Source: an optimization exercise on an open RTL-to-GDS flow (aim: small area, a short achievable clock period and few clock cycles). Production flows keep margins and buffers that such runs may drop.
RTL that was checked went through simulation tests only; none was proved equivalent to the original.
Not every run is shown, and edits may drop behaviour that the tests do not exercise.
Only the layout flow was run in runs 1 and 4 to 9; the RTL was not checked for function there.

### run.sh
#!/bin/bash
# synth_recipe.tcl (not shown) runs the flow's synth.tcl, then flattens the netlist and writes it again
# the make line also repeats each setting of config.mk as NAME=value (left out here)
make -C /OpenROAD-flow-scripts/flow DESIGN_CONFIG=/design/flow/config.mk WORK_HOME=/design/flow/orfs CLKGATE_MAP_FILE= SYNTH_SCRIPT=/design/flow/synth_recipe.tcl finish
### config.mk
export PLATFORM = sky130hd
export DESIGN_NAME = day12_top
export DESIGN_NICKNAME = day12_top
export VERILOG_FILES = /design/flow/design.v
export SDC_FILE = /design/flow/constraint.sdc
export NUM_CORES = 4
export LEC_CHECK = 0
export CAP_MARGIN = 20
export CORE_MARGIN = 2
export CORE_UTILIZATION = 40
export SLEW_MARGIN = 20
### constraint.sdc
create_clock -name core_clock -period 14.5 [get_ports {clk}]
set_input_delay 2.9000 -clock core_clock [delete_from_list [all_inputs] [get_ports {clk}]]
set_output_delay 2.9000 -clock core_clock [all_outputs]
set_load 0.01 [all_outputs]
### design.v
module accelerator (
    input  wire clk,
    input  wire rst_n,
    input  wire in_valid,
    input  wire [31:0] in_data,
    output wire in_ready,
    output wire out_valid,
    output wire [31:0] out_data,
    input  wire out_ready
);
parameter MAX_SHAPES = 8;
parameter MAX_REGION_W = 64;
parameter MAX_REGION_H = 64;
parameter MAX_SHAPE_CELLS = 16;
localparam PH_HDR   = 2'd0;
localparam PH_SHDR  = 2'd1;
localparam PH_SDATA = 2'd2;
localparam PH_REG   = 2'd3;
reg  [1:0]  phase;
reg  [2:0]  idx;           
reg  [3:0]  sleft;         
reg  [6:0]  wl;            
reg  [15:0] rleft;         
reg  [1:0]  rsub;          
reg         busy;          
reg         ovalid;
reg  [15:0] count;
reg  [7:0]  cells [0:7];
reg  [31:0] r_data;
reg         r_v;
reg         r_wh, r_q1, r_q2, r_end;
wire accept = in_valid & ~busy;
assign in_ready  = ~busy;
assign out_valid = ovalid;
assign out_data  = {16'd0, count};
wire [7:0] rhc = r_data[23:16];
wire       r_ns_zero = (r_data[15:0] == 16'd0);
wire       r_nr_zero = (r_data[31:16] == 16'd0);
wire [3:0] r_ns_clamp = (r_data[15:4] != 12'd0 || r_data[3]) ? 4'd8 : {1'b0, r_data[2:0]};
reg [1:0]  nxt_phase;
reg [2:0]  nxt_idx;
reg [3:0]  nxt_sleft;
reg [6:0]  nxt_wl;
reg [15:0] nxt_rleft;
reg [1:0]  nxt_rsub;
reg        sdone;
always @(*) begin
    nxt_phase = phase; nxt_idx = idx; nxt_sleft = sleft; nxt_wl = wl;
    nxt_rleft = rleft; nxt_rsub = rsub;
    sdone = 1'b0;
    if (r_v) begin
        case (phase)
            PH_HDR: begin
                nxt_sleft = r_ns_clamp;
                nxt_rleft = r_data[31:16];
                nxt_idx   = 3'd0;
                nxt_rsub  = 2'd0;
                nxt_phase = !r_ns_zero ? PH_SHDR : (!r_nr_zero ? PH_REG : PH_HDR);
            end
            PH_SHDR, PH_SDATA: begin
                if (phase == PH_SHDR) begin
                    sdone = (rhc == 8'd0);
                    nxt_wl = {1'b0, rhc[7:2]} + {6'd0, (rhc[1:0] != 2'd0)};
                    nxt_phase = PH_SDATA;
                end else begin
                    sdone = (wl == 7'd1);
                    nxt_wl = wl - 7'd1;
                end
                if (sdone) begin
                    nxt_idx   = idx + 3'd1;
                    nxt_sleft = sleft - 4'd1;
                    nxt_phase = (sleft != 4'd1) ? PH_SHDR : ((rleft != 16'd0) ? PH_REG : PH_HDR);
                end
            end
            default: begin
                if (rsub == 2'd2) begin
                    nxt_rsub  = 2'd0;
                    nxt_rleft = rleft - 16'd1;
                    if (rleft == 16'd1)
                        nxt_phase = PH_HDR;
                end else begin
                    nxt_rsub = rsub + 2'd1;
                end
            end
        endcase
    end
end
wire in_ns_zero = (in_data[15:0] == 16'd0);
wire in_nr_zero = (in_data[31:16] == 16'd0);
wire in_hc_zero = (in_data[23:16] == 8'd0);
wire n_last_shape = (nxt_sleft == 4'd1);
wire n_rl_zero = (nxt_rleft == 16'd0);
wire n_rl_one  = (nxt_rleft == 16'd1);
wire n_reg = (nxt_phase == PH_REG);
wire t_wh = accept & n_reg & (nxt_rsub == 2'd0);
wire t_q1 = accept & n_reg & (nxt_rsub == 2'd1);
wire t_q2 = accept & n_reg & (nxt_rsub == 2'd2);
reg  end_if;
always @(*) begin
    case (nxt_phase)
        PH_HDR:   end_if = in_ns_zero & in_nr_zero;
        PH_SHDR:  end_if = in_hc_zero & n_last_shape & n_rl_zero;
        PH_SDATA: end_if = (nxt_wl == 7'd1) & n_last_shape & n_rl_zero;
        default:  end_if = (nxt_rsub == 2'd2) & n_rl_one;
    endcase
end
wire t_end = accept & end_if;
integer i;
always @(posedge clk) begin
    r_data <= in_data;
    phase <= nxt_phase;
    idx   <= nxt_idx;
    sleft <= nxt_sleft;
    wl    <= nxt_wl;
    rleft <= nxt_rleft;
    rsub  <= nxt_rsub;
    if (r_v && phase == PH_SHDR)
        cells[idx] <= rhc;
    if (!rst_n) begin
        phase <= PH_HDR;
        r_v   <= 1'b0;
        busy  <= 1'b0;
        r_wh <= 1'b0; r_q1 <= 1'b0; r_q2 <= 1'b0; r_end <= 1'b0;
        for (i = 0; i < 8; i = i + 1)
            cells[i] <= 8'd0;
    end else begin
        r_v <= accept;
        r_wh <= t_wh; r_q1 <= t_q1; r_q2 <= t_q2; r_end <= t_end;
        if (t_end)
            busy <= 1'b1;
        else if (ovalid && out_ready)
            busy <= 1'b0;
    end
end
wire wh = r_wh;
wire [7:0] by0 = r_data[7:0];
wire [7:0] by1 = r_data[15:8];
wire [7:0] by2 = r_data[23:16];
wire [7:0] by3 = r_data[31:24];
wire [7:0] a0 = ({8{wh}} & by2) | ({8{r_q1}} & cells[0]) | ({8{r_q2}} & cells[4]);
wire [7:0] a1 = ({8{wh}} & by3) | ({8{r_q1}} & cells[1]) | ({8{r_q2}} & cells[5]);
wire [7:0] a2 = ({8{wh}} & by1) | ({8{r_q1}} & cells[2]) | ({8{r_q2}} & cells[6]);
wire [7:0] a3 = ({8{wh}} & by0) | ({8{r_q1}} & cells[3]) | ({8{r_q2}} & cells[7]);
wire [7:0] b0 = by0;
wire [7:0] b1q = by1 & {8{~wh}};
wire [7:0] b1w = by1 & {8{wh}};
wire [7:0] b2 = by2;
wire [7:0] b3 = by3;
wire pp1;
wire pp2;
wire pp3;
wire pp4;
wire pp5;
wire pp6;
wire pp7;
wire pp8;
wire pp9;
wire pp10;
wire pp11;
wire pp12;
wire pp13;
wire pp14;
wire pp15;
wire pp16;
wire pp17;
wire pp18;
wire pp19;
wire pp20;
wire pp21;
wire pp22;
wire pp23;
wire pp24;
wire pp25;
wire pp26;
wire pp27;
wire pp28;
wire pp29;
wire pp30;
wire pp31;
wire pp32;
wire pp33;
wire pp34;
wire pp35;
wire pp36;
wire pp37;
wire pp38;
wire pp39;
wire pp40;
wire pp41;
wire pp42;
wire pp43;
wire pp44;
wire pp45;
wire pp46;
wire pp47;
wire pp48;
wire pp49;
wire pp50;
wire pp51;
wire pp52;
wire pp53;
wire pp54;
wire pp55;
wire pp56;
wire pp57;
wire pp58;
wire pp59;
wire pp60;
wire pp61;
wire pp62;
wire pp63;
wire pp64;
wire pp65;
wire pp66;
wire pp67;
wire pp68;
wire pp69;
wire pp70;
wire pp71;
wire pp72;
wire pp73;
wire pp74;
wire pp75;
wire pp76;
wire pp77;
wire pp78;
wire pp79;
wire pp80;
wire pp81;
wire pp82;
wire pp83;
wire pp84;
wire pp85;
wire pp86;
wire pp87;
wire pp88;
wire pp89;
wire pp90;
wire pp91;
wire pp92;
wire pp93;
wire pp94;
wire pp95;
wire pp96;
wire pp97;
wire pp98;
wire pp99;
wire pp100;
wire pp101;
wire pp102;
wire pp103;
wire pp104;
wire pp105;
wire pp106;
wire pp107;
wire pp108;
wire pp109;
wire pp110;
wire pp111;
wire pp112;
wire pp113;
wire pp114;
wire pp115;
wire pp116;
wire pp117;
wire pp118;
wire pp119;
wire pp120;
wire pp121;
wire pp122;
wire pp123;
wire pp124;
wire pp125;
wire pp126;
wire pp127;
wire pp128;
wire gh129;
wire gk130;
wire gs131;
wire gc132;
wire gs133;
wire gc134;
wire gs135;
wire gc136;
wire gh137;
wire gk138;
wire gh139;
wire gk140;
wire gh141;
wire gk142;
wire gs143;
wire gc144;
wire gs145;
wire gc146;
wire gs147;
wire gc148;
wire gs149;
wire gc150;
wire gs151;
wire gc152;
wire gs153;
wire gc154;
wire gs155;
wire gc156;
wire gs157;
wire gc158;
wire gh159;
wire gk160;
wire gs161;
wire gc162;
wire gs163;
wire gc164;
wire gs165;
wire gc166;
wire gs167;
wire gc168;
wire gs169;
wire gc170;
wire gs171;
wire gc172;
wire gs173;
wire gc174;
wire gs175;
wire gc176;
wire gs177;
wire gc178;
wire gs179;
wire gc180;
wire gs181;
wire gc182;
wire gs183;
wire gc184;
wire gs185;
wire gc186;
wire gs187;
wire gc188;
wire gs189;
wire gc190;
wire gs191;
wire gc192;
wire gs193;
wire gc194;
wire gh195;
wire gk196;
wire gs197;
wire gc198;
wire gs199;
wire gc200;
wire gs201;
wire gc202;
wire gs203;
wire gc204;
wire gs205;
wire gc206;
wire gs207;
wire gc208;
wire gs209;
wire gc210;
wire gs211;
wire gc212;
wire gs213;
wire gc214;
wire gs215;
wire gc216;
wire gs217;
wire gc218;
wire gs219;
wire gc220;
wire gs221;
wire gc222;
wire gs223;
wire gc224;
wire gs225;
wire gc226;
wire gs227;
wire gc228;
wire gs229;
wire gc230;
wire gs231;
wire gc232;
wire gs233;
wire gc234;
wire gs235;
wire gc236;
wire gs237;
wire gc238;
wire gs239;
wire gc240;
wire gh241;
wire gk242;
wire gs243;
wire gc244;
wire gs245;
wire gc246;
wire gs247;
wire gc248;
wire gs249;
wire gc250;
wire gs251;
wire gc252;
wire gs253;
wire gc254;
wire gs255;
wire gc256;
wire gs257;
wire gc258;
wire gs259;
wire gc260;
wire gs261;
wire gc262;
wire gs263;
wire gc264;
wire gs265;
wire gc266;
wire gs267;
wire gc268;
wire gs269;
wire gc270;
wire gs271;
wire gc272;
wire gs273;
wire gc274;
wire gs275;
wire gc276;
wire gs277;
wire gc278;
wire gs279;
wire gc280;
wire gs281;
wire gc282;
wire gh283;
wire gk284;
wire gs285;
wire gc286;
wire gs287;
wire gc288;
wire gs289;
wire gc290;
wire gs291;
wire gc292;
wire gs293;
wire gc294;
wire gs295;
wire gc296;
wire gs297;
wire gc298;
wire gs299;
wire gc300;
wire gs301;
wire gc302;
wire gs303;
wire gc304;
wire gs305;
wire gc306;
wire gs307;
wire gc308;
wire gs309;
wire gc310;
wire gh311;
wire gk312;
wire gs313;
wire gc314;
wire gs315;
wire gc316;
wire gs317;
wire gc318;
wire gs319;
wire gc320;
wire gs321;
wire gc322;
wire gs323;
wire gc324;
wire gs325;
wire gc326;
wire gs327;
wire gc328;
wire gs329;
wire gc330;
wire gs331;
wire gc332;
wire gs333;
wire gc334;
wire gs335;
wire gc336;
wire gs337;
wire gc338;
wire pp339;
wire pp340;
wire pp341;
wire pp342;
wire pp343;
wire pp344;
wire pp345;
wire pp346;
wire pp347;
wire pp348;
wire pp349;
wire pp350;
wire pp351;
wire pp352;
wire pp353;
wire pp354;
wire pp355;
wire pp356;
wire pp357;
wire pp358;
wire pp359;
wire pp360;
wire pp361;
wire pp362;
wire pp363;
wire pp364;
wire pp365;
wire pp366;
wire pp367;
wire pp368;
wire pp369;
wire pp370;
wire pp371;
wire pp372;
wire pp373;
wire pp374;
wire pp375;
wire pp376;
wire pp377;
wire pp378;
wire pp379;
wire pp380;
wire pp381;
wire pp382;
wire pp383;
wire pp384;
wire pp385;
wire pp386;
wire pp387;
wire pp388;
wire pp389;
wire pp390;
wire pp391;
wire pp392;
wire pp393;
wire pp394;
wire pp395;
wire pp396;
wire pp397;
wire pp398;
wire pp399;
wire pp400;
wire pp401;
wire pp402;
wire pp403;
wire pp404;
wire pp405;
wire pp406;
wire pp407;
wire pp408;
wire pp409;
wire pp410;
wire pp411;
wire pp412;
wire pp413;
wire pp414;
wire pp415;
wire pp416;
wire pp417;
wire pp418;
wire pp419;
wire pp420;
wire pp421;
wire pp422;
wire pp423;
wire pp424;
wire pp425;
wire pp426;
wire pp427;
wire pp428;
wire pp429;
wire pp430;
wire pp431;
wire pp432;
wire pp433;
wire pp434;
wire pp435;
wire pp436;
wire pp437;
wire pp438;
wire pp439;
wire pp440;
wire pp441;
wire pp442;
wire pp443;
wire pp444;
wire pp445;
wire pp446;
wire pp447;
wire pp448;
wire pp449;
wire pp450;
wire pp451;
wire pp452;
wire pp453;
wire pp454;
wire pp455;
wire pp456;
wire pp457;
wire pp458;
wire pp459;
wire pp460;
wire pp461;
wire pp462;
wire pp463;
wire pp464;
wire pp465;
wire pp466;
wire pp467;
wire pp468;
wire pp469;
wire pp470;
wire pp471;
wire pp472;
wire pp473;
wire pp474;
wire pp475;
wire pp476;
wire mh477;
wire mk478;
wire ms479;
wire mc480;
wire ms481;
wire mc482;
wire ms483;
wire mc484;
wire mh485;
wire mk486;
wire mh487;
wire mk488;
wire mh489;
wire mk490;
wire ms491;
wire mc492;
wire ms493;
wire mc494;
wire ms495;
wire mc496;
wire ms497;
wire mc498;
wire ms499;
wire mc500;
wire ms501;
wire mc502;
wire ms503;
wire mc504;
wire ms505;
wire mc506;
wire mh507;
wire mk508;
wire ms509;
wire mc510;
wire ms511;
wire mc512;
wire ms513;
wire mc514;
wire ms515;
wire mc516;
wire ms517;
wire mc518;
wire ms519;
wire mc520;
wire ms521;
wire mc522;
wire ms523;
wire mc524;
wire ms525;
wire mc526;
wire ms527;
wire mc528;
wire ms529;
wire mc530;
wire ms531;
wire mc532;
wire ms533;
wire mc534;
wire ms535;
wire mc536;
wire ms537;
wire mc538;
wire ms539;
wire mc540;
wire ms541;
wire mc542;
wire mh543;
wire mk544;
wire ms545;
wire mc546;
wire ms547;
wire mc548;
wire ms549;
wire mc550;
wire ms551;
wire mc552;
wire ms553;
wire mc554;
wire ms555;
wire mc556;
wire ms557;
wire mc558;
wire ms559;
wire mc560;
wire ms561;
wire mc562;
wire ms563;
wire mc564;
wire ms565;
wire mc566;
wire ms567;
wire mc568;
wire ms569;
wire mc570;
wire ms571;
wire mc572;
wire ms573;
wire mc574;
wire ms575;
wire mc576;
wire ms577;
wire mc578;
wire ms579;
wire mc580;
wire ms581;
wire mc582;
wire ms583;
wire mc584;
wire ms585;
wire mc586;
wire ms587;
wire mc588;
wire mh589;
wire mk590;
wire ms591;
wire mc592;
wire ms593;
wire mc594;
wire ms595;
wire mc596;
wire ms597;
wire mc598;
wire ms599;
wire mc600;
wire ms601;
wire mc602;
wire ms603;
wire mc604;
wire ms605;
wire mc606;
wire ms607;
wire mc608;
wire ms609;
wire mc610;
wire ms611;
wire mc612;
wire ms613;
wire mc614;
wire ms615;
wire mc616;
wire ms617;
wire mc618;
wire ms619;
wire mc620;
wire ms621;
wire mc622;
wire ms623;
wire mc624;
wire ms625;
wire mc626;
wire ms627;
wire mc628;
wire ms629;
wire mc630;
wire mh631;
wire mk632;
wire ms633;
wire mc634;
wire ms635;
wire mc636;
wire ms637;
wire mc638;
wire ms639;
wire mc640;
wire ms641;
wire mc642;
wire ms643;
wire mc644;
wire ms645;
wire mc646;
wire ms647;
wire mc648;
wire ms649;
wire mc650;
wire ms651;
wire mc652;
wire ms653;
wire mc654;
wire ms655;
wire mc656;
wire ms657;
wire mc658;
wire mh659;
wire mk660;
wire mh661;
wire mk662;
wire ms663;
wire mc664;
wire ms665;
wire mc666;
wire ms667;
wire mc668;
wire ms669;
wire mc670;
wire ms671;
wire mc672;
wire ms673;
wire mc674;
wire ms675;
wire mc676;
wire ms677;
wire mc678;
wire ms679;
wire mc680;
wire ms681;
wire mc682;
wire ms683;
wire mc684;
wire ms685;
wire mc686;
wire ms687;
wire mc688;
wire mh689;
wire mk690;
wire ms691;
wire mc692;
assign pp1 = a2[0] & b2[0];
assign pp2 = a2[0] & b2[1];
assign pp3 = a2[0] & b2[2];
assign pp4 = a2[0] & b2[3];
assign pp5 = a2[0] & b2[4];
assign pp6 = a2[0] & b2[5];
assign pp7 = a2[0] & b2[6];
assign pp8 = a2[0] & b2[7];
assign pp9 = a2[1] & b2[0];
assign pp10 = a2[1] & b2[1];
assign pp11 = a2[1] & b2[2];
assign pp12 = a2[1] & b2[3];
assign pp13 = a2[1] & b2[4];
assign pp14 = a2[1] & b2[5];
assign pp15 = a2[1] & b2[6];
assign pp16 = a2[1] & b2[7];
assign pp17 = a2[2] & b2[0];
assign pp18 = a2[2] & b2[1];
assign pp19 = a2[2] & b2[2];
assign pp20 = a2[2] & b2[3];
assign pp21 = a2[2] & b2[4];
assign pp22 = a2[2] & b2[5];
assign pp23 = a2[2] & b2[6];
assign pp24 = a2[2] & b2[7];
assign pp25 = a2[3] & b2[0];
assign pp26 = a2[3] & b2[1];
assign pp27 = a2[3] & b2[2];
assign pp28 = a2[3] & b2[3];
assign pp29 = a2[3] & b2[4];
assign pp30 = a2[3] & b2[5];
assign pp31 = a2[3] & b2[6];
assign pp32 = a2[3] & b2[7];
assign pp33 = a2[4] & b2[0];
assign pp34 = a2[4] & b2[1];
assign pp35 = a2[4] & b2[2];
assign pp36 = a2[4] & b2[3];
assign pp37 = a2[4] & b2[4];
assign pp38 = a2[4] & b2[5];
assign pp39 = a2[4] & b2[6];
assign pp40 = a2[4] & b2[7];
assign pp41 = a2[5] & b2[0];
assign pp42 = a2[5] & b2[1];
assign pp43 = a2[5] & b2[2];
assign pp44 = a2[5] & b2[3];
assign pp45 = a2[5] & b2[4];
assign pp46 = a2[5] & b2[5];
assign pp47 = a2[5] & b2[6];
assign pp48 = a2[5] & b2[7];
assign pp49 = a2[6] & b2[0];
assign pp50 = a2[6] & b2[1];
assign pp51 = a2[6] & b2[2];
assign pp52 = a2[6] & b2[3];
assign pp53 = a2[6] & b2[4];
assign pp54 = a2[6] & b2[5];
assign pp55 = a2[6] & b2[6];
assign pp56 = a2[6] & b2[7];
assign pp57 = a2[7] & b2[0];
assign pp58 = a2[7] & b2[1];
assign pp59 = a2[7] & b2[2];
assign pp60 = a2[7] & b2[3];
assign pp61 = a2[7] & b2[4];
assign pp62 = a2[7] & b2[5];
assign pp63 = a2[7] & b2[6];
assign pp64 = a2[7] & b2[7];
assign pp65 = a3[0] & b3[0];
assign pp66 = a3[0] & b3[1];
assign pp67 = a3[0] & b3[2];
assign pp68 = a3[0] & b3[3];
assign pp69 = a3[0] & b3[4];
assign pp70 = a3[0] & b3[5];
assign pp71 = a3[0] & b3[6];
assign pp72 = a3[0] & b3[7];
assign pp73 = a3[1] & b3[0];
assign pp74 = a3[1] & b3[1];
assign pp75 = a3[1] & b3[2];
assign pp76 = a3[1] & b3[3];
assign pp77 = a3[1] & b3[4];
assign pp78 = a3[1] & b3[5];
assign pp79 = a3[1] & b3[6];
assign pp80 = a3[1] & b3[7];
assign pp81 = a3[2] & b3[0];
assign pp82 = a3[2] & b3[1];
assign pp83 = a3[2] & b3[2];
assign pp84 = a3[2] & b3[3];
assign pp85 = a3[2] & b3[4];
assign pp86 = a3[2] & b3[5];
assign pp87 = a3[2] & b3[6];
assign pp88 = a3[2] & b3[7];
assign pp89 = a3[3] & b3[0];
assign pp90 = a3[3] & b3[1];
assign pp91 = a3[3] & b3[2];
assign pp92 = a3[3] & b3[3];
assign pp93 = a3[3] & b3[4];
assign pp94 = a3[3] & b3[5];
assign pp95 = a3[3] & b3[6];
assign pp96 = a3[3] & b3[7];
assign pp97 = a3[4] & b3[0];
assign pp98 = a3[4] & b3[1];
assign pp99 = a3[4] & b3[2];
assign pp100 = a3[4] & b3[3];
assign pp101 = a3[4] & b3[4];
assign pp102 = a3[4] & b3[5];
assign pp103 = a3[4] & b3[6];
assign pp104 = a3[4] & b3[7];
assign pp105 = a3[5] & b3[0];
assign pp106 = a3[5] & b3[1];
assign pp107 = a3[5] & b3[2];
assign pp108 = a3[5] & b3[3];
assign pp109 = a3[5] & b3[4];
assign pp110 = a3[5] & b3[5];
assign pp111 = a3[5] & b3[6];
assign pp112 = a3[5] & b3[7];
assign pp113 = a3[6] & b3[0];
assign pp114 = a3[6] & b3[1];
assign pp115 = a3[6] & b3[2];
assign pp116 = a3[6] & b3[3];
assign pp117 = a3[6] & b3[4];
assign pp118 = a3[6] & b3[5];
assign pp119 = a3[6] & b3[6];
assign pp120 = a3[6] & b3[7];
assign pp121 = a3[7] & b3[0];
assign pp122 = a3[7] & b3[1];
assign pp123 = a3[7] & b3[2];
assign pp124 = a3[7] & b3[3];
assign pp125 = a3[7] & b3[4];
assign pp126 = a3[7] & b3[5];
assign pp127 = a3[7] & b3[6];
assign pp128 = a3[7] & b3[7];
assign {gk130, gh129} = {1'b0, pp7} + {1'b0, pp14};
assign {gc132, gs131} = {1'b0, pp8} + {1'b0, pp15} + {1'b0, pp22};
assign {gc134, gs133} = {1'b0, pp29} + {1'b0, pp36} + {1'b0, pp43};
assign {gc136, gs135} = {1'b0, pp16} + {1'b0, pp23} + {1'b0, pp30};
assign {gk138, gh137} = {1'b0, pp37} + {1'b0, pp44};
assign {gk140, gh139} = {1'b0, pp24} + {1'b0, pp31};
assign {gk142, gh141} = {1'b0, pp5} + {1'b0, pp12};
assign {gc144, gs143} = {1'b0, pp6} + {1'b0, pp13} + {1'b0, pp20};
assign {gc146, gs145} = {1'b0, pp27} + {1'b0, pp34} + {1'b0, pp41};
assign {gc148, gs147} = {1'b0, pp21} + {1'b0, pp28} + {1'b0, pp35};
assign {gc150, gs149} = {1'b0, pp42} + {1'b0, pp49} + {1'b0, pp71};
assign {gc152, gs151} = {1'b0, pp78} + {1'b0, pp85} + {1'b0, pp92};
assign {gc154, gs153} = {1'b0, pp50} + {1'b0, pp57} + {1'b0, pp72};
assign {gc156, gs155} = {1'b0, pp79} + {1'b0, pp86} + {1'b0, pp93};
assign {gc158, gs157} = {1'b0, pp100} + {1'b0, pp107} + {1'b0, pp114};
assign {gk160, gh159} = {1'b0, pp121} + {1'b0, gk130};
assign {gc162, gs161} = {1'b0, pp51} + {1'b0, pp58} + {1'b0, pp80};
assign {gc164, gs163} = {1'b0, pp87} + {1'b0, pp94} + {1'b0, pp101};
assign {gc166, gs165} = {1'b0, pp108} + {1'b0, pp115} + {1'b0, pp122};
assign {gc168, gs167} = {1'b0, gh137} + {1'b0, gc132} + {1'b0, gc134};
assign {gc170, gs169} = {1'b0, pp38} + {1'b0, pp45} + {1'b0, pp52};
assign {gc172, gs171} = {1'b0, pp59} + {1'b0, pp88} + {1'b0, pp95};
assign {gc174, gs173} = {1'b0, pp102} + {1'b0, pp109} + {1'b0, pp116};
assign {gc176, gs175} = {1'b0, pp123} + {1'b0, gk138} + {1'b0, gh139};
assign {gc178, gs177} = {1'b0, pp32} + {1'b0, pp39} + {1'b0, pp46};
assign {gc180, gs179} = {1'b0, pp53} + {1'b0, pp60} + {1'b0, pp96};
assign {gc182, gs181} = {1'b0, pp103} + {1'b0, pp110} + {1'b0, pp117};
assign {gc184, gs183} = {1'b0, pp40} + {1'b0, pp47} + {1'b0, pp54};
assign {gc186, gs185} = {1'b0, pp4} + {1'b0, pp11} + {1'b0, pp18};
assign {gc188, gs187} = {1'b0, pp19} + {1'b0, pp26} + {1'b0, pp33};
assign {gc190, gs189} = {1'b0, pp69} + {1'b0, pp76} + {1'b0, pp83};
assign {gc192, gs191} = {1'b0, pp70} + {1'b0, pp77} + {1'b0, pp84};
assign {gc194, gs193} = {1'b0, pp91} + {1'b0, pp98} + {1'b0, pp105};
assign {gk196, gh195} = {1'b0, gk142} + {1'b0, gs143};
assign {gc198, gs197} = {1'b0, pp99} + {1'b0, pp106} + {1'b0, pp113};
assign {gc200, gs199} = {1'b0, gh129} + {1'b0, gc144} + {1'b0, gc146};
assign {gc202, gs201} = {1'b0, gs147} + {1'b0, gs149} + {1'b0, gs151};
assign {gc204, gs203} = {1'b0, gc148} + {1'b0, gc150} + {1'b0, gc152};
assign {gc206, gs205} = {1'b0, gs153} + {1'b0, gs155} + {1'b0, gs157};
assign {gc208, gs207} = {1'b0, gs131} + {1'b0, gs133} + {1'b0, gh159};
assign {gc210, gs209} = {1'b0, gc154} + {1'b0, gc156} + {1'b0, gc158};
assign {gc212, gs211} = {1'b0, gs161} + {1'b0, gs163} + {1'b0, gs165};
assign {gc214, gs213} = {1'b0, gs135} + {1'b0, gk160} + {1'b0, gs167};
assign {gc216, gs215} = {1'b0, gc162} + {1'b0, gc164} + {1'b0, gc166};
assign {gc218, gs217} = {1'b0, gs169} + {1'b0, gs171} + {1'b0, gs173};
assign {gc220, gs219} = {1'b0, gc136} + {1'b0, gs175} + {1'b0, gc168};
assign {gc222, gs221} = {1'b0, pp124} + {1'b0, gk140} + {1'b0, gc170};
assign {gc224, gs223} = {1'b0, gc172} + {1'b0, gc174} + {1'b0, gs177};
assign {gc226, gs225} = {1'b0, gs179} + {1'b0, gs181} + {1'b0, gc176};
assign {gc228, gs227} = {1'b0, pp61} + {1'b0, pp104} + {1'b0, pp111};
assign {gc230, gs229} = {1'b0, pp118} + {1'b0, pp125} + {1'b0, gc178};
assign {gc232, gs231} = {1'b0, gc180} + {1'b0, gc182} + {1'b0, gs183};
assign {gc234, gs233} = {1'b0, pp48} + {1'b0, pp55} + {1'b0, pp62};
assign {gc236, gs235} = {1'b0, pp112} + {1'b0, pp119} + {1'b0, pp126};
assign {gc238, gs237} = {1'b0, pp3} + {1'b0, pp10} + {1'b0, pp17};
assign {gc240, gs239} = {1'b0, pp25} + {1'b0, pp68} + {1'b0, pp75};
assign {gk242, gh241} = {1'b0, pp82} + {1'b0, pp89};
assign {gc244, gs243} = {1'b0, pp90} + {1'b0, pp97} + {1'b0, gh141};
assign {gc246, gs245} = {1'b0, gc186} + {1'b0, gs187} + {1'b0, gs189};
assign {gc248, gs247} = {1'b0, gc188} + {1'b0, gc190} + {1'b0, gs191};
assign {gc250, gs249} = {1'b0, gs193} + {1'b0, gs145} + {1'b0, gh195};
assign {gc252, gs251} = {1'b0, gc192} + {1'b0, gc194} + {1'b0, gs197};
assign {gc254, gs253} = {1'b0, gk196} + {1'b0, gs199} + {1'b0, gs201};
assign {gc256, gs255} = {1'b0, gc198} + {1'b0, gc200} + {1'b0, gc202};
assign {gc258, gs257} = {1'b0, gs203} + {1'b0, gs205} + {1'b0, gs207};
assign {gc260, gs259} = {1'b0, gc204} + {1'b0, gc206} + {1'b0, gs209};
assign {gc262, gs261} = {1'b0, gs211} + {1'b0, gc208} + {1'b0, gs213};
assign {gc264, gs263} = {1'b0, gc210} + {1'b0, gc212} + {1'b0, gs215};
assign {gc266, gs265} = {1'b0, gs217} + {1'b0, gc214} + {1'b0, gs219};
assign {gc268, gs267} = {1'b0, gc216} + {1'b0, gc218} + {1'b0, gs221};
assign {gc270, gs269} = {1'b0, gs223} + {1'b0, gs225} + {1'b0, gc220};
assign {gc272, gs271} = {1'b0, gs227} + {1'b0, gc222} + {1'b0, gc224};
assign {gc274, gs273} = {1'b0, gs229} + {1'b0, gs231} + {1'b0, gc226};
assign {gc276, gs275} = {1'b0, gc228} + {1'b0, gs233} + {1'b0, gs235};
assign {gc278, gs277} = {1'b0, gc184} + {1'b0, gc230} + {1'b0, gc232};
assign {gc280, gs279} = {1'b0, pp56} + {1'b0, pp63} + {1'b0, pp120};
assign {gc282, gs281} = {1'b0, pp127} + {1'b0, gc234} + {1'b0, gc236};
assign {gk284, gh283} = {1'b0, pp2} + {1'b0, pp9};
assign {gc286, gs285} = {1'b0, pp67} + {1'b0, pp74} + {1'b0, pp81};
assign {gc288, gs287} = {1'b0, gh241} + {1'b0, gc238} + {1'b0, gs239};
assign {gc290, gs289} = {1'b0, gk242} + {1'b0, gc240} + {1'b0, gs243};
assign {gc292, gs291} = {1'b0, gc244} + {1'b0, gc246} + {1'b0, gs247};
assign {gc294, gs293} = {1'b0, gc248} + {1'b0, gs251} + {1'b0, gc250};
assign {gc296, gs295} = {1'b0, gc252} + {1'b0, gc254} + {1'b0, gs255};
assign {gc298, gs297} = {1'b0, gc256} + {1'b0, gs259} + {1'b0, gc258};
assign {gc300, gs299} = {1'b0, gc260} + {1'b0, gs263} + {1'b0, gc262};
assign {gc302, gs301} = {1'b0, gc264} + {1'b0, gs267} + {1'b0, gc266};
assign {gc304, gs303} = {1'b0, gc268} + {1'b0, gs271} + {1'b0, gs273};
assign {gc306, gs305} = {1'b0, gs275} + {1'b0, gc272} + {1'b0, gs277};
assign {gc308, gs307} = {1'b0, gs279} + {1'b0, gc276} + {1'b0, gs281};
assign {gc310, gs309} = {1'b0, pp64} + {1'b0, pp128} + {1'b0, gc280};
assign {gk312, gh311} = {1'b0, pp66} + {1'b0, pp73};
assign {gc314, gs313} = {1'b0, gk284} + {1'b0, gs285} + {1'b0, gs237};
assign {gc316, gs315} = {1'b0, gc286} + {1'b0, gs185} + {1'b0, gs287};
assign {gc318, gs317} = {1'b0, gc288} + {1'b0, gs245} + {1'b0, gs289};
assign {gc320, gs319} = {1'b0, gc290} + {1'b0, gs249} + {1'b0, gs291};
assign {gc322, gs321} = {1'b0, gc292} + {1'b0, gs253} + {1'b0, gs293};
assign {gc324, gs323} = {1'b0, gs257} + {1'b0, gc294} + {1'b0, gs295};
assign {gc326, gs325} = {1'b0, gc296} + {1'b0, gs261} + {1'b0, gs297};
assign {gc328, gs327} = {1'b0, gs265} + {1'b0, gc298} + {1'b0, gs299};
assign {gc330, gs329} = {1'b0, gs269} + {1'b0, gc300} + {1'b0, gs301};
assign {gc332, gs331} = {1'b0, gc270} + {1'b0, gs303} + {1'b0, gc302};
assign {gc334, gs333} = {1'b0, gc274} + {1'b0, gs305} + {1'b0, gc304};
assign {gc336, gs335} = {1'b0, gs307} + {1'b0, gc278} + {1'b0, gc306};
assign {gc338, gs337} = {1'b0, gs309} + {1'b0, gc282} + {1'b0, gc308};
assign pp339 = a0[0] & b0[0];
assign pp340 = a1[0] & b1q[0];
assign pp341 = a1[0] & b1w[0];
assign pp342 = a0[0] & b0[1];
assign pp343 = a1[0] & b1q[1];
assign pp344 = a1[0] & b1w[1];
assign pp345 = a0[0] & b0[2];
assign pp346 = a1[0] & b1q[2];
assign pp347 = a1[0] & b1w[2];
assign pp348 = a0[0] & b0[3];
assign pp349 = a1[0] & b1q[3];
assign pp350 = a1[0] & b1w[3];
assign pp351 = a0[0] & b0[4];
assign pp352 = a1[0] & b1q[4];
assign pp353 = a0[0] & b0[5];
assign pp354 = a1[0] & b1q[5];
assign pp355 = a0[0] & b0[6];
assign pp356 = a1[0] & b1q[6];
assign pp357 = a0[0] & b0[7];
assign pp358 = a1[0] & b1q[7];
assign pp359 = a0[1] & b0[0];
assign pp360 = a1[1] & b1q[0];
assign pp361 = a1[1] & b1w[0];
assign pp362 = a0[1] & b0[1];
assign pp363 = a1[1] & b1q[1];
assign pp364 = a1[1] & b1w[1];
assign pp365 = a0[1] & b0[2];
assign pp366 = a1[1] & b1q[2];
assign pp367 = a1[1] & b1w[2];
assign pp368 = a0[1] & b0[3];
assign pp369 = a1[1] & b1q[3];
assign pp370 = a0[1] & b0[4];
assign pp371 = a1[1] & b1q[4];
assign pp372 = a0[1] & b0[5];
assign pp373 = a1[1] & b1q[5];
assign pp374 = a0[1] & b0[6];
assign pp375 = a1[1] & b1q[6];
assign pp376 = a0[1] & b0[7];
assign pp377 = a1[1] & b1q[7];
assign pp378 = a0[2] & b0[0];
assign pp379 = a1[2] & b1q[0];
assign pp380 = a1[2] & b1w[0];
assign pp381 = a0[2] & b0[1];
assign pp382 = a1[2] & b1q[1];
assign pp383 = a1[2] & b1w[1];
assign pp384 = a0[2] & b0[2];
assign pp385 = a1[2] & b1q[2];
assign pp386 = a0[2] & b0[3];
assign pp387 = a1[2] & b1q[3];
assign pp388 = a0[2] & b0[4];
assign pp389 = a1[2] & b1q[4];
assign pp390 = a0[2] & b0[5];
assign pp391 = a1[2] & b1q[5];
assign pp392 = a0[2] & b0[6];
assign pp393 = a1[2] & b1q[6];
assign pp394 = a0[2] & b0[7];
assign pp395 = a1[2] & b1q[7];
assign pp396 = a0[3] & b0[0];
assign pp397 = a1[3] & b1q[0];
assign pp398 = a1[3] & b1w[0];
assign pp399 = a0[3] & b0[1];
assign pp400 = a1[3] & b1q[1];
assign pp401 = a0[3] & b0[2];
assign pp402 = a1[3] & b1q[2];
assign pp403 = a0[3] & b0[3];
assign pp404 = a1[3] & b1q[3];
assign pp405 = a0[3] & b0[4];
assign pp406 = a1[3] & b1q[4];
assign pp407 = a0[3] & b0[5];
assign pp408 = a1[3] & b1q[5];
assign pp409 = a0[3] & b0[6];
assign pp410 = a1[3] & b1q[6];
assign pp411 = a0[3] & b0[7];
assign pp412 = a1[3] & b1q[7];
assign pp413 = a0[4] & b0[0];
assign pp414 = a1[4] & b1q[0];
assign pp415 = a0[4] & b0[1];
assign pp416 = a1[4] & b1q[1];
assign pp417 = a0[4] & b0[2];
assign pp418 = a1[4] & b1q[2];
assign pp419 = a0[4] & b0[3];
assign pp420 = a1[4] & b1q[3];
assign pp421 = a0[4] & b0[4];
assign pp422 = a1[4] & b1q[4];
assign pp423 = a0[4] & b0[5];
assign pp424 = a1[4] & b1q[5];
assign pp425 = a0[4] & b0[6];
assign pp426 = a1[4] & b1q[6];
assign pp427 = a0[4] & b0[7];
assign pp428 = a1[4] & b1q[7];
assign pp429 = a0[5] & b0[0];
assign pp430 = a1[5] & b1q[0];
assign pp431 = a0[5] & b0[1];
assign pp432 = a1[5] & b1q[1];
assign pp433 = a0[5] & b0[2];
assign pp434 = a1[5] & b1q[2];
assign pp435 = a0[5] & b0[3];
assign pp436 = a1[5] & b1q[3];
assign pp437 = a0[5] & b0[4];
assign pp438 = a1[5] & b1q[4];
assign pp439 = a0[5] & b0[5];
assign pp440 = a1[5] & b1q[5];
assign pp441 = a0[5] & b0[6];
assign pp442 = a1[5] & b1q[6];
assign pp443 = a0[5] & b0[7];
assign pp444 = a1[5] & b1q[7];
assign pp445 = a0[6] & b0[0];
assign pp446 = a1[6] & b1q[0];
assign pp447 = a0[6] & b0[1];
assign pp448 = a1[6] & b1q[1];
assign pp449 = a0[6] & b0[2];
assign pp450 = a1[6] & b1q[2];
assign pp451 = a0[6] & b0[3];
assign pp452 = a1[6] & b1q[3];
assign pp453 = a0[6] & b0[4];
assign pp454 = a1[6] & b1q[4];
assign pp455 = a0[6] & b0[5];
assign pp456 = a1[6] & b1q[5];
assign pp457 = a0[6] & b0[6];
assign pp458 = a1[6] & b1q[6];
assign pp459 = a0[6] & b0[7];
assign pp460 = a1[6] & b1q[7];
assign pp461 = a0[7] & b0[0];
assign pp462 = a1[7] & b1q[0];
assign pp463 = a0[7] & b0[1];
assign pp464 = a1[7] & b1q[1];
assign pp465 = a0[7] & b0[2];
assign pp466 = a1[7] & b1q[2];
assign pp467 = a0[7] & b0[3];
assign pp468 = a1[7] & b1q[3];
assign pp469 = a0[7] & b0[4];
assign pp470 = a1[7] & b1q[4];
assign pp471 = a0[7] & b0[5];
assign pp472 = a1[7] & b1q[5];
assign pp473 = a0[7] & b0[6];
assign pp474 = a1[7] & b1q[6];
assign pp475 = a0[7] & b0[7];
assign pp476 = a1[7] & b1q[7];
assign {mk478, mh477} = {1'b0, pp355} + {1'b0, pp356};
assign {mc480, ms479} = {1'b0, pp357} + {1'b0, pp358} + {1'b0, pp374};
assign {mc482, ms481} = {1'b0, pp375} + {1'b0, pp390} + {1'b0, pp391};
assign {mc484, ms483} = {1'b0, pp376} + {1'b0, pp377} + {1'b0, pp392};
assign {mk486, mh485} = {1'b0, pp393} + {1'b0, pp407};
assign {mk488, mh487} = {1'b0, pp394} + {1'b0, pp395};
assign {mk490, mh489} = {1'b0, pp351} + {1'b0, pp352};
assign {mc492, ms491} = {1'b0, pp353} + {1'b0, pp354} + {1'b0, pp370};
assign {mc494, ms493} = {1'b0, pp371} + {1'b0, pp386} + {1'b0, pp387};
assign {mc496, ms495} = {1'b0, pp372} + {1'b0, pp373} + {1'b0, pp388};
assign {mc498, ms497} = {1'b0, pp389} + {1'b0, pp403} + {1'b0, pp404};
assign {mc500, ms499} = {1'b0, pp417} + {1'b0, pp418} + {1'b0, pp431};
assign {mc502, ms501} = {1'b0, pp405} + {1'b0, pp406} + {1'b0, pp419};
assign {mc504, ms503} = {1'b0, pp420} + {1'b0, pp433} + {1'b0, pp434};
assign {mc506, ms505} = {1'b0, pp447} + {1'b0, pp448} + {1'b0, pp461};
assign {mk508, mh507} = {1'b0, pp462} + {1'b0, mk478};
assign {mc510, ms509} = {1'b0, pp408} + {1'b0, pp421} + {1'b0, pp422};
assign {mc512, ms511} = {1'b0, pp435} + {1'b0, pp436} + {1'b0, pp449};
assign {mc514, ms513} = {1'b0, pp450} + {1'b0, pp463} + {1'b0, pp464};
assign {mc516, ms515} = {1'b0, mh485} + {1'b0, mc480} + {1'b0, mc482};
assign {mc518, ms517} = {1'b0, pp409} + {1'b0, pp410} + {1'b0, pp423};
assign {mc520, ms519} = {1'b0, pp424} + {1'b0, pp437} + {1'b0, pp438};
assign {mc522, ms521} = {1'b0, pp451} + {1'b0, pp452} + {1'b0, pp465};
assign {mc524, ms523} = {1'b0, pp466} + {1'b0, mk486} + {1'b0, mh487};
assign {mc526, ms525} = {1'b0, pp411} + {1'b0, pp412} + {1'b0, pp425};
assign {mc528, ms527} = {1'b0, pp426} + {1'b0, pp439} + {1'b0, pp440};
assign {mc530, ms529} = {1'b0, pp453} + {1'b0, pp454} + {1'b0, pp467};
assign {mc532, ms531} = {1'b0, pp427} + {1'b0, pp428} + {1'b0, pp441};
assign {mc534, ms533} = {1'b0, pp348} + {1'b0, pp349} + {1'b0, pp365};
assign {mc536, ms535} = {1'b0, pp368} + {1'b0, pp369} + {1'b0, pp384};
assign {mc538, ms537} = {1'b0, pp385} + {1'b0, pp399} + {1'b0, pp400};
assign {mc540, ms539} = {1'b0, pp401} + {1'b0, pp402} + {1'b0, pp415};
assign {mc542, ms541} = {1'b0, pp416} + {1'b0, pp429} + {1'b0, pp430};
assign {mk544, mh543} = {1'b0, mk490} + {1'b0, ms491};
assign {mc546, ms545} = {1'b0, pp432} + {1'b0, pp445} + {1'b0, pp446};
assign {mc548, ms547} = {1'b0, mh477} + {1'b0, mc492} + {1'b0, mc494};
assign {mc550, ms549} = {1'b0, ms495} + {1'b0, ms497} + {1'b0, ms499};
assign {mc552, ms551} = {1'b0, mc496} + {1'b0, mc498} + {1'b0, mc500};
assign {mc554, ms553} = {1'b0, ms501} + {1'b0, ms503} + {1'b0, ms505};
assign {mc556, ms555} = {1'b0, ms479} + {1'b0, ms481} + {1'b0, mh507};
assign {mc558, ms557} = {1'b0, mc502} + {1'b0, mc504} + {1'b0, mc506};
assign {mc560, ms559} = {1'b0, ms509} + {1'b0, ms511} + {1'b0, ms513};
assign {mc562, ms561} = {1'b0, ms483} + {1'b0, mk508} + {1'b0, ms515};
assign {mc564, ms563} = {1'b0, mc510} + {1'b0, mc512} + {1'b0, mc514};
assign {mc566, ms565} = {1'b0, ms517} + {1'b0, ms519} + {1'b0, ms521};
assign {mc568, ms567} = {1'b0, mc484} + {1'b0, ms523} + {1'b0, mc516};
assign {mc570, ms569} = {1'b0, pp468} + {1'b0, mk488} + {1'b0, mc518};
assign {mc572, ms571} = {1'b0, mc520} + {1'b0, mc522} + {1'b0, ms525};
assign {mc574, ms573} = {1'b0, ms527} + {1'b0, ms529} + {1'b0, mc524};
assign {mc576, ms575} = {1'b0, pp442} + {1'b0, pp455} + {1'b0, pp456};
assign {mc578, ms577} = {1'b0, pp469} + {1'b0, pp470} + {1'b0, mc526};
assign {mc580, ms579} = {1'b0, mc528} + {1'b0, mc530} + {1'b0, ms531};
assign {mc582, ms581} = {1'b0, pp443} + {1'b0, pp444} + {1'b0, pp457};
assign {mc584, ms583} = {1'b0, pp458} + {1'b0, pp471} + {1'b0, pp472};
assign {mc586, ms585} = {1'b0, pp345} + {1'b0, pp346} + {1'b0, pp362};
assign {mc588, ms587} = {1'b0, pp366} + {1'b0, pp381} + {1'b0, pp382};
assign {mk590, mh589} = {1'b0, pp396} + {1'b0, pp397};
assign {mc592, ms591} = {1'b0, pp413} + {1'b0, pp414} + {1'b0, mh489};
assign {mc594, ms593} = {1'b0, mc534} + {1'b0, ms535} + {1'b0, ms537};
assign {mc596, ms595} = {1'b0, mc536} + {1'b0, mc538} + {1'b0, ms539};
assign {mc598, ms597} = {1'b0, ms541} + {1'b0, ms493} + {1'b0, mh543};
assign {mc600, ms599} = {1'b0, mc540} + {1'b0, mc542} + {1'b0, ms545};
assign {mc602, ms601} = {1'b0, mk544} + {1'b0, ms547} + {1'b0, ms549};
assign {mc604, ms603} = {1'b0, mc546} + {1'b0, mc548} + {1'b0, mc550};
assign {mc606, ms605} = {1'b0, ms551} + {1'b0, ms553} + {1'b0, ms555};
assign {mc608, ms607} = {1'b0, mc552} + {1'b0, mc554} + {1'b0, ms557};
assign {mc610, ms609} = {1'b0, ms559} + {1'b0, mc556} + {1'b0, ms561};
assign {mc612, ms611} = {1'b0, mc558} + {1'b0, mc560} + {1'b0, ms563};
assign {mc614, ms613} = {1'b0, ms565} + {1'b0, mc562} + {1'b0, ms567};
assign {mc616, ms615} = {1'b0, mc564} + {1'b0, mc566} + {1'b0, ms569};
assign {mc618, ms617} = {1'b0, ms571} + {1'b0, ms573} + {1'b0, mc568};
assign {mc620, ms619} = {1'b0, ms575} + {1'b0, mc570} + {1'b0, mc572};
assign {mc622, ms621} = {1'b0, ms577} + {1'b0, ms579} + {1'b0, mc574};
assign {mc624, ms623} = {1'b0, mc576} + {1'b0, ms581} + {1'b0, ms583};
assign {mc626, ms625} = {1'b0, mc532} + {1'b0, mc578} + {1'b0, mc580};
assign {mc628, ms627} = {1'b0, pp459} + {1'b0, pp460} + {1'b0, pp473};
assign {mc630, ms629} = {1'b0, pp474} + {1'b0, mc582} + {1'b0, mc584};
assign {mk632, mh631} = {1'b0, pp342} + {1'b0, pp343};
assign {mc634, ms633} = {1'b0, pp363} + {1'b0, pp378} + {1'b0, pp379};
assign {mc636, ms635} = {1'b0, mh589} + {1'b0, mc586} + {1'b0, ms587};
assign {mc638, ms637} = {1'b0, mk590} + {1'b0, mc588} + {1'b0, ms591};
assign {mc640, ms639} = {1'b0, mc592} + {1'b0, mc594} + {1'b0, ms595};
assign {mc642, ms641} = {1'b0, mc596} + {1'b0, ms599} + {1'b0, mc598};
assign {mc644, ms643} = {1'b0, mc600} + {1'b0, mc602} + {1'b0, ms603};
assign {mc646, ms645} = {1'b0, mc604} + {1'b0, ms607} + {1'b0, mc606};
assign {mc648, ms647} = {1'b0, mc608} + {1'b0, ms611} + {1'b0, mc610};
assign {mc650, ms649} = {1'b0, mc612} + {1'b0, ms615} + {1'b0, mc614};
assign {mc652, ms651} = {1'b0, mc616} + {1'b0, ms619} + {1'b0, ms621};
assign {mc654, ms653} = {1'b0, ms623} + {1'b0, mc620} + {1'b0, ms625};
assign {mc656, ms655} = {1'b0, ms627} + {1'b0, mc624} + {1'b0, ms629};
assign {mc658, ms657} = {1'b0, pp475} + {1'b0, pp476} + {1'b0, mc628};
assign {mk660, mh659} = {1'b0, pp350} + {1'b0, pp367};
assign {mk662, mh661} = {1'b0, pp359} + {1'b0, pp360};
assign {mc664, ms663} = {1'b0, mk632} + {1'b0, ms633} + {1'b0, ms585};
assign {mc666, ms665} = {1'b0, mc634} + {1'b0, ms533} + {1'b0, ms635};
assign {mc668, ms667} = {1'b0, mc636} + {1'b0, ms593} + {1'b0, ms637};
assign {mc670, ms669} = {1'b0, mc638} + {1'b0, ms597} + {1'b0, ms639};
assign {mc672, ms671} = {1'b0, mc640} + {1'b0, ms601} + {1'b0, ms641};
assign {mc674, ms673} = {1'b0, ms605} + {1'b0, mc642} + {1'b0, ms643};
assign {mc676, ms675} = {1'b0, mc644} + {1'b0, ms609} + {1'b0, ms645};
assign {mc678, ms677} = {1'b0, ms613} + {1'b0, mc646} + {1'b0, ms647};
assign {mc680, ms679} = {1'b0, ms617} + {1'b0, mc648} + {1'b0, ms649};
assign {mc682, ms681} = {1'b0, mc618} + {1'b0, ms651} + {1'b0, mc650};
assign {mc684, ms683} = {1'b0, mc622} + {1'b0, ms653} + {1'b0, mc652};
assign {mc686, ms685} = {1'b0, ms655} + {1'b0, mc626} + {1'b0, mc654};
assign {mc688, ms687} = {1'b0, ms657} + {1'b0, mc630} + {1'b0, mc656};
assign {mk690, mh689} = {1'b0, pp347} + {1'b0, pp364};
assign {mc692, ms691} = {1'b0, pp383} + {1'b0, pp398} + {1'b0, mh659};
wire [15:0] w_in = r_data[15:0];
wire [15:0] h_in = r_data[31:16];
reg big;
integer bi, bj;
always @(*) begin
    big = 1'b0;
    for (bi = 4; bi < 16; bi = bi + 1)
        for (bj = 19 - bi; bj < 16; bj = bj + 1)
            big = big | (w_in[bi] & h_in[bj]);
end
reg sg0_0;
reg sm0_0;
reg sg0_1;
reg sm0_1;
reg sg0_2;
reg sm0_2;
reg sg0_3;
reg sm0_3;
reg sg0_4;
reg sm0_4;
reg sg0_5;
reg sm0_5;
reg sg0_6;
reg sm0_6;
reg sg0_7;
reg sm0_7;
reg sg0_8;
reg sm0_8;
reg sg0_9;
reg sm0_9;
reg sg0_10;
reg sm0_10;
reg sg0_11;
reg sm0_11;
reg sg0_12;
reg sm0_12;
reg sg0_13;
reg sm0_13;
reg sg0_14;
reg sm0_14;
reg sg0_15;
reg sm0_15;
reg sm0_16;
reg sm0_17;
reg sm0_18;
reg sm0_19;
reg sg1_0;
reg sm1_0;
reg sg1_1;
reg sm1_1;
reg sg1_2;
reg sm1_2;
reg sg1_3;
reg sm1_3;
reg sg1_4;
reg sm1_4;
reg sg1_5;
reg sm1_5;
reg sg1_6;
reg sm1_6;
reg sg1_7;
reg sm1_7;
reg sg1_8;
reg sm1_8;
reg sg1_9;
reg sm1_9;
reg sg1_10;
reg sm1_10;
reg sg1_11;
reg sm1_11;
reg sg1_12;
reg sm1_12;
reg sg1_13;
reg sm1_13;
reg sg1_14;
reg sm1_14;
reg sg1_15;
reg sm1_15;
reg sm1_17;
reg sm1_18;
reg sm1_19;
reg         p_big;
reg         p_wh, p_q2, p_end;
always @(posedge clk) begin
    sg0_0 <= pp1;
    sm0_0 <= pp339;
    sg0_1 <= gh311;
    sm0_1 <= mh661;
    sg0_2 <= gk312;
    sm0_2 <= mk662;
    sg0_3 <= gc314;
    sm0_3 <= mc664;
    sg0_4 <= gc316;
    sm0_4 <= mc666;
    sg0_5 <= gc318;
    sm0_5 <= mc668;
    sg0_6 <= gc320;
    sm0_6 <= mc670;
    sg0_7 <= gc322;
    sm0_7 <= mc672;
    sg0_8 <= gc324;
    sm0_8 <= mc674;
    sg0_9 <= gc326;
    sm0_9 <= mc676;
    sg0_10 <= gc328;
    sm0_10 <= mc678;
    sg0_11 <= gc330;
    sm0_11 <= mc680;
    sg0_12 <= gc332;
    sm0_12 <= mc682;
    sg0_13 <= gc334;
    sm0_13 <= mc684;
    sg0_14 <= gc336;
    sm0_14 <= mc686;
    sg0_15 <= gc338;
    sm0_15 <= mc688;
    sm0_16 <= pp341;
    sm0_17 <= pp344;
    sm0_18 <= mh689;
    sm0_19 <= mk690;
    sg1_0 <= pp65;
    sm1_0 <= pp340;
    sg1_1 <= gh283;
    sm1_1 <= mh631;
    sg1_2 <= gs313;
    sm1_2 <= ms663;
    sg1_3 <= gs315;
    sm1_3 <= ms665;
    sg1_4 <= gs317;
    sm1_4 <= ms667;
    sg1_5 <= gs319;
    sm1_5 <= ms669;
    sg1_6 <= gs321;
    sm1_6 <= ms671;
    sg1_7 <= gs323;
    sm1_7 <= ms673;
    sg1_8 <= gs325;
    sm1_8 <= ms675;
    sg1_9 <= gs327;
    sm1_9 <= ms677;
    sg1_10 <= gs329;
    sm1_10 <= ms679;
    sg1_11 <= gs331;
    sm1_11 <= ms681;
    sg1_12 <= gs333;
    sm1_12 <= ms683;
    sg1_13 <= gs335;
    sm1_13 <= ms685;
    sg1_14 <= gs337;
    sm1_14 <= ms687;
    sg1_15 <= gc310;
    sm1_15 <= mc658;
    sm1_17 <= pp361;
    sm1_18 <= pp380;
    sm1_19 <= ms691;
    p_big <= big;
    if (!rst_n) begin
        p_wh <= 1'b0; p_q2 <= 1'b0; p_end <= 1'b0;
    end else begin
        p_wh <= r_wh; p_q2 <= r_q2; p_end <= r_end;
    end
end
reg  [19:0] acc;
wire [19:0] sum_s, sum_c;
wire gm1;
wire gm2;
wire gm3;
wire gm4;
wire gm5;
wire gm6;
wire gm7;
wire gm8;
wire gm9;
wire gm10;
wire gm11;
wire gm12;
wire gm13;
wire gm14;
wire gm15;
wire gm16;
wire gm17;
wire gm18;
wire gm19;
wire gm20;
wire gm21;
wire gm22;
wire gm23;
wire gm24;
wire gm25;
wire gm26;
wire gm27;
wire gm28;
wire gm29;
wire gm30;
wire gm31;
wire gm32;
wire gm33;
wire gm34;
wire gm35;
wire gm36;
wire gm37;
wire gm38;
wire gm39;
wire gm40;
wire ag41;
wire ag42;
wire ag43;
wire ag44;
wire ag45;
wire ag46;
wire ag47;
wire ag48;
wire ag49;
wire ag50;
wire ag51;
wire ag52;
wire ag53;
wire ag54;
wire ag55;
wire ag56;
wire ag57;
wire ag58;
wire ag59;
wire ag60;
wire bh61;
wire bk62;
wire bs63;
wire bc64;
wire bs65;
wire bc66;
wire bs67;
wire bc68;
wire bs69;
wire bc70;
wire bs71;
wire bc72;
wire bs73;
wire bc74;
wire bs75;
wire bc76;
wire bs77;
wire bc78;
wire bs79;
wire bc80;
wire bs81;
wire bc82;
wire bs83;
wire bc84;
wire bs85;
wire bc86;
wire bs87;
wire bc88;
wire bs89;
wire bc90;
wire bs91;
wire bc92;
wire bh93;
wire bk94;
wire bs95;
wire bc96;
wire bs97;
wire bc98;
wire bs99;
wire bc100;
wire bh101;
wire bk102;
wire bs103;
wire bc104;
wire bs105;
wire bc106;
wire bs107;
wire bc108;
wire bs109;
wire bc110;
wire bs111;
wire bc112;
wire bs113;
wire bc114;
wire bs115;
wire bc116;
wire bs117;
wire bc118;
wire bs119;
wire bc120;
wire bs121;
wire bc122;
wire bs123;
wire bc124;
wire bs125;
wire bc126;
wire bs127;
wire bc128;
wire bs129;
wire bc130;
wire bs131;
wire bc132;
wire bs133;
wire bc134;
wire bs135;
wire bc136;
wire bs137;
wire bc138;
wire bs139;
wire bc140;
wire bh141;
wire bk142;
wire bs143;
wire bc144;
wire bs145;
wire bc146;
wire bs147;
wire bc148;
wire bs149;
wire bc150;
wire bs151;
wire bc152;
wire bs153;
wire bc154;
wire bs155;
wire bc156;
wire bs157;
wire bc158;
wire bs159;
wire bc160;
wire bs161;
wire bc162;
wire bs163;
wire bc164;
wire bs165;
wire bc166;
wire bs167;
wire bc168;
wire bs169;
wire bc170;
wire bs171;
wire bc172;
wire bs173;
wire bc174;
wire bs175;
wire bc176;
wire bs177;
wire bc178;
wire bs179;
wire bc180;
assign gm1 = sg0_0 & ~p_wh;
assign gm2 = sg0_1 & ~p_wh;
assign gm3 = sg0_2 & ~p_wh;
assign gm4 = sg0_3 & ~p_wh;
assign gm5 = sg0_4 & ~p_wh;
assign gm6 = sg0_5 & ~p_wh;
assign gm7 = sg0_6 & ~p_wh;
assign gm8 = sg0_7 & ~p_wh;
assign gm9 = p_wh ? sg0_0 : sg0_8;
assign gm10 = p_wh ? sg0_1 : sg0_9;
assign gm11 = p_wh ? sg0_2 : sg0_10;
assign gm12 = p_wh ? sg0_3 : sg0_11;
assign gm13 = p_wh ? sg0_4 : sg0_12;
assign gm14 = p_wh ? sg0_5 : sg0_13;
assign gm15 = p_wh ? sg0_6 : sg0_14;
assign gm16 = p_wh ? sg0_7 : sg0_15;
assign gm17 = sg0_8 & p_wh;
assign gm18 = sg0_9 & p_wh;
assign gm19 = sg0_10 & p_wh;
assign gm20 = sg0_11 & p_wh;
assign gm21 = sg1_0 & ~p_wh;
assign gm22 = sg1_1 & ~p_wh;
assign gm23 = sg1_2 & ~p_wh;
assign gm24 = sg1_3 & ~p_wh;
assign gm25 = sg1_4 & ~p_wh;
assign gm26 = sg1_5 & ~p_wh;
assign gm27 = sg1_6 & ~p_wh;
assign gm28 = sg1_7 & ~p_wh;
assign gm29 = p_wh ? sg1_0 : sg1_8;
assign gm30 = p_wh ? sg1_1 : sg1_9;
assign gm31 = p_wh ? sg1_2 : sg1_10;
assign gm32 = p_wh ? sg1_3 : sg1_11;
assign gm33 = p_wh ? sg1_4 : sg1_12;
assign gm34 = p_wh ? sg1_5 : sg1_13;
assign gm35 = p_wh ? sg1_6 : sg1_14;
assign gm36 = p_wh ? sg1_7 : sg1_15;
assign gm37 = sg1_8 & p_wh;
assign gm38 = sg1_9 & p_wh;
assign gm39 = sg1_10 & p_wh;
assign gm40 = sg1_11 & p_wh;
assign ag41 = acc[0] & ~p_wh;
assign ag42 = acc[1] & ~p_wh;
assign ag43 = acc[2] & ~p_wh;
assign ag44 = acc[3] & ~p_wh;
assign ag45 = acc[4] & ~p_wh;
assign ag46 = acc[5] & ~p_wh;
assign ag47 = acc[6] & ~p_wh;
assign ag48 = acc[7] & ~p_wh;
assign ag49 = acc[8] & ~p_wh;
assign ag50 = acc[9] & ~p_wh;
assign ag51 = acc[10] & ~p_wh;
assign ag52 = acc[11] & ~p_wh;
assign ag53 = acc[12] & ~p_wh;
assign ag54 = acc[13] & ~p_wh;
assign ag55 = acc[14] & ~p_wh;
assign ag56 = acc[15] & ~p_wh;
assign ag57 = acc[16] & ~p_wh;
assign ag58 = acc[17] & ~p_wh;
assign ag59 = acc[18] & ~p_wh;
assign ag60 = acc[19] & ~p_wh;
assign {bk62, bh61} = {1'b0, sm0_0} + {1'b0, sm1_0};
assign {bc64, bs63} = {1'b0, sm0_1} + {1'b0, sm1_1} + {1'b0, ag42};
assign {bc66, bs65} = {1'b0, sm0_2} + {1'b0, sm1_2} + {1'b0, ag43};
assign {bc68, bs67} = {1'b0, sm0_3} + {1'b0, sm1_3} + {1'b0, ag44};
assign {bc70, bs69} = {1'b0, sm0_4} + {1'b0, sm1_4} + {1'b0, ag45};
assign {bc72, bs71} = {1'b0, sm0_5} + {1'b0, sm1_5} + {1'b0, ag46};
assign {bc74, bs73} = {1'b0, sm0_6} + {1'b0, sm1_6} + {1'b0, ag47};
assign {bc76, bs75} = {1'b0, sm0_7} + {1'b0, sm1_7} + {1'b0, ag48};
assign {bc78, bs77} = {1'b0, sm0_8} + {1'b0, sm1_8} + {1'b0, ag49};
assign {bc80, bs79} = {1'b0, sm0_9} + {1'b0, sm1_9} + {1'b0, ag50};
assign {bc82, bs81} = {1'b0, sm0_10} + {1'b0, sm1_10} + {1'b0, ag51};
assign {bc84, bs83} = {1'b0, sm0_11} + {1'b0, sm1_11} + {1'b0, ag52};
assign {bc86, bs85} = {1'b0, sm0_12} + {1'b0, sm1_12} + {1'b0, ag53};
assign {bc88, bs87} = {1'b0, sm0_13} + {1'b0, sm1_13} + {1'b0, ag54};
assign {bc90, bs89} = {1'b0, sm0_14} + {1'b0, sm1_14} + {1'b0, ag55};
assign {bc92, bs91} = {1'b0, sm0_15} + {1'b0, sm1_15} + {1'b0, ag56};
assign {bk94, bh93} = {1'b0, sm0_16} + {1'b0, ag57};
assign {bc96, bs95} = {1'b0, sm0_17} + {1'b0, sm1_17} + {1'b0, ag58};
assign {bc98, bs97} = {1'b0, sm0_18} + {1'b0, sm1_18} + {1'b0, ag59};
assign {bc100, bs99} = {1'b0, sm0_19} + {1'b0, sm1_19} + {1'b0, ag60};
assign {bk102, bh101} = {1'b0, ag41} + {1'b0, bh61};
assign {bc104, bs103} = {1'b0, bk62} + {1'b0, gm2} + {1'b0, gm22};
assign {bc106, bs105} = {1'b0, gm3} + {1'b0, gm23} + {1'b0, bc64};
assign {bc108, bs107} = {1'b0, gm4} + {1'b0, gm24} + {1'b0, bc66};
assign {bc110, bs109} = {1'b0, gm5} + {1'b0, gm25} + {1'b0, bc68};
assign {bc112, bs111} = {1'b0, gm6} + {1'b0, gm26} + {1'b0, bc70};
assign {bc114, bs113} = {1'b0, gm7} + {1'b0, gm27} + {1'b0, bc72};
assign {bc116, bs115} = {1'b0, gm8} + {1'b0, gm28} + {1'b0, bc74};
assign {bc118, bs117} = {1'b0, gm9} + {1'b0, gm29} + {1'b0, bc76};
assign {bc120, bs119} = {1'b0, gm10} + {1'b0, gm30} + {1'b0, bc78};
assign {bc122, bs121} = {1'b0, gm11} + {1'b0, gm31} + {1'b0, bc80};
assign {bc124, bs123} = {1'b0, gm12} + {1'b0, gm32} + {1'b0, bc82};
assign {bc126, bs125} = {1'b0, gm13} + {1'b0, gm33} + {1'b0, bc84};
assign {bc128, bs127} = {1'b0, gm14} + {1'b0, gm34} + {1'b0, bc86};
assign {bc130, bs129} = {1'b0, gm15} + {1'b0, gm35} + {1'b0, bc88};
assign {bc132, bs131} = {1'b0, gm16} + {1'b0, gm36} + {1'b0, bc90};
assign {bc134, bs133} = {1'b0, gm17} + {1'b0, gm37} + {1'b0, bh93};
assign {bc136, bs135} = {1'b0, gm18} + {1'b0, gm38} + {1'b0, bk94};
assign {bc138, bs137} = {1'b0, gm19} + {1'b0, gm39} + {1'b0, bc96};
assign {bc140, bs139} = {1'b0, gm20} + {1'b0, gm40} + {1'b0, bc98};
assign {bk142, bh141} = {1'b0, gm1} + {1'b0, gm21};
assign {bc144, bs143} = {1'b0, bk102} + {1'b0, bs63} + {1'b0, bs103};
assign {bc146, bs145} = {1'b0, bs65} + {1'b0, bc104} + {1'b0, bs105};
assign {bc148, bs147} = {1'b0, bs67} + {1'b0, bc106} + {1'b0, bs107};
assign {bc150, bs149} = {1'b0, bs69} + {1'b0, bc108} + {1'b0, bs109};
assign {bc152, bs151} = {1'b0, bs71} + {1'b0, bc110} + {1'b0, bs111};
assign {bc154, bs153} = {1'b0, bs73} + {1'b0, bc112} + {1'b0, bs113};
assign {bc156, bs155} = {1'b0, bs75} + {1'b0, bc114} + {1'b0, bs115};
assign {bc158, bs157} = {1'b0, bs77} + {1'b0, bc116} + {1'b0, bs117};
assign {bc160, bs159} = {1'b0, bs79} + {1'b0, bc118} + {1'b0, bs119};
assign {bc162, bs161} = {1'b0, bs81} + {1'b0, bc120} + {1'b0, bs121};
assign {bc164, bs163} = {1'b0, bs83} + {1'b0, bc122} + {1'b0, bs123};
assign {bc166, bs165} = {1'b0, bs85} + {1'b0, bc124} + {1'b0, bs125};
assign {bc168, bs167} = {1'b0, bs87} + {1'b0, bc126} + {1'b0, bs127};
assign {bc170, bs169} = {1'b0, bs89} + {1'b0, bc128} + {1'b0, bs129};
assign {bc172, bs171} = {1'b0, bs91} + {1'b0, bc130} + {1'b0, bs131};
assign {bc174, bs173} = {1'b0, bc92} + {1'b0, bs133} + {1'b0, bc132};
assign {bc176, bs175} = {1'b0, bs95} + {1'b0, bc134} + {1'b0, bs135};
assign {bc178, bs177} = {1'b0, bs97} + {1'b0, bc136} + {1'b0, bs137};
assign {bc180, bs179} = {1'b0, bs99} + {1'b0, bc138} + {1'b0, bs139};
assign sum_s = {bc178, bc176, bc174, bc172, bc170, bc168, bc166, bc164, bc162, bc160, bc158, bc156, bc154, bc152, bc150, bc148, bc146, bc144, bk142, bh141};
assign sum_c = {bs179, bs177, bs175, bs173, bs171, bs169, bs167, bs165, bs163, bs161, bs159, bs157, bs155, bs153, bs151, bs149, bs147, bs145, bs143, bh101};
wire [19:0] sum = sum_s + sum_c;
wire        sat = p_big | sum[19];
wire        fit = p_q2 & sum[19];
reg         f_fit, f_end;
always @(posedge clk) begin
    if (p_wh)
        acc <= {1'b1, ~sum[18:0] & {19{~sat}}};
    else
        acc <= sum;
    f_fit <= fit;
    if (r_v && phase == PH_HDR)
        count <= 16'd0;
    else
        count <= count + {15'd0, f_fit};
    if (!rst_n) begin
        ovalid <= 1'b0;
        f_end <= 1'b0;
    end else begin
        f_end <= p_end;
        if (f_end)
            ovalid <= 1'b1;
        else if (ovalid && out_ready)
            ovalid <= 1'b0;
    end
end
endmodule
`timescale 1ns / 1ps
module day12_top #(
    parameter MAX_REGION_W = 64,
    parameter MAX_REGION_H = 64
) (
    input  wire clk,
    input  wire rst_n,
    input  wire in_valid,
    input  wire [31:0] in_data,
    output wire in_ready,
    output wire out_valid,
    output wire [31:0] out_data,
    input  wire out_ready
);
accelerator #(
    .MAX_REGION_W(MAX_REGION_W),
    .MAX_REGION_H(MAX_REGION_H)
) accel (
    .clk(clk),
    .rst_n(rst_n),
    .in_valid(in_valid),
    .in_data(in_data),
    .in_ready(in_ready),
    .out_valid(out_valid),
    .out_data(out_data),
    .out_ready(out_ready)
);
endmodule
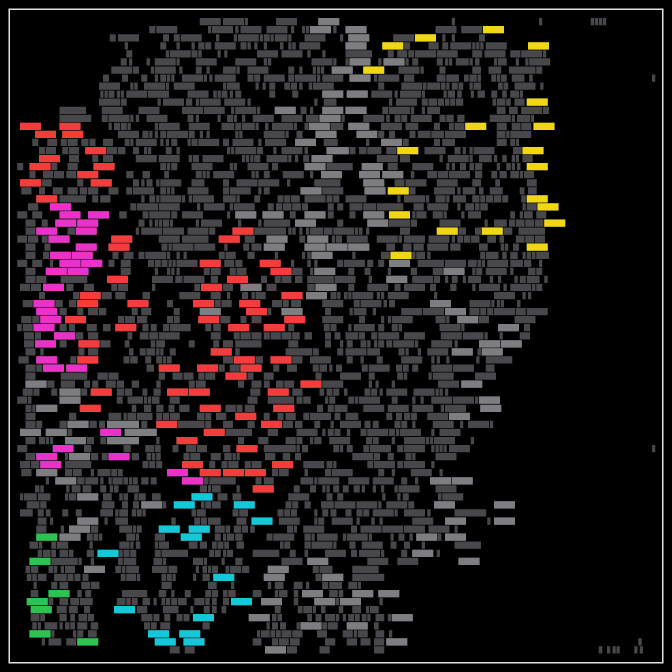
(run_1/ff_map.png)
Other sequential cells in the stronger grey, the rest of the logic in the fainter grey.
[accel.rleft] cyan | flops: 16 | where: bottom left
[accel.acc] yellow | flops: 20 | where: top right
[accel.wl] green | flops: 7 | where: bottom left
[accel.cells] red | flops: 64
[accel.r_data] magenta | flops: 32
not coloured: 111
Layout Utilization: 45.13%
fraction of area in registers: 24.07%
register area: 0.005036 mm²

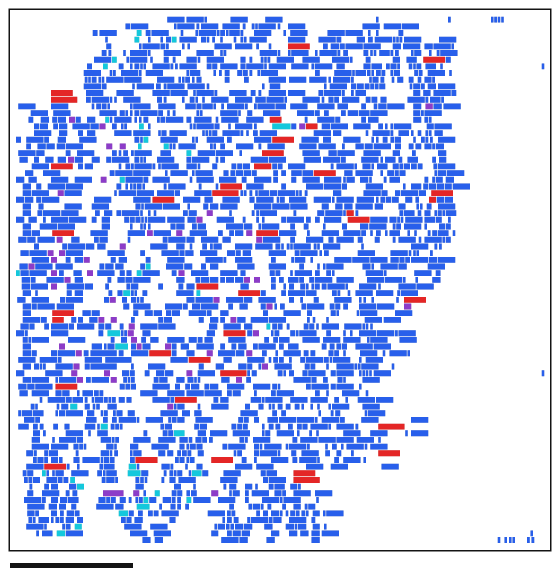
(run_1/sizing.png)
The bar under the picture is 50 µm long.
[x3 and x4] purple | cells: 58 | share: 2.9%
[x2] cyan | cells: 37 | share: 1.9%
[x6 and larger] red | cells: 38 | share: 1.9%
[x1 and smaller] blue | cells: 1850 | share: 93%

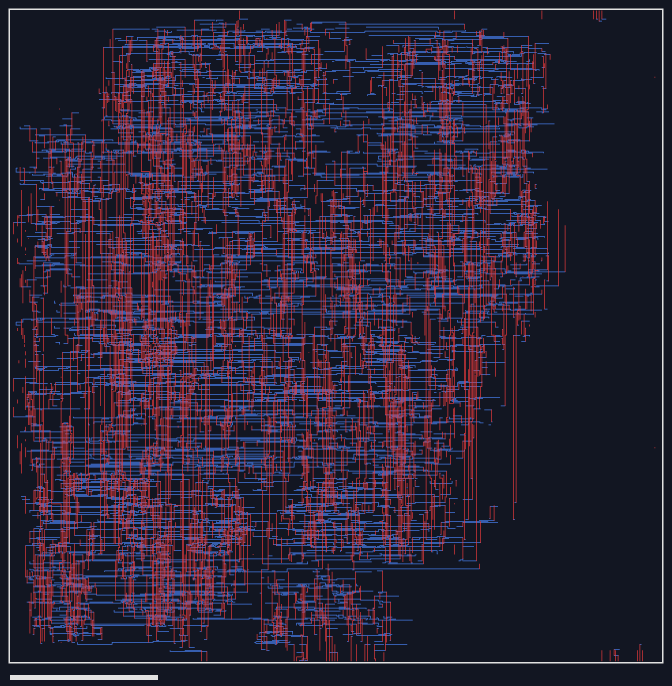
(run_1/layers.png)
The bar under the picture is 50 µm long. Only two layers are drawn.
[M2] red | wire length: 23.2 mm
[M1] blue | wire length: 22.5 mm
wire per inst: 18.99 µm
GRT Util Overall: 20.76%

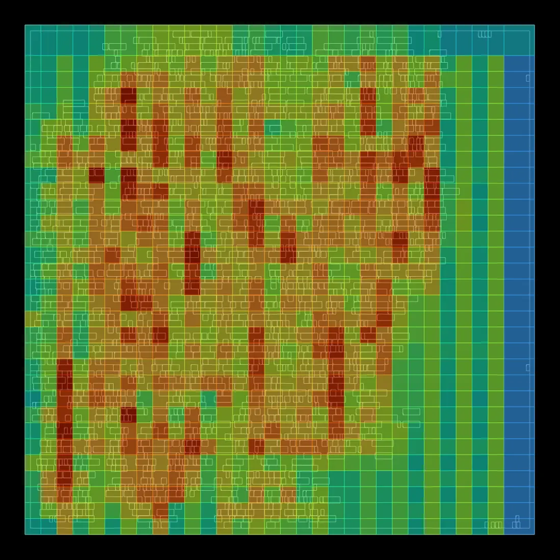
(run_1/congestion_map.png)
M3 GR Usage: 2.062%
busiest grt layer: met2
GR Layer Usage met2: 34.61%
GRT met1 Usage: 28.38%

-- run 1: kinds of logic after synthesis --
logic type	after synthesis	share of synthesized area, %
AOI/OAI and AO/OA	178	7.135
xor gates and xnor gates	40	1.874
adders and majority gates	307	30.43
DFF	250	26.93
other	1	0.02006
muxes	106	5.689
buffers and inverters	416	8.741
and+or+nand+nor	628	19.18
-- run 1: state kept, by name, indices dropped and copies added (netlist names), 2 cells and up --
| register | cells |
|---|---|
| accel.count | 16 |
| accel.idx | 3 |
| accel.acc | 20 |
| accel.phase | 2 |
| accel.sleft | 4 |
| accel.cells | 64 |
| accel.wl | 7 |
| accel.rleft | 16 |
| accel.rsub | 2 |
| accel.r_data | 32 |
-- run 1: area by class of cell --
cell class / count / share of cell area, %
multi-input cells: 1275 / 57.81
flip-flops and latches: 250 / 24.07
inverters: 302 / 5.419
repair buffers: 106 / 4.378
well taps: 607 / 3.630
clock buffers: 33 / 3.481
clock inverters: 17 / 1.208
-- run 1: worst register-to-register path, stage by stage, from the launching register on --
cell,delay [ns]
dfxtp_2,0.31
buf_4,0.64
nor2b_1,0.17
fa_1,0.39
inv_1,0.08
fa_1,0.41
fa_1,0.55
inv_1,0.04
ha_1,0.35
o21ai_0,0.11
o21a_1,0.20
o31a_1,0.32
a21oi_1,0.20
o2111ai_1,0.16
o21ai_0,0.22
xnor2_1,0.20
nand3b_1,0.66
mux2i_1,0.41
-- run 1: worst max-delay path by stage --
| stage | to | slack, ns | from | cells past startpoint |
|---|---|---|---|---|
| global placement | accel.acc[5]$_DFF_P_ | 9.14 | accel.p_wh$_SDFF_PN0_ | 17 |
| detailed placement | accel.acc[2]$_DFF_P_ | 8.94 | accel.p_wh$_SDFF_PN0_ | 17 |
| floorplan | accel.acc[18]$_DFF_P_ | 9.76 | accel.p_wh$_SDFF_PN0_ | 18 |
| finish | accel.acc[2]$_DFF_P_ | 8.97 | accel.p_wh$_SDFF_PN0_ | 17 |
| CTS | accel.acc[2]$_DFF_P_ | 8.93 | accel.p_wh$_SDFF_PN0_ | 17 |
| global route | accel.acc[17]$_DFF_P_ | 8.49 | accel.p_wh$_SDFF_PN0_ | 17 |
-- run 1: stage by stage --
step / util [%] / worst slack (ns) / hold slack (ns)
after floorplan: - / 9.762 / 0.4119
after global placement: 42.98 / 9.135 / 0.4216
after detailed placement: 43.00 / 8.945 / 0.4208
after CTS: 45.12 / 8.929 / 0.4444
after global routing: 45.13 / 8.490 / 0.4676
final: 45.13 / 8.975 / 0.4407
-- run 1: per-layer routing --
layer / vias up / share of wire, % / global-route usage, %
li1: 6169 / - / -
met1: 6683 / 46 / 28.38
met2: 331 / 47 / 34.61
met3: 83 / 3.9 / 2.062
met4: 0 / 3.1 / 6.801
met5: - / 0 / 0
-- run 1: placed cells by master, fill, tap and decap left out, drive strengths merged, types with 5 or more instances in the layout --
cell type,instances
inv,305
nor2b,270
dfxtp,247
fa,246
nor2,105
mux2i,104
ha,61
buf,53
clkdlybuf4s50,52
nand2,51
nand2b,46
o21ai,34
clkbuf,34
a222oi,32
nand3,25
and2,25
a21oi,25
xnor2,22
xor2,18
nor3,16
conb,16
nor4,15
or3,14
or2,14
nand4,10
a21o,8
nor3b,8
and3,7
a31oi,7
a221oi,7
nor4b,7
a211oi,6
o21a,6
a221o,6
clkinv,6
bufinv,5
a31o,5
==> flow_metrics.py, run 1 <==
metrics = {
    "placed_design": {
        "placedCellCount": 2539,
        "dp_hpwl_um": 36490,
        "io_buffers": 53,
        "place_area_mm2": 0.01993,
        "gp_congestion": 0.8601,
    },
    "clock_tree": {
        "htreeDepth": 1,
        "cts_root_buf": "clkbuf_16",
        "cts_resized": 0,
        "hold_buffers": 0,
        "cts_buffers": 27,
        "clk_pin_slew_worst_paths_ns": 0.06,
        "cts.path.max_buffers": 3,
        "cts_tree": "done",
        "clock_latency_ns": 0.58,
        "cts_sinks": 250,
        "cts_setup_buffers": 0,
    },
    "die": {
        "dieHeight_um": 220.2,
        "dieWidth_um": 220.2,
        "die_area_mm2": 0.04848,
        "top_level_ports": 70,
        "core_mm2": 0.04636,
        "fp-row-count": 79,
        "initial_utilization_pct": 40.33,
    },
    "timing": {
        "worst_pin_slew_ns": 1.018,
        "finClkSkew_ns": 0.03115,
        "relSlewSlack_pct": 31.87,
        "slew_violations": 0,
        "finalHoldViolCount": 0,
        "min_period_over_period_pct": 38.11,
        "finalSetupViolations": 0,
        "final.setup.tns_ns": 0,
        "max_clock_freq_ghz": 0.1810,
        "period_minus_slack_ns": 5.525,
        "grt_setup_unrepaired": "false",
    },
    "logic_synthesis": {
        "synth_ff_type": "dfxtp_1",
        "ys_top_cells_by_area": "dfxtp_1 26%, fa_1 26%, nor2b_1 9.0%, inv_1 6.0%, mux2i_1 5.6%",
        "synth_top_area_share_pct": 26.45,
        "synth_warnings": 1,
        "async_flop_share_pct": 0,
        "synthCells": 1926,
        "ys_types": 78,
        "synth_area_mm2": 0.01869,
        "avgSynthCellArea_um2": 9.706,
        "ys_top_cells_by_count": "301 x inv_1, 270 x nor2b_1, 247 x dfxtp_1",
        "ys_seq_area_share_pct": 26.93,
        "yosysMostFrequentCell": "inv_1",
        "synth_edf_count": 3,
        "synth_top_area_cell": "dfxtp_1",
        "yosys_register_bits": 250,
    },
    "setup_path": {
        "r2r_cells": 17,
        "crit_buf_inv": 3,
        "crit_fanout": 80,
        "path_class": "register to register",
        "critPathMaxStageDelay_ns": 0.66,
        "cp_cell_sequence": "buf_4, nor2b_1, fa_1, inv_1, fa_1, fa_1, inv_1, ha_1, o21ai_0, o21a_1, o31a_1, a21oi_1, o2111ai_1, o21ai_0, xnor2_1, nand3b_1, mux2i_1",
        "end_kind": "register",
        "crit_required_ns": 14.96,
        "worstReg2RegStart": "accel.p_wh$_SDFF_PN0_",
        "r2r_end": "accel.acc[2]$_DFF_P_",
        "crit_top_cell": "fa_1",
        "reg2reg_slack_ns": 8.97,
        "start_kind": "register",
        "slowest_stage": "nand3b_1",
        "arrival_ns": 5.98,
        "critPathTopFamily": "adder cells",
    },
    "cells_and_area": {
        "multi_input_area_mm2": 0.01209,
        "fill_cells": 4382,
        "drive_gt1_share_pct": 6.707,
        "diodes": 0,
        "final_cells": 2590,
        "syn_to_final_growth_pct": 11.91,
        "nets": 2305,
        "final_area_mm2": 0.02092,
    },
    "grt": {
        "antenna_found_initial": 0,
        "grt-ovfl-total": 0,
        "grt_max_degree": 81,
        "grt_pass1_wl_um": 77550,
        "grt_pass1_vias": 13720,
    },
    "job": {
        "drv_cap": 0,
    },
    "hold_path": {
        "hold_depth": 1,
        "min_path_type": "register to register",
        "hold_end": "accel.p_end$_SDFF_PN0_",
        "hold_start": "accel.r_end$_SDFF_PN0_",
    },
    "routing": {
        "dr.pass1.iters": 6,
        "drcViolationCount": 0,
        "initialDrtViolationCount": 935,
        "avgViaCountPerCell": 5.122,
        "via_count": 13270,
        "antenna_left": 0,
        "wl_um": 49190,
    },
    "outcome": {
        "status": "no timing/DRC/antenna violations",
    },
}
==> run_1/gates.png <==
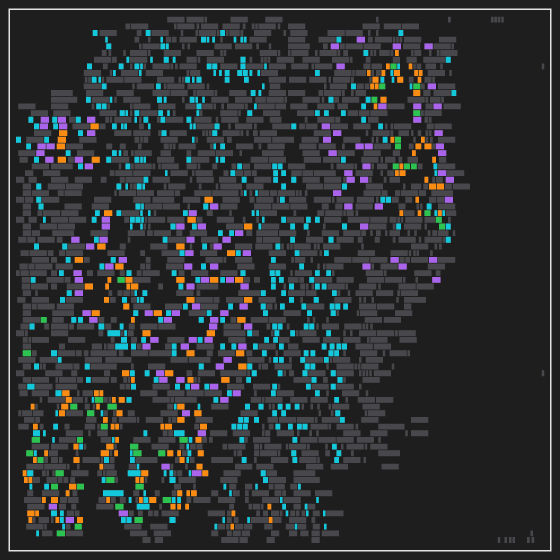

--- run 2 (changed files replaced; the others as in run 1) ---
==> design.v <==
module accelerator (
    input  wire clk,
    input  wire rst_n,
    input  wire in_valid,
    input  wire [31:0] in_data,
    output wire in_ready,
    output wire out_valid,
    output wire [31:0] out_data,
    input  wire out_ready
);
parameter MAX_SHAPES = 8;
parameter MAX_REGION_W = 64;
parameter MAX_REGION_H = 64;
parameter MAX_SHAPE_CELLS = 16;
localparam PH_HDR   = 2'd0;
localparam PH_SHDR  = 2'd1;
localparam PH_SDATA = 2'd2;
localparam PH_REG   = 2'd3;
reg  [1:0]  phase;
reg  [2:0]  idx;           
reg  [3:0]  sleft;         
reg  [6:0]  wl;            
reg  [15:0] rleft;         
reg  [1:0]  rsub;          
reg         busy;          
reg         ovalid;
reg  [15:0] count;
reg  [7:0]  cells [0:7];
reg  [31:0] r_data;
reg         r_v;
reg         r_wh, r_q1, r_q2, r_end;
wire accept = in_valid & ~busy;
assign in_ready  = ~busy;
assign out_valid = ovalid;
assign out_data  = {16'd0, count};
wire [7:0] rhc = r_data[23:16];
wire       r_ns_zero = (r_data[15:0] == 16'd0);
wire       r_nr_zero = (r_data[31:16] == 16'd0);
wire [3:0] r_ns_clamp = (r_data[15:4] != 12'd0 || r_data[3]) ? 4'd8 : {1'b0, r_data[2:0]};
reg [1:0]  nxt_phase;
reg [2:0]  nxt_idx;
reg [3:0]  nxt_sleft;
reg [6:0]  nxt_wl;
reg [15:0] nxt_rleft;
reg [1:0]  nxt_rsub;
reg        sdone;
always @(*) begin
    nxt_phase = phase; nxt_idx = idx; nxt_sleft = sleft; nxt_wl = wl;
    nxt_rleft = rleft; nxt_rsub = rsub;
    sdone = 1'b0;
    if (r_v) begin
        case (phase)
            PH_HDR: begin
                nxt_sleft = r_ns_clamp;
                nxt_rleft = r_data[31:16];
                nxt_idx   = 3'd0;
                nxt_rsub  = 2'd0;
                nxt_phase = !r_ns_zero ? PH_SHDR : (!r_nr_zero ? PH_REG : PH_HDR);
            end
            PH_SHDR, PH_SDATA: begin
                if (phase == PH_SHDR) begin
                    sdone = (rhc == 8'd0);
                    nxt_wl = {1'b0, rhc[7:2]} + {6'd0, (rhc[1:0] != 2'd0)};
                    nxt_phase = PH_SDATA;
                end else begin
                    sdone = (wl == 7'd1);
                    nxt_wl = wl - 7'd1;
                end
                if (sdone) begin
                    nxt_idx   = idx + 3'd1;
                    nxt_sleft = sleft - 4'd1;
                    nxt_phase = (sleft != 4'd1) ? PH_SHDR : ((rleft != 16'd0) ? PH_REG : PH_HDR);
                end
            end
            default: begin
                if (rsub == 2'd2) begin
                    nxt_rsub  = 2'd0;
                    nxt_rleft = rleft - 16'd1;
                    if (rleft == 16'd1)
                        nxt_phase = PH_HDR;
                end else begin
                    nxt_rsub = rsub + 2'd1;
                end
            end
        endcase
    end
end
wire in_ns_zero = (in_data[15:0] == 16'd0);
wire in_nr_zero = (in_data[31:16] == 16'd0);
wire in_hc_zero = (in_data[23:16] == 8'd0);
wire n_last_shape = (nxt_sleft == 4'd1);
wire n_rl_zero = (nxt_rleft == 16'd0);
wire n_rl_one  = (nxt_rleft == 16'd1);
wire n_reg = (nxt_phase == PH_REG);
wire t_wh = accept & n_reg & (nxt_rsub == 2'd0);
wire t_q1 = accept & n_reg & (nxt_rsub == 2'd1);
wire t_q2 = accept & n_reg & (nxt_rsub == 2'd2);
reg  end_if;
always @(*) begin
    case (nxt_phase)
        PH_HDR:   end_if = in_ns_zero & in_nr_zero;
        PH_SHDR:  end_if = in_hc_zero & n_last_shape & n_rl_zero;
        PH_SDATA: end_if = (nxt_wl == 7'd1) & n_last_shape & n_rl_zero;
        default:  end_if = (nxt_rsub == 2'd2) & n_rl_one;
    endcase
end
wire t_end = accept & end_if;
integer i;
always @(posedge clk) begin
    r_data <= in_data;
    phase <= nxt_phase;
    idx   <= nxt_idx;
    sleft <= nxt_sleft;
    wl    <= nxt_wl;
    rleft <= nxt_rleft;
    rsub  <= nxt_rsub;
    if (r_v && phase == PH_SHDR)
        cells[idx] <= rhc;
    if (!rst_n) begin
        phase <= PH_HDR;
        r_v   <= 1'b0;
        busy  <= 1'b0;
        r_wh <= 1'b0; r_q1 <= 1'b0; r_q2 <= 1'b0; r_end <= 1'b0;
        for (i = 0; i < 8; i = i + 1)
            cells[i] <= 8'd0;
    end else begin
        r_v <= accept;
        r_wh <= t_wh; r_q1 <= t_q1; r_q2 <= t_q2; r_end <= t_end;
        if (t_end)
            busy <= 1'b1;
        else if (ovalid && out_ready)
            busy <= 1'b0;
    end
end
wire wh = r_wh;
wire [7:0] by0 = r_data[7:0];
wire [7:0] by1 = r_data[15:8];
wire [7:0] by2 = r_data[23:16];
wire [7:0] by3 = r_data[31:24];
wire [7:0] a0 = ({8{wh}} & by2) | ({8{r_q1}} & cells[0]) | ({8{r_q2}} & cells[4]);
wire [7:0] a1 = ({8{wh}} & by3) | ({8{r_q1}} & cells[1]) | ({8{r_q2}} & cells[5]);
wire [7:0] a2 = ({8{wh}} & by1) | ({8{r_q1}} & cells[2]) | ({8{r_q2}} & cells[6]);
wire [7:0] a3 = ({8{wh}} & by0) | ({8{r_q1}} & cells[3]) | ({8{r_q2}} & cells[7]);
wire [7:0] b0 = by0;
wire [7:0] b1q = by1 & {8{~wh}};
wire [7:0] b1w = by1 & {8{wh}};
wire [7:0] b2 = by2;
wire [7:0] b3 = by3;
wire pp1;
wire pp2;
wire pp3;
wire pp4;
wire pp5;
wire pp6;
wire pp7;
wire pp8;
wire pp9;
wire pp10;
wire pp11;
wire pp12;
wire pp13;
wire pp14;
wire pp15;
wire pp16;
wire pp17;
wire pp18;
wire pp19;
wire pp20;
wire pp21;
wire pp22;
wire pp23;
wire pp24;
wire pp25;
wire pp26;
wire pp27;
wire pp28;
wire pp29;
wire pp30;
wire pp31;
wire pp32;
wire pp33;
wire pp34;
wire pp35;
wire pp36;
wire pp37;
wire pp38;
wire pp39;
wire pp40;
wire pp41;
wire pp42;
wire pp43;
wire pp44;
wire pp45;
wire pp46;
wire pp47;
wire pp48;
wire pp49;
wire pp50;
wire pp51;
wire pp52;
wire pp53;
wire pp54;
wire pp55;
wire pp56;
wire pp57;
wire pp58;
wire pp59;
wire pp60;
wire pp61;
wire pp62;
wire pp63;
wire pp64;
wire pp65;
wire pp66;
wire pp67;
wire pp68;
wire pp69;
wire pp70;
wire pp71;
wire pp72;
wire pp73;
wire pp74;
wire pp75;
wire pp76;
wire pp77;
wire pp78;
wire pp79;
wire pp80;
wire pp81;
wire pp82;
wire pp83;
wire pp84;
wire pp85;
wire pp86;
wire pp87;
wire pp88;
wire pp89;
wire pp90;
wire pp91;
wire pp92;
wire pp93;
wire pp94;
wire pp95;
wire pp96;
wire pp97;
wire pp98;
wire pp99;
wire pp100;
wire pp101;
wire pp102;
wire pp103;
wire pp104;
wire pp105;
wire pp106;
wire pp107;
wire pp108;
wire pp109;
wire pp110;
wire pp111;
wire pp112;
wire pp113;
wire pp114;
wire pp115;
wire pp116;
wire pp117;
wire pp118;
wire pp119;
wire pp120;
wire pp121;
wire pp122;
wire pp123;
wire pp124;
wire pp125;
wire pp126;
wire pp127;
wire pp128;
wire gh129;
wire gk130;
wire gs131;
wire gc132;
wire gs133;
wire gc134;
wire gs135;
wire gc136;
wire gh137;
wire gk138;
wire gh139;
wire gk140;
wire gh141;
wire gk142;
wire gs143;
wire gc144;
wire gs145;
wire gc146;
wire gs147;
wire gc148;
wire gs149;
wire gc150;
wire gs151;
wire gc152;
wire gs153;
wire gc154;
wire gs155;
wire gc156;
wire gs157;
wire gc158;
wire gh159;
wire gk160;
wire gs161;
wire gc162;
wire gs163;
wire gc164;
wire gs165;
wire gc166;
wire gs167;
wire gc168;
wire gs169;
wire gc170;
wire gs171;
wire gc172;
wire gs173;
wire gc174;
wire gs175;
wire gc176;
wire gs177;
wire gc178;
wire gs179;
wire gc180;
wire gs181;
wire gc182;
wire gs183;
wire gc184;
wire gs185;
wire gc186;
wire gs187;
wire gc188;
wire gs189;
wire gc190;
wire gs191;
wire gc192;
wire gs193;
wire gc194;
wire gh195;
wire gk196;
wire gs197;
wire gc198;
wire gs199;
wire gc200;
wire gs201;
wire gc202;
wire gs203;
wire gc204;
wire gs205;
wire gc206;
wire gs207;
wire gc208;
wire gs209;
wire gc210;
wire gs211;
wire gc212;
wire gs213;
wire gc214;
wire gs215;
wire gc216;
wire gs217;
wire gc218;
wire gs219;
wire gc220;
wire gs221;
wire gc222;
wire gs223;
wire gc224;
wire gs225;
wire gc226;
wire gs227;
wire gc228;
wire gs229;
wire gc230;
wire gs231;
wire gc232;
wire gs233;
wire gc234;
wire gs235;
wire gc236;
wire gs237;
wire gc238;
wire gs239;
wire gc240;
wire gh241;
wire gk242;
wire gs243;
wire gc244;
wire gs245;
wire gc246;
wire gs247;
wire gc248;
wire gs249;
wire gc250;
wire gs251;
wire gc252;
wire gs253;
wire gc254;
wire gs255;
wire gc256;
wire gs257;
wire gc258;
wire gs259;
wire gc260;
wire gs261;
wire gc262;
wire gs263;
wire gc264;
wire gs265;
wire gc266;
wire gs267;
wire gc268;
wire gs269;
wire gc270;
wire gs271;
wire gc272;
wire gs273;
wire gc274;
wire gs275;
wire gc276;
wire gs277;
wire gc278;
wire gs279;
wire gc280;
wire gs281;
wire gc282;
wire gh283;
wire gk284;
wire gs285;
wire gc286;
wire gs287;
wire gc288;
wire gs289;
wire gc290;
wire gs291;
wire gc292;
wire gs293;
wire gc294;
wire gs295;
wire gc296;
wire gs297;
wire gc298;
wire gs299;
wire gc300;
wire gs301;
wire gc302;
wire gs303;
wire gc304;
wire gs305;
wire gc306;
wire gs307;
wire gc308;
wire gs309;
wire gc310;
wire gh311;
wire gk312;
wire gs313;
wire gc314;
wire gs315;
wire gc316;
wire gs317;
wire gc318;
wire gs319;
wire gc320;
wire gs321;
wire gc322;
wire gs323;
wire gc324;
wire gs325;
wire gc326;
wire gs327;
wire gc328;
wire gs329;
wire gc330;
wire gs331;
wire gc332;
wire gs333;
wire gc334;
wire gs335;
wire gc336;
wire gs337;
wire gc338;
wire pp339;
wire pp340;
wire pp341;
wire pp342;
wire pp343;
wire pp344;
wire pp345;
wire pp346;
wire pp347;
wire pp348;
wire pp349;
wire pp350;
wire pp351;
wire pp352;
wire pp353;
wire pp354;
wire pp355;
wire pp356;
wire pp357;
wire pp358;
wire pp359;
wire pp360;
wire pp361;
wire pp362;
wire pp363;
wire pp364;
wire pp365;
wire pp366;
wire pp367;
wire pp368;
wire pp369;
wire pp370;
wire pp371;
wire pp372;
wire pp373;
wire pp374;
wire pp375;
wire pp376;
wire pp377;
wire pp378;
wire pp379;
wire pp380;
wire pp381;
wire pp382;
wire pp383;
wire pp384;
wire pp385;
wire pp386;
wire pp387;
wire pp388;
wire pp389;
wire pp390;
wire pp391;
wire pp392;
wire pp393;
wire pp394;
wire pp395;
wire pp396;
wire pp397;
wire pp398;
wire pp399;
wire pp400;
wire pp401;
wire pp402;
wire pp403;
wire pp404;
wire pp405;
wire pp406;
wire pp407;
wire pp408;
wire pp409;
wire pp410;
wire pp411;
wire pp412;
wire pp413;
wire pp414;
wire pp415;
wire pp416;
wire pp417;
wire pp418;
wire pp419;
wire pp420;
wire pp421;
wire pp422;
wire pp423;
wire pp424;
wire pp425;
wire pp426;
wire pp427;
wire pp428;
wire pp429;
wire pp430;
wire pp431;
wire pp432;
wire pp433;
wire pp434;
wire pp435;
wire pp436;
wire pp437;
wire pp438;
wire pp439;
wire pp440;
wire pp441;
wire pp442;
wire pp443;
wire pp444;
wire pp445;
wire pp446;
wire pp447;
wire pp448;
wire pp449;
wire pp450;
wire pp451;
wire pp452;
wire pp453;
wire pp454;
wire pp455;
wire pp456;
wire pp457;
wire pp458;
wire pp459;
wire pp460;
wire pp461;
wire pp462;
wire pp463;
wire pp464;
wire pp465;
wire pp466;
wire pp467;
wire pp468;
wire pp469;
wire pp470;
wire pp471;
wire pp472;
wire pp473;
wire pp474;
wire pp475;
wire pp476;
wire mh477;
wire mk478;
wire ms479;
wire mc480;
wire ms481;
wire mc482;
wire ms483;
wire mc484;
wire mh485;
wire mk486;
wire mh487;
wire mk488;
wire mh489;
wire mk490;
wire ms491;
wire mc492;
wire ms493;
wire mc494;
wire ms495;
wire mc496;
wire ms497;
wire mc498;
wire ms499;
wire mc500;
wire ms501;
wire mc502;
wire ms503;
wire mc504;
wire ms505;
wire mc506;
wire mh507;
wire mk508;
wire ms509;
wire mc510;
wire ms511;
wire mc512;
wire ms513;
wire mc514;
wire ms515;
wire mc516;
wire ms517;
wire mc518;
wire ms519;
wire mc520;
wire ms521;
wire mc522;
wire ms523;
wire mc524;
wire ms525;
wire mc526;
wire ms527;
wire mc528;
wire ms529;
wire mc530;
wire ms531;
wire mc532;
wire ms533;
wire mc534;
wire ms535;
wire mc536;
wire ms537;
wire mc538;
wire ms539;
wire mc540;
wire ms541;
wire mc542;
wire mh543;
wire mk544;
wire ms545;
wire mc546;
wire ms547;
wire mc548;
wire ms549;
wire mc550;
wire ms551;
wire mc552;
wire ms553;
wire mc554;
wire ms555;
wire mc556;
wire ms557;
wire mc558;
wire ms559;
wire mc560;
wire ms561;
wire mc562;
wire ms563;
wire mc564;
wire ms565;
wire mc566;
wire ms567;
wire mc568;
wire ms569;
wire mc570;
wire ms571;
wire mc572;
wire ms573;
wire mc574;
wire ms575;
wire mc576;
wire ms577;
wire mc578;
wire ms579;
wire mc580;
wire ms581;
wire mc582;
wire ms583;
wire mc584;
wire ms585;
wire mc586;
wire ms587;
wire mc588;
wire mh589;
wire mk590;
wire ms591;
wire mc592;
wire ms593;
wire mc594;
wire ms595;
wire mc596;
wire ms597;
wire mc598;
wire ms599;
wire mc600;
wire ms601;
wire mc602;
wire ms603;
wire mc604;
wire ms605;
wire mc606;
wire ms607;
wire mc608;
wire ms609;
wire mc610;
wire ms611;
wire mc612;
wire ms613;
wire mc614;
wire ms615;
wire mc616;
wire ms617;
wire mc618;
wire ms619;
wire mc620;
wire ms621;
wire mc622;
wire ms623;
wire mc624;
wire ms625;
wire mc626;
wire ms627;
wire mc628;
wire ms629;
wire mc630;
wire mh631;
wire mk632;
wire ms633;
wire mc634;
wire ms635;
wire mc636;
wire ms637;
wire mc638;
wire ms639;
wire mc640;
wire ms641;
wire mc642;
wire ms643;
wire mc644;
wire ms645;
wire mc646;
wire ms647;
wire mc648;
wire ms649;
wire mc650;
wire ms651;
wire mc652;
wire ms653;
wire mc654;
wire ms655;
wire mc656;
wire ms657;
wire mc658;
wire mh659;
wire mk660;
wire mh661;
wire mk662;
wire ms663;
wire mc664;
wire ms665;
wire mc666;
wire ms667;
wire mc668;
wire ms669;
wire mc670;
wire ms671;
wire mc672;
wire ms673;
wire mc674;
wire ms675;
wire mc676;
wire ms677;
wire mc678;
wire ms679;
wire mc680;
wire ms681;
wire mc682;
wire ms683;
wire mc684;
wire ms685;
wire mc686;
wire ms687;
wire mc688;
wire mh689;
wire mk690;
wire ms691;
wire mc692;
assign pp1 = a2[0] & b2[0];
assign pp2 = a2[0] & b2[1];
assign pp3 = a2[0] & b2[2];
assign pp4 = a2[0] & b2[3];
assign pp5 = a2[0] & b2[4];
assign pp6 = a2[0] & b2[5];
assign pp7 = a2[0] & b2[6];
assign pp8 = a2[0] & b2[7];
assign pp9 = a2[1] & b2[0];
assign pp10 = a2[1] & b2[1];
assign pp11 = a2[1] & b2[2];
assign pp12 = a2[1] & b2[3];
assign pp13 = a2[1] & b2[4];
assign pp14 = a2[1] & b2[5];
assign pp15 = a2[1] & b2[6];
assign pp16 = a2[1] & b2[7];
assign pp17 = a2[2] & b2[0];
assign pp18 = a2[2] & b2[1];
assign pp19 = a2[2] & b2[2];
assign pp20 = a2[2] & b2[3];
assign pp21 = a2[2] & b2[4];
assign pp22 = a2[2] & b2[5];
assign pp23 = a2[2] & b2[6];
assign pp24 = a2[2] & b2[7];
assign pp25 = a2[3] & b2[0];
assign pp26 = a2[3] & b2[1];
assign pp27 = a2[3] & b2[2];
assign pp28 = a2[3] & b2[3];
assign pp29 = a2[3] & b2[4];
assign pp30 = a2[3] & b2[5];
assign pp31 = a2[3] & b2[6];
assign pp32 = a2[3] & b2[7];
assign pp33 = a2[4] & b2[0];
assign pp34 = a2[4] & b2[1];
assign pp35 = a2[4] & b2[2];
assign pp36 = a2[4] & b2[3];
assign pp37 = a2[4] & b2[4];
assign pp38 = a2[4] & b2[5];
assign pp39 = a2[4] & b2[6];
assign pp40 = a2[4] & b2[7];
assign pp41 = a2[5] & b2[0];
assign pp42 = a2[5] & b2[1];
assign pp43 = a2[5] & b2[2];
assign pp44 = a2[5] & b2[3];
assign pp45 = a2[5] & b2[4];
assign pp46 = a2[5] & b2[5];
assign pp47 = a2[5] & b2[6];
assign pp48 = a2[5] & b2[7];
assign pp49 = a2[6] & b2[0];
assign pp50 = a2[6] & b2[1];
assign pp51 = a2[6] & b2[2];
assign pp52 = a2[6] & b2[3];
assign pp53 = a2[6] & b2[4];
assign pp54 = a2[6] & b2[5];
assign pp55 = a2[6] & b2[6];
assign pp56 = a2[6] & b2[7];
assign pp57 = a2[7] & b2[0];
assign pp58 = a2[7] & b2[1];
assign pp59 = a2[7] & b2[2];
assign pp60 = a2[7] & b2[3];
assign pp61 = a2[7] & b2[4];
assign pp62 = a2[7] & b2[5];
assign pp63 = a2[7] & b2[6];
assign pp64 = a2[7] & b2[7];
assign pp65 = a3[0] & b3[0];
assign pp66 = a3[0] & b3[1];
assign pp67 = a3[0] & b3[2];
assign pp68 = a3[0] & b3[3];
assign pp69 = a3[0] & b3[4];
assign pp70 = a3[0] & b3[5];
assign pp71 = a3[0] & b3[6];
assign pp72 = a3[0] & b3[7];
assign pp73 = a3[1] & b3[0];
assign pp74 = a3[1] & b3[1];
assign pp75 = a3[1] & b3[2];
assign pp76 = a3[1] & b3[3];
assign pp77 = a3[1] & b3[4];
assign pp78 = a3[1] & b3[5];
assign pp79 = a3[1] & b3[6];
assign pp80 = a3[1] & b3[7];
assign pp81 = a3[2] & b3[0];
assign pp82 = a3[2] & b3[1];
assign pp83 = a3[2] & b3[2];
assign pp84 = a3[2] & b3[3];
assign pp85 = a3[2] & b3[4];
assign pp86 = a3[2] & b3[5];
assign pp87 = a3[2] & b3[6];
assign pp88 = a3[2] & b3[7];
assign pp89 = a3[3] & b3[0];
assign pp90 = a3[3] & b3[1];
assign pp91 = a3[3] & b3[2];
assign pp92 = a3[3] & b3[3];
assign pp93 = a3[3] & b3[4];
assign pp94 = a3[3] & b3[5];
assign pp95 = a3[3] & b3[6];
assign pp96 = a3[3] & b3[7];
assign pp97 = a3[4] & b3[0];
assign pp98 = a3[4] & b3[1];
assign pp99 = a3[4] & b3[2];
assign pp100 = a3[4] & b3[3];
assign pp101 = a3[4] & b3[4];
assign pp102 = a3[4] & b3[5];
assign pp103 = a3[4] & b3[6];
assign pp104 = a3[4] & b3[7];
assign pp105 = a3[5] & b3[0];
assign pp106 = a3[5] & b3[1];
assign pp107 = a3[5] & b3[2];
assign pp108 = a3[5] & b3[3];
assign pp109 = a3[5] & b3[4];
assign pp110 = a3[5] & b3[5];
assign pp111 = a3[5] & b3[6];
assign pp112 = a3[5] & b3[7];
assign pp113 = a3[6] & b3[0];
assign pp114 = a3[6] & b3[1];
assign pp115 = a3[6] & b3[2];
assign pp116 = a3[6] & b3[3];
assign pp117 = a3[6] & b3[4];
assign pp118 = a3[6] & b3[5];
assign pp119 = a3[6] & b3[6];
assign pp120 = a3[6] & b3[7];
assign pp121 = a3[7] & b3[0];
assign pp122 = a3[7] & b3[1];
assign pp123 = a3[7] & b3[2];
assign pp124 = a3[7] & b3[3];
assign pp125 = a3[7] & b3[4];
assign pp126 = a3[7] & b3[5];
assign pp127 = a3[7] & b3[6];
assign pp128 = a3[7] & b3[7];
day12_ha u_gh129 (.a(pp7), .b(pp14), .s(gh129), .co(gk130));
day12_fa u_gs131 (.a(pp8), .b(pp15), .c(pp22), .s(gs131), .co(gc132));
day12_fa u_gs133 (.a(pp29), .b(pp36), .c(pp43), .s(gs133), .co(gc134));
day12_fa u_gs135 (.a(pp16), .b(pp23), .c(pp30), .s(gs135), .co(gc136));
day12_ha u_gh137 (.a(pp37), .b(pp44), .s(gh137), .co(gk138));
day12_ha u_gh139 (.a(pp24), .b(pp31), .s(gh139), .co(gk140));
day12_ha u_gh141 (.a(pp5), .b(pp12), .s(gh141), .co(gk142));
day12_fa u_gs143 (.a(pp6), .b(pp13), .c(pp20), .s(gs143), .co(gc144));
day12_fa u_gs145 (.a(pp27), .b(pp34), .c(pp41), .s(gs145), .co(gc146));
day12_fa u_gs147 (.a(pp21), .b(pp28), .c(pp35), .s(gs147), .co(gc148));
day12_fa u_gs149 (.a(pp42), .b(pp49), .c(pp71), .s(gs149), .co(gc150));
day12_fa u_gs151 (.a(pp78), .b(pp85), .c(pp92), .s(gs151), .co(gc152));
day12_fa u_gs153 (.a(pp50), .b(pp57), .c(pp72), .s(gs153), .co(gc154));
day12_fa u_gs155 (.a(pp79), .b(pp86), .c(pp93), .s(gs155), .co(gc156));
day12_fa u_gs157 (.a(pp100), .b(pp107), .c(pp114), .s(gs157), .co(gc158));
day12_ha u_gh159 (.a(pp121), .b(gk130), .s(gh159), .co(gk160));
day12_fa u_gs161 (.a(pp51), .b(pp58), .c(pp80), .s(gs161), .co(gc162));
day12_fa u_gs163 (.a(pp87), .b(pp94), .c(pp101), .s(gs163), .co(gc164));
day12_fa u_gs165 (.a(pp108), .b(pp115), .c(pp122), .s(gs165), .co(gc166));
day12_fa u_gs167 (.a(gh137), .b(gc132), .c(gc134), .s(gs167), .co(gc168));
day12_fa u_gs169 (.a(pp38), .b(pp45), .c(pp52), .s(gs169), .co(gc170));
day12_fa u_gs171 (.a(pp59), .b(pp88), .c(pp95), .s(gs171), .co(gc172));
day12_fa u_gs173 (.a(pp102), .b(pp109), .c(pp116), .s(gs173), .co(gc174));
day12_fa u_gs175 (.a(pp123), .b(gk138), .c(gh139), .s(gs175), .co(gc176));
day12_fa u_gs177 (.a(pp32), .b(pp39), .c(pp46), .s(gs177), .co(gc178));
day12_fa u_gs179 (.a(pp53), .b(pp60), .c(pp96), .s(gs179), .co(gc180));
day12_fa u_gs181 (.a(pp103), .b(pp110), .c(pp117), .s(gs181), .co(gc182));
day12_fa u_gs183 (.a(pp40), .b(pp47), .c(pp54), .s(gs183), .co(gc184));
day12_fa u_gs185 (.a(pp4), .b(pp11), .c(pp18), .s(gs185), .co(gc186));
day12_fa u_gs187 (.a(pp19), .b(pp26), .c(pp33), .s(gs187), .co(gc188));
day12_fa u_gs189 (.a(pp69), .b(pp76), .c(pp83), .s(gs189), .co(gc190));
day12_fa u_gs191 (.a(pp70), .b(pp77), .c(pp84), .s(gs191), .co(gc192));
day12_fa u_gs193 (.a(pp91), .b(pp98), .c(pp105), .s(gs193), .co(gc194));
day12_ha u_gh195 (.a(gk142), .b(gs143), .s(gh195), .co(gk196));
day12_fa u_gs197 (.a(pp99), .b(pp106), .c(pp113), .s(gs197), .co(gc198));
day12_fa u_gs199 (.a(gh129), .b(gc144), .c(gc146), .s(gs199), .co(gc200));
day12_fa u_gs201 (.a(gs147), .b(gs149), .c(gs151), .s(gs201), .co(gc202));
day12_fa u_gs203 (.a(gc148), .b(gc150), .c(gc152), .s(gs203), .co(gc204));
day12_fa u_gs205 (.a(gs153), .b(gs155), .c(gs157), .s(gs205), .co(gc206));
day12_fa u_gs207 (.a(gs131), .b(gs133), .c(gh159), .s(gs207), .co(gc208));
day12_fa u_gs209 (.a(gc154), .b(gc156), .c(gc158), .s(gs209), .co(gc210));
day12_fa u_gs211 (.a(gs161), .b(gs163), .c(gs165), .s(gs211), .co(gc212));
day12_fa u_gs213 (.a(gs135), .b(gk160), .c(gs167), .s(gs213), .co(gc214));
day12_fa u_gs215 (.a(gc162), .b(gc164), .c(gc166), .s(gs215), .co(gc216));
day12_fa u_gs217 (.a(gs169), .b(gs171), .c(gs173), .s(gs217), .co(gc218));
day12_fa u_gs219 (.a(gc136), .b(gs175), .c(gc168), .s(gs219), .co(gc220));
day12_fa u_gs221 (.a(pp124), .b(gk140), .c(gc170), .s(gs221), .co(gc222));
day12_fa u_gs223 (.a(gc172), .b(gc174), .c(gs177), .s(gs223), .co(gc224));
day12_fa u_gs225 (.a(gs179), .b(gs181), .c(gc176), .s(gs225), .co(gc226));
day12_fa u_gs227 (.a(pp61), .b(pp104), .c(pp111), .s(gs227), .co(gc228));
day12_fa u_gs229 (.a(pp118), .b(pp125), .c(gc178), .s(gs229), .co(gc230));
day12_fa u_gs231 (.a(gc180), .b(gc182), .c(gs183), .s(gs231), .co(gc232));
day12_fa u_gs233 (.a(pp48), .b(pp55), .c(pp62), .s(gs233), .co(gc234));
day12_fa u_gs235 (.a(pp112), .b(pp119), .c(pp126), .s(gs235), .co(gc236));
day12_fa u_gs237 (.a(pp3), .b(pp10), .c(pp17), .s(gs237), .co(gc238));
day12_fa u_gs239 (.a(pp25), .b(pp68), .c(pp75), .s(gs239), .co(gc240));
day12_ha u_gh241 (.a(pp82), .b(pp89), .s(gh241), .co(gk242));
day12_fa u_gs243 (.a(pp90), .b(pp97), .c(gh141), .s(gs243), .co(gc244));
day12_fa u_gs245 (.a(gc186), .b(gs187), .c(gs189), .s(gs245), .co(gc246));
day12_fa u_gs247 (.a(gc188), .b(gc190), .c(gs191), .s(gs247), .co(gc248));
day12_fa u_gs249 (.a(gs193), .b(gs145), .c(gh195), .s(gs249), .co(gc250));
day12_fa u_gs251 (.a(gc192), .b(gc194), .c(gs197), .s(gs251), .co(gc252));
day12_fa u_gs253 (.a(gk196), .b(gs199), .c(gs201), .s(gs253), .co(gc254));
day12_fa u_gs255 (.a(gc198), .b(gc200), .c(gc202), .s(gs255), .co(gc256));
day12_fa u_gs257 (.a(gs203), .b(gs205), .c(gs207), .s(gs257), .co(gc258));
day12_fa u_gs259 (.a(gc204), .b(gc206), .c(gs209), .s(gs259), .co(gc260));
day12_fa u_gs261 (.a(gs211), .b(gc208), .c(gs213), .s(gs261), .co(gc262));
day12_fa u_gs263 (.a(gc210), .b(gc212), .c(gs215), .s(gs263), .co(gc264));
day12_fa u_gs265 (.a(gs217), .b(gc214), .c(gs219), .s(gs265), .co(gc266));
day12_fa u_gs267 (.a(gc216), .b(gc218), .c(gs221), .s(gs267), .co(gc268));
day12_fa u_gs269 (.a(gs223), .b(gs225), .c(gc220), .s(gs269), .co(gc270));
day12_fa u_gs271 (.a(gs227), .b(gc222), .c(gc224), .s(gs271), .co(gc272));
day12_fa u_gs273 (.a(gs229), .b(gs231), .c(gc226), .s(gs273), .co(gc274));
day12_fa u_gs275 (.a(gc228), .b(gs233), .c(gs235), .s(gs275), .co(gc276));
day12_fa u_gs277 (.a(gc184), .b(gc230), .c(gc232), .s(gs277), .co(gc278));
day12_fa u_gs279 (.a(pp56), .b(pp63), .c(pp120), .s(gs279), .co(gc280));
day12_fa u_gs281 (.a(pp127), .b(gc234), .c(gc236), .s(gs281), .co(gc282));
day12_ha u_gh283 (.a(pp2), .b(pp9), .s(gh283), .co(gk284));
day12_fa u_gs285 (.a(pp67), .b(pp74), .c(pp81), .s(gs285), .co(gc286));
day12_fa u_gs287 (.a(gh241), .b(gc238), .c(gs239), .s(gs287), .co(gc288));
day12_fa u_gs289 (.a(gk242), .b(gc240), .c(gs243), .s(gs289), .co(gc290));
day12_fa u_gs291 (.a(gc244), .b(gc246), .c(gs247), .s(gs291), .co(gc292));
day12_fa u_gs293 (.a(gc248), .b(gs251), .c(gc250), .s(gs293), .co(gc294));
day12_fa u_gs295 (.a(gc252), .b(gc254), .c(gs255), .s(gs295), .co(gc296));
day12_fa u_gs297 (.a(gc256), .b(gs259), .c(gc258), .s(gs297), .co(gc298));
day12_fa u_gs299 (.a(gc260), .b(gs263), .c(gc262), .s(gs299), .co(gc300));
day12_fa u_gs301 (.a(gc264), .b(gs267), .c(gc266), .s(gs301), .co(gc302));
day12_fa u_gs303 (.a(gc268), .b(gs271), .c(gs273), .s(gs303), .co(gc304));
day12_fa u_gs305 (.a(gs275), .b(gc272), .c(gs277), .s(gs305), .co(gc306));
day12_fa u_gs307 (.a(gs279), .b(gc276), .c(gs281), .s(gs307), .co(gc308));
day12_fa u_gs309 (.a(pp64), .b(pp128), .c(gc280), .s(gs309), .co(gc310));
day12_ha u_gh311 (.a(pp66), .b(pp73), .s(gh311), .co(gk312));
day12_fa u_gs313 (.a(gk284), .b(gs285), .c(gs237), .s(gs313), .co(gc314));
day12_fa u_gs315 (.a(gc286), .b(gs185), .c(gs287), .s(gs315), .co(gc316));
day12_fa u_gs317 (.a(gc288), .b(gs245), .c(gs289), .s(gs317), .co(gc318));
day12_fa u_gs319 (.a(gc290), .b(gs249), .c(gs291), .s(gs319), .co(gc320));
day12_fa u_gs321 (.a(gc292), .b(gs253), .c(gs293), .s(gs321), .co(gc322));
day12_fa u_gs323 (.a(gs257), .b(gc294), .c(gs295), .s(gs323), .co(gc324));
day12_fa u_gs325 (.a(gc296), .b(gs261), .c(gs297), .s(gs325), .co(gc326));
day12_fa u_gs327 (.a(gs265), .b(gc298), .c(gs299), .s(gs327), .co(gc328));
day12_fa u_gs329 (.a(gs269), .b(gc300), .c(gs301), .s(gs329), .co(gc330));
day12_fa u_gs331 (.a(gc270), .b(gs303), .c(gc302), .s(gs331), .co(gc332));
day12_fa u_gs333 (.a(gc274), .b(gs305), .c(gc304), .s(gs333), .co(gc334));
day12_fa u_gs335 (.a(gs307), .b(gc278), .c(gc306), .s(gs335), .co(gc336));
day12_fa u_gs337 (.a(gs309), .b(gc282), .c(gc308), .s(gs337), .co(gc338));
assign pp339 = a0[0] & b0[0];
assign pp340 = a1[0] & b1q[0];
assign pp341 = a1[0] & b1w[0];
assign pp342 = a0[0] & b0[1];
assign pp343 = a1[0] & b1q[1];
assign pp344 = a1[0] & b1w[1];
assign pp345 = a0[0] & b0[2];
assign pp346 = a1[0] & b1q[2];
assign pp347 = a1[0] & b1w[2];
assign pp348 = a0[0] & b0[3];
assign pp349 = a1[0] & b1q[3];
assign pp350 = a1[0] & b1w[3];
assign pp351 = a0[0] & b0[4];
assign pp352 = a1[0] & b1q[4];
assign pp353 = a0[0] & b0[5];
assign pp354 = a1[0] & b1q[5];
assign pp355 = a0[0] & b0[6];
assign pp356 = a1[0] & b1q[6];
assign pp357 = a0[0] & b0[7];
assign pp358 = a1[0] & b1q[7];
assign pp359 = a0[1] & b0[0];
assign pp360 = a1[1] & b1q[0];
assign pp361 = a1[1] & b1w[0];
assign pp362 = a0[1] & b0[1];
assign pp363 = a1[1] & b1q[1];
assign pp364 = a1[1] & b1w[1];
assign pp365 = a0[1] & b0[2];
assign pp366 = a1[1] & b1q[2];
assign pp367 = a1[1] & b1w[2];
assign pp368 = a0[1] & b0[3];
assign pp369 = a1[1] & b1q[3];
assign pp370 = a0[1] & b0[4];
assign pp371 = a1[1] & b1q[4];
assign pp372 = a0[1] & b0[5];
assign pp373 = a1[1] & b1q[5];
assign pp374 = a0[1] & b0[6];
assign pp375 = a1[1] & b1q[6];
assign pp376 = a0[1] & b0[7];
assign pp377 = a1[1] & b1q[7];
assign pp378 = a0[2] & b0[0];
assign pp379 = a1[2] & b1q[0];
assign pp380 = a1[2] & b1w[0];
assign pp381 = a0[2] & b0[1];
assign pp382 = a1[2] & b1q[1];
assign pp383 = a1[2] & b1w[1];
assign pp384 = a0[2] & b0[2];
assign pp385 = a1[2] & b1q[2];
assign pp386 = a0[2] & b0[3];
assign pp387 = a1[2] & b1q[3];
assign pp388 = a0[2] & b0[4];
assign pp389 = a1[2] & b1q[4];
assign pp390 = a0[2] & b0[5];
assign pp391 = a1[2] & b1q[5];
assign pp392 = a0[2] & b0[6];
assign pp393 = a1[2] & b1q[6];
assign pp394 = a0[2] & b0[7];
assign pp395 = a1[2] & b1q[7];
assign pp396 = a0[3] & b0[0];
assign pp397 = a1[3] & b1q[0];
assign pp398 = a1[3] & b1w[0];
assign pp399 = a0[3] & b0[1];
assign pp400 = a1[3] & b1q[1];
assign pp401 = a0[3] & b0[2];
assign pp402 = a1[3] & b1q[2];
assign pp403 = a0[3] & b0[3];
assign pp404 = a1[3] & b1q[3];
assign pp405 = a0[3] & b0[4];
assign pp406 = a1[3] & b1q[4];
assign pp407 = a0[3] & b0[5];
assign pp408 = a1[3] & b1q[5];
assign pp409 = a0[3] & b0[6];
assign pp410 = a1[3] & b1q[6];
assign pp411 = a0[3] & b0[7];
assign pp412 = a1[3] & b1q[7];
assign pp413 = a0[4] & b0[0];
assign pp414 = a1[4] & b1q[0];
assign pp415 = a0[4] & b0[1];
assign pp416 = a1[4] & b1q[1];
assign pp417 = a0[4] & b0[2];
assign pp418 = a1[4] & b1q[2];
assign pp419 = a0[4] & b0[3];
assign pp420 = a1[4] & b1q[3];
assign pp421 = a0[4] & b0[4];
assign pp422 = a1[4] & b1q[4];
assign pp423 = a0[4] & b0[5];
assign pp424 = a1[4] & b1q[5];
assign pp425 = a0[4] & b0[6];
assign pp426 = a1[4] & b1q[6];
assign pp427 = a0[4] & b0[7];
assign pp428 = a1[4] & b1q[7];
assign pp429 = a0[5] & b0[0];
assign pp430 = a1[5] & b1q[0];
assign pp431 = a0[5] & b0[1];
assign pp432 = a1[5] & b1q[1];
assign pp433 = a0[5] & b0[2];
assign pp434 = a1[5] & b1q[2];
assign pp435 = a0[5] & b0[3];
assign pp436 = a1[5] & b1q[3];
assign pp437 = a0[5] & b0[4];
assign pp438 = a1[5] & b1q[4];
assign pp439 = a0[5] & b0[5];
assign pp440 = a1[5] & b1q[5];
assign pp441 = a0[5] & b0[6];
assign pp442 = a1[5] & b1q[6];
assign pp443 = a0[5] & b0[7];
assign pp444 = a1[5] & b1q[7];
assign pp445 = a0[6] & b0[0];
assign pp446 = a1[6] & b1q[0];
assign pp447 = a0[6] & b0[1];
assign pp448 = a1[6] & b1q[1];
assign pp449 = a0[6] & b0[2];
assign pp450 = a1[6] & b1q[2];
assign pp451 = a0[6] & b0[3];
assign pp452 = a1[6] & b1q[3];
assign pp453 = a0[6] & b0[4];
assign pp454 = a1[6] & b1q[4];
assign pp455 = a0[6] & b0[5];
assign pp456 = a1[6] & b1q[5];
assign pp457 = a0[6] & b0[6];
assign pp458 = a1[6] & b1q[6];
assign pp459 = a0[6] & b0[7];
assign pp460 = a1[6] & b1q[7];
assign pp461 = a0[7] & b0[0];
assign pp462 = a1[7] & b1q[0];
assign pp463 = a0[7] & b0[1];
assign pp464 = a1[7] & b1q[1];
assign pp465 = a0[7] & b0[2];
assign pp466 = a1[7] & b1q[2];
assign pp467 = a0[7] & b0[3];
assign pp468 = a1[7] & b1q[3];
assign pp469 = a0[7] & b0[4];
assign pp470 = a1[7] & b1q[4];
assign pp471 = a0[7] & b0[5];
assign pp472 = a1[7] & b1q[5];
assign pp473 = a0[7] & b0[6];
assign pp474 = a1[7] & b1q[6];
assign pp475 = a0[7] & b0[7];
assign pp476 = a1[7] & b1q[7];
day12_ha u_mh477 (.a(pp355), .b(pp356), .s(mh477), .co(mk478));
day12_fa u_ms479 (.a(pp357), .b(pp358), .c(pp374), .s(ms479), .co(mc480));
day12_fa u_ms481 (.a(pp375), .b(pp390), .c(pp391), .s(ms481), .co(mc482));
day12_fa u_ms483 (.a(pp376), .b(pp377), .c(pp392), .s(ms483), .co(mc484));
day12_ha u_mh485 (.a(pp393), .b(pp407), .s(mh485), .co(mk486));
day12_ha u_mh487 (.a(pp394), .b(pp395), .s(mh487), .co(mk488));
day12_ha u_mh489 (.a(pp351), .b(pp352), .s(mh489), .co(mk490));
day12_fa u_ms491 (.a(pp353), .b(pp354), .c(pp370), .s(ms491), .co(mc492));
day12_fa u_ms493 (.a(pp371), .b(pp386), .c(pp387), .s(ms493), .co(mc494));
day12_fa u_ms495 (.a(pp372), .b(pp373), .c(pp388), .s(ms495), .co(mc496));
day12_fa u_ms497 (.a(pp389), .b(pp403), .c(pp404), .s(ms497), .co(mc498));
day12_fa u_ms499 (.a(pp417), .b(pp418), .c(pp431), .s(ms499), .co(mc500));
day12_fa u_ms501 (.a(pp405), .b(pp406), .c(pp419), .s(ms501), .co(mc502));
day12_fa u_ms503 (.a(pp420), .b(pp433), .c(pp434), .s(ms503), .co(mc504));
day12_fa u_ms505 (.a(pp447), .b(pp448), .c(pp461), .s(ms505), .co(mc506));
day12_ha u_mh507 (.a(pp462), .b(mk478), .s(mh507), .co(mk508));
day12_fa u_ms509 (.a(pp408), .b(pp421), .c(pp422), .s(ms509), .co(mc510));
day12_fa u_ms511 (.a(pp435), .b(pp436), .c(pp449), .s(ms511), .co(mc512));
day12_fa u_ms513 (.a(pp450), .b(pp463), .c(pp464), .s(ms513), .co(mc514));
day12_fa u_ms515 (.a(mh485), .b(mc480), .c(mc482), .s(ms515), .co(mc516));
day12_fa u_ms517 (.a(pp409), .b(pp410), .c(pp423), .s(ms517), .co(mc518));
day12_fa u_ms519 (.a(pp424), .b(pp437), .c(pp438), .s(ms519), .co(mc520));
day12_fa u_ms521 (.a(pp451), .b(pp452), .c(pp465), .s(ms521), .co(mc522));
day12_fa u_ms523 (.a(pp466), .b(mk486), .c(mh487), .s(ms523), .co(mc524));
day12_fa u_ms525 (.a(pp411), .b(pp412), .c(pp425), .s(ms525), .co(mc526));
day12_fa u_ms527 (.a(pp426), .b(pp439), .c(pp440), .s(ms527), .co(mc528));
day12_fa u_ms529 (.a(pp453), .b(pp454), .c(pp467), .s(ms529), .co(mc530));
day12_fa u_ms531 (.a(pp427), .b(pp428), .c(pp441), .s(ms531), .co(mc532));
day12_fa u_ms533 (.a(pp348), .b(pp349), .c(pp365), .s(ms533), .co(mc534));
day12_fa u_ms535 (.a(pp368), .b(pp369), .c(pp384), .s(ms535), .co(mc536));
day12_fa u_ms537 (.a(pp385), .b(pp399), .c(pp400), .s(ms537), .co(mc538));
day12_fa u_ms539 (.a(pp401), .b(pp402), .c(pp415), .s(ms539), .co(mc540));
day12_fa u_ms541 (.a(pp416), .b(pp429), .c(pp430), .s(ms541), .co(mc542));
day12_ha u_mh543 (.a(mk490), .b(ms491), .s(mh543), .co(mk544));
day12_fa u_ms545 (.a(pp432), .b(pp445), .c(pp446), .s(ms545), .co(mc546));
day12_fa u_ms547 (.a(mh477), .b(mc492), .c(mc494), .s(ms547), .co(mc548));
day12_fa u_ms549 (.a(ms495), .b(ms497), .c(ms499), .s(ms549), .co(mc550));
day12_fa u_ms551 (.a(mc496), .b(mc498), .c(mc500), .s(ms551), .co(mc552));
day12_fa u_ms553 (.a(ms501), .b(ms503), .c(ms505), .s(ms553), .co(mc554));
day12_fa u_ms555 (.a(ms479), .b(ms481), .c(mh507), .s(ms555), .co(mc556));
day12_fa u_ms557 (.a(mc502), .b(mc504), .c(mc506), .s(ms557), .co(mc558));
day12_fa u_ms559 (.a(ms509), .b(ms511), .c(ms513), .s(ms559), .co(mc560));
day12_fa u_ms561 (.a(ms483), .b(mk508), .c(ms515), .s(ms561), .co(mc562));
day12_fa u_ms563 (.a(mc510), .b(mc512), .c(mc514), .s(ms563), .co(mc564));
day12_fa u_ms565 (.a(ms517), .b(ms519), .c(ms521), .s(ms565), .co(mc566));
day12_fa u_ms567 (.a(mc484), .b(ms523), .c(mc516), .s(ms567), .co(mc568));
day12_fa u_ms569 (.a(pp468), .b(mk488), .c(mc518), .s(ms569), .co(mc570));
day12_fa u_ms571 (.a(mc520), .b(mc522), .c(ms525), .s(ms571), .co(mc572));
day12_fa u_ms573 (.a(ms527), .b(ms529), .c(mc524), .s(ms573), .co(mc574));
day12_fa u_ms575 (.a(pp442), .b(pp455), .c(pp456), .s(ms575), .co(mc576));
day12_fa u_ms577 (.a(pp469), .b(pp470), .c(mc526), .s(ms577), .co(mc578));
day12_fa u_ms579 (.a(mc528), .b(mc530), .c(ms531), .s(ms579), .co(mc580));
day12_fa u_ms581 (.a(pp443), .b(pp444), .c(pp457), .s(ms581), .co(mc582));
day12_fa u_ms583 (.a(pp458), .b(pp471), .c(pp472), .s(ms583), .co(mc584));
day12_fa u_ms585 (.a(pp345), .b(pp346), .c(pp362), .s(ms585), .co(mc586));
day12_fa u_ms587 (.a(pp366), .b(pp381), .c(pp382), .s(ms587), .co(mc588));
day12_ha u_mh589 (.a(pp396), .b(pp397), .s(mh589), .co(mk590));
day12_fa u_ms591 (.a(pp413), .b(pp414), .c(mh489), .s(ms591), .co(mc592));
day12_fa u_ms593 (.a(mc534), .b(ms535), .c(ms537), .s(ms593), .co(mc594));
day12_fa u_ms595 (.a(mc536), .b(mc538), .c(ms539), .s(ms595), .co(mc596));
day12_fa u_ms597 (.a(ms541), .b(ms493), .c(mh543), .s(ms597), .co(mc598));
day12_fa u_ms599 (.a(mc540), .b(mc542), .c(ms545), .s(ms599), .co(mc600));
day12_fa u_ms601 (.a(mk544), .b(ms547), .c(ms549), .s(ms601), .co(mc602));
day12_fa u_ms603 (.a(mc546), .b(mc548), .c(mc550), .s(ms603), .co(mc604));
day12_fa u_ms605 (.a(ms551), .b(ms553), .c(ms555), .s(ms605), .co(mc606));
day12_fa u_ms607 (.a(mc552), .b(mc554), .c(ms557), .s(ms607), .co(mc608));
day12_fa u_ms609 (.a(ms559), .b(mc556), .c(ms561), .s(ms609), .co(mc610));
day12_fa u_ms611 (.a(mc558), .b(mc560), .c(ms563), .s(ms611), .co(mc612));
day12_fa u_ms613 (.a(ms565), .b(mc562), .c(ms567), .s(ms613), .co(mc614));
day12_fa u_ms615 (.a(mc564), .b(mc566), .c(ms569), .s(ms615), .co(mc616));
day12_fa u_ms617 (.a(ms571), .b(ms573), .c(mc568), .s(ms617), .co(mc618));
day12_fa u_ms619 (.a(ms575), .b(mc570), .c(mc572), .s(ms619), .co(mc620));
day12_fa u_ms621 (.a(ms577), .b(ms579), .c(mc574), .s(ms621), .co(mc622));
day12_fa u_ms623 (.a(mc576), .b(ms581), .c(ms583), .s(ms623), .co(mc624));
day12_fa u_ms625 (.a(mc532), .b(mc578), .c(mc580), .s(ms625), .co(mc626));
day12_fa u_ms627 (.a(pp459), .b(pp460), .c(pp473), .s(ms627), .co(mc628));
day12_fa u_ms629 (.a(pp474), .b(mc582), .c(mc584), .s(ms629), .co(mc630));
day12_ha u_mh631 (.a(pp342), .b(pp343), .s(mh631), .co(mk632));
day12_fa u_ms633 (.a(pp363), .b(pp378), .c(pp379), .s(ms633), .co(mc634));
day12_fa u_ms635 (.a(mh589), .b(mc586), .c(ms587), .s(ms635), .co(mc636));
day12_fa u_ms637 (.a(mk590), .b(mc588), .c(ms591), .s(ms637), .co(mc638));
day12_fa u_ms639 (.a(mc592), .b(mc594), .c(ms595), .s(ms639), .co(mc640));
day12_fa u_ms641 (.a(mc596), .b(ms599), .c(mc598), .s(ms641), .co(mc642));
day12_fa u_ms643 (.a(mc600), .b(mc602), .c(ms603), .s(ms643), .co(mc644));
day12_fa u_ms645 (.a(mc604), .b(ms607), .c(mc606), .s(ms645), .co(mc646));
day12_fa u_ms647 (.a(mc608), .b(ms611), .c(mc610), .s(ms647), .co(mc648));
day12_fa u_ms649 (.a(mc612), .b(ms615), .c(mc614), .s(ms649), .co(mc650));
day12_fa u_ms651 (.a(mc616), .b(ms619), .c(ms621), .s(ms651), .co(mc652));
day12_fa u_ms653 (.a(ms623), .b(mc620), .c(ms625), .s(ms653), .co(mc654));
day12_fa u_ms655 (.a(ms627), .b(mc624), .c(ms629), .s(ms655), .co(mc656));
day12_fa u_ms657 (.a(pp475), .b(pp476), .c(mc628), .s(ms657), .co(mc658));
day12_ha u_mh659 (.a(pp350), .b(pp367), .s(mh659), .co(mk660));
day12_ha u_mh661 (.a(pp359), .b(pp360), .s(mh661), .co(mk662));
day12_fa u_ms663 (.a(mk632), .b(ms633), .c(ms585), .s(ms663), .co(mc664));
day12_fa u_ms665 (.a(mc634), .b(ms533), .c(ms635), .s(ms665), .co(mc666));
day12_fa u_ms667 (.a(mc636), .b(ms593), .c(ms637), .s(ms667), .co(mc668));
day12_fa u_ms669 (.a(mc638), .b(ms597), .c(ms639), .s(ms669), .co(mc670));
day12_fa u_ms671 (.a(mc640), .b(ms601), .c(ms641), .s(ms671), .co(mc672));
day12_fa u_ms673 (.a(ms605), .b(mc642), .c(ms643), .s(ms673), .co(mc674));
day12_fa u_ms675 (.a(mc644), .b(ms609), .c(ms645), .s(ms675), .co(mc676));
day12_fa u_ms677 (.a(ms613), .b(mc646), .c(ms647), .s(ms677), .co(mc678));
day12_fa u_ms679 (.a(ms617), .b(mc648), .c(ms649), .s(ms679), .co(mc680));
day12_fa u_ms681 (.a(mc618), .b(ms651), .c(mc650), .s(ms681), .co(mc682));
day12_fa u_ms683 (.a(mc622), .b(ms653), .c(mc652), .s(ms683), .co(mc684));
day12_fa u_ms685 (.a(ms655), .b(mc626), .c(mc654), .s(ms685), .co(mc686));
day12_fa u_ms687 (.a(ms657), .b(mc630), .c(mc656), .s(ms687), .co(mc688));
day12_ha u_mh689 (.a(pp347), .b(pp364), .s(mh689), .co(mk690));
day12_fa u_ms691 (.a(pp383), .b(pp398), .c(mh659), .s(ms691), .co(mc692));
wire [15:0] w_in = r_data[15:0];
wire [15:0] h_in = r_data[31:16];
reg big;
integer bi, bj;
always @(*) begin
    big = 1'b0;
    for (bi = 4; bi < 16; bi = bi + 1)
        for (bj = 19 - bi; bj < 16; bj = bj + 1)
            big = big | (w_in[bi] & h_in[bj]);
end
reg sg0_0;
reg sm0_0;
reg sg0_1;
reg sm0_1;
reg sg0_2;
reg sm0_2;
reg sg0_3;
reg sm0_3;
reg sg0_4;
reg sm0_4;
reg sg0_5;
reg sm0_5;
reg sg0_6;
reg sm0_6;
reg sg0_7;
reg sm0_7;
reg sg0_8;
reg sm0_8;
reg sg0_9;
reg sm0_9;
reg sg0_10;
reg sm0_10;
reg sg0_11;
reg sm0_11;
reg sg0_12;
reg sm0_12;
reg sg0_13;
reg sm0_13;
reg sg0_14;
reg sm0_14;
reg sg0_15;
reg sm0_15;
reg sm0_16;
reg sm0_17;
reg sm0_18;
reg sm0_19;
reg sg1_0;
reg sm1_0;
reg sg1_1;
reg sm1_1;
reg sg1_2;
reg sm1_2;
reg sg1_3;
reg sm1_3;
reg sg1_4;
reg sm1_4;
reg sg1_5;
reg sm1_5;
reg sg1_6;
reg sm1_6;
reg sg1_7;
reg sm1_7;
reg sg1_8;
reg sm1_8;
reg sg1_9;
reg sm1_9;
reg sg1_10;
reg sm1_10;
reg sg1_11;
reg sm1_11;
reg sg1_12;
reg sm1_12;
reg sg1_13;
reg sm1_13;
reg sg1_14;
reg sm1_14;
reg sg1_15;
reg sm1_15;
reg sm1_17;
reg sm1_18;
reg sm1_19;
reg         p_big;
reg         p_wh, p_q2, p_end;
always @(posedge clk) begin
    sg0_0 <= pp1;
    sm0_0 <= pp339;
    sg0_1 <= gh311;
    sm0_1 <= mh661;
    sg0_2 <= gk312;
    sm0_2 <= mk662;
    sg0_3 <= gc314;
    sm0_3 <= mc664;
    sg0_4 <= gc316;
    sm0_4 <= mc666;
    sg0_5 <= gc318;
    sm0_5 <= mc668;
    sg0_6 <= gc320;
    sm0_6 <= mc670;
    sg0_7 <= gc322;
    sm0_7 <= mc672;
    sg0_8 <= gc324;
    sm0_8 <= mc674;
    sg0_9 <= gc326;
    sm0_9 <= mc676;
    sg0_10 <= gc328;
    sm0_10 <= mc678;
    sg0_11 <= gc330;
    sm0_11 <= mc680;
    sg0_12 <= gc332;
    sm0_12 <= mc682;
    sg0_13 <= gc334;
    sm0_13 <= mc684;
    sg0_14 <= gc336;
    sm0_14 <= mc686;
    sg0_15 <= gc338;
    sm0_15 <= mc688;
    sm0_16 <= pp341;
    sm0_17 <= pp344;
    sm0_18 <= mh689;
    sm0_19 <= mk690;
    sg1_0 <= pp65;
    sm1_0 <= pp340;
    sg1_1 <= gh283;
    sm1_1 <= mh631;
    sg1_2 <= gs313;
    sm1_2 <= ms663;
    sg1_3 <= gs315;
    sm1_3 <= ms665;
    sg1_4 <= gs317;
    sm1_4 <= ms667;
    sg1_5 <= gs319;
    sm1_5 <= ms669;
    sg1_6 <= gs321;
    sm1_6 <= ms671;
    sg1_7 <= gs323;
    sm1_7 <= ms673;
    sg1_8 <= gs325;
    sm1_8 <= ms675;
    sg1_9 <= gs327;
    sm1_9 <= ms677;
    sg1_10 <= gs329;
    sm1_10 <= ms679;
    sg1_11 <= gs331;
    sm1_11 <= ms681;
    sg1_12 <= gs333;
    sm1_12 <= ms683;
    sg1_13 <= gs335;
    sm1_13 <= ms685;
    sg1_14 <= gs337;
    sm1_14 <= ms687;
    sg1_15 <= gc310;
    sm1_15 <= mc658;
    sm1_17 <= pp361;
    sm1_18 <= pp380;
    sm1_19 <= ms691;
    p_big <= big;
    if (!rst_n) begin
        p_wh <= 1'b0; p_q2 <= 1'b0; p_end <= 1'b0;
    end else begin
        p_wh <= r_wh; p_q2 <= r_q2; p_end <= r_end;
    end
end
reg  [19:0] acc;
wire [19:0] sum_s, sum_c;
wire gm1;
wire gm2;
wire gm3;
wire gm4;
wire gm5;
wire gm6;
wire gm7;
wire gm8;
wire gm9;
wire gm10;
wire gm11;
wire gm12;
wire gm13;
wire gm14;
wire gm15;
wire gm16;
wire gm17;
wire gm18;
wire gm19;
wire gm20;
wire gm21;
wire gm22;
wire gm23;
wire gm24;
wire gm25;
wire gm26;
wire gm27;
wire gm28;
wire gm29;
wire gm30;
wire gm31;
wire gm32;
wire gm33;
wire gm34;
wire gm35;
wire gm36;
wire gm37;
wire gm38;
wire gm39;
wire gm40;
wire ag41;
wire ag42;
wire ag43;
wire ag44;
wire ag45;
wire ag46;
wire ag47;
wire ag48;
wire ag49;
wire ag50;
wire ag51;
wire ag52;
wire ag53;
wire ag54;
wire ag55;
wire ag56;
wire ag57;
wire ag58;
wire ag59;
wire ag60;
wire bh61;
wire bk62;
wire bs63;
wire bc64;
wire bs65;
wire bc66;
wire bs67;
wire bc68;
wire bs69;
wire bc70;
wire bs71;
wire bc72;
wire bs73;
wire bc74;
wire bs75;
wire bc76;
wire bs77;
wire bc78;
wire bs79;
wire bc80;
wire bs81;
wire bc82;
wire bs83;
wire bc84;
wire bs85;
wire bc86;
wire bs87;
wire bc88;
wire bs89;
wire bc90;
wire bs91;
wire bc92;
wire bh93;
wire bk94;
wire bs95;
wire bc96;
wire bs97;
wire bc98;
wire bs99;
wire bc100;
wire bh101;
wire bk102;
wire bs103;
wire bc104;
wire bs105;
wire bc106;
wire bs107;
wire bc108;
wire bs109;
wire bc110;
wire bs111;
wire bc112;
wire bs113;
wire bc114;
wire bs115;
wire bc116;
wire bs117;
wire bc118;
wire bs119;
wire bc120;
wire bs121;
wire bc122;
wire bs123;
wire bc124;
wire bs125;
wire bc126;
wire bs127;
wire bc128;
wire bs129;
wire bc130;
wire bs131;
wire bc132;
wire bs133;
wire bc134;
wire bs135;
wire bc136;
wire bs137;
wire bc138;
wire bs139;
wire bc140;
wire bh141;
wire bk142;
wire bs143;
wire bc144;
wire bs145;
wire bc146;
wire bs147;
wire bc148;
wire bs149;
wire bc150;
wire bs151;
wire bc152;
wire bs153;
wire bc154;
wire bs155;
wire bc156;
wire bs157;
wire bc158;
wire bs159;
wire bc160;
wire bs161;
wire bc162;
wire bs163;
wire bc164;
wire bs165;
wire bc166;
wire bs167;
wire bc168;
wire bs169;
wire bc170;
wire bs171;
wire bc172;
wire bs173;
wire bc174;
wire bs175;
wire bc176;
wire bs177;
wire bc178;
wire bs179;
wire bc180;
assign gm1 = sg0_0 & ~p_wh;
assign gm2 = sg0_1 & ~p_wh;
assign gm3 = sg0_2 & ~p_wh;
assign gm4 = sg0_3 & ~p_wh;
assign gm5 = sg0_4 & ~p_wh;
assign gm6 = sg0_5 & ~p_wh;
assign gm7 = sg0_6 & ~p_wh;
assign gm8 = sg0_7 & ~p_wh;
assign gm9 = p_wh ? sg0_0 : sg0_8;
assign gm10 = p_wh ? sg0_1 : sg0_9;
assign gm11 = p_wh ? sg0_2 : sg0_10;
assign gm12 = p_wh ? sg0_3 : sg0_11;
assign gm13 = p_wh ? sg0_4 : sg0_12;
assign gm14 = p_wh ? sg0_5 : sg0_13;
assign gm15 = p_wh ? sg0_6 : sg0_14;
assign gm16 = p_wh ? sg0_7 : sg0_15;
assign gm17 = sg0_8 & p_wh;
assign gm18 = sg0_9 & p_wh;
assign gm19 = sg0_10 & p_wh;
assign gm20 = sg0_11 & p_wh;
assign gm21 = sg1_0 & ~p_wh;
assign gm22 = sg1_1 & ~p_wh;
assign gm23 = sg1_2 & ~p_wh;
assign gm24 = sg1_3 & ~p_wh;
assign gm25 = sg1_4 & ~p_wh;
assign gm26 = sg1_5 & ~p_wh;
assign gm27 = sg1_6 & ~p_wh;
assign gm28 = sg1_7 & ~p_wh;
assign gm29 = p_wh ? sg1_0 : sg1_8;
assign gm30 = p_wh ? sg1_1 : sg1_9;
assign gm31 = p_wh ? sg1_2 : sg1_10;
assign gm32 = p_wh ? sg1_3 : sg1_11;
assign gm33 = p_wh ? sg1_4 : sg1_12;
assign gm34 = p_wh ? sg1_5 : sg1_13;
assign gm35 = p_wh ? sg1_6 : sg1_14;
assign gm36 = p_wh ? sg1_7 : sg1_15;
assign gm37 = sg1_8 & p_wh;
assign gm38 = sg1_9 & p_wh;
assign gm39 = sg1_10 & p_wh;
assign gm40 = sg1_11 & p_wh;
assign ag41 = acc[0] & ~p_wh;
assign ag42 = acc[1] & ~p_wh;
assign ag43 = acc[2] & ~p_wh;
assign ag44 = acc[3] & ~p_wh;
assign ag45 = acc[4] & ~p_wh;
assign ag46 = acc[5] & ~p_wh;
assign ag47 = acc[6] & ~p_wh;
assign ag48 = acc[7] & ~p_wh;
assign ag49 = acc[8] & ~p_wh;
assign ag50 = acc[9] & ~p_wh;
assign ag51 = acc[10] & ~p_wh;
assign ag52 = acc[11] & ~p_wh;
assign ag53 = acc[12] & ~p_wh;
assign ag54 = acc[13] & ~p_wh;
assign ag55 = acc[14] & ~p_wh;
assign ag56 = acc[15] & ~p_wh;
assign ag57 = acc[16] & ~p_wh;
assign ag58 = acc[17] & ~p_wh;
assign ag59 = acc[18] & ~p_wh;
assign ag60 = acc[19] & ~p_wh;
day12_ha u_bh61 (.a(sm0_0), .b(sm1_0), .s(bh61), .co(bk62));
day12_fa u_bs63 (.a(sm0_1), .b(sm1_1), .c(ag42), .s(bs63), .co(bc64));
day12_fa u_bs65 (.a(sm0_2), .b(sm1_2), .c(ag43), .s(bs65), .co(bc66));
day12_fa u_bs67 (.a(sm0_3), .b(sm1_3), .c(ag44), .s(bs67), .co(bc68));
day12_fa u_bs69 (.a(sm0_4), .b(sm1_4), .c(ag45), .s(bs69), .co(bc70));
day12_fa u_bs71 (.a(sm0_5), .b(sm1_5), .c(ag46), .s(bs71), .co(bc72));
day12_fa u_bs73 (.a(sm0_6), .b(sm1_6), .c(ag47), .s(bs73), .co(bc74));
day12_fa u_bs75 (.a(sm0_7), .b(sm1_7), .c(ag48), .s(bs75), .co(bc76));
day12_fa u_bs77 (.a(sm0_8), .b(sm1_8), .c(ag49), .s(bs77), .co(bc78));
day12_fa u_bs79 (.a(sm0_9), .b(sm1_9), .c(ag50), .s(bs79), .co(bc80));
day12_fa u_bs81 (.a(sm0_10), .b(sm1_10), .c(ag51), .s(bs81), .co(bc82));
day12_fa u_bs83 (.a(sm0_11), .b(sm1_11), .c(ag52), .s(bs83), .co(bc84));
day12_fa u_bs85 (.a(sm0_12), .b(sm1_12), .c(ag53), .s(bs85), .co(bc86));
day12_fa u_bs87 (.a(sm0_13), .b(sm1_13), .c(ag54), .s(bs87), .co(bc88));
day12_fa u_bs89 (.a(sm0_14), .b(sm1_14), .c(ag55), .s(bs89), .co(bc90));
day12_fa u_bs91 (.a(sm0_15), .b(sm1_15), .c(ag56), .s(bs91), .co(bc92));
day12_ha u_bh93 (.a(sm0_16), .b(ag57), .s(bh93), .co(bk94));
day12_fa u_bs95 (.a(sm0_17), .b(sm1_17), .c(ag58), .s(bs95), .co(bc96));
day12_fa u_bs97 (.a(sm0_18), .b(sm1_18), .c(ag59), .s(bs97), .co(bc98));
day12_fa u_bs99 (.a(sm0_19), .b(sm1_19), .c(ag60), .s(bs99), .co(bc100));
day12_ha u_bh101 (.a(ag41), .b(bh61), .s(bh101), .co(bk102));
day12_fa u_bs103 (.a(bk62), .b(gm2), .c(gm22), .s(bs103), .co(bc104));
day12_fa u_bs105 (.a(gm3), .b(gm23), .c(bc64), .s(bs105), .co(bc106));
day12_fa u_bs107 (.a(gm4), .b(gm24), .c(bc66), .s(bs107), .co(bc108));
day12_fa u_bs109 (.a(gm5), .b(gm25), .c(bc68), .s(bs109), .co(bc110));
day12_fa u_bs111 (.a(gm6), .b(gm26), .c(bc70), .s(bs111), .co(bc112));
day12_fa u_bs113 (.a(gm7), .b(gm27), .c(bc72), .s(bs113), .co(bc114));
day12_fa u_bs115 (.a(gm8), .b(gm28), .c(bc74), .s(bs115), .co(bc116));
day12_fa u_bs117 (.a(gm9), .b(gm29), .c(bc76), .s(bs117), .co(bc118));
day12_fa u_bs119 (.a(gm10), .b(gm30), .c(bc78), .s(bs119), .co(bc120));
day12_fa u_bs121 (.a(gm11), .b(gm31), .c(bc80), .s(bs121), .co(bc122));
day12_fa u_bs123 (.a(gm12), .b(gm32), .c(bc82), .s(bs123), .co(bc124));
day12_fa u_bs125 (.a(gm13), .b(gm33), .c(bc84), .s(bs125), .co(bc126));
day12_fa u_bs127 (.a(gm14), .b(gm34), .c(bc86), .s(bs127), .co(bc128));
day12_fa u_bs129 (.a(gm15), .b(gm35), .c(bc88), .s(bs129), .co(bc130));
day12_fa u_bs131 (.a(gm16), .b(gm36), .c(bc90), .s(bs131), .co(bc132));
day12_fa u_bs133 (.a(gm17), .b(gm37), .c(bh93), .s(bs133), .co(bc134));
day12_fa u_bs135 (.a(gm18), .b(gm38), .c(bk94), .s(bs135), .co(bc136));
day12_fa u_bs137 (.a(gm19), .b(gm39), .c(bc96), .s(bs137), .co(bc138));
day12_fa u_bs139 (.a(gm20), .b(gm40), .c(bc98), .s(bs139), .co(bc140));
day12_ha u_bh141 (.a(gm1), .b(gm21), .s(bh141), .co(bk142));
day12_fa u_bs143 (.a(bk102), .b(bs63), .c(bs103), .s(bs143), .co(bc144));
day12_fa u_bs145 (.a(bs65), .b(bc104), .c(bs105), .s(bs145), .co(bc146));
day12_fa u_bs147 (.a(bs67), .b(bc106), .c(bs107), .s(bs147), .co(bc148));
day12_fa u_bs149 (.a(bs69), .b(bc108), .c(bs109), .s(bs149), .co(bc150));
day12_fa u_bs151 (.a(bs71), .b(bc110), .c(bs111), .s(bs151), .co(bc152));
day12_fa u_bs153 (.a(bs73), .b(bc112), .c(bs113), .s(bs153), .co(bc154));
day12_fa u_bs155 (.a(bs75), .b(bc114), .c(bs115), .s(bs155), .co(bc156));
day12_fa u_bs157 (.a(bs77), .b(bc116), .c(bs117), .s(bs157), .co(bc158));
day12_fa u_bs159 (.a(bs79), .b(bc118), .c(bs119), .s(bs159), .co(bc160));
day12_fa u_bs161 (.a(bs81), .b(bc120), .c(bs121), .s(bs161), .co(bc162));
day12_fa u_bs163 (.a(bs83), .b(bc122), .c(bs123), .s(bs163), .co(bc164));
day12_fa u_bs165 (.a(bs85), .b(bc124), .c(bs125), .s(bs165), .co(bc166));
day12_fa u_bs167 (.a(bs87), .b(bc126), .c(bs127), .s(bs167), .co(bc168));
day12_fa u_bs169 (.a(bs89), .b(bc128), .c(bs129), .s(bs169), .co(bc170));
day12_fa u_bs171 (.a(bs91), .b(bc130), .c(bs131), .s(bs171), .co(bc172));
day12_fa u_bs173 (.a(bc92), .b(bs133), .c(bc132), .s(bs173), .co(bc174));
day12_fa u_bs175 (.a(bs95), .b(bc134), .c(bs135), .s(bs175), .co(bc176));
day12_fa u_bs177 (.a(bs97), .b(bc136), .c(bs137), .s(bs177), .co(bc178));
day12_fa u_bs179 (.a(bs99), .b(bc138), .c(bs139), .s(bs179), .co(bc180));
assign sum_s = {bc178, bc176, bc174, bc172, bc170, bc168, bc166, bc164, bc162, bc160, bc158, bc156, bc154, bc152, bc150, bc148, bc146, bc144, bk142, bh141};
assign sum_c = {bs179, bs177, bs175, bs173, bs171, bs169, bs167, bs165, bs163, bs161, bs159, bs157, bs155, bs153, bs151, bs149, bs147, bs145, bs143, bh101};
wire [19:0] sum = sum_s + sum_c;
wire        sat = p_big | sum[19];
wire        fit = p_q2 & sum[19];
reg         f_fit, f_end;
always @(posedge clk) begin
    if (p_wh)
        acc <= {1'b1, ~sum[18:0] & {19{~sat}}};
    else
        acc <= sum;
    f_fit <= fit;
    if (r_v && phase == PH_HDR)
        count <= 16'd0;
    else
        count <= count + {15'd0, f_fit};
    if (!rst_n) begin
        ovalid <= 1'b0;
        f_end <= 1'b0;
    end else begin
        f_end <= p_end;
        if (f_end)
            ovalid <= 1'b1;
        else if (ovalid && out_ready)
            ovalid <= 1'b0;
    end
end
endmodule
module day12_fa (
    input  wire a,
    input  wire b,
    input  wire c,
    output wire s,
    output wire co
);
assign s  = a ^ b ^ c;
assign co = (a & b) | (c & (a ^ b));
endmodule
module day12_ha (
    input  wire a,
    input  wire b,
    output wire s,
    output wire co
);
assign s  = a ^ b;
assign co = a & b;
endmodule
`timescale 1ns / 1ps
module day12_top #(
    parameter MAX_REGION_W = 64,
    parameter MAX_REGION_H = 64
) (
    input  wire clk,
    input  wire rst_n,
    input  wire in_valid,
    input  wire [31:0] in_data,
    output wire in_ready,
    output wire out_valid,
    output wire [31:0] out_data,
    input  wire out_ready
);
accelerator #(
    .MAX_REGION_W(MAX_REGION_W),
    .MAX_REGION_H(MAX_REGION_H)
) accel (
    .clk(clk),
    .rst_n(rst_n),
    .in_valid(in_valid),
    .in_data(in_data),
    .in_ready(in_ready),
    .out_valid(out_valid),
    .out_data(out_data),
    .out_ready(out_ready)
);
endmodule
==> config.mk <==
export PLATFORM = sky130hd
export DESIGN_NAME = day12_top
export DESIGN_NICKNAME = day12_top
export VERILOG_FILES = /design/flow/design.v
export SDC_FILE = /design/flow/constraint.sdc
export NUM_CORES = 4
export LEC_CHECK = 0
export CAP_MARGIN = 20
export CORE_MARGIN = 2
export CORE_UTILIZATION = 60
export CTS_BUF_LIST = sky130_fd_sc_hd__clkbuf_4
export SLEW_MARGIN = 20
export SYNTH_HIERARCHICAL = 1
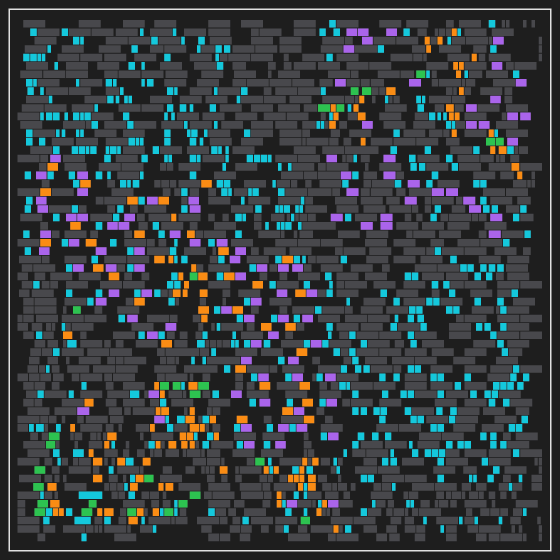
(run_2/gates.png)
[mux cells] purple | cells: 102
[non-inverting ao/oa cells] green | cells: 28 | where: all over the die
[aoi and oai cells] orange | cells: 127 | where: all over the die
[nor cells] cyan | cells: 480 | where: all over the die
Non-Filler Instances: 2134
fraction of area in multi-input gates: 61.71%
most common cell after layout, fill and taps aside: nor2b_1

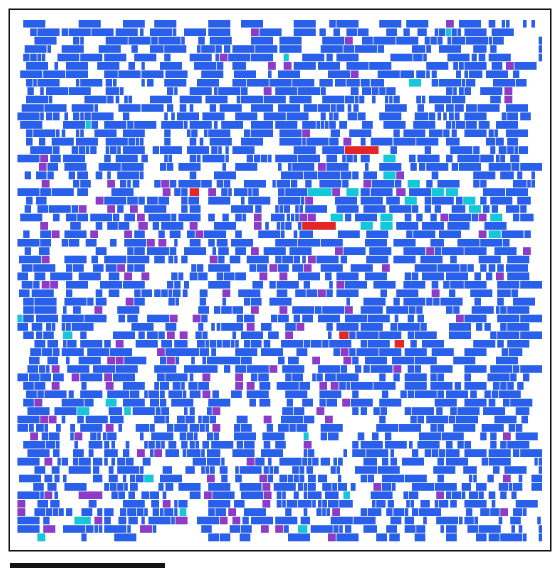
(run_2/sizing.png)
The bar under the picture is 50 µm long.
[x1 and smaller] blue | cells: 1563 | share: 89%
[x6 and larger] red | cells: 5 | share: 0.29%
[x2] cyan | cells: 32 | share: 1.8%
[x3 and x4] purple | cells: 148 | share: 8.5%
Final WS setup: 9.055 ns
number of non-clock buffers in the layout: 99
area grow syn2layout: 10.49%
cell area after layout: 0.01926 mm²

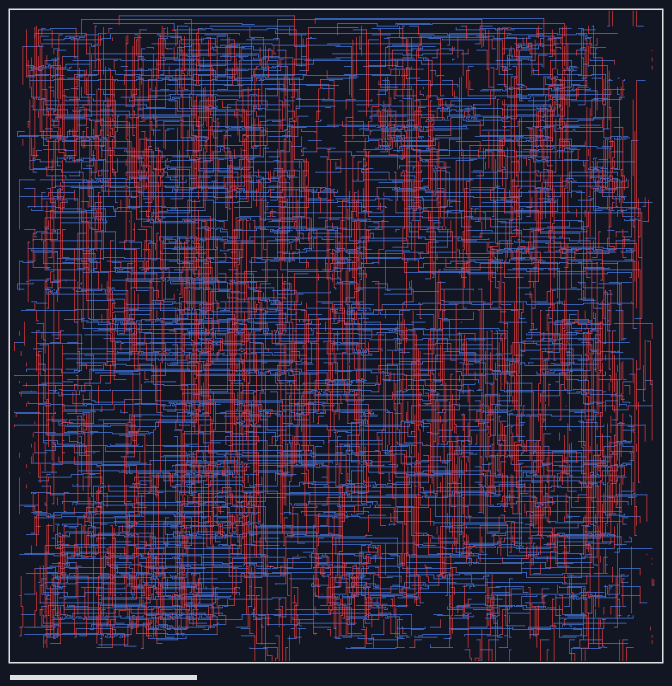
(run_2/layers.png)
The bar under the picture is 50 µm long. Only two layers are drawn.
[M1] blue | wire length: 20.7 mm
[M2] red | wire length: 21.6 mm
GRT Util Overall: 32.34%
Vias: 12630
wire per inst: 22.14 µm
Post-Route WL: 47240 µm

==> flow_metrics.py, run 2 <==
metrics = {
    "outcome": {
        "status": "no timing/DRC/antenna violations",
    },
    "timing": {
        "max_clock_freq_ghz": 0.1837,
        "worst_pin_slew_ns": 1.109,
        "hold_slack_ns": 0.3822,
        "slew_violations": 0,
        "finalSetupViolations": 0,
        "finClkSkew_ns": 0.05430,
        "grt_setup_unrepaired": "false",
        "finalHoldViolCount": 0,
        "period_minus_slack_ns": 5.445,
        "min_period_over_period_pct": 37.55,
        "relSlewSlack_pct": 26.09,
        "final.setup.tns_ns": 0,
    },
    "setup_path": {
        "r2r_end": "accel.acc[12]$_DFF_P_",
        "arrival_ns": 6.07,
        "path_class": "register to register",
        "critPathMaxStageDelay_ns": 0.60,
        "slowest_stage": "buf_4",
        "crit_required_ns": 15.12,
        "cp-startpoint": "accel.p_wh$_SDFF_PN0_",
        "start_kind": "register",
        "crit_top_cell": "fa_1",
        "end_kind": "register",
        "r2r_cells": 14,
        "endpoint": "accel.acc[12]$_DFF_P_",
        "worstReg2RegStart": "accel.p_wh$_SDFF_PN0_",
        "cp_cell_sequence": "buf_4, nor2b_1, fa_1, fa_1, fa_1, ha_1, or3_1, o21ai_0, a2bb2oi_1, o31ai_1, a21oi_1, xnor2_1, nand3b_1, mux2i_1",
        "reg2reg_slack_ns": 9.06,
        "crit_fanout": 81,
    },
    "routing": {
        "avgViaCountPerCell": 5.917,
        "dr.pass1.iters": 5,
        "initialDrtViolationCount": 1169,
        "drcViolationCount": 0,
        "antenna_left": 0,
    },
    "logic_synthesis": {
        "ys_top_cells_by_area": "fa_1 29%, dfxtp_1 28%, nor2b_1 11%, mux2i_1 4.9%, ha_1 4.4%",
        "yosys_register_bits": 250,
        "avgSynthCellArea_um2": 10.73,
        "synth_top_area_cell": "fa_1",
        "synth_area_mm2": 0.01743,
        "synth_top_area_share_pct": 28.71,
        "yosysMostFrequentCell": "nor2b_1",
        "synthCells": 1625,
        "async_flop_share_pct": 0,
        "ys_seq_area_share_pct": 28.88,
        "synth_ff_type": "dfxtp_1",
        "ys_top_cells_by_count": "295 x nor2b_1, 250 x fa_1, 247 x dfxtp_1",
        "synth_warnings": 7,
        "ys_types": 73,
        "synth_edf_count": 3,
    },
    "cells_and_area": {
        "drive_gt1_share_pct": 10.58,
        "largest_register_ffs": 64,
        "regArea_mm2": 0.005036,
        "biggestRegsByFlops": "accel.cells x64, accel.r_data x32, accel.acc x20",
        "regMostFlops": "accel.cells",
        "multi_input_area_mm2": 0.01189,
        "layout_common_cells": "295 x nor2b_1, 250 x fa_1, 246 x dfxtp_1",
        "fill_cells": 2282,
        "nets": 2051,
    },
    "clock_tree": {
        "htreeDepth": 3,
        "cts_root_buf": "clkbuf_4",
        "cts.path.max_buffers": 3,
        "cts_setup_buffers": 0,
        "hold_buffers": 0,
        "cts_sinks": 250,
        "clock_latency_ns": 0.74,
        "cts_buffers": 69,
        "cts_resized": 0,
        "cts_tree": "done",
        "clk_pin_slew_worst_paths_ns": 0.07,
    },
    "hold_path": {
        "hold_start": "accel.r_end$_SDFF_PN0_",
        "min_path_type": "register to register",
        "hold_depth": 1,
    },
    "die": {
        "dieWidth_um": 174.5,
        "dieHeight_um": 174.5,
        "fp-row-count": 62,
        "initial_utilization_pct": 60.90,
        "core_mm2": 0.02863,
        "die_area_mm2": 0.03043,
        "top_level_ports": 70,
    },
    "placed_design": {
        "dp_hpwl_um": 33710,
        "io_buffers": 53,
        "pre_cts_slack_ns": 9.121,
        "gp_congestion": 0.8943,
    },
    "grt": {
        "grt_pass1_vias": 13410,
        "grt_pass1_wl_um": 75100,
        "antenna_found_initial": 4,
        "grt-ovfl-total": 0,
        "grt_max_degree": 82,
    },
    "job": {
        "drv_cap": 0,
    },
}
Testbench counts for the RTL of run 2, summed over its fixed seeds: cycles 41,753.
run 2: cell types whose count changed after synthesis, moves of 11 or more:
cell	before	now
or2_2	14	3
nor2_1	104	142
inv_1	301	28
mux2i_1	104	85
nor2b_1	270	295
nand2b_1	46	15
mux2_2	2	17
run 2: worst min path at each step:
stage / endpoint
3_5_place_dp: accel.p_end$_SDFF_PN0_
5_1_grt: accel.p_end$_SDFF_PN0_
2_1_floorplan: accel.f_fit$_DFF_P_
6_report: accel.p_end$_SDFF_PN0_
4_1_cts: accel.p_end$_SDFF_PN0_
3_3_place_gp: accel.p_end$_SDFF_PN0_
run 2: cell type report:
type                       count  share of cell area (%)
multi-input combinational   1255                   61.71
sequential                   250                   26.14
timing repair buffer          99                   4.508
clock buffer                  96                   3.741
tap                          384                   2.494
clock inverter                20                  0.8314
inverter                      28                  0.5456
antenna                        2                 0.02598
run 2: worst max-delay path, delay by kind of cell (launching register included):
| family | cells | cell delay, ns |
|---|---|---|
| compound gates | 4 | 1.07 |
| xor+xnor | 1 | 0.20 |
| fa+ha+maj | 4 | 1.58 |
| buf+inv | 1 | 0.60 |
| flops | 1 | 0.31 |
| mux | 1 | 0.40 |
| simple gates | 3 | 1.16 |
run 2: cells by family after synthesis:
logic type | Yosys count | share of synthesized area, %
DFF | 250 | 28.88
muxes | 102 | 5.979
other | 1 | 0.02151
and+or+nand+nor | 635 | 20.33
buffers and inverters | 135 | 3.258
AOI/OAI and AO/OA | 155 | 6.610
adders and majority gates | 312 | 33.16
xor gates and xnor gates | 35 | 1.758
run 2: routing by layer:
layer,GRT usage (%),routed length (µm),up-vias
li1,-,-,5634
met1,45.22,20730,6359
met2,50.18,21580,501
met3,6.321,3404,130
met4,12.29,1519,2
met5,0,10,-
run 2: per-module statistics from Yosys, one instance, submodules excluded, excerpt:
| module | flops+latches | cell area (µm²) |
|---|---|---|
| day12_fa | 0 | 20.02 |
| day12_ha | 0 | 12.51 |
run 2: through the flow:
| stage | std cells | util, % | area, µm² |
|---|---|---|---|
| finish | 2134 | 67.29 | 19260 |
| global route | 2134 | 67.29 | 19260 |
| CTS | 2132 | 67.27 | 19260 |
| detailed placement | 2016 | 64.20 | 18380 |
| global placement | 2015 | 64.18 | 18370 |
| floorplan | 1640 | - | 17490 |
==> run_2/ff_map.png <==
Other sequential cells in the stronger grey, the rest of the logic in the fainter grey.
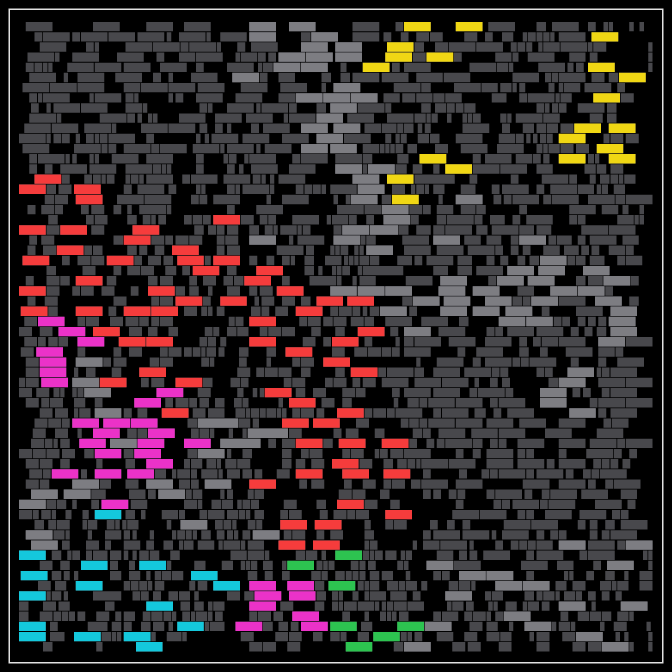

==> run 2 -> run 3 <==
--- a/config.mk
+++ b/config.mk
@@ -8,6 +8,5 @@
 export CAP_MARGIN = 20
 export CORE_MARGIN = 2
-export CORE_UTILIZATION = 60
-export CTS_BUF_LIST = sky130_fd_sc_hd__clkbuf_4
+export CORE_UTILIZATION = 40
 export SLEW_MARGIN = 20
 export SYNTH_HIERARCHICAL = 1
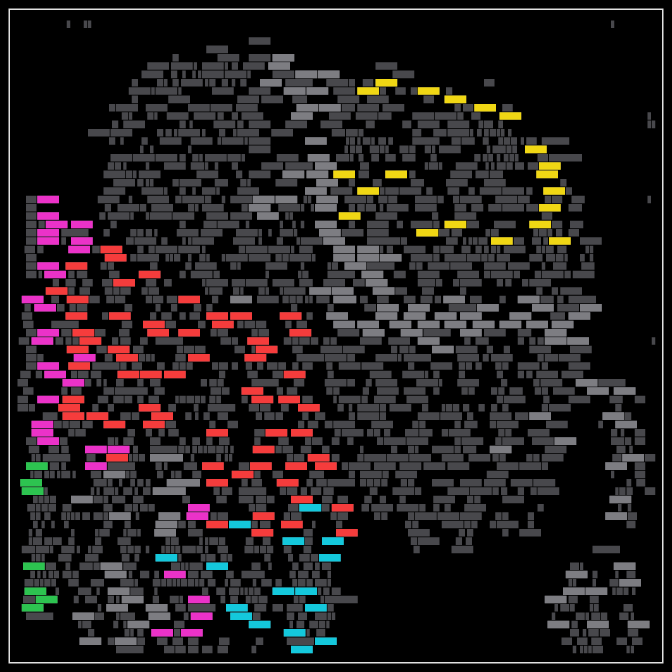
(run_3/ff_map.png)
Other sequential cells in the stronger grey, the rest of the logic in the fainter grey.
[accel.r_data] magenta | flops: 32
[accel.rleft] cyan | flops: 16 | where: bottom middle
[accel.cells] red | flops: 64
[accel.wl] green | flops: 7 | where: bottom left
[accel.acc] yellow | flops: 20
Layout Utilization: 45.56%
fraction of area in registers: 25.66%

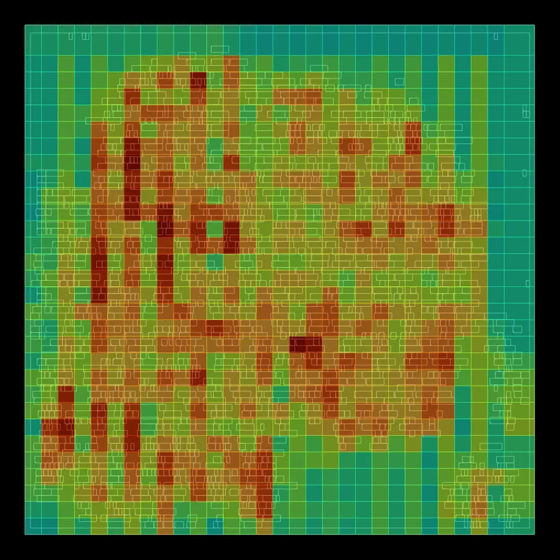
(run_3/congestion_map.png)
GRT met1 Usage: 29.95%
GR Layer Usage met2: 35.35%
GRT Util Overall: 21.66%
M3 GR Usage: 3.177%
wire per inst: 20.93 µm

==> flow_metrics.py, run 3 <==
metrics = {
    "cells_and_area": {
        "biggestRegsByFlops": "accel.cells x64, accel.r_data x32, accel.acc x20",
        "syn_to_final_growth_pct": 12.57,
        "layout_common_cells": "295 x nor2b_1, 250 x fa_1, 246 x dfxtp_1",
        "drive_gt1_share_pct": 7.491,
        "final_common_cell": "nor2b_1",
        "regMostFlops": "accel.cells",
        "final_cells": 2267,
        "nets": 2009,
        "diodes": 0,
        "largest_register_ffs": 64,
    },
    "timing": {
        "relSlewSlack_pct": 28.36,
        "max_clock_freq_ghz": 0.1798,
        "finalSetupViolations": 0,
        "slew_violations": 0,
        "hold_slack_ns": 0.4348,
        "worst_pin_slew_ns": 1.071,
        "final.setup.tns_ns": 0,
        "grt_setup_unrepaired": "false",
        "period_minus_slack_ns": 5.561,
        "finClkSkew_ns": 0.02206,
        "min_period_over_period_pct": 38.35,
    },
    "logic_synthesis": {
        "synth_edf_count": 3,
        "yosysMostFrequentCell": "nor2b_1",
        "synth_area_mm2": 0.01743,
        "yosys_register_bits": 250,
        "ys_types": 73,
        "ys_top_cells_by_count": "295 x nor2b_1, 250 x fa_1, 247 x dfxtp_1",
        "ys_top_cells_by_area": "fa_1 29%, dfxtp_1 28%, nor2b_1 11%, mux2i_1 4.9%, ha_1 4.4%",
        "synth_warnings": 7,
        "async_flop_share_pct": 0,
        "synth_top_area_share_pct": 28.71,
        "synth_ff_type": "dfxtp_1",
        "ys_seq_area_share_pct": 28.88,
        "avgSynthCellArea_um2": 10.73,
        "synthCells": 1625,
        "synth_top_area_cell": "fa_1",
    },
    "setup_path": {
        "critPathTopFamily": "adder cells",
        "crit_buf_inv": 1,
        "critPathMaxStageDelay_ns": 0.62,
        "crit_required_ns": 14.96,
        "crit_top_cell": "fa_1",
        "crit_fanout": 81,
        "slowest_stage": "buf_4",
        "path_class": "register to register",
        "arrival_ns": 6.02,
        "cp_cell_sequence": "buf_4, nor2b_1, fa_1, fa_1, fa_1, ha_1, or3_1, o21ai_0, a2bb2oi_1, o31ai_1, a21oi_1, xnor2_1, nand3b_1, mux2i_1",
    },
    "clock_tree": {
        "htreeDepth": 1,
        "cts.path.max_buffers": 3,
        "cts_root_buf": "clkbuf_16",
        "cts_tree": "done",
        "clock_latency_ns": 0.56,
        "cts_resized": 0,
        "cts_setup_buffers": 0,
        "clk_pin_slew_worst_paths_ns": 0.06,
        "hold_buffers": 0,
    },
    "grt": {
        "grt_pass1_wl_um": 74600,
        "antenna_found_initial": 1,
        "grt-ovfl-total": 0,
        "grt_max_degree": 82,
        "grt_pass1_vias": 12930,
    },
    "routing": {
        "dr.pass1.iters": 5,
        "wl_um": 47440,
        "initialDrtViolationCount": 1099,
        "drcViolationCount": 0,
        "antenna_left": 0,
    },
    "job": {
        "drv_cap": 0,
    },
    "hold_path": {
        "min_path_type": "register to register",
    },
    "placed_design": {
        "io_buffers": 53,
        "placedCellCount": 2216,
        "gp_congestion": 0.8658,
        "pre_cts_slack_ns": 8.965,
        "dp_hpwl_um": 34890,
        "place_area_mm2": 0.01862,
    },
    "die": {
        "die_area_mm2": 0.04527,
        "core_mm2": 0.04308,
        "top_level_ports": 70,
        "dieHeight_um": 212.8,
        "dieWidth_um": 212.8,
        "initial_utilization_pct": 40.47,
    },
    "outcome": {
        "status": "no timing/DRC/antenna violations",
    },
}
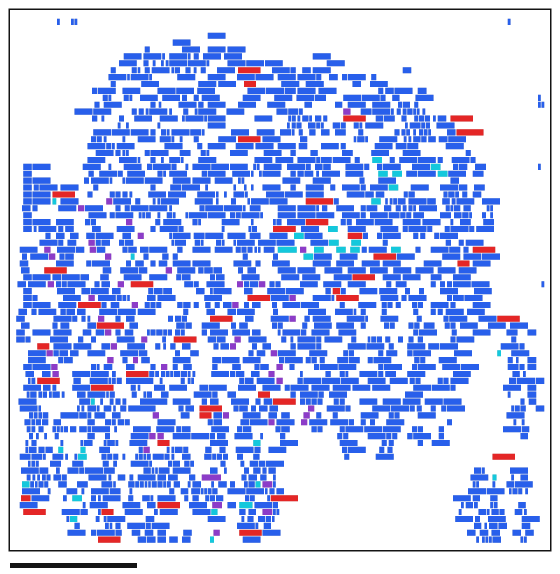
(run_3/sizing.png)
The bar under the picture is 50 µm long.
[x6 and larger] red | cells: 42 | share: 2.5%
[x1 and smaller] blue | cells: 1556 | share: 93%
[x2] cyan | cells: 33 | share: 2.0%
[x3 and x4] purple | cells: 51 | share: 3.0%
number of non-clock buffers in the layout: 98
Final WS setup: 8.939 ns
cell area after layout: 0.01962 mm²

-- run 3: worst reg2reg max path, stage by stage (launching register included) --
cell	delay (ns)
dfxtp_2	0.31
buf_4	0.62
nor2b_1	0.16
fa_1	0.41
fa_1	0.52
fa_1	0.43
ha_1	0.22
or3_1	0.41
o21ai_0	0.53
a2bb2oi_1	0.39
o31ai_1	0.12
a21oi_1	0.18
xnor2_1	0.19
nand3b_1	0.61
mux2i_1	0.38
-- run 3: final timing paths --
check	from	to	slack (ns)	cells past startpoint
hold reg to reg	accel.p_end$_SDFF_PN0_	accel.f_end$_SDFF_PN0_	0.43	1
hold / removal	accel.p_end$_SDFF_PN0_	accel.f_end$_SDFF_PN0_	0.43	1
setup reg to reg	accel.p_wh$_SDFF_PN0_	accel.acc[11]$_DFF_P_	8.94	14
setup / recovery	accel.p_wh$_SDFF_PN0_	accel.acc[11]$_DFF_P_	8.94	14
-- run 3: routing by layer --
metal / global-route usage [%] / routed length (µm) / up-vias
li1: - / - / 5501
met2: 35.35 / 22040 / 401
met4: 6.342 / 1363 / 0
met1: 29.95 / 21470 / 6144
met5: 0 / 0 / -
met3: 3.177 / 2569 / 82
-- run 3: per-stage QoR --
stage / utilization (%)
finish: 45.56
global route: 45.56
CTS: 45.56
detailed placement: 43.23
global placement: 43.23
floorplan: -
-- run 3: layout make-up --
cell class | count | area (µm²)
Sequential cell | 250 | 5036
Timing Repair Buffer | 98 | 863.3
Inverter | 28 | 105.1
Multi-Input combinational cell | 1255 | 11890
Clock inverter | 14 | 196.4
Fill cell | 4029 | 23450
Tap cell | 585 | 732.0
Clock buffer | 37 | 804.5
-- run 3: kinds of logic (layout without fill, tap and decap cells) --
kind of cell               Yosys count  after routing  synth area share, %
AOI/OAI and AO/OA                  155            155                6.610
and+or+nand+nor                    635            635                20.33
other                                1             16              0.02151
buffers and inverters              135            177                3.258
DFF                                250            250                28.88
xor gates and xnor gates            35             35                1.758
adders and majority gates          312            312                33.16
muxes                              102            102                5.979
-- run 3: Yosys stat by module, one instance, submodules excluded, a selection --
| module | cell area [µm²] | cells | copies in the design | flops+latches |
|---|---|---|---|---|
| day12_fa | 20.02 | 1 | 249 | 0 |
| day12_ha | 12.51 | 1 | 24 | 0 |
==> run_3/layers.png <==
The bar under the picture is 50 µm long. Only two layers are drawn.
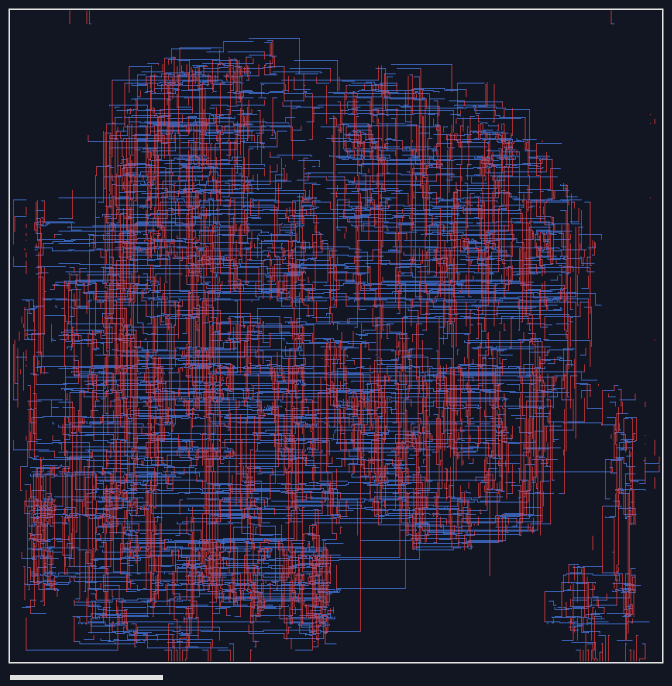

==> run 3 -> run 4 <==
--- a/design.v
+++ b/design.v
@@ -839,4 +839,44 @@
 wire ms691;
 wire mc692;
+wire gm693;
+wire gm694;
+wire gm695;
+wire gm696;
+wire gm697;
+wire gm698;
+wire gm699;
+wire gm700;
+wire gm701;
+wire gm702;
+wire gm703;
+wire gm704;
+wire gm705;
+wire gm706;
+wire gm707;
+wire gm708;
+wire gm709;
+wire gm710;
+wire gm711;
+wire gm712;
+wire gm713;
+wire gm714;
+wire gm715;
+wire gm716;
+wire gm717;
+wire gm718;
+wire gm719;
+wire gm720;
+wire gm721;
+wire gm722;
+wire gm723;
+wire gm724;
+wire gm725;
+wire gm726;
+wire gm727;
+wire gm728;
+wire gm729;
+wire gm730;
+wire gm731;
+wire gm732;
 assign pp1 = a2[0] & b2[0];
 assign pp2 = a2[0] & b2[1];
@@ -1318,4 +1358,44 @@
 day12_ha u_mh689 (.a(pp347), .b(pp364), .s(mh689), .co(mk690));
 day12_fa u_ms691 (.a(pp383), .b(pp398), .c(mh659), .s(ms691), .co(mc692));
+assign gm693 = pp1 & ~wh;
+assign gm694 = gh311 & ~wh;
+assign gm695 = gk312 & ~wh;
+assign gm696 = gc314 & ~wh;
+assign gm697 = gc316 & ~wh;
+assign gm698 = gc318 & ~wh;
+assign gm699 = gc320 & ~wh;
+assign gm700 = gc322 & ~wh;
+assign gm701 = wh ? pp1 : gc324;
+assign gm702 = wh ? gh311 : gc326;
+assign gm703 = wh ? gk312 : gc328;
+assign gm704 = wh ? gc314 : gc330;
+assign gm705 = wh ? gc316 : gc332;
+assign gm706 = wh ? gc318 : gc334;
+assign gm707 = wh ? gc320 : gc336;
+assign gm708 = wh ? gc322 : gc338;
+assign gm709 = gc324 & wh;
+assign gm710 = gc326 & wh;
+assign gm711 = gc328 & wh;
+assign gm712 = gc330 & wh;
+assign gm713 = pp65 & ~wh;
+assign gm714 = gh283 & ~wh;
+assign gm715 = gs313 & ~wh;
+assign gm716 = gs315 & ~wh;
+assign gm717 = gs317 & ~wh;
+assign gm718 = gs319 & ~wh;
+assign gm719 = gs321 & ~wh;
+assign gm720 = gs323 & ~wh;
+assign gm721 = wh ? pp65 : gs325;
+assign gm722 = wh ? gh283 : gs327;
+assign gm723 = wh ? gs313 : gs329;
+assign gm724 = wh ? gs315 : gs331;
+assign gm725 = wh ? gs317 : gs333;
+assign gm726 = wh ? gs319 : gs335;
+assign gm727 = wh ? gs321 : gs337;
+assign gm728 = wh ? gs323 : gc310;
+assign gm729 = gs325 & wh;
+assign gm730 = gs327 & wh;
+assign gm731 = gs329 & wh;
+assign gm732 = gs331 & wh;
 wire [15:0] w_in = r_data[15:0];
 wire [15:0] h_in = r_data[31:16];
@@ -1360,7 +1440,11 @@
 reg sg0_15;
 reg sm0_15;
+reg sg0_16;
 reg sm0_16;
+reg sg0_17;
 reg sm0_17;
+reg sg0_18;
 reg sm0_18;
+reg sg0_19;
 reg sm0_19;
 reg sg1_0;
@@ -1396,80 +1480,92 @@
 reg sg1_15;
 reg sm1_15;
+reg sg1_16;
+reg sg1_17;
 reg sm1_17;
+reg sg1_18;
 reg sm1_18;
+reg sg1_19;
 reg sm1_19;
 reg         p_big;
 reg         p_wh, p_q2, p_end;
 always @(posedge clk) begin
-    sg0_0 <= pp1;
+    sg0_0 <= gm693;
     sm0_0 <= pp339;
-    sg0_1 <= gh311;
+    sg0_1 <= gm694;
     sm0_1 <= mh661;
-    sg0_2 <= gk312;
+    sg0_2 <= gm695;
     sm0_2 <= mk662;
-    sg0_3 <= gc314;
+    sg0_3 <= gm696;
     sm0_3 <= mc664;
-    sg0_4 <= gc316;
+    sg0_4 <= gm697;
     sm0_4 <= mc666;
-    sg0_5 <= gc318;
+    sg0_5 <= gm698;
     sm0_5 <= mc668;
-    sg0_6 <= gc320;
+    sg0_6 <= gm699;
     sm0_6 <= mc670;
-    sg0_7 <= gc322;
+    sg0_7 <= gm700;
     sm0_7 <= mc672;
-    sg0_8 <= gc324;
+    sg0_8 <= gm701;
     sm0_8 <= mc674;
-    sg0_9 <= gc326;
+    sg0_9 <= gm702;
     sm0_9 <= mc676;
-    sg0_10 <= gc328;
+    sg0_10 <= gm703;
     sm0_10 <= mc678;
-    sg0_11 <= gc330;
+    sg0_11 <= gm704;
     sm0_11 <= mc680;
-    sg0_12 <= gc332;
+    sg0_12 <= gm705;
     sm0_12 <= mc682;
-    sg0_13 <= gc334;
+    sg0_13 <= gm706;
     sm0_13 <= mc684;
-    sg0_14 <= gc336;
+    sg0_14 <= gm707;
     sm0_14 <= mc686;
-    sg0_15 <= gc338;
+    sg0_15 <= gm708;
     sm0_15 <= mc688;
+    sg0_16 <= gm709;
     sm0_16 <= pp341;
+    sg0_17 <= gm710;
     sm0_17 <= pp344;
+    sg0_18 <= gm711;
     sm0_18 <= mh689;
+    sg0_19 <= gm712;
     sm0_19 <= mk690;
-    sg1_0 <= pp65;
+    sg1_0 <= gm713;
     sm1_0 <= pp340;
-    sg1_1 <= gh283;
+    sg1_1 <= gm714;
     sm1_1 <= mh631;
-    sg1_2 <= gs313;
+    sg1_2 <= gm715;
     sm1_2 <= ms663;
-    sg1_3 <= gs315;
+    sg1_3 <= gm716;
     sm1_3 <= ms665;
-    sg1_4 <= gs317;
+    sg1_4 <= gm717;
     sm1_4 <= ms667;
-    sg1_5 <= gs319;
+    sg1_5 <= gm718;
     sm1_5 <= ms669;
-    sg1_6 <= gs321;
+    sg1_6 <= gm719;
     sm1_6 <= ms671;
-    sg1_7 <= gs323;
+    sg1_7 <= gm720;
     sm1_7 <= ms673;
-    sg1_8 <= gs325;
+    sg1_8 <= gm721;
     sm1_8 <= ms675;
-    sg1_9 <= gs327;
+    sg1_9 <= gm722;
     sm1_9 <= ms677;
-    sg1_10 <= gs329;
+    sg1_10 <= gm723;
     sm1_10 <= ms679;
-    sg1_11 <= gs331;
+    sg1_11 <= gm724;
     sm1_11 <= ms681;
-    sg1_12 <= gs333;
+    sg1_12 <= gm725;
     sm1_12 <= ms683;
-    sg1_13 <= gs335;
+    sg1_13 <= gm726;
     sm1_13 <= ms685;
-    sg1_14 <= gs337;
+    sg1_14 <= gm727;
     sm1_14 <= ms687;
-    sg1_15 <= gc310;
+    sg1_15 <= gm728;
     sm1_15 <= mc658;
+    sg1_16 <= gm729;
+    sg1_17 <= gm730;
     sm1_17 <= pp361;
+    sg1_18 <= gm731;
     sm1_18 <= pp380;
+    sg1_19 <= gm732;
     sm1_19 <= ms691;
     p_big <= big;
@@ -1482,66 +1578,66 @@
 reg  [19:0] acc;
 wire [19:0] sum_s, sum_c;
-wire gm1;
-wire gm2;
-wire gm3;
-wire gm4;
-wire gm5;
-wire gm6;
-wire gm7;
-wire gm8;
-wire gm9;
-wire gm10;
-wire gm11;
-wire gm12;
-wire gm13;
-wire gm14;
-wire gm15;
-wire gm16;
-wire gm17;
-wire gm18;
-wire gm19;
-wire gm20;
-wire gm21;
-wire gm22;
-wire gm23;
-wire gm24;
-wire gm25;
-wire gm26;
-wire gm27;
-wire gm28;
-wire gm29;
-wire gm30;
-wire gm31;
-wire gm32;
-wire gm33;
-wire gm34;
-wire gm35;
-wire gm36;
-wire gm37;
-wire gm38;
-wire gm39;
-wire gm40;
-wire ag41;
-wire ag42;
-wire ag43;
-wire ag44;
-wire ag45;
-wire ag46;
-wire ag47;
-wire ag48;
-wire ag49;
-wire ag50;
-wire ag51;
-wire ag52;
-wire ag53;
-wire ag54;
-wire ag55;
-wire ag56;
-wire ag57;
-wire ag58;
-wire ag59;
-wire ag60;
-wire bh61;
-wire bk62;
+wire bh1;
+wire bk2;
+wire bs3;
+wire bc4;
+wire bs5;
+wire bc6;
+wire bs7;
+wire bc8;
+wire bs9;
+wire bc10;
+wire bs11;
+wire bc12;
+wire bs13;
+wire bc14;
+wire bs15;
+wire bc16;
+wire bs17;
+wire bc18;
+wire bs19;
+wire bc20;
+wire bs21;
+wire bc22;
+wire bs23;
+wire bc24;
+wire bs25;
+wire bc26;
+wire bs27;
+wire bc28;
+wire bs29;
+wire bc30;
+wire bs31;
+wire bc32;
+wire bh33;
+wire bk34;
+wire bs35;
+wire bc36;
+wire bs37;
+wire bc38;
+wire bs39;
+wire bc40;
+wire bh41;
+wire bk42;
+wire bs43;
+wire bc44;
+wire bs45;
+wire bc46;
+wire bs47;
+wire bc48;
+wire bs49;
+wire bc50;
+wire bs51;
+wire bc52;
+wire bs53;
+wire bc54;
+wire bs55;
+wire bc56;
+wire bs57;
+wire bc58;
+wire bs59;
+wire bc60;
+wire bs61;
+wire bc62;
 wire bs63;
 wire bc64;
@@ -1562,6 +1658,6 @@
 wire bs79;
 wire bc80;
-wire bs81;
-wire bc82;
+wire bh81;
+wire bk82;
 wire bs83;
 wire bc84;
@@ -1574,6 +1670,6 @@
 wire bs91;
 wire bc92;
-wire bh93;
-wire bk94;
+wire bs93;
+wire bc94;
 wire bs95;
 wire bc96;
@@ -1582,6 +1678,6 @@
 wire bs99;
 wire bc100;
-wire bh101;
-wire bk102;
+wire bs101;
+wire bc102;
 wire bs103;
 wire bc104;
@@ -1602,195 +1698,79 @@
 wire bs119;
 wire bc120;
-wire bs121;
-wire bc122;
-wire bs123;
-wire bc124;
-wire bs125;
-wire bc126;
-wire bs127;
-wire bc128;
-wire bs129;
-wire bc130;
-wire bs131;
-wire bc132;
-wire bs133;
-wire bc134;
-wire bs135;
-wire bc136;
-wire bs137;
-wire bc138;
-wire bs139;
-wire bc140;
-wire bh141;
-wire bk142;
-wire bs143;
-wire bc144;
-wire bs145;
-wire bc146;
-wire bs147;
-wire bc148;
-wire bs149;
-wire bc150;
-wire bs151;
-wire bc152;
-wire bs153;
-wire bc154;
-wire bs155;
-wire bc156;
-wire bs157;
-wire bc158;
-wire bs159;
-wire bc160;
-wire bs161;
-wire bc162;
-wire bs163;
-wire bc164;
-wire bs165;
-wire bc166;
-wire bs167;
-wire bc168;
-wire bs169;
-wire bc170;
-wire bs171;
-wire bc172;
-wire bs173;
-wire bc174;
-wire bs175;
-wire bc176;
-wire bs177;
-wire bc178;
-wire bs179;
-wire bc180;
-assign gm1 = sg0_0 & ~p_wh;
-assign gm2 = sg0_1 & ~p_wh;
-assign gm3 = sg0_2 & ~p_wh;
-assign gm4 = sg0_3 & ~p_wh;
-assign gm5 = sg0_4 & ~p_wh;
-assign gm6 = sg0_5 & ~p_wh;
-assign gm7 = sg0_6 & ~p_wh;
-assign gm8 = sg0_7 & ~p_wh;
-assign gm9 = p_wh ? sg0_0 : sg0_8;
-assign gm10 = p_wh ? sg0_1 : sg0_9;
-assign gm11 = p_wh ? sg0_2 : sg0_10;
-assign gm12 = p_wh ? sg0_3 : sg0_11;
-assign gm13 = p_wh ? sg0_4 : sg0_12;
-assign gm14 = p_wh ? sg0_5 : sg0_13;
-assign gm15 = p_wh ? sg0_6 : sg0_14;
-assign gm16 = p_wh ? sg0_7 : sg0_15;
-assign gm17 = sg0_8 & p_wh;
-assign gm18 = sg0_9 & p_wh;
-assign gm19 = sg0_10 & p_wh;
-assign gm20 = sg0_11 & p_wh;
-assign gm21 = sg1_0 & ~p_wh;
-assign gm22 = sg1_1 & ~p_wh;
-assign gm23 = sg1_2 & ~p_wh;
-assign gm24 = sg1_3 & ~p_wh;
-assign gm25 = sg1_4 & ~p_wh;
-assign gm26 = sg1_5 & ~p_wh;
-assign gm27 = sg1_6 & ~p_wh;
-assign gm28 = sg1_7 & ~p_wh;
-assign gm29 = p_wh ? sg1_0 : sg1_8;
-assign gm30 = p_wh ? sg1_1 : sg1_9;
-assign gm31 = p_wh ? sg1_2 : sg1_10;
-assign gm32 = p_wh ? sg1_3 : sg1_11;
-assign gm33 = p_wh ? sg1_4 : sg1_12;
-assign gm34 = p_wh ? sg1_5 : sg1_13;
-assign gm35 = p_wh ? sg1_6 : sg1_14;
-assign gm36 = p_wh ? sg1_7 : sg1_15;
-assign gm37 = sg1_8 & p_wh;
-assign gm38 = sg1_9 & p_wh;
-assign gm39 = sg1_10 & p_wh;
-assign gm40 = sg1_11 & p_wh;
-assign ag41 = acc[0] & ~p_wh;
-assign ag42 = acc[1] & ~p_wh;
-assign ag43 = acc[2] & ~p_wh;
-assign ag44 = acc[3] & ~p_wh;
-assign ag45 = acc[4] & ~p_wh;
-assign ag46 = acc[5] & ~p_wh;
-assign ag47 = acc[6] & ~p_wh;
-assign ag48 = acc[7] & ~p_wh;
-assign ag49 = acc[8] & ~p_wh;
-assign ag50 = acc[9] & ~p_wh;
-assign ag51 = acc[10] & ~p_wh;
-assign ag52 = acc[11] & ~p_wh;
-assign ag53 = acc[12] & ~p_wh;
-assign ag54 = acc[13] & ~p_wh;
-assign ag55 = acc[14] & ~p_wh;
-assign ag56 = acc[15] & ~p_wh;
-assign ag57 = acc[16] & ~p_wh;
-assign ag58 = acc[17] & ~p_wh;
-assign ag59 = acc[18] & ~p_wh;
-assign ag60 = acc[19] & ~p_wh;
-day12_ha u_bh61 (.a(sm0_0), .b(sm1_0), .s(bh61), .co(bk62));
-day12_fa u_bs63 (.a(sm0_1), .b(sm1_1), .c(ag42), .s(bs63), .co(bc64));
-day12_fa u_bs65 (.a(sm0_2), .b(sm1_2), .c(ag43), .s(bs65), .co(bc66));
-day12_fa u_bs67 (.a(sm0_3), .b(sm1_3), .c(ag44), .s(bs67), .co(bc68));
-day12_fa u_bs69 (.a(sm0_4), .b(sm1_4), .c(ag45), .s(bs69), .co(bc70));
-day12_fa u_bs71 (.a(sm0_5), .b(sm1_5), .c(ag46), .s(bs71), .co(bc72));
-day12_fa u_bs73 (.a(sm0_6), .b(sm1_6), .c(ag47), .s(bs73), .co(bc74));
-day12_fa u_bs75 (.a(sm0_7), .b(sm1_7), .c(ag48), .s(bs75), .co(bc76));
-day12_fa u_bs77 (.a(sm0_8), .b(sm1_8), .c(ag49), .s(bs77), .co(bc78));
-day12_fa u_bs79 (.a(sm0_9), .b(sm1_9), .c(ag50), .s(bs79), .co(bc80));
-day12_fa u_bs81 (.a(sm0_10), .b(sm1_10), .c(ag51), .s(bs81), .co(bc82));
-day12_fa u_bs83 (.a(sm0_11), .b(sm1_11), .c(ag52), .s(bs83), .co(bc84));
-day12_fa u_bs85 (.a(sm0_12), .b(sm1_12), .c(ag53), .s(bs85), .co(bc86));
-day12_fa u_bs87 (.a(sm0_13), .b(sm1_13), .c(ag54), .s(bs87), .co(bc88));
-day12_fa u_bs89 (.a(sm0_14), .b(sm1_14), .c(ag55), .s(bs89), .co(bc90));
-day12_fa u_bs91 (.a(sm0_15), .b(sm1_15), .c(ag56), .s(bs91), .co(bc92));
-day12_ha u_bh93 (.a(sm0_16), .b(ag57), .s(bh93), .co(bk94));
-day12_fa u_bs95 (.a(sm0_17), .b(sm1_17), .c(ag58), .s(bs95), .co(bc96));
-day12_fa u_bs97 (.a(sm0_18), .b(sm1_18), .c(ag59), .s(bs97), .co(bc98));
-day12_fa u_bs99 (.a(sm0_19), .b(sm1_19), .c(ag60), .s(bs99), .co(bc100));
-day12_ha u_bh101 (.a(ag41), .b(bh61), .s(bh101), .co(bk102));
-day12_fa u_bs103 (.a(bk62), .b(gm2), .c(gm22), .s(bs103), .co(bc104));
-day12_fa u_bs105 (.a(gm3), .b(gm23), .c(bc64), .s(bs105), .co(bc106));
-day12_fa u_bs107 (.a(gm4), .b(gm24), .c(bc66), .s(bs107), .co(bc108));
-day12_fa u_bs109 (.a(gm5), .b(gm25), .c(bc68), .s(bs109), .co(bc110));
-day12_fa u_bs111 (.a(gm6), .b(gm26), .c(bc70), .s(bs111), .co(bc112));
-day12_fa u_bs113 (.a(gm7), .b(gm27), .c(bc72), .s(bs113), .co(bc114));
-day12_fa u_bs115 (.a(gm8), .b(gm28), .c(bc74), .s(bs115), .co(bc116));
-day12_fa u_bs117 (.a(gm9), .b(gm29), .c(bc76), .s(bs117), .co(bc118));
-day12_fa u_bs119 (.a(gm10), .b(gm30), .c(bc78), .s(bs119), .co(bc120));
-day12_fa u_bs121 (.a(gm11), .b(gm31), .c(bc80), .s(bs121), .co(bc122));
-day12_fa u_bs123 (.a(gm12), .b(gm32), .c(bc82), .s(bs123), .co(bc124));
-day12_fa u_bs125 (.a(gm13), .b(gm33), .c(bc84), .s(bs125), .co(bc126));
-day12_fa u_bs127 (.a(gm14), .b(gm34), .c(bc86), .s(bs127), .co(bc128));
-day12_fa u_bs129 (.a(gm15), .b(gm35), .c(bc88), .s(bs129), .co(bc130));
-day12_fa u_bs131 (.a(gm16), .b(gm36), .c(bc90), .s(bs131), .co(bc132));
-day12_fa u_bs133 (.a(gm17), .b(gm37), .c(bh93), .s(bs133), .co(bc134));
-day12_fa u_bs135 (.a(gm18), .b(gm38), .c(bk94), .s(bs135), .co(bc136));
-day12_fa u_bs137 (.a(gm19), .b(gm39), .c(bc96), .s(bs137), .co(bc138));
-day12_fa u_bs139 (.a(gm20), .b(gm40), .c(bc98), .s(bs139), .co(bc140));
-day12_ha u_bh141 (.a(gm1), .b(gm21), .s(bh141), .co(bk142));
-day12_fa u_bs143 (.a(bk102), .b(bs63), .c(bs103), .s(bs143), .co(bc144));
-day12_fa u_bs145 (.a(bs65), .b(bc104), .c(bs105), .s(bs145), .co(bc146));
-day12_fa u_bs147 (.a(bs67), .b(bc106), .c(bs107), .s(bs147), .co(bc148));
-day12_fa u_bs149 (.a(bs69), .b(bc108), .c(bs109), .s(bs149), .co(bc150));
-day12_fa u_bs151 (.a(bs71), .b(bc110), .c(bs111), .s(bs151), .co(bc152));
-day12_fa u_bs153 (.a(bs73), .b(bc112), .c(bs113), .s(bs153), .co(bc154));
-day12_fa u_bs155 (.a(bs75), .b(bc114), .c(bs115), .s(bs155), .co(bc156));
-day12_fa u_bs157 (.a(bs77), .b(bc116), .c(bs117), .s(bs157), .co(bc158));
-day12_fa u_bs159 (.a(bs79), .b(bc118), .c(bs119), .s(bs159), .co(bc160));
-day12_fa u_bs161 (.a(bs81), .b(bc120), .c(bs121), .s(bs161), .co(bc162));
-day12_fa u_bs163 (.a(bs83), .b(bc122), .c(bs123), .s(bs163), .co(bc164));
-day12_fa u_bs165 (.a(bs85), .b(bc124), .c(bs125), .s(bs165), .co(bc166));
-day12_fa u_bs167 (.a(bs87), .b(bc126), .c(bs127), .s(bs167), .co(bc168));
-day12_fa u_bs169 (.a(bs89), .b(bc128), .c(bs129), .s(bs169), .co(bc170));
-day12_fa u_bs171 (.a(bs91), .b(bc130), .c(bs131), .s(bs171), .co(bc172));
-day12_fa u_bs173 (.a(bc92), .b(bs133), .c(bc132), .s(bs173), .co(bc174));
-day12_fa u_bs175 (.a(bs95), .b(bc134), .c(bs135), .s(bs175), .co(bc176));
-day12_fa u_bs177 (.a(bs97), .b(bc136), .c(bs137), .s(bs177), .co(bc178));
-day12_fa u_bs179 (.a(bs99), .b(bc138), .c(bs139), .s(bs179), .co(bc180));
-assign sum_s = {bc178, bc176, bc174, bc172, bc170, bc168, bc166, bc164, bc162, bc160, bc158, bc156, bc154, bc152, bc150, bc148, bc146, bc144, bk142, bh141};
-assign sum_c = {bs179, bs177, bs175, bs173, bs171, bs169, bs167, bs165, bs163, bs161, bs159, bs157, bs155, bs153, bs151, bs149, bs147, bs145, bs143, bh101};
+day12_ha u_bh1 (.a(sg0_0), .b(sm0_0), .s(bh1), .co(bk2));
+day12_fa u_bs3 (.a(sg0_1), .b(sm0_1), .c(sg1_1), .s(bs3), .co(bc4));
+day12_fa u_bs5 (.a(sg0_2), .b(sm0_2), .c(sg1_2), .s(bs5), .co(bc6));
+day12_fa u_bs7 (.a(sg0_3), .b(sm0_3), .c(sg1_3), .s(bs7), .co(bc8));
+day12_fa u_bs9 (.a(sg0_4), .b(sm0_4), .c(sg1_4), .s(bs9), .co(bc10));
+day12_fa u_bs11 (.a(sg0_5), .b(sm0_5), .c(sg1_5), .s(bs11), .co(bc12));
+day12_fa u_bs13 (.a(sg0_6), .b(sm0_6), .c(sg1_6), .s(bs13), .co(bc14));
+day12_fa u_bs15 (.a(sg0_7), .b(sm0_7), .c(sg1_7), .s(bs15), .co(bc16));
+day12_fa u_bs17 (.a(sg0_8), .b(sm0_8), .c(sg1_8), .s(bs17), .co(bc18));
+day12_fa u_bs19 (.a(sg0_9), .b(sm0_9), .c(sg1_9), .s(bs19), .co(bc20));
+day12_fa u_bs21 (.a(sg0_10), .b(sm0_10), .c(sg1_10), .s(bs21), .co(bc22));
+day12_fa u_bs23 (.a(sg0_11), .b(sm0_11), .c(sg1_11), .s(bs23), .co(bc24));
+day12_fa u_bs25 (.a(sg0_12), .b(sm0_12), .c(sg1_12), .s(bs25), .co(bc26));
+day12_fa u_bs27 (.a(sg0_13), .b(sm0_13), .c(sg1_13), .s(bs27), .co(bc28));
+day12_fa u_bs29 (.a(sg0_14), .b(sm0_14), .c(sg1_14), .s(bs29), .co(bc30));
+day12_fa u_bs31 (.a(sg0_15), .b(sm0_15), .c(sg1_15), .s(bs31), .co(bc32));
+day12_ha u_bh33 (.a(sg0_16), .b(sm0_16), .s(bh33), .co(bk34));
+day12_fa u_bs35 (.a(sg0_17), .b(sm0_17), .c(sg1_17), .s(bs35), .co(bc36));
+day12_fa u_bs37 (.a(sg0_18), .b(sm0_18), .c(sg1_18), .s(bs37), .co(bc38));
+day12_fa u_bs39 (.a(sg0_19), .b(sm0_19), .c(sg1_19), .s(bs39), .co(bc40));
+day12_ha u_bh41 (.a(sg1_0), .b(sm1_0), .s(bh41), .co(bk42));
+day12_fa u_bs43 (.a(sm1_1), .b(acc[1]), .c(bk2), .s(bs43), .co(bc44));
+day12_fa u_bs45 (.a(sm1_2), .b(acc[2]), .c(bc4), .s(bs45), .co(bc46));
+day12_fa u_bs47 (.a(sm1_3), .b(acc[3]), .c(bc6), .s(bs47), .co(bc48));
+day12_fa u_bs49 (.a(sm1_4), .b(acc[4]), .c(bc8), .s(bs49), .co(bc50));
+day12_fa u_bs51 (.a(sm1_5), .b(acc[5]), .c(bc10), .s(bs51), .co(bc52));
+day12_fa u_bs53 (.a(sm1_6), .b(acc[6]), .c(bc12), .s(bs53), .co(bc54));
+day12_fa u_bs55 (.a(sm1_7), .b(acc[7]), .c(bc14), .s(bs55), .co(bc56));
+day12_fa u_bs57 (.a(sm1_8), .b(acc[8]), .c(bc16), .s(bs57), .co(bc58));
+day12_fa u_bs59 (.a(sm1_9), .b(acc[9]), .c(bc18), .s(bs59), .co(bc60));
+day12_fa u_bs61 (.a(sm1_10), .b(acc[10]), .c(bc20), .s(bs61), .co(bc62));
+day12_fa u_bs63 (.a(sm1_11), .b(acc[11]), .c(bc22), .s(bs63), .co(bc64));
+day12_fa u_bs65 (.a(sm1_12), .b(acc[12]), .c(bc24), .s(bs65), .co(bc66));
+day12_fa u_bs67 (.a(sm1_13), .b(acc[13]), .c(bc26), .s(bs67), .co(bc68));
+day12_fa u_bs69 (.a(sm1_14), .b(acc[14]), .c(bc28), .s(bs69), .co(bc70));
+day12_fa u_bs71 (.a(sm1_15), .b(acc[15]), .c(bc30), .s(bs71), .co(bc72));
+day12_fa u_bs73 (.a(sg1_16), .b(acc[16]), .c(bh33), .s(bs73), .co(bc74));
+day12_fa u_bs75 (.a(sm1_17), .b(acc[17]), .c(bk34), .s(bs75), .co(bc76));
+day12_fa u_bs77 (.a(sm1_18), .b(acc[18]), .c(bc36), .s(bs77), .co(bc78));
+day12_fa u_bs79 (.a(sm1_19), .b(acc[19]), .c(bc38), .s(bs79), .co(bc80));
+day12_ha u_bh81 (.a(acc[0]), .b(bh41), .s(bh81), .co(bk82));
+day12_fa u_bs83 (.a(bk42), .b(bs3), .c(bs43), .s(bs83), .co(bc84));
+day12_fa u_bs85 (.a(bs5), .b(bc44), .c(bs45), .s(bs85), .co(bc86));
+day12_fa u_bs87 (.a(bs7), .b(bc46), .c(bs47), .s(bs87), .co(bc88));
+day12_fa u_bs89 (.a(bs9), .b(bc48), .c(bs49), .s(bs89), .co(bc90));
+day12_fa u_bs91 (.a(bs11), .b(bc50), .c(bs51), .s(bs91), .co(bc92));
+day12_fa u_bs93 (.a(bs13), .b(bc52), .c(bs53), .s(bs93), .co(bc94));
+day12_fa u_bs95 (.a(bs15), .b(bc54), .c(bs55), .s(bs95), .co(bc96));
+day12_fa u_bs97 (.a(bs17), .b(bc56), .c(bs57), .s(bs97), .co(bc98));
+day12_fa u_bs99 (.a(bs19), .b(bc58), .c(bs59), .s(bs99), .co(bc100));
+day12_fa u_bs101 (.a(bs21), .b(bc60), .c(bs61), .s(bs101), .co(bc102));
+day12_fa u_bs103 (.a(bs23), .b(bc62), .c(bs63), .s(bs103), .co(bc104));
+day12_fa u_bs105 (.a(bs25), .b(bc64), .c(bs65), .s(bs105), .co(bc106));
+day12_fa u_bs107 (.a(bs27), .b(bc66), .c(bs67), .s(bs107), .co(bc108));
+day12_fa u_bs109 (.a(bs29), .b(bc68), .c(bs69), .s(bs109), .co(bc110));
+day12_fa u_bs111 (.a(bs31), .b(bc70), .c(bs71), .s(bs111), .co(bc112));
+day12_fa u_bs113 (.a(bc32), .b(bs73), .c(bc72), .s(bs113), .co(bc114));
+day12_fa u_bs115 (.a(bs35), .b(bc74), .c(bs75), .s(bs115), .co(bc116));
+day12_fa u_bs117 (.a(bs37), .b(bc76), .c(bs77), .s(bs117), .co(bc118));
+day12_fa u_bs119 (.a(bs39), .b(bc78), .c(bs79), .s(bs119), .co(bc120));
+assign sum_s = {bc118, bc116, bc114, bc112, bc110, bc108, bc106, bc104, bc102, bc100, bc98, bc96, bc94, bc92, bc90, bc88, bc86, bc84, bk82, bh81};
+assign sum_c = {bs119, bs117, bs115, bs113, bs111, bs109, bs107, bs105, bs103, bs101, bs99, bs97, bs95, bs93, bs91, bs89, bs87, bs85, bs83, bh1};
 wire [19:0] sum = sum_s + sum_c;
-wire        sat = p_big | sum[19];
-wire        fit = p_q2 & sum[19];
+reg         satf;
+wire        fit = p_q2 & (satf | sum[19]);
 reg         f_fit, f_end;
 always @(posedge clk) begin
-    if (p_wh)
-        acc <= {1'b1, ~sum[18:0] & {19{~sat}}};
+    if (!rst_n || p_q2)
+        acc <= 20'd0;
+    else if (p_wh)
+        acc <= ~sum;
     else
         acc <= sum;
+    if (p_wh)
+        satf <= p_big | sum[19];
     f_fit <= fit;
     if (r_v && phase == PH_HDR)
--- a/config.mk
+++ b/config.mk
@@ -8,5 +8,6 @@
 export CAP_MARGIN = 20
 export CORE_MARGIN = 2
-export CORE_UTILIZATION = 40
+export CORE_UTILIZATION = 70
+export CTS_BUF_LIST = sky130_fd_sc_hd__clkbuf_4
 export SLEW_MARGIN = 20
 export SYNTH_HIERARCHICAL = 1
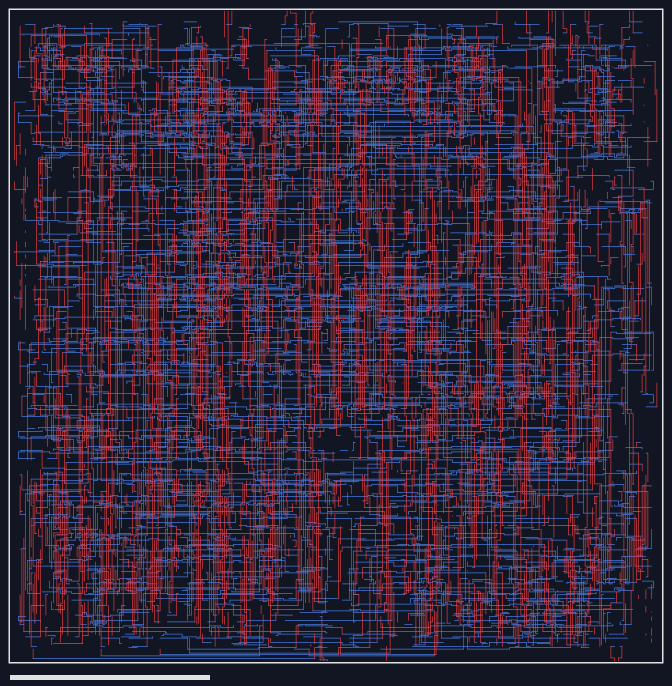
(run_4/layers.png)
The bar under the picture is 50 µm long. Only two layers are drawn.
[M2] red | wire length: 22.5 mm
[M1] blue | wire length: 18700 µm

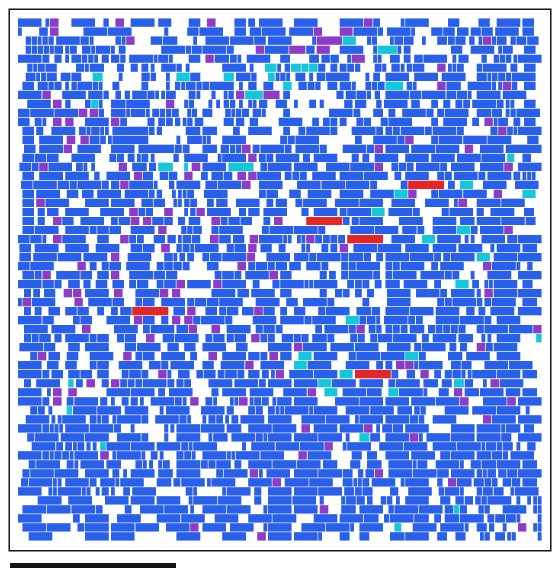
(run_4/sizing.png)
The bar under the picture is 50 µm long.
[x3 and x4] purple | cells: 140 | share: 7.9%
[x2] cyan | cells: 42 | share: 2.4%
[x1 and smaller] blue | cells: 1575 | share: 89%
[x6 and larger] red | cells: 5 | share: 0.28%
area grow syn2layout: 9.983%
cell area after layout: 0.01945 mm²

==> flow_metrics.py, run 4 <==
metrics = {
    "logic_synthesis": {
        "ys_seq_area_share_pct": 29.54,
        "synth_ff_type": "dfxtp_1",
        "synthCells": 1645,
        "ys_types": 82,
        "synth_warnings": 7,
        "ys_top_cells_by_area": "dfxtp_1 29%, fa_1 28%, nor2b_1 9.8%, ha_1 4.4%, mux2i_1 3.6%",
        "ys_top_cells_by_count": "277 x nor2b_1, 255 x dfxtp_1, 250 x fa_1",
        "synth_edf_count": 4,
        "yosysMostFrequentCell": "nor2b_1",
        "yosys_register_bits": 259,
        "synth_top_area_share_pct": 28.86,
        "avgSynthCellArea_um2": 10.75,
    },
    "clock_tree": {
        "cts_root_buf": "clkbuf_4",
        "cts.path.max_buffers": 3,
        "cts_setup_buffers": 0,
        "cts_buffers": 69,
        "htreeDepth": 3,
        "cts_sinks": 259,
        "cts_tree": "done",
        "clock_latency_ns": 0.69,
        "cts_resized": 0,
    },
    "cells_and_area": {
        "layout_common_cells": "277 x nor2b_1, 254 x dfxtp_1, 250 x fa_1",
        "nets": 2066,
        "biggestRegsByFlops": "accel.cells x64, accel.r_data x32, accel.acc x20",
        "regMostFlops": "accel.cells",
        "utilization_pct": 77.92,
    },
    "die": {
        "top_level_ports": 70,
        "core_mm2": 0.02496,
        "die_area_mm2": 0.02655,
        "fp-row-count": 58,
        "initial_utilization_pct": 70.85,
        "dieWidth_um": 163.0,
        "dieHeight_um": 163.0,
    },
    "timing": {
        "slew_violations": 0,
        "setup_ws_ns": 9.303,
        "finalHoldViolCount": 0,
        "grt_setup_unrepaired": "false",
        "finalSetupViolations": 0,
        "period_minus_slack_ns": 5.197,
        "relSlewSlack_pct": 19.95,
        "max_clock_freq_ghz": 0.1924,
        "min_period_over_period_pct": 35.84,
    },
    "placed_design": {
        "pre_cts_slack_ns": 9.424,
        "placedCellCount": 1976,
        "place_area_mm2": 0.01853,
        "dp_hpwl_um": 34320,
        "gp_congestion": 0.9184,
    },
    "setup_path": {
        "end_kind": "register",
        "start_kind": "register",
        "arrival_ns": 5.74,
        "reg2reg_slack_ns": 9.30,
    },
    "grt": {
        "grt-ovfl-total": 0,
        "antenna_found_initial": 2,
        "grt_max_degree": 88,
        "grt_usage_pct": 37.12,
        "grt_pass1_wl_um": 74240,
        "grt_pass1_vias": 13650,
    },
    "job": {
        "drv_cap": 0,
    },
    "routing": {
        "wl_um": 48050,
        "initialDrtViolationCount": 1348,
        "via_count": 13010,
        "avgViaCountPerCell": 6.209,
        "dr.pass1.iters": 9,
        "drcViolationCount": 0,
        "avgRoutedWirePerCell_um": 22.94,
    },
    "outcome": {
        "status": "no timing/DRC/antenna violations",
    },
    "hold_path": {
        "min_path_type": "register to register",
    },
}
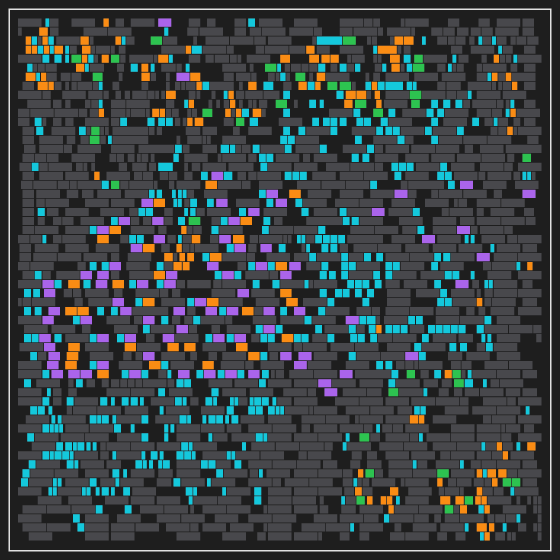
(run_4/gates.png)
[mux cells] purple | cells: 81
[aoi and oai cells] orange | cells: 134 | where: all over the die
[non-inverting ao/oa cells] green | cells: 35 | where: all over the die
[nor cells] cyan | cells: 465 | where: all over the die
Non-Filler Instances: 2095
fraction of area in multi-input gates: 61.45%

run 4: metal layers:
metal	wire (µm)	share of wire, %	vias to the layer above	global-route usage [%]
met5	0	0	-	0
met4	2152	4.5	0	16.73
met3	4707	9.8	167	9.346
met2	22460	47	722	58.80
met1	18730	39	6428	48.59
li1	-	-	5690	-
run 4: per-module statistics from Yosys, one instance, submodules excluded, excerpt:
module    flip-flops and latches  times used  cells inside  area [µm²]
day12_ha                       0          24             1       12.51
day12_fa                       0         249             1       20.02
run 4: kinds of logic after synthesis:
logic type / count (synthesis) / synth area share [%]
xor+xnor: 52 / 2.575
mux: 81 / 4.705
buf+inv: 134 / 3.191
compound gates: 169 / 7.167
other cells: 1 / 0.02120
simple gates: 637 / 20.11
fa+ha+maj: 312 / 32.68
flops: 259 / 29.54
run 4: cell type report:
type                       instances  area (µm²)
antenna                            3       7.507
clock buffer                      90       675.6
clock inverter                    25       235.2
fill                            1682        5513
inverter                          24       90.09
multi-input combinational       1267       11950
sequential                       259        5226
tap                              330       412.9
timing repair buffer              97       850.8
run 4: final timing paths:
| check | startpoint | endpoint | cells past startpoint |
|---|---|---|---|
| max | accel.r_wh$_SDFF_PN0_ | accel.sg1_9$_DFF_P_ | 10 |
| min | accel.f_end$_SDFF_PN0_ | accel.ovalid$_SDFFE_PN0P_ | 1 |
| max reg2reg | accel.r_wh$_SDFF_PN0_ | accel.sg1_9$_DFF_P_ | 10 |
| min reg2reg | accel.f_end$_SDFF_PN0_ | accel.ovalid$_SDFFE_PN0P_ | 1 |
run 4: critical path: stages, from the launching register on:
cell and delay, ns:
dfxtp_2 0.31, buf_4 0.36, a222oi_1 1.08, nor2b_1 0.17, fa_1 0.50, fa_1 0.55, fa_1 0.44, fa_1 0.40
fa_1 0.51, fa_1 0.43, mux2_2 0.28
==> run_4/congestion_map.png <==
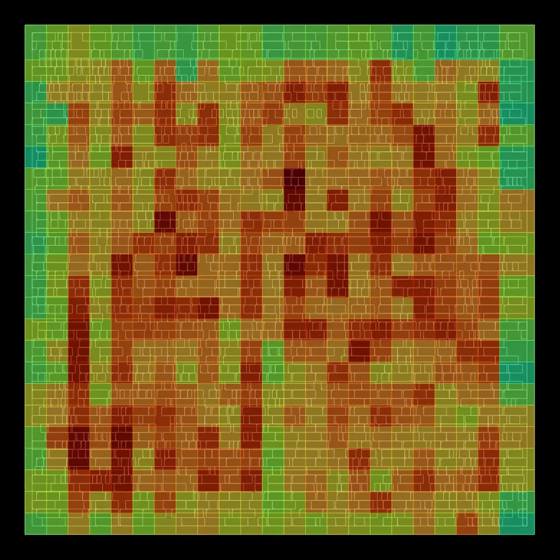

==> run 4 -> run 5 <==
--- a/design.v
+++ b/design.v
@@ -28,4 +28,5 @@
 reg  [7:0]  cells [0:7];
 reg  [31:0] r_data;
+reg  [31:0] r_a;           
 reg         r_v;
 reg         r_wh, r_q1, r_q2, r_end;
@@ -107,6 +108,10 @@
 wire t_end = accept & end_if;
 integer i;
+wire [31:0] a_in = ({32{t_wh}} & {in_data[7:0], in_data[15:8], in_data[31:24], in_data[23:16]})
+                 | ({32{t_q1}} & {cells[3], cells[2], cells[1], cells[0]})
+                 | ({32{t_q2}} & {cells[7], cells[6], cells[5], cells[4]});
 always @(posedge clk) begin
     r_data <= in_data;
+    r_a    <= a_in;
     phase <= nxt_phase;
     idx   <= nxt_idx;
@@ -138,8 +143,8 @@
 wire [7:0] by2 = r_data[23:16];
 wire [7:0] by3 = r_data[31:24];
-wire [7:0] a0 = ({8{wh}} & by2) | ({8{r_q1}} & cells[0]) | ({8{r_q2}} & cells[4]);
-wire [7:0] a1 = ({8{wh}} & by3) | ({8{r_q1}} & cells[1]) | ({8{r_q2}} & cells[5]);
-wire [7:0] a2 = ({8{wh}} & by1) | ({8{r_q1}} & cells[2]) | ({8{r_q2}} & cells[6]);
-wire [7:0] a3 = ({8{wh}} & by0) | ({8{r_q1}} & cells[3]) | ({8{r_q2}} & cells[7]);
+wire [7:0] a0 = r_a[7:0];
+wire [7:0] a1 = r_a[15:8];
+wire [7:0] a2 = r_a[23:16];
+wire [7:0] a3 = r_a[31:24];
 wire [7:0] b0 = by0;
 wire [7:0] b1q = by1 & {8{~wh}};
--- a/config.mk
+++ b/config.mk
@@ -8,6 +8,5 @@
 export CAP_MARGIN = 20
 export CORE_MARGIN = 2
-export CORE_UTILIZATION = 70
-export CTS_BUF_LIST = sky130_fd_sc_hd__clkbuf_4
+export CORE_UTILIZATION = 60
 export SLEW_MARGIN = 20
 export SYNTH_HIERARCHICAL = 1
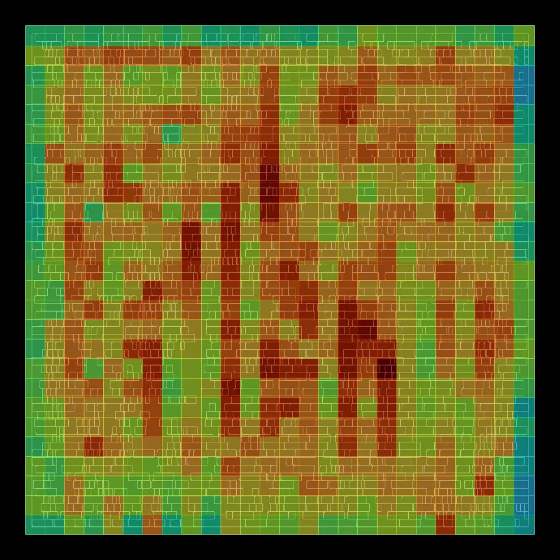
(run_5/congestion_map.png)
Layout Utilization: 67.00%
wire per inst: 21.97 µm
GRT met1 Usage: 40.22%
M3 GR Usage: 4.335%
GR Layer Usage met2: 51.22%

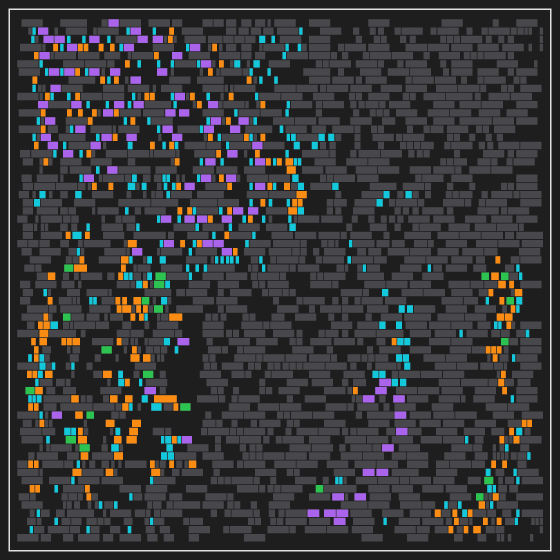
(run_5/gates.png)
[mux cells] purple | cells: 84
[aoi and oai cells] orange | cells: 184 | where: all over the die
[nor cells] cyan | cells: 240 | where: all over the die
[non-inverting ao/oa cells] green | cells: 20
most common cell after layout, fill and taps aside: dfxtp_1
Non-Filler Instances: 2239

==> flow_metrics.py, run 5 <==
metrics = {
    "clock_tree": {
        "cts_sinks": 290,
        "clock_latency_ns": 0.53,
        "cts_root_buf": "clkbuf_16",
        "cts_resized": 0,
        "clk_pin_slew_worst_paths_ns": 0.06,
        "htreeDepth": 2,
        "hold_buffers": 0,
        "cts.path.max_buffers": 3,
        "cts_setup_buffers": 0,
        "cts_buffers": 34,
        "cts_tree": "done",
    },
    "setup_path": {
        "crit_buf_inv": 1,
        "cp_cell_sequence": "clkdlybuf4s50_1, nor4_1, a21oi_1, or3b_2, or4_1, o31ai_2, and3_1",
        "slowest_stage": "or4_1",
        "end_kind": "register",
        "critPathTopFamily": "simple AND/OR/NAND/NOR gates",
        "path_class": "input pin to register",
        "start_kind": "input pin",
        "arrival_ns": 5.34,
        "critPathMaxStageDelay_ns": 0.53,
        "crit_required_ns": 14.96,
        "crit_fanout": 3,
    },
    "cells_and_area": {
        "syn_to_final_growth_pct": 10.29,
        "regMostFlops": "accel.cells",
        "drive_gt1_share_pct": 5.534,
        "biggestRegsByFlops": "accel.cells x64, accel.r_a x32, accel.r_data x32",
        "diodes": 0,
        "nets": 2166,
        "largest_register_ffs": 64,
        "fill_cells": 2458,
        "layout_common_cells": "285 x dfxtp_1, 270 x and2_1, 250 x fa_1",
    },
    "logic_synthesis": {
        "yosysMostFrequentCell": "dfxtp_1",
        "synth_ff_type": "dfxtp_1",
        "synth_top_area_cell": "dfxtp_1",
        "yosys_register_bits": 290,
        "synthCells": 1790,
        "avgSynthCellArea_um2": 10.35,
        "synth_edf_count": 4,
        "synth_warnings": 7,
        "ys_types": 70,
        "ys_top_cells_by_count": "286 x dfxtp_1, 270 x and2_1, 250 x fa_1",
        "async_flop_share_pct": 0,
        "synth_area_mm2": 0.01854,
        "ys_seq_area_share_pct": 31.54,
        "ys_top_cells_by_area": "dfxtp_1 31%, fa_1 27%, and2_1 9.1%, ha_1 4.2%, mux2i_1 3.6%",
        "synth_top_area_share_pct": 30.89,
    },
    "grt": {
        "grt_max_degree": 69,
        "grt_usage_pct": 30.75,
        "grt_pass1_vias": 13500,
        "grt-ovfl-total": 0,
        "grt_pass1_wl_um": 76440,
        "antenna_found_initial": 0,
    },
    "routing": {
        "dr.pass1.iters": 6,
        "antenna_left": 0,
        "drcViolationCount": 0,
        "via_count": 12970,
        "initialDrtViolationCount": 970,
        "wl_um": 49190,
        "avgViaCountPerCell": 5.793,
    },
    "timing": {
        "worst_pin_slew_ns": 1.053,
        "grt_setup_unrepaired": "false",
        "slew_violations": 0,
        "finalSetupViolations": 0,
        "max_clock_freq_ghz": 0.2047,
        "finalHoldViolCount": 0,
        "finClkSkew_ns": 0.03149,
        "hold_slack_ns": 0.4377,
        "final.setup.tns_ns": 0,
        "relSlewSlack_pct": 29.81,
        "period_minus_slack_ns": 4.886,
        "min_period_over_period_pct": 33.70,
    },
    "outcome": {
        "status": "no timing/DRC/antenna violations",
    },
    "hold_path": {
        "min_path_type": "register to register",
    },
    "placed_design": {
        "io_buffers": 53,
        "gp_congestion": 0.8804,
        "pre_cts_slack_ns": 9.129,
        "dp_hpwl_um": 36030,
    },
    "job": {
        "drv_cap": 0,
    },
    "die": {
        "dieHeight_um": 179.8,
        "top_level_ports": 70,
        "initial_utilization_pct": 60.75,
        "fp-row-count": 64,
        "dieWidth_um": 179.8,
        "die_area_mm2": 0.03231,
        "core_mm2": 0.03051,
    },
}
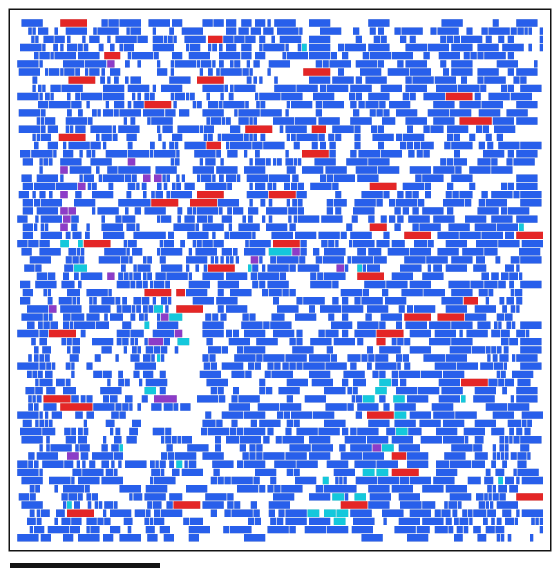
(run_5/sizing.png)
The bar under the picture is 50 µm long.
[x1 and smaller] blue | cells: 1741 | share: 94%
[x2] cyan | cells: 35 | share: 1.9%
[x3 and x4] purple | cells: 22 | share: 1.2%
[x6 and larger] red | cells: 45 | share: 2.4%
cell area after layout: 0.02044 mm²
Final WS setup: 9.614 ns

==> run 5: cell types whose count changed after synthesis, moves of 30 or more <==
| cell | before | now |
|---|---|---|
| a21oi_1 | 24 | 101 |
| a222oi_1 | 32 | 2 |
| and2_1 | 20 | 270 |
| dfxtp_1 | 255 | 286 |
| nand2_1 | 49 | 117 |
| nor2_1 | 140 | 172 |
| nor2b_1 | 277 | 27 |
==> run 5: modules after synthesis (local to each module, per instance), excerpt <==
module / flops+latches / area [µm²] / copies in the design
day12_fa: 0 / 20.02 / 249
day12_ha: 0 / 12.51 / 24
==> run 5: final timing paths <==
check | start | to | slack, ns | depth (start not counted)
setup / recovery | in_data[23] | accel.r_end$_SDFF_PN0_ | 9.61 | 7
hold / removal | accel.f_end$_SDFF_PN0_ | accel.ovalid$_SDFFE_PN0P_ | 0.44 | 2
setup reg to reg | accel.r_data[23]$_DFF_P_ | accel.r_end$_SDFF_PN0_ | 10.02 | 14
hold reg to reg | accel.f_end$_SDFF_PN0_ | accel.ovalid$_SDFFE_PN0P_ | 0.44 | 2
==> run 5: cell families (layout without fill, tap and decap cells) <==
group	count (synthesis)	after routing	share of synthesized area, %
other cells	1	16	0.02023
xor+xnor	53	53	2.504
compound gates	204	204	6.744
mux	84	84	4.651
fa+ha+maj	312	312	31.19
buf+inv	125	163	2.896
flops	290	290	31.54
simple gates	721	721	20.46
==> run 5: per-stage QoR <==
step / cell area [µm²] / cells / util [%]
after floorplan: 18590 / 1805 / -
after global placement: 19330 / 2177 / 63.36
after detailed placement: 19330 / 2177 / 63.36
after CTS: 20430 / 2238 / 66.95
after global routing: 20440 / 2239 / 67.00
final: 20440 / 2239 / 67.00
==> run 5: metal layers <==
| layer | vias to the layer above | wire (µm) | GRT usage, % |
|---|---|---|---|
| met5 | - | 0 | 0 |
| met4 | 0 | 2438 | 13.69 |
| met3 | 120 | 2740 | 4.335 |
| met2 | 409 | 23580 | 51.22 |
| met1 | 6508 | 20430 | 40.22 |
| li1 | 5934 | - | - |
==> run 5: cell type report <==
type / count / area, µm² / area share [%]
Multi-Input combinational cell: 1390 / 12210 / 59.75
Sequential cell: 290 / 5847 / 28.60
Clock buffer: 46 / 945.9 / 4.627
Timing Repair Buffer: 71 / 673.1 / 3.293
Tap cell: 396 / 495.5 / 2.424
Clock inverter: 15 / 150.1 / 0.7345
Inverter: 31 / 116.4 / 0.5692
==> run 5: worst min-delay path: stages (launching register included) <==
cell and delay (ns):
dfxtp_1 0.30, a21oi_1 0.03, nor2_1 0.07
==> run_5/layers.png <==
The bar under the picture is 50 µm long. Only two layers are drawn.
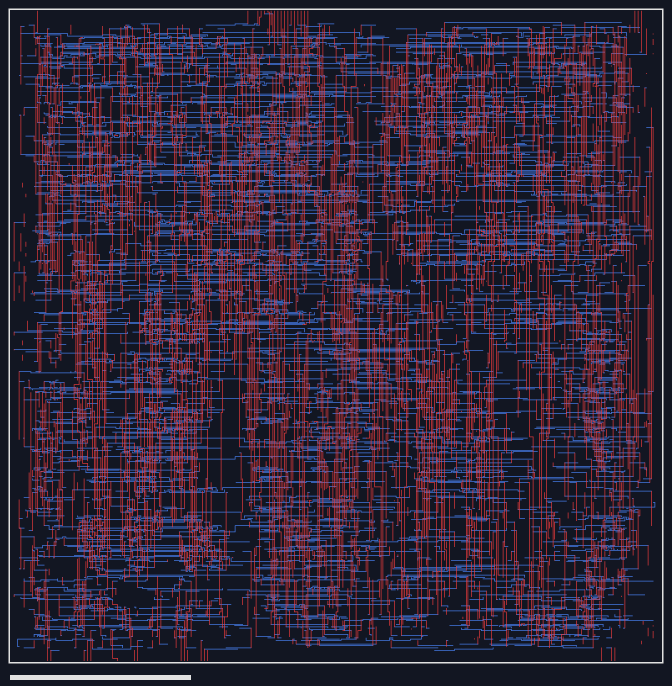

==> run 5 -> run 6 <==
--- a/design.v
+++ b/design.v
@@ -90,7 +90,12 @@
 wire in_nr_zero = (in_data[31:16] == 16'd0);
 wire in_hc_zero = (in_data[23:16] == 8'd0);
-wire n_last_shape = (nxt_sleft == 4'd1);
-wire n_rl_zero = (nxt_rleft == 16'd0);
-wire n_rl_one  = (nxt_rleft == 16'd1);
+wire hdr_in_r  = r_v && (phase == PH_HDR);
+wire rdec      = r_v && (phase == PH_REG) && (rsub == 2'd2);
+wire sdec      = r_v && (phase == PH_SHDR || phase == PH_SDATA) && sdone;
+wire n_last_shape = hdr_in_r ? (r_ns_clamp == 4'd1) : (sdec ? (sleft == 4'd2) : (sleft == 4'd1));
+wire n_rl_zero = hdr_in_r ? r_nr_zero : (rdec ? (rleft == 16'd1) : (rleft == 16'd0));
+wire n_rl_one  = hdr_in_r ? (r_data[31:16] == 16'd1) : (rdec ? (rleft == 16'd2) : (rleft == 16'd1));
+wire n_wl_one  = (r_v && phase == PH_SHDR) ? (rhc[7:3] == 5'd0 && rhc[2:0] != 3'd0) || (rhc == 8'd4)
+                                           : ((r_v && phase == PH_SDATA) ? (wl == 7'd2) : (wl == 7'd1));
 wire n_reg = (nxt_phase == PH_REG);
 wire t_wh = accept & n_reg & (nxt_rsub == 2'd0);
@@ -102,5 +107,5 @@
         PH_HDR:   end_if = in_ns_zero & in_nr_zero;
         PH_SHDR:  end_if = in_hc_zero & n_last_shape & n_rl_zero;
-        PH_SDATA: end_if = (nxt_wl == 7'd1) & n_last_shape & n_rl_zero;
+        PH_SDATA: end_if = n_wl_one & n_last_shape & n_rl_zero;
         default:  end_if = (nxt_rsub == 2'd2) & n_rl_one;
     endcase
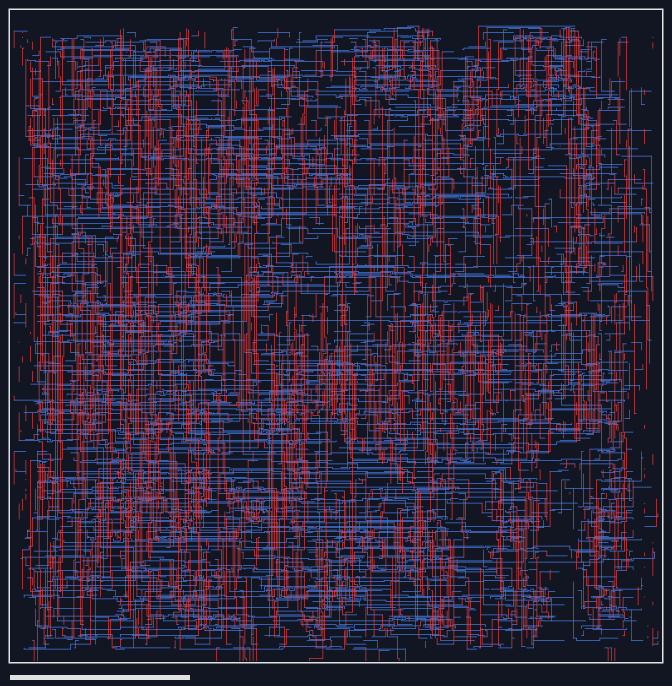
(run_6/layers.png)
The bar under the picture is 50 µm long. Only two layers are drawn.
[M2] red | wire length: 23.0 mm
[M1] blue | wire length: 21.3 mm

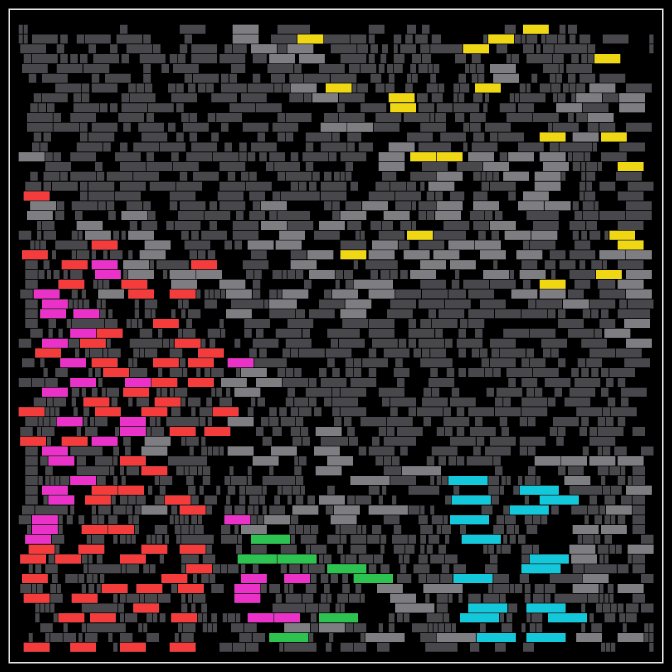
(run_6/ff_map.png)
Other sequential cells in the stronger grey, the rest of the logic in the fainter grey.
[accel.r_data] magenta | flops: 32
[accel.cells] red | flops: 64
[accel.rleft] cyan | flops: 16 | where: bottom right
[accel.wl] green | flops: 7 | where: bottom middle
[accel.acc] yellow | flops: 20
not coloured: 151

==> flow_metrics.py, run 6 <==
metrics = {
    "outcome": {
        "status": "no timing/DRC/antenna violations",
    },
    "grt": {
        "grt_usage_pct": 30.90,
        "grt_pass1_vias": 13480,
        "grt-ovfl-total": 0,
        "grt_pass1_wl_um": 77490,
        "antenna_found_initial": 0,
        "grt_max_degree": 67,
    },
    "hold_path": {
        "min_path_type": "register to register",
        "hold_start": "accel.r_q2$_SDFF_PN0_",
        "hold_depth": 1,
    },
    "setup_path": {
        "crit_top_cell": "nor4_1",
        "arrival_ns": 5.09,
        "slowest_stage": "nor4_1",
        "cp_cell_sequence": "clkdlybuf4s50_1, nor4_1, nand4_1, nor4_1, o21ai_0, a21boi_1",
        "path_class": "input pin to register",
        "crit_fanout": 3,
        "cp-startpoint": "in_data[10]",
        "critPathTopFamily": "simple AND/OR/NAND/NOR gates",
        "worst-path-stages": 6,
        "r2r_cells": 9,
        "end_kind": "register",
        "critPathMaxStageDelay_ns": 0.57,
        "crit_required_ns": 15.00,
        "crit_buf_inv": 1,
        "start_kind": "input pin",
        "worstReg2RegStart": "accel.r_data[20]$_DFF_P_",
    },
    "cells_and_area": {
        "final_common_cell": "and2_1",
        "biggestRegsByFlops": "accel.cells x64, accel.r_a x32, accel.r_data x32",
        "final_area_mm2": 0.02064,
        "nets": 2147,
        "layout_common_cells": "276 x and2_1, 258 x dfxtp_1, 250 x fa_1",
        "largest_register_ffs": 64,
        "utilization_pct": 67.31,
        "syn_to_final_growth_pct": 10.12,
        "regMostFlops": "accel.cells",
        "drive_gt1_share_pct": 5.717,
    },
    "timing": {
        "period_minus_slack_ns": 4.586,
        "finalSetupViolations": 0,
        "min_period_over_period_pct": 31.63,
        "final.setup.tns_ns": 0,
        "grt_setup_unrepaired": "false",
        "slew_violations": 0,
        "worst_pin_slew_ns": 1.017,
        "finalHoldViolCount": 0,
        "finClkSkew_ns": 0.01755,
        "relSlewSlack_pct": 31.92,
        "max_clock_freq_ghz": 0.2181,
    },
    "routing": {
        "wl_um": 48850,
        "initialDrtViolationCount": 912,
        "drcViolationCount": 0,
        "dr.pass1.iters": 5,
        "avgRoutedWirePerCell_um": 22.04,
        "via_count": 12880,
        "antenna_left": 0,
        "avgViaCountPerCell": 5.811,
    },
    "logic_synthesis": {
        "ys_types": 62,
        "avgSynthCellArea_um2": 10.56,
        "ys_top_cells_by_area": "dfxtp_1 28%, fa_1 27%, and2_1 9.2%, edfxtp_1 5.0%, ha_1 4.5%",
        "synth_ff_type": "dfxtp_1",
        "ys_seq_area_share_pct": 32.62,
        "synth_top_area_cell": "dfxtp_1",
        "synth_edf_count": 31,
        "async_flop_share_pct": 0,
        "synth_area_mm2": 0.01875,
        "yosysMostFrequentCell": "and2_1",
        "yosys_register_bits": 290,
        "synth_warnings": 7,
        "synthCells": 1775,
        "ys_top_cells_by_count": "276 x and2_1, 259 x dfxtp_1, 250 x fa_1",
        "synth_top_area_share_pct": 27.66,
    },
    "clock_tree": {
        "htreeDepth": 1,
        "cts_resized": 0,
        "cts_setup_buffers": 0,
        "clk_pin_slew_worst_paths_ns": 0.06,
        "cts_root_buf": "clkbuf_16",
        "clock_latency_ns": 0.57,
        "cts_buffers": 31,
        "cts.path.max_buffers": 3,
        "cts_sinks": 290,
        "cts_tree": "done",
        "hold_buffers": 0,
    },
    "die": {
        "dieWidth_um": 180.8,
        "dieHeight_um": 180.8,
        "fp-row-count": 64,
        "core_mm2": 0.03067,
        "die_area_mm2": 0.03267,
        "top_level_ports": 70,
        "initial_utilization_pct": 61.13,
    },
    "placed_design": {
        "gp_congestion": 0.8665,
        "io_buffers": 53,
        "place_area_mm2": 0.01955,
        "dp_hpwl_um": 36320,
    },
    "job": {
        "drv_cap": 0,
    },
}
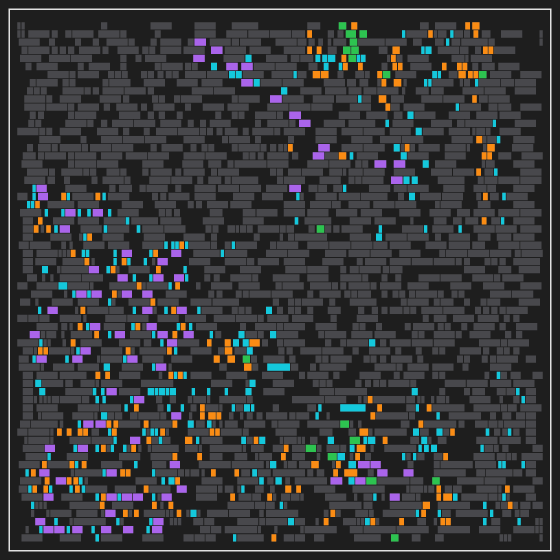
(run_6/gates.png)
[non-inverting ao/oa cells] green | cells: 18
[aoi and oai cells] orange | cells: 164 | where: all over the die
[nor cells] cyan | cells: 232 | where: all over the die
[mux cells] purple | cells: 80

[run 6: changes by cell type in the layout (fill, tap and decap cells not counted), moves of 9 or more]
cell | before | now
a22oi_1 | 11 | 1
dfxtp_1 | 285 | 258
edfxtp_1 | 4 | 31
nand2_1 | 117 | 108
o21ai_0 | 29 | 45
xor2_1 | 17 | 28
[run 6: final timing paths]
| check | slack [ns] | to |
|---|---|---|
| setup / recovery | 9.91 | accel.r_end$_SDFF_PN0_ |
| hold / removal | 0.43 | accel.p_q2$_SDFF_PN0_ |
| setup reg to reg | 10.15 | accel.sg1_9$_DFF_P_ |
| hold reg to reg | 0.43 | accel.p_q2$_SDFF_PN0_ |
[run 6: modules after synthesis (local to each module, per instance), a selection]
module	area, µm²	flops+latches
day12_fa	20.02	0
day12_ha	12.51	0
[run 6: cell families after synthesis]
logic type	share of synthesized area, %
DFF	32.62
xor gates and xnor gates	3.317
other	0.02000
buffers and inverters	2.890
AOI/OAI and AO/OA	5.513
and+or+nand+nor	20.08
muxes	4.385
adders and majority gates	31.17
[run 6: layout make-up]
cell class                      count  area [µm²]
Antenna cell                        1       2.502
Clock buffer                       43       933.4
Clock inverter                     15       162.7
Fill cell                        2471       10020
Inverter                           30       112.6
Multi-Input combinational cell   1372       12150
Sequential cell                   290        6117
Tap cell                          396       495.5
Timing Repair Buffer               69       670.6
[run 6: routing by layer]
metal  part of all wire (%)  vias up  global-route usage (%)
li1                       -     5813                       -
met1                     44     6515                   43.43
met2                     47      475                   49.84
met3                    6.7       74                   5.422
met4                    2.7        0                   8.290
met5                      0        -                       0
[run 6: per-stage QoR]
step                hold slack [ns]  std cells  worst slack, ns
finish                       0.4281       2216            9.914
global route                 0.4534       2215            9.862
CTS                          0.4326       2215            9.919
detailed placement           0.4179       2157            9.440
global placement             0.4183       2156            9.490
floorplan                    0.4118       1790            10.58
==> run_6/sizing.png <==
The bar under the picture is 50 µm long.
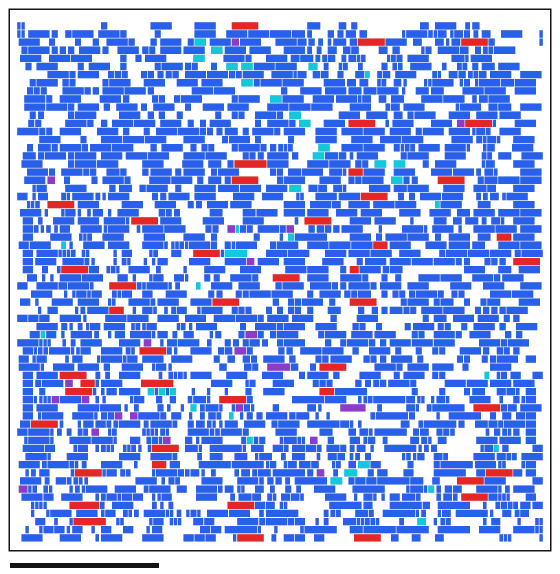

==> run 6 -> run 7 <==
--- a/config.mk
+++ b/config.mk
@@ -9,4 +9,5 @@
 export CORE_MARGIN = 2
 export CORE_UTILIZATION = 60
+export CTS_BUF_LIST = sky130_fd_sc_hd__clkbuf_8
 export SLEW_MARGIN = 20
 export SYNTH_HIERARCHICAL = 1
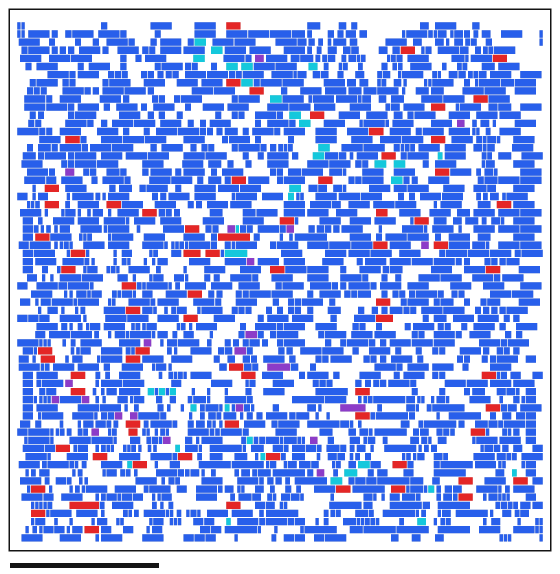
(run_7/sizing.png)
The bar under the picture is 50 µm long.
[x1 and smaller] blue | cells: 1725 | share: 93%
[x3 and x4] purple | cells: 22 | share: 1.2%
[x6 and larger] red | cells: 72 | share: 3.9%
[x2] cyan | cells: 36 | share: 1.9%

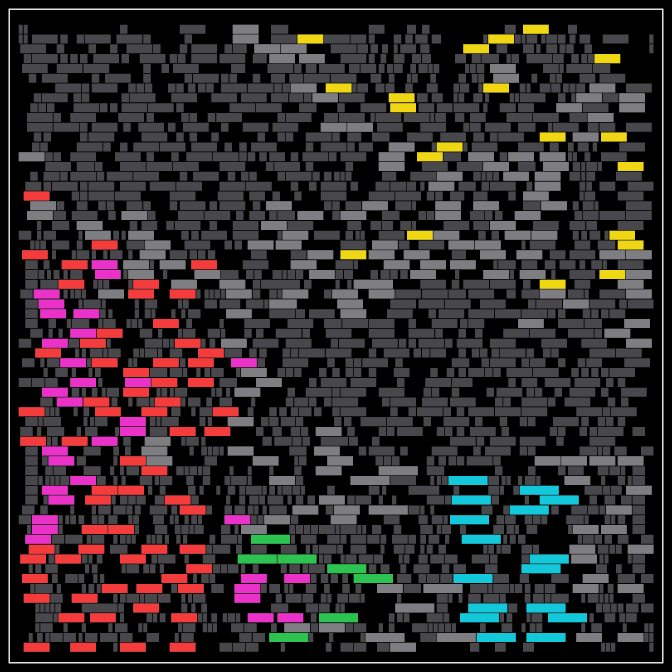
(run_7/ff_map.png)
Other sequential cells in the stronger grey, the rest of the logic in the fainter grey.
[accel.wl] green | flops: 7 | where: bottom middle
[accel.r_data] magenta | flops: 32
[accel.cells] red | flops: 64
[accel.rleft] cyan | flops: 16 | where: bottom right
[accel.acc] yellow | flops: 20
not coloured: 151
register area: 0.006117 mm²
Layout Utilization: 67.32%
fraction of area in registers: 29.63%

==> flow_metrics.py, run 7 <==
metrics = {
    "outcome": {
        "status": "no timing/DRC/antenna violations",
    },
    "logic_synthesis": {
        "yosys_register_bits": 290,
        "yosysMostFrequentCell": "and2_1",
        "ys_top_cells_by_count": "276 x and2_1, 259 x dfxtp_1, 250 x fa_1",
        "ys_seq_area_share_pct": 32.62,
        "synthCells": 1775,
        "avgSynthCellArea_um2": 10.56,
        "synth_area_mm2": 0.01875,
        "synth_top_area_share_pct": 27.66,
        "synth_ff_type": "dfxtp_1",
        "ys_types": 62,
        "async_flop_share_pct": 0,
        "ys_top_cells_by_area": "dfxtp_1 28%, fa_1 27%, and2_1 9.2%, edfxtp_1 5.0%, ha_1 4.5%",
        "synth_edf_count": 31,
        "synth_warnings": 7,
        "synth_top_area_cell": "dfxtp_1",
    },
    "setup_path": {
        "crit_buf_inv": 1,
        "slowest_stage": "clkdlybuf4s50_1",
        "arrival_ns": 1.67,
        "critPathTopFamily": "buffers and inverters",
        "start_kind": "register",
        "critPathMaxStageDelay_ns": 0.60,
        "crit_required_ns": 11.60,
        "cp-startpoint": "accel.count[2]$_SDFF_PP0_",
        "end_kind": "output pin",
        "cp_cell_sequence": "clkdlybuf4s50_1",
        "worstReg2RegStart": "accel.r_data[20]$_DFF_P_",
        "crit_fanout": 9,
        "path_class": "register to output pin",
    },
    "cells_and_area": {
        "syn_to_final_growth_pct": 10.13,
        "drive_gt1_share_pct": 7.008,
        "layout_common_cells": "276 x and2_1, 258 x dfxtp_1, 250 x fa_1",
        "regMostFlops": "accel.cells",
        "final_common_cell": "and2_1",
        "biggestRegsByFlops": "accel.cells x64, accel.r_a x32, accel.r_data x32",
        "nets": 2167,
        "diodes": 0,
        "largest_register_ffs": 64,
        "fill_cells": 2517,
    },
    "die": {
        "core_mm2": 0.03067,
        "top_level_ports": 70,
        "initial_utilization_pct": 61.13,
        "dieHeight_um": 180.8,
        "dieWidth_um": 180.8,
        "fp-row-count": 64,
        "die_area_mm2": 0.03267,
    },
    "routing": {
        "avgRoutedWirePerCell_um": 21.78,
        "dr.pass1.iters": 5,
        "drcViolationCount": 0,
        "antenna_left": 0,
        "via_count": 12920,
        "wl_um": 49030,
        "initialDrtViolationCount": 923,
        "avgViaCountPerCell": 5.740,
    },
    "clock_tree": {
        "cts_root_buf": "clkbuf_8",
        "hold_buffers": 0,
        "cts.path.max_buffers": 3,
        "cts_setup_buffers": 0,
        "cts_tree": "done",
        "cts_sinks": 290,
        "cts_resized": 0,
        "clk_pin_slew_worst_paths_ns": 0.06,
        "htreeDepth": 2,
        "clock_latency_ns": 0.61,
        "cts_buffers": 51,
    },
    "timing": {
        "min_period_over_period_pct": 31.50,
        "relSlewSlack_pct": 29.34,
        "finClkSkew_ns": 0.05942,
        "max_clock_freq_ghz": 0.2190,
        "slew_violations": 0,
        "finalSetupViolations": 0,
        "period_minus_slack_ns": 4.567,
        "hold_slack_ns": 0.4054,
        "finalHoldViolCount": 0,
        "grt_setup_unrepaired": "false",
        "final.setup.tns_ns": 0,
        "worst_pin_slew_ns": 1.056,
        "setup_ws_ns": 9.933,
    },
    "placed_design": {
        "dp_hpwl_um": 36320,
        "pre_cts_slack_ns": 9.440,
        "gp_congestion": 0.8665,
        "io_buffers": 53,
    },
    "grt": {
        "grt-ovfl-total": 0,
        "grt_usage_pct": 31.08,
        "grt_pass1_wl_um": 77840,
        "grt_max_degree": 67,
        "antenna_found_initial": 0,
        "grt_pass1_vias": 13630,
    },
    "hold_path": {
        "hold_start": "accel.r_q2$_SDFF_PN0_",
        "min_path_type": "register to register",
    },
    "job": {
        "drv_cap": 0,
    },
}
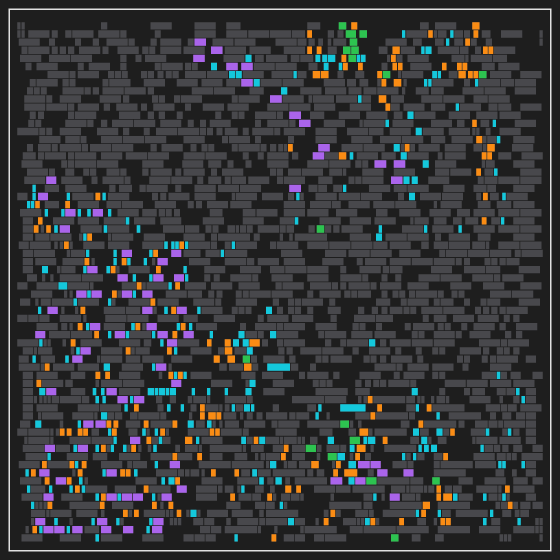
(run_7/gates.png)
[nor cells] cyan | cells: 232 | where: all over the die
[non-inverting ao/oa cells] green | cells: 18
[aoi and oai cells] orange | cells: 164 | where: all over the die
[mux cells] purple | cells: 80

## run 7: cells by family (layout without fill, tap and decap cells)
group                    Yosys count  in the layout  synth area share (%)
AO/OA/AOI/OAI                    182            182                 5.513
XOR/XNOR                          71             71                 3.317
adder cells (fa/ha/maj)          317            317                 31.17
buffers and inverters            128            193                 2.890
flip-flops                       290            290                 32.62
multiplexers                      80             80                 4.385
other                              1             16               0.02000
AND/OR/NAND/NOR                  706            706                 20.08
## run 7: through the flow
| stage | utilization, % | cells | instance area [µm²] |
|---|---|---|---|
| floorplan | - | 1790 | 18800 |
| global placement | 63.64 | 2156 | 19520 |
| detailed placement | 63.73 | 2157 | 19550 |
| CTS | 67.32 | 2251 | 20650 |
| global route | 67.32 | 2251 | 20650 |
| finish | 67.32 | 2251 | 20650 |
## run 7: worst paths after layout
kind / to / slack, ns / cells past startpoint
setup / recovery: out_data[2] / 9.93 / 1
hold / removal: accel.p_q2$_SDFF_PN0_ / 0.41 / 1
setup reg to reg: accel.sg1_9$_DFF_P_ / 10.13 / 9
hold reg to reg: accel.p_q2$_SDFF_PN0_ / 0.41 / 1
## run 7: modules after synthesis, one instance, submodules excluded, a selection
module,cells inside,cell area (µm²)
day12_fa,1,20.02
day12_ha,1,12.51
## run 7: area by class of cell
type                            instances  area [µm²]  area share, %
Tap cell                              396       495.5          2.400
Inverter                               30       112.6         0.5454
Multi-Input combinational cell       1372       12150          58.85
Clock inverter                         28       191.4         0.9272
Timing Repair Buffer                   69       670.6          3.248
Clock buffer                           66       908.4          4.400
Sequential cell                       290        6117          29.63
## run 7: per-layer routing
metal | global-route usage (%) | routed length (µm) | share of wire [%]
met1 | 43.25 | 21060 | 43
met2 | 50.30 | 22930 | 47
met3 | 5.765 | 3736 | 7.6
met4 | 8.548 | 1293 | 2.6
met5 | 0 | 0 | 0
==> run_7/layers.png <==
The bar under the picture is 50 µm long. Only two layers are drawn.
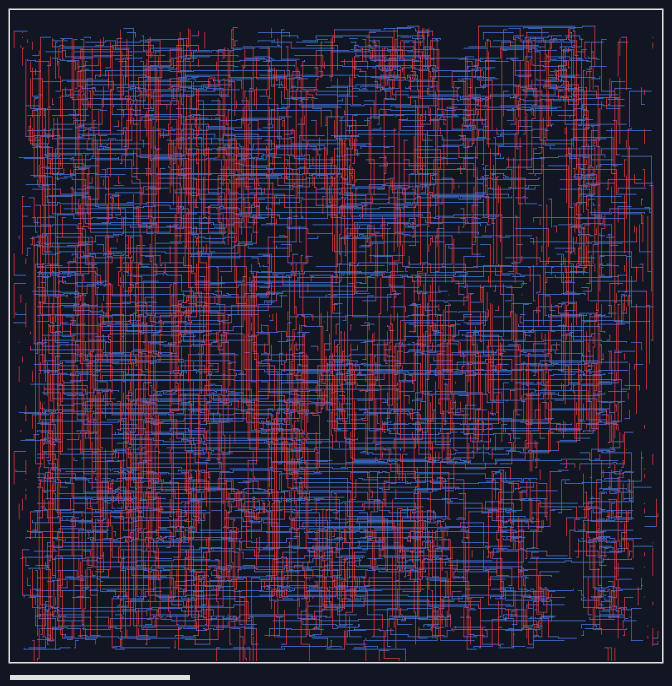

==> run 7 -> run 8 <==
==> flow/run.sh (new file) <==
#!/bin/bash
# The standard layout (standard.sh: standard synthesis, floorplan,
# placement, CTS, routing), with one change: the buffers that global
# placement puts on every input and output port are buf_2 cells instead of
# the cell buffer_ports picks by default.
set -euo pipefail
export BUFFER_PORTS_ARGS="-buffer_cell sky130_fd_sc_hd__buf_2"
bash standard.sh > standard.log 2>&1
==> standard.sh (new file) <==
#!/bin/bash
# synth_recipe.tcl (not shown) runs the flow's synth.tcl, then flattens the netlist and writes it again
# the make line also repeats each setting of config.mk as NAME=value (left out here)
make -C /OpenROAD-flow-scripts/flow DESIGN_CONFIG=/design/flow/config.mk WORK_HOME=/design/flow/orfs CLKGATE_MAP_FILE= SYNTH_SCRIPT=/design/flow/synth_recipe.tcl "${@:-finish}"
--- a/config.mk
+++ b/config.mk
@@ -9,5 +9,4 @@
 export CORE_MARGIN = 2
 export CORE_UTILIZATION = 60
-export CTS_BUF_LIST = sky130_fd_sc_hd__clkbuf_8
 export SLEW_MARGIN = 20
 export SYNTH_HIERARCHICAL = 1
removed: run.sh
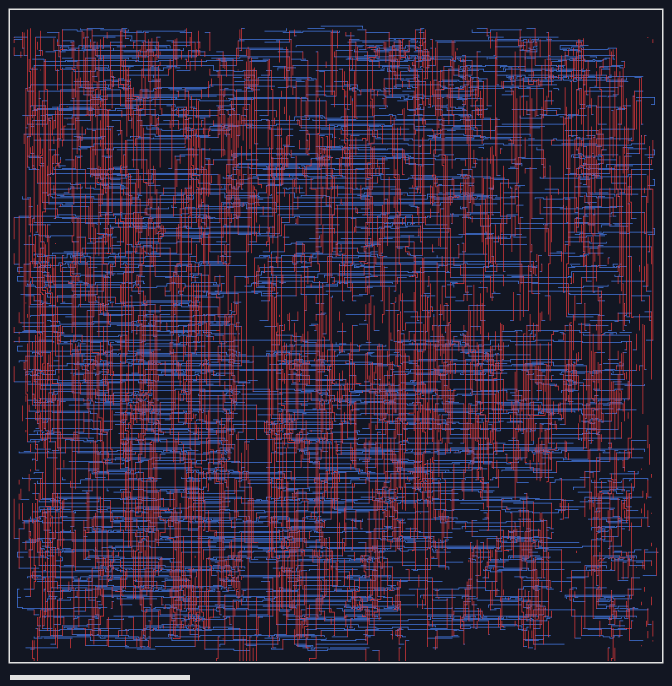
(run_8/layers.png)
The bar under the picture is 50 µm long. Only two layers are drawn.
[M2] red | wire length: 23.0 mm
[M1] blue | wire length: 21.4 mm

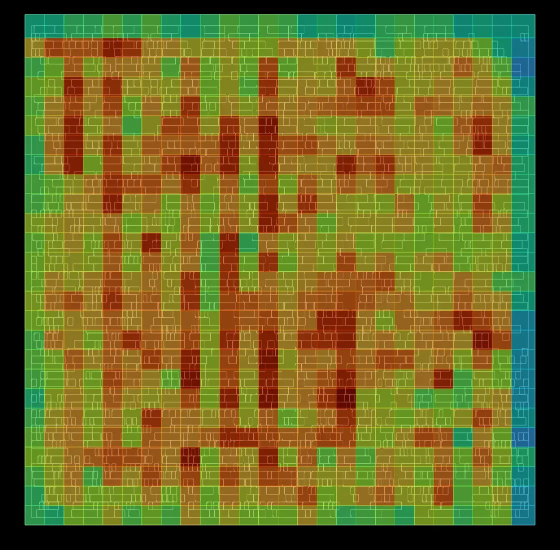
(run_8/congestion_map.png)
GRT met1 Usage: 43.53%
Layout Utilization: 66.40%
GR Layer Usage met2: 49.57%
wire per inst: 22.24 µm

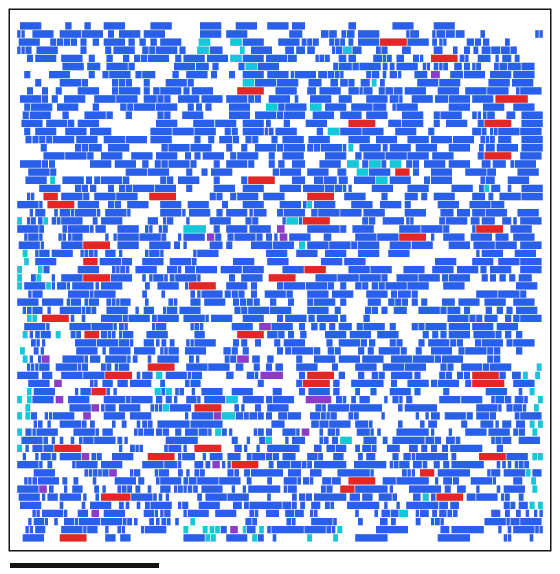
(run_8/sizing.png)
The bar under the picture is 50 µm long.
[x1 and smaller] blue | cells: 1667 | share: 92%
[x2] cyan | cells: 88 | share: 4.8%
[x3 and x4] purple | cells: 21 | share: 1.2%
[x6 and larger] red | cells: 44 | share: 2.4%
area grow syn2layout: 8.623%
number of non-clock buffers in the layout: 70

==> flow_metrics.py, run 8 <==
metrics = {
    "cells_and_area": {
        "drive_gt1_share_pct": 8.407,
        "final_area_mm2": 0.02036,
        "final_common_cell": "and2_1",
        "final_cells": 2217,
        "regMostFlops": "accel.cells",
        "largest_register_ffs": 64,
        "biggestRegsByFlops": "accel.cells x64, accel.r_a x32, accel.r_data x32",
        "nets": 2148,
        "layout_common_cells": "276 x and2_1, 258 x dfxtp_1, 250 x fa_1",
    },
    "setup_path": {
        "critPathMaxStageDelay_ns": 0.53,
        "path_class": "register to register",
        "arrival_ns": 4.66,
        "crit_required_ns": 14.94,
        "start_kind": "register",
        "crit_top_cell": "fa_1",
        "slowest_stage": "fa_1",
        "crit_fanout": 61,
        "cp_cell_sequence": "buf_4, nor2b_1, and2_1, fa_1, fa_1, fa_1, fa_1, fa_1, fa_1",
        "end_kind": "register",
    },
    "routing": {
        "via_count": 12880,
        "dr.pass1.iters": 5,
        "wl_met2_um": 23050,
        "antenna_left": 0,
        "drcViolationCount": 0,
        "wl_um": 49310,
        "top_layer_used": "met4",
        "avgViaCountPerCell": 5.810,
        "dr_wl_met3_um": 3413,
        "initialDrtViolationCount": 892,
        "drt-met1-wl_um": 21380,
    },
    "grt": {
        "grt_usage_pct": 31.00,
        "antenna_found_initial": 1,
        "grt-ovfl-total": 0,
        "grt_max_degree": 66,
        "grt_pass1_vias": 13570,
        "grt_pass1_wl_um": 77740,
    },
    "timing": {
        "slew_violations": 0,
        "relSlewSlack_pct": 34.19,
        "finalHoldViolCount": 0,
        "final.setup.tns_ns": 0,
        "grt_setup_unrepaired": "false",
        "finalSetupViolations": 0,
        "finClkSkew_ns": 0.04175,
        "max_clock_freq_ghz": 0.2370,
        "worst_pin_slew_ns": 0.9835,
        "min_period_over_period_pct": 29.10,
        "period_minus_slack_ns": 4.220,
    },
    "logic_synthesis": {
        "ys_top_cells_by_count": "276 x and2_1, 259 x dfxtp_1, 250 x fa_1",
        "avgSynthCellArea_um2": 10.56,
        "async_flop_share_pct": 0,
        "synth_top_area_cell": "dfxtp_1",
        "ys_seq_area_share_pct": 32.62,
        "synthCells": 1775,
        "synth_edf_count": 31,
        "yosys_register_bits": 290,
        "synth_area_mm2": 0.01875,
        "ys_top_cells_by_area": "dfxtp_1 28%, fa_1 27%, and2_1 9.2%, edfxtp_1 5.0%, ha_1 4.5%",
        "yosysMostFrequentCell": "and2_1",
        "ys_types": 62,
        "synth_top_area_share_pct": 27.66,
        "synth_warnings": 7,
        "synth_ff_type": "dfxtp_1",
    },
    "placed_design": {
        "dp_hpwl_um": 36330,
        "gp_congestion": 0.8659,
        "placedCellCount": 2157,
        "io_buffers": 53,
        "place_area_mm2": 0.01926,
    },
    "clock_tree": {
        "hold_buffers": 0,
        "clk_pin_slew_worst_paths_ns": 0.06,
        "cts.path.max_buffers": 3,
        "cts_resized": 0,
        "cts_setup_buffers": 0,
        "clock_latency_ns": 0.60,
        "cts_tree": "done",
        "cts_buffers": 31,
        "cts_sinks": 290,
        "cts_root_buf": "clkbuf_16",
        "htreeDepth": 1,
    },
    "die": {
        "core_mm2": 0.03067,
        "initial_utilization_pct": 61.13,
        "fp-row-count": 64,
        "dieWidth_um": 180.8,
        "top_level_ports": 70,
        "dieHeight_um": 180.8,
        "die_area_mm2": 0.03267,
    },
    "outcome": {
        "status": "no timing/DRC/antenna violations",
    },
    "job": {
        "drv_cap": 0,
    },
    "hold_path": {
        "min_path_type": "register to register",
    },
}
-- run 8: kinds of logic after synthesis --
kind of cell,synth area share [%]
AOI/OAI and AO/OA,5.513
xor gates and xnor gates,3.317
adders and majority gates,31.17
buffers and inverters,2.890
DFF,32.62
muxes,4.385
other,0.02000
and+or+nand+nor,20.08
-- run 8: metrics by stage --
stage	hold slack, ns	worst slack [ns]	utilization [%]
finish	0.4437	10.28	66.40
global route	0.4678	10.10	66.39
CTS	0.4428	10.28	66.29
detailed placement	0.4291	9.962	62.80
global placement	0.4301	9.875	62.80
floorplan	0.4118	10.58	-
-- run 8: layout make-up --
| class | instances | area (µm²) |
|---|---|---|
| Multi-Input combinational cell | 1372 | 12150 |
| Tap cell | 396 | 495.5 |
| Antenna cell | 1 | 2.502 |
| Timing Repair Buffer | 70 | 412.9 |
| Fill cell | 2489 | 10310 |
| Sequential cell | 290 | 6117 |
| Clock buffer | 49 | 955.9 |
| Inverter | 30 | 112.6 |
| Clock inverter | 9 | 113.9 |
-- run 8: worst max-delay path: cells and delay by family (launching register included) --
kind	cells	cell delay [ns]
DFF	1	0.31
buffers and inverters	1	0.47
adders and majority gates	6	2.68
and+or+nand+nor	2	0.58
-- run 8: modules after synthesis, one instance, submodules excluded, a selection --
module	flip-flops and latches	area, µm²	times used
day12_fa	0	20.02	249
day12_ha	0	12.51	24
-- run 8: routing by layer --
metal | vias up | GRT usage [%]
met5 | - | 0
met4 | 0 | 9.226
met3 | 93 | 5.543
met2 | 438 | 49.57
met1 | 6537 | 43.53
li1 | 5813 | -
-- run 8: worst paths after layout --
kind	start	endpoint	slack, ns	cells after the start
max	accel.r_wh$_SDFF_PN0_	accel.sm1_9$_DFF_P_	10.28	9
max reg2reg	accel.r_wh$_SDFF_PN0_	accel.sm1_9$_DFF_P_	10.28	9
min reg2reg	accel.r_q2$_SDFF_PN0_	accel.p_q2$_SDFF_PN0_	0.44	1
min	accel.r_q2$_SDFF_PN0_	accel.p_q2$_SDFF_PN0_	0.44	1
==> run_8/gates.png <==
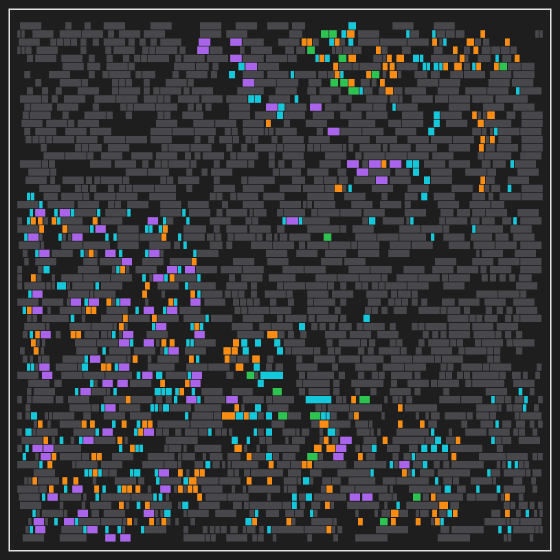

==> run 8 -> run 9 <==
--- a/design.v
+++ b/design.v
@@ -29,4 +29,5 @@
 reg  [31:0] r_data;
 reg  [31:0] r_a;           
+reg  [3:0]  r_a1w;
 reg         r_v;
 reg         r_wh, r_q1, r_q2, r_end;
@@ -113,5 +114,5 @@
 wire t_end = accept & end_if;
 integer i;
-wire [31:0] a_in = ({32{t_wh}} & {in_data[7:0], in_data[15:8], in_data[31:24], in_data[23:16]})
+wire [31:0] a_in = ({32{t_wh}} & {in_data[7:0], in_data[15:8], 8'd0, in_data[23:16]})
                  | ({32{t_q1}} & {cells[3], cells[2], cells[1], cells[0]})
                  | ({32{t_q2}} & {cells[7], cells[6], cells[5], cells[4]});
@@ -119,4 +120,5 @@
     r_data <= in_data;
     r_a    <= a_in;
+    r_a1w  <= {4{t_wh}} & in_data[27:24];
     phase <= nxt_phase;
     idx   <= nxt_idx;
@@ -149,10 +151,10 @@
 wire [7:0] by3 = r_data[31:24];
 wire [7:0] a0 = r_a[7:0];
-wire [7:0] a1 = r_a[15:8];
+wire [7:0] a1 = r_a[15:8];     
 wire [7:0] a2 = r_a[23:16];
 wire [7:0] a3 = r_a[31:24];
+wire [3:0] a1w = r_a1w;     
 wire [7:0] b0 = by0;
-wire [7:0] b1q = by1 & {8{~wh}};
-wire [7:0] b1w = by1 & {8{wh}};
+wire [7:0] b1 = by1;
 wire [7:0] b2 = by2;
 wire [7:0] b3 = by3;
@@ -1123,141 +1125,141 @@
 day12_fa u_gs337 (.a(gs309), .b(gc282), .c(gc308), .s(gs337), .co(gc338));
 assign pp339 = a0[0] & b0[0];
-assign pp340 = a1[0] & b1q[0];
-assign pp341 = a1[0] & b1w[0];
+assign pp340 = a1[0] & b1[0];
+assign pp341 = a1w[0] & b1[0];
 assign pp342 = a0[0] & b0[1];
-assign pp343 = a1[0] & b1q[1];
-assign pp344 = a1[0] & b1w[1];
+assign pp343 = a1[0] & b1[1];
+assign pp344 = a1w[0] & b1[1];
 assign pp345 = a0[0] & b0[2];
-assign pp346 = a1[0] & b1q[2];
-assign pp347 = a1[0] & b1w[2];
+assign pp346 = a1[0] & b1[2];
+assign pp347 = a1w[0] & b1[2];
 assign pp348 = a0[0] & b0[3];
-assign pp349 = a1[0] & b1q[3];
-assign pp350 = a1[0] & b1w[3];
+assign pp349 = a1[0] & b1[3];
+assign pp350 = a1w[0] & b1[3];
 assign pp351 = a0[0] & b0[4];
-assign pp352 = a1[0] & b1q[4];
+assign pp352 = a1[0] & b1[4];
 assign pp353 = a0[0] & b0[5];
-assign pp354 = a1[0] & b1q[5];
+assign pp354 = a1[0] & b1[5];
 assign pp355 = a0[0] & b0[6];
-assign pp356 = a1[0] & b1q[6];
+assign pp356 = a1[0] & b1[6];
 assign pp357 = a0[0] & b0[7];
-assign pp358 = a1[0] & b1q[7];
+assign pp358 = a1[0] & b1[7];
 assign pp359 = a0[1] & b0[0];
-assign pp360 = a1[1] & b1q[0];
-assign pp361 = a1[1] & b1w[0];
+assign pp360 = a1[1] & b1[0];
+assign pp361 = a1w[1] & b1[0];
 assign pp362 = a0[1] & b0[1];
-assign pp363 = a1[1] & b1q[1];
-assign pp364 = a1[1] & b1w[1];
+assign pp363 = a1[1] & b1[1];
+assign pp364 = a1w[1] & b1[1];
 assign pp365 = a0[1] & b0[2];
-assign pp366 = a1[1] & b1q[2];
-assign pp367 = a1[1] & b1w[2];
+assign pp366 = a1[1] & b1[2];
+assign pp367 = a1w[1] & b1[2];
 assign pp368 = a0[1] & b0[3];
-assign pp369 = a1[1] & b1q[3];
+assign pp369 = a1[1] & b1[3];
 assign pp370 = a0[1] & b0[4];
-assign pp371 = a1[1] & b1q[4];
+assign pp371 = a1[1] & b1[4];
 assign pp372 = a0[1] & b0[5];
-assign pp373 = a1[1] & b1q[5];
+assign pp373 = a1[1] & b1[5];
 assign pp374 = a0[1] & b0[6];
-assign pp375 = a1[1] & b1q[6];
+assign pp375 = a1[1] & b1[6];
 assign pp376 = a0[1] & b0[7];
-assign pp377 = a1[1] & b1q[7];
+assign pp377 = a1[1] & b1[7];
 assign pp378 = a0[2] & b0[0];
-assign pp379 = a1[2] & b1q[0];
-assign pp380 = a1[2] & b1w[0];
+assign pp379 = a1[2] & b1[0];
+assign pp380 = a1w[2] & b1[0];
 assign pp381 = a0[2] & b0[1];
-assign pp382 = a1[2] & b1q[1];
-assign pp383 = a1[2] & b1w[1];
+assign pp382 = a1[2] & b1[1];
+assign pp383 = a1w[2] & b1[1];
 assign pp384 = a0[2] & b0[2];
-assign pp385 = a1[2] & b1q[2];
+assign pp385 = a1[2] & b1[2];
 assign pp386 = a0[2] & b0[3];
-assign pp387 = a1[2] & b1q[3];
+assign pp387 = a1[2] & b1[3];
 assign pp388 = a0[2] & b0[4];
-assign pp389 = a1[2] & b1q[4];
+assign pp389 = a1[2] & b1[4];
 assign pp390 = a0[2] & b0[5];
-assign pp391 = a1[2] & b1q[5];
+assign pp391 = a1[2] & b1[5];
 assign pp392 = a0[2] & b0[6];
-assign pp393 = a1[2] & b1q[6];
+assign pp393 = a1[2] & b1[6];
 assign pp394 = a0[2] & b0[7];
-assign pp395 = a1[2] & b1q[7];
+assign pp395 = a1[2] & b1[7];
 assign pp396 = a0[3] & b0[0];
-assign pp397 = a1[3] & b1q[0];
-assign pp398 = a1[3] & b1w[0];
+assign pp397 = a1[3] & b1[0];
+assign pp398 = a1w[3] & b1[0];
 assign pp399 = a0[3] & b0[1];
-assign pp400 = a1[3] & b1q[1];
+assign pp400 = a1[3] & b1[1];
 assign pp401 = a0[3] & b0[2];
-assign pp402 = a1[3] & b1q[2];
+assign pp402 = a1[3] & b1[2];
 assign pp403 = a0[3] & b0[3];
-assign pp404 = a1[3] & b1q[3];
+assign pp404 = a1[3] & b1[3];
 assign pp405 = a0[3] & b0[4];
-assign pp406 = a1[3] & b1q[4];
+assign pp406 = a1[3] & b1[4];
 assign pp407 = a0[3] & b0[5];
-assign pp408 = a1[3] & b1q[5];
+assign pp408 = a1[3] & b1[5];
 assign pp409 = a0[3] & b0[6];
-assign pp410 = a1[3] & b1q[6];
+assign pp410 = a1[3] & b1[6];
 assign pp411 = a0[3] & b0[7];
-assign pp412 = a1[3] & b1q[7];
+assign pp412 = a1[3] & b1[7];
 assign pp413 = a0[4] & b0[0];
-assign pp414 = a1[4] & b1q[0];
+assign pp414 = a1[4] & b1[0];
 assign pp415 = a0[4] & b0[1];
-assign pp416 = a1[4] & b1q[1];
+assign pp416 = a1[4] & b1[1];
 assign pp417 = a0[4] & b0[2];
-assign pp418 = a1[4] & b1q[2];
+assign pp418 = a1[4] & b1[2];
 assign pp419 = a0[4] & b0[3];
-assign pp420 = a1[4] & b1q[3];
+assign pp420 = a1[4] & b1[3];
 assign pp421 = a0[4] & b0[4];
-assign pp422 = a1[4] & b1q[4];
+assign pp422 = a1[4] & b1[4];
 assign pp423 = a0[4] & b0[5];
-assign pp424 = a1[4] & b1q[5];
+assign pp424 = a1[4] & b1[5];
 assign pp425 = a0[4] & b0[6];
-assign pp426 = a1[4] & b1q[6];
+assign pp426 = a1[4] & b1[6];
 assign pp427 = a0[4] & b0[7];
-assign pp428 = a1[4] & b1q[7];
+assign pp428 = a1[4] & b1[7];
 assign pp429 = a0[5] & b0[0];
-assign pp430 = a1[5] & b1q[0];
+assign pp430 = a1[5] & b1[0];
 assign pp431 = a0[5] & b0[1];
-assign pp432 = a1[5] & b1q[1];
+assign pp432 = a1[5] & b1[1];
 assign pp433 = a0[5] & b0[2];
-assign pp434 = a1[5] & b1q[2];
+assign pp434 = a1[5] & b1[2];
 assign pp435 = a0[5] & b0[3];
-assign pp436 = a1[5] & b1q[3];
+assign pp436 = a1[5] & b1[3];
 assign pp437 = a0[5] & b0[4];
-assign pp438 = a1[5] & b1q[4];
+assign pp438 = a1[5] & b1[4];
 assign pp439 = a0[5] & b0[5];
-assign pp440 = a1[5] & b1q[5];
+assign pp440 = a1[5] & b1[5];
 assign pp441 = a0[5] & b0[6];
-assign pp442 = a1[5] & b1q[6];
+assign pp442 = a1[5] & b1[6];
 assign pp443 = a0[5] & b0[7];
-assign pp444 = a1[5] & b1q[7];
+assign pp444 = a1[5] & b1[7];
 assign pp445 = a0[6] & b0[0];
-assign pp446 = a1[6] & b1q[0];
+assign pp446 = a1[6] & b1[0];
 assign pp447 = a0[6] & b0[1];
-assign pp448 = a1[6] & b1q[1];
+assign pp448 = a1[6] & b1[1];
 assign pp449 = a0[6] & b0[2];
-assign pp450 = a1[6] & b1q[2];
+assign pp450 = a1[6] & b1[2];
 assign pp451 = a0[6] & b0[3];
-assign pp452 = a1[6] & b1q[3];
+assign pp452 = a1[6] & b1[3];
 assign pp453 = a0[6] & b0[4];
-assign pp454 = a1[6] & b1q[4];
+assign pp454 = a1[6] & b1[4];
 assign pp455 = a0[6] & b0[5];
-assign pp456 = a1[6] & b1q[5];
+assign pp456 = a1[6] & b1[5];
 assign pp457 = a0[6] & b0[6];
-assign pp458 = a1[6] & b1q[6];
+assign pp458 = a1[6] & b1[6];
 assign pp459 = a0[6] & b0[7];
-assign pp460 = a1[6] & b1q[7];
+assign pp460 = a1[6] & b1[7];
 assign pp461 = a0[7] & b0[0];
-assign pp462 = a1[7] & b1q[0];
+assign pp462 = a1[7] & b1[0];
 assign pp463 = a0[7] & b0[1];
-assign pp464 = a1[7] & b1q[1];
+assign pp464 = a1[7] & b1[1];
 assign pp465 = a0[7] & b0[2];
-assign pp466 = a1[7] & b1q[2];
+assign pp466 = a1[7] & b1[2];
 assign pp467 = a0[7] & b0[3];
-assign pp468 = a1[7] & b1q[3];
+assign pp468 = a1[7] & b1[3];
 assign pp469 = a0[7] & b0[4];
-assign pp470 = a1[7] & b1q[4];
+assign pp470 = a1[7] & b1[4];
 assign pp471 = a0[7] & b0[5];
-assign pp472 = a1[7] & b1q[5];
+assign pp472 = a1[7] & b1[5];
 assign pp473 = a0[7] & b0[6];
-assign pp474 = a1[7] & b1q[6];
+assign pp474 = a1[7] & b1[6];
 assign pp475 = a0[7] & b0[7];
-assign pp476 = a1[7] & b1q[7];
+assign pp476 = a1[7] & b1[7];
 day12_ha u_mh477 (.a(pp355), .b(pp356), .s(mh477), .co(mk478));
 day12_fa u_ms479 (.a(pp357), .b(pp358), .c(pp374), .s(ms479), .co(mc480));
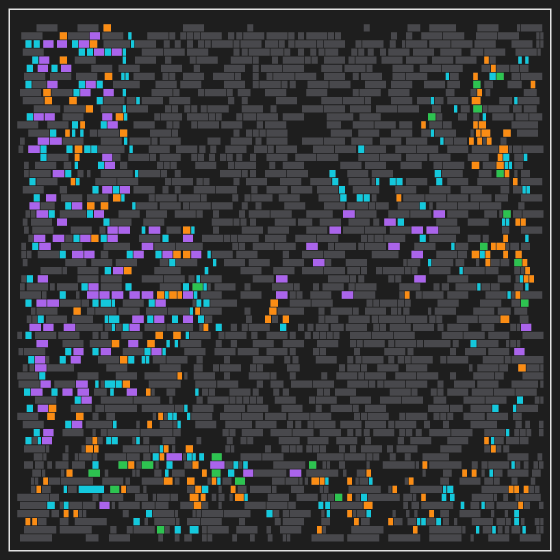
(run_9/gates.png)
[mux cells] purple | cells: 105
[non-inverting ao/oa cells] green | cells: 20 | where: all over the die
[nor cells] cyan | cells: 223 | where: all over the die
[aoi and oai cells] orange | cells: 137 | where: all over the die

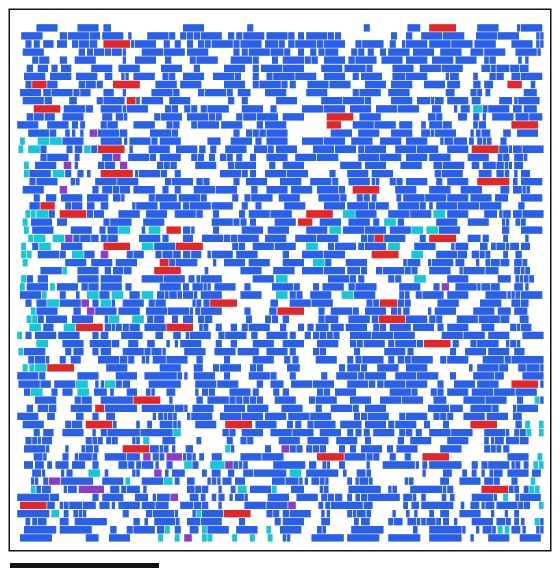
(run_9/sizing.png)
The bar under the picture is 50 µm long.
[x1 and smaller] blue | cells: 1575 | share: 90%
[x6 and larger] red | cells: 47 | share: 2.7%
[x2] cyan | cells: 108 | share: 6.2%
[x3 and x4] purple | cells: 20 | share: 1.1%
cell area after layout: 0.02052 mm²
area grow syn2layout: 8.651%
Final WS setup: 10.15 ns

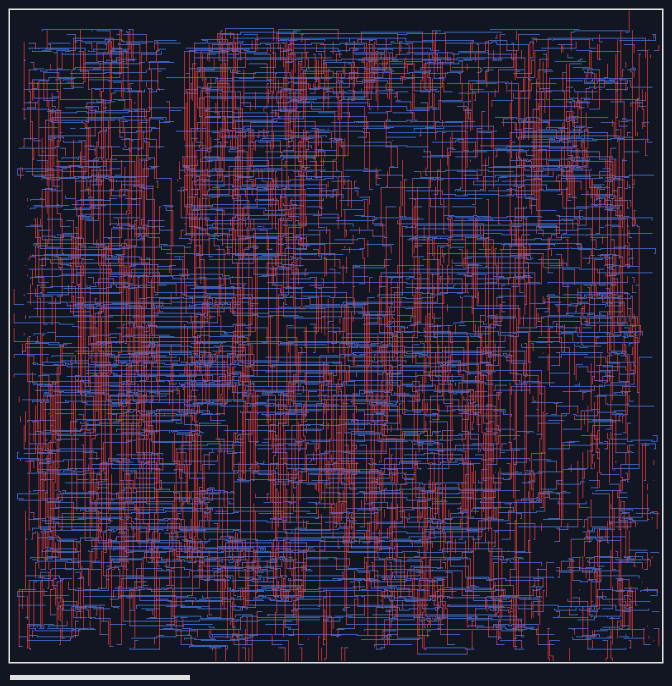
(run_9/layers.png)
The bar under the picture is 50 µm long. Only two layers are drawn.
[M1] blue | wire length: 21.2 mm
[M2] red | wire length: 21.3 mm

==> flow_metrics.py, run 9 <==
metrics = {
    "grt": {
        "antenna_found_initial": 2,
        "use_met3_pct": 5.134,
    },
    "cells_and_area": {
        "utilization_pct": 66.57,
        "nets": 2078,
    },
    "clock_tree": {
        "cts_sinks": 294,
    },
    "placed_design": {
        "dp_hpwl_um": 34800,
    },
    "logic_synthesis": {
        "ys_types": 68,
        "avgSynthCellArea_um2": 11.16,
        "async_flop_share_pct": 0,
        "synth_top_area_cell": "dfxtp_1",
    },
    "outcome": {
        "status": "no timing/DRC/antenna violations",
    },
    "setup_path": {
        "critPathTopFamily": "simple AND/OR/NAND/NOR gates",
    },
    "timing": {
        "finalSetupViolations": 0,
        "final.setup.tns_ns": 0,
    },
}
## run 9: final timing paths
path	startpoint	to	slack, ns	cells past startpoint
setup / recovery	in_data[19]	accel.busy$_SDFFE_PN0P_	10.15	7
hold reg to reg	accel.p_end$_SDFF_PN0_	accel.f_end$_SDFF_PN0_	0.43	1
setup reg to reg	accel.r_data[22]$_DFF_P_	accel.sg1_10$_DFF_P_	10.47	9
hold / removal	accel.p_end$_SDFF_PN0_	accel.f_end$_SDFF_PN0_	0.43	1
## run 9: area by class of cell
class | instances | share of cell area (%)
inverters | 24 | 0.4390
clock buffers | 48 | 4.695
well taps | 396 | 2.414
flip-flops and latches | 294 | 30.19
clock inverters | 13 | 0.6706
multi-input cells | 1301 | 59.68
repair buffers | 70 | 1.914

[what the ideal ports hide]
The flow's constraints put no driver on any port. The routed layouts listed below were extracted and timed again, unchanged, in two steps.
Step 1 sets driving cells, clkbuf_16 on the clock port and buf_2 on the other inputs (assumed; they add their load-dependent delay and slew).
Step 2 also shifts input and output timing later by t, the mid clock arrival at the registers, as if the neighbouring blocks saw the same clock.
a / b / c = no drivers / after step 1 / after step 2; a / b = the first two.
| run | shift t [ns] | setup slack, ns | latest minus earliest clock arrival (ns) |
|---|---|---|---|
| run 1 | 0.631 | 8.975 / 8.975 / 8.975 | 0.036 / 0.036 |
| run 2 | 0.760 | 9.055 / 9.055 / 9.055 | 0.055 / 0.056 |
| run 3 | 0.602 | 8.939 / 8.939 / 8.939 | 0.022 / 0.022 |
| run 4 | 0.720 | 9.303 / 9.303 / 9.303 | 0.037 / 0.037 |
| run 5 | 0.567 | 9.614 / 9.642 / 9.075 | 0.031 / 0.032 |
| run 6 | 0.621 | 9.914 / 9.895 / 9.328 | 0.019 / 0.019 |
| run 7 | 0.637 | 9.933 / 9.882 / 9.354 | 0.061 / 0.061 |
| run 8 | 0.629 | 10.280 / 10.238 / 9.936 | 0.041 / 0.041 |
| run 9 | 0.564 | 10.150 / 10.186 / 9.623 | 0.025 / 0.025 |
After both steps setup and hold are still met in every run listed. For run 6, which loses most, drivers alone change the setup slack by -0.019 ns; drivers and shift together by -0.586 ns.
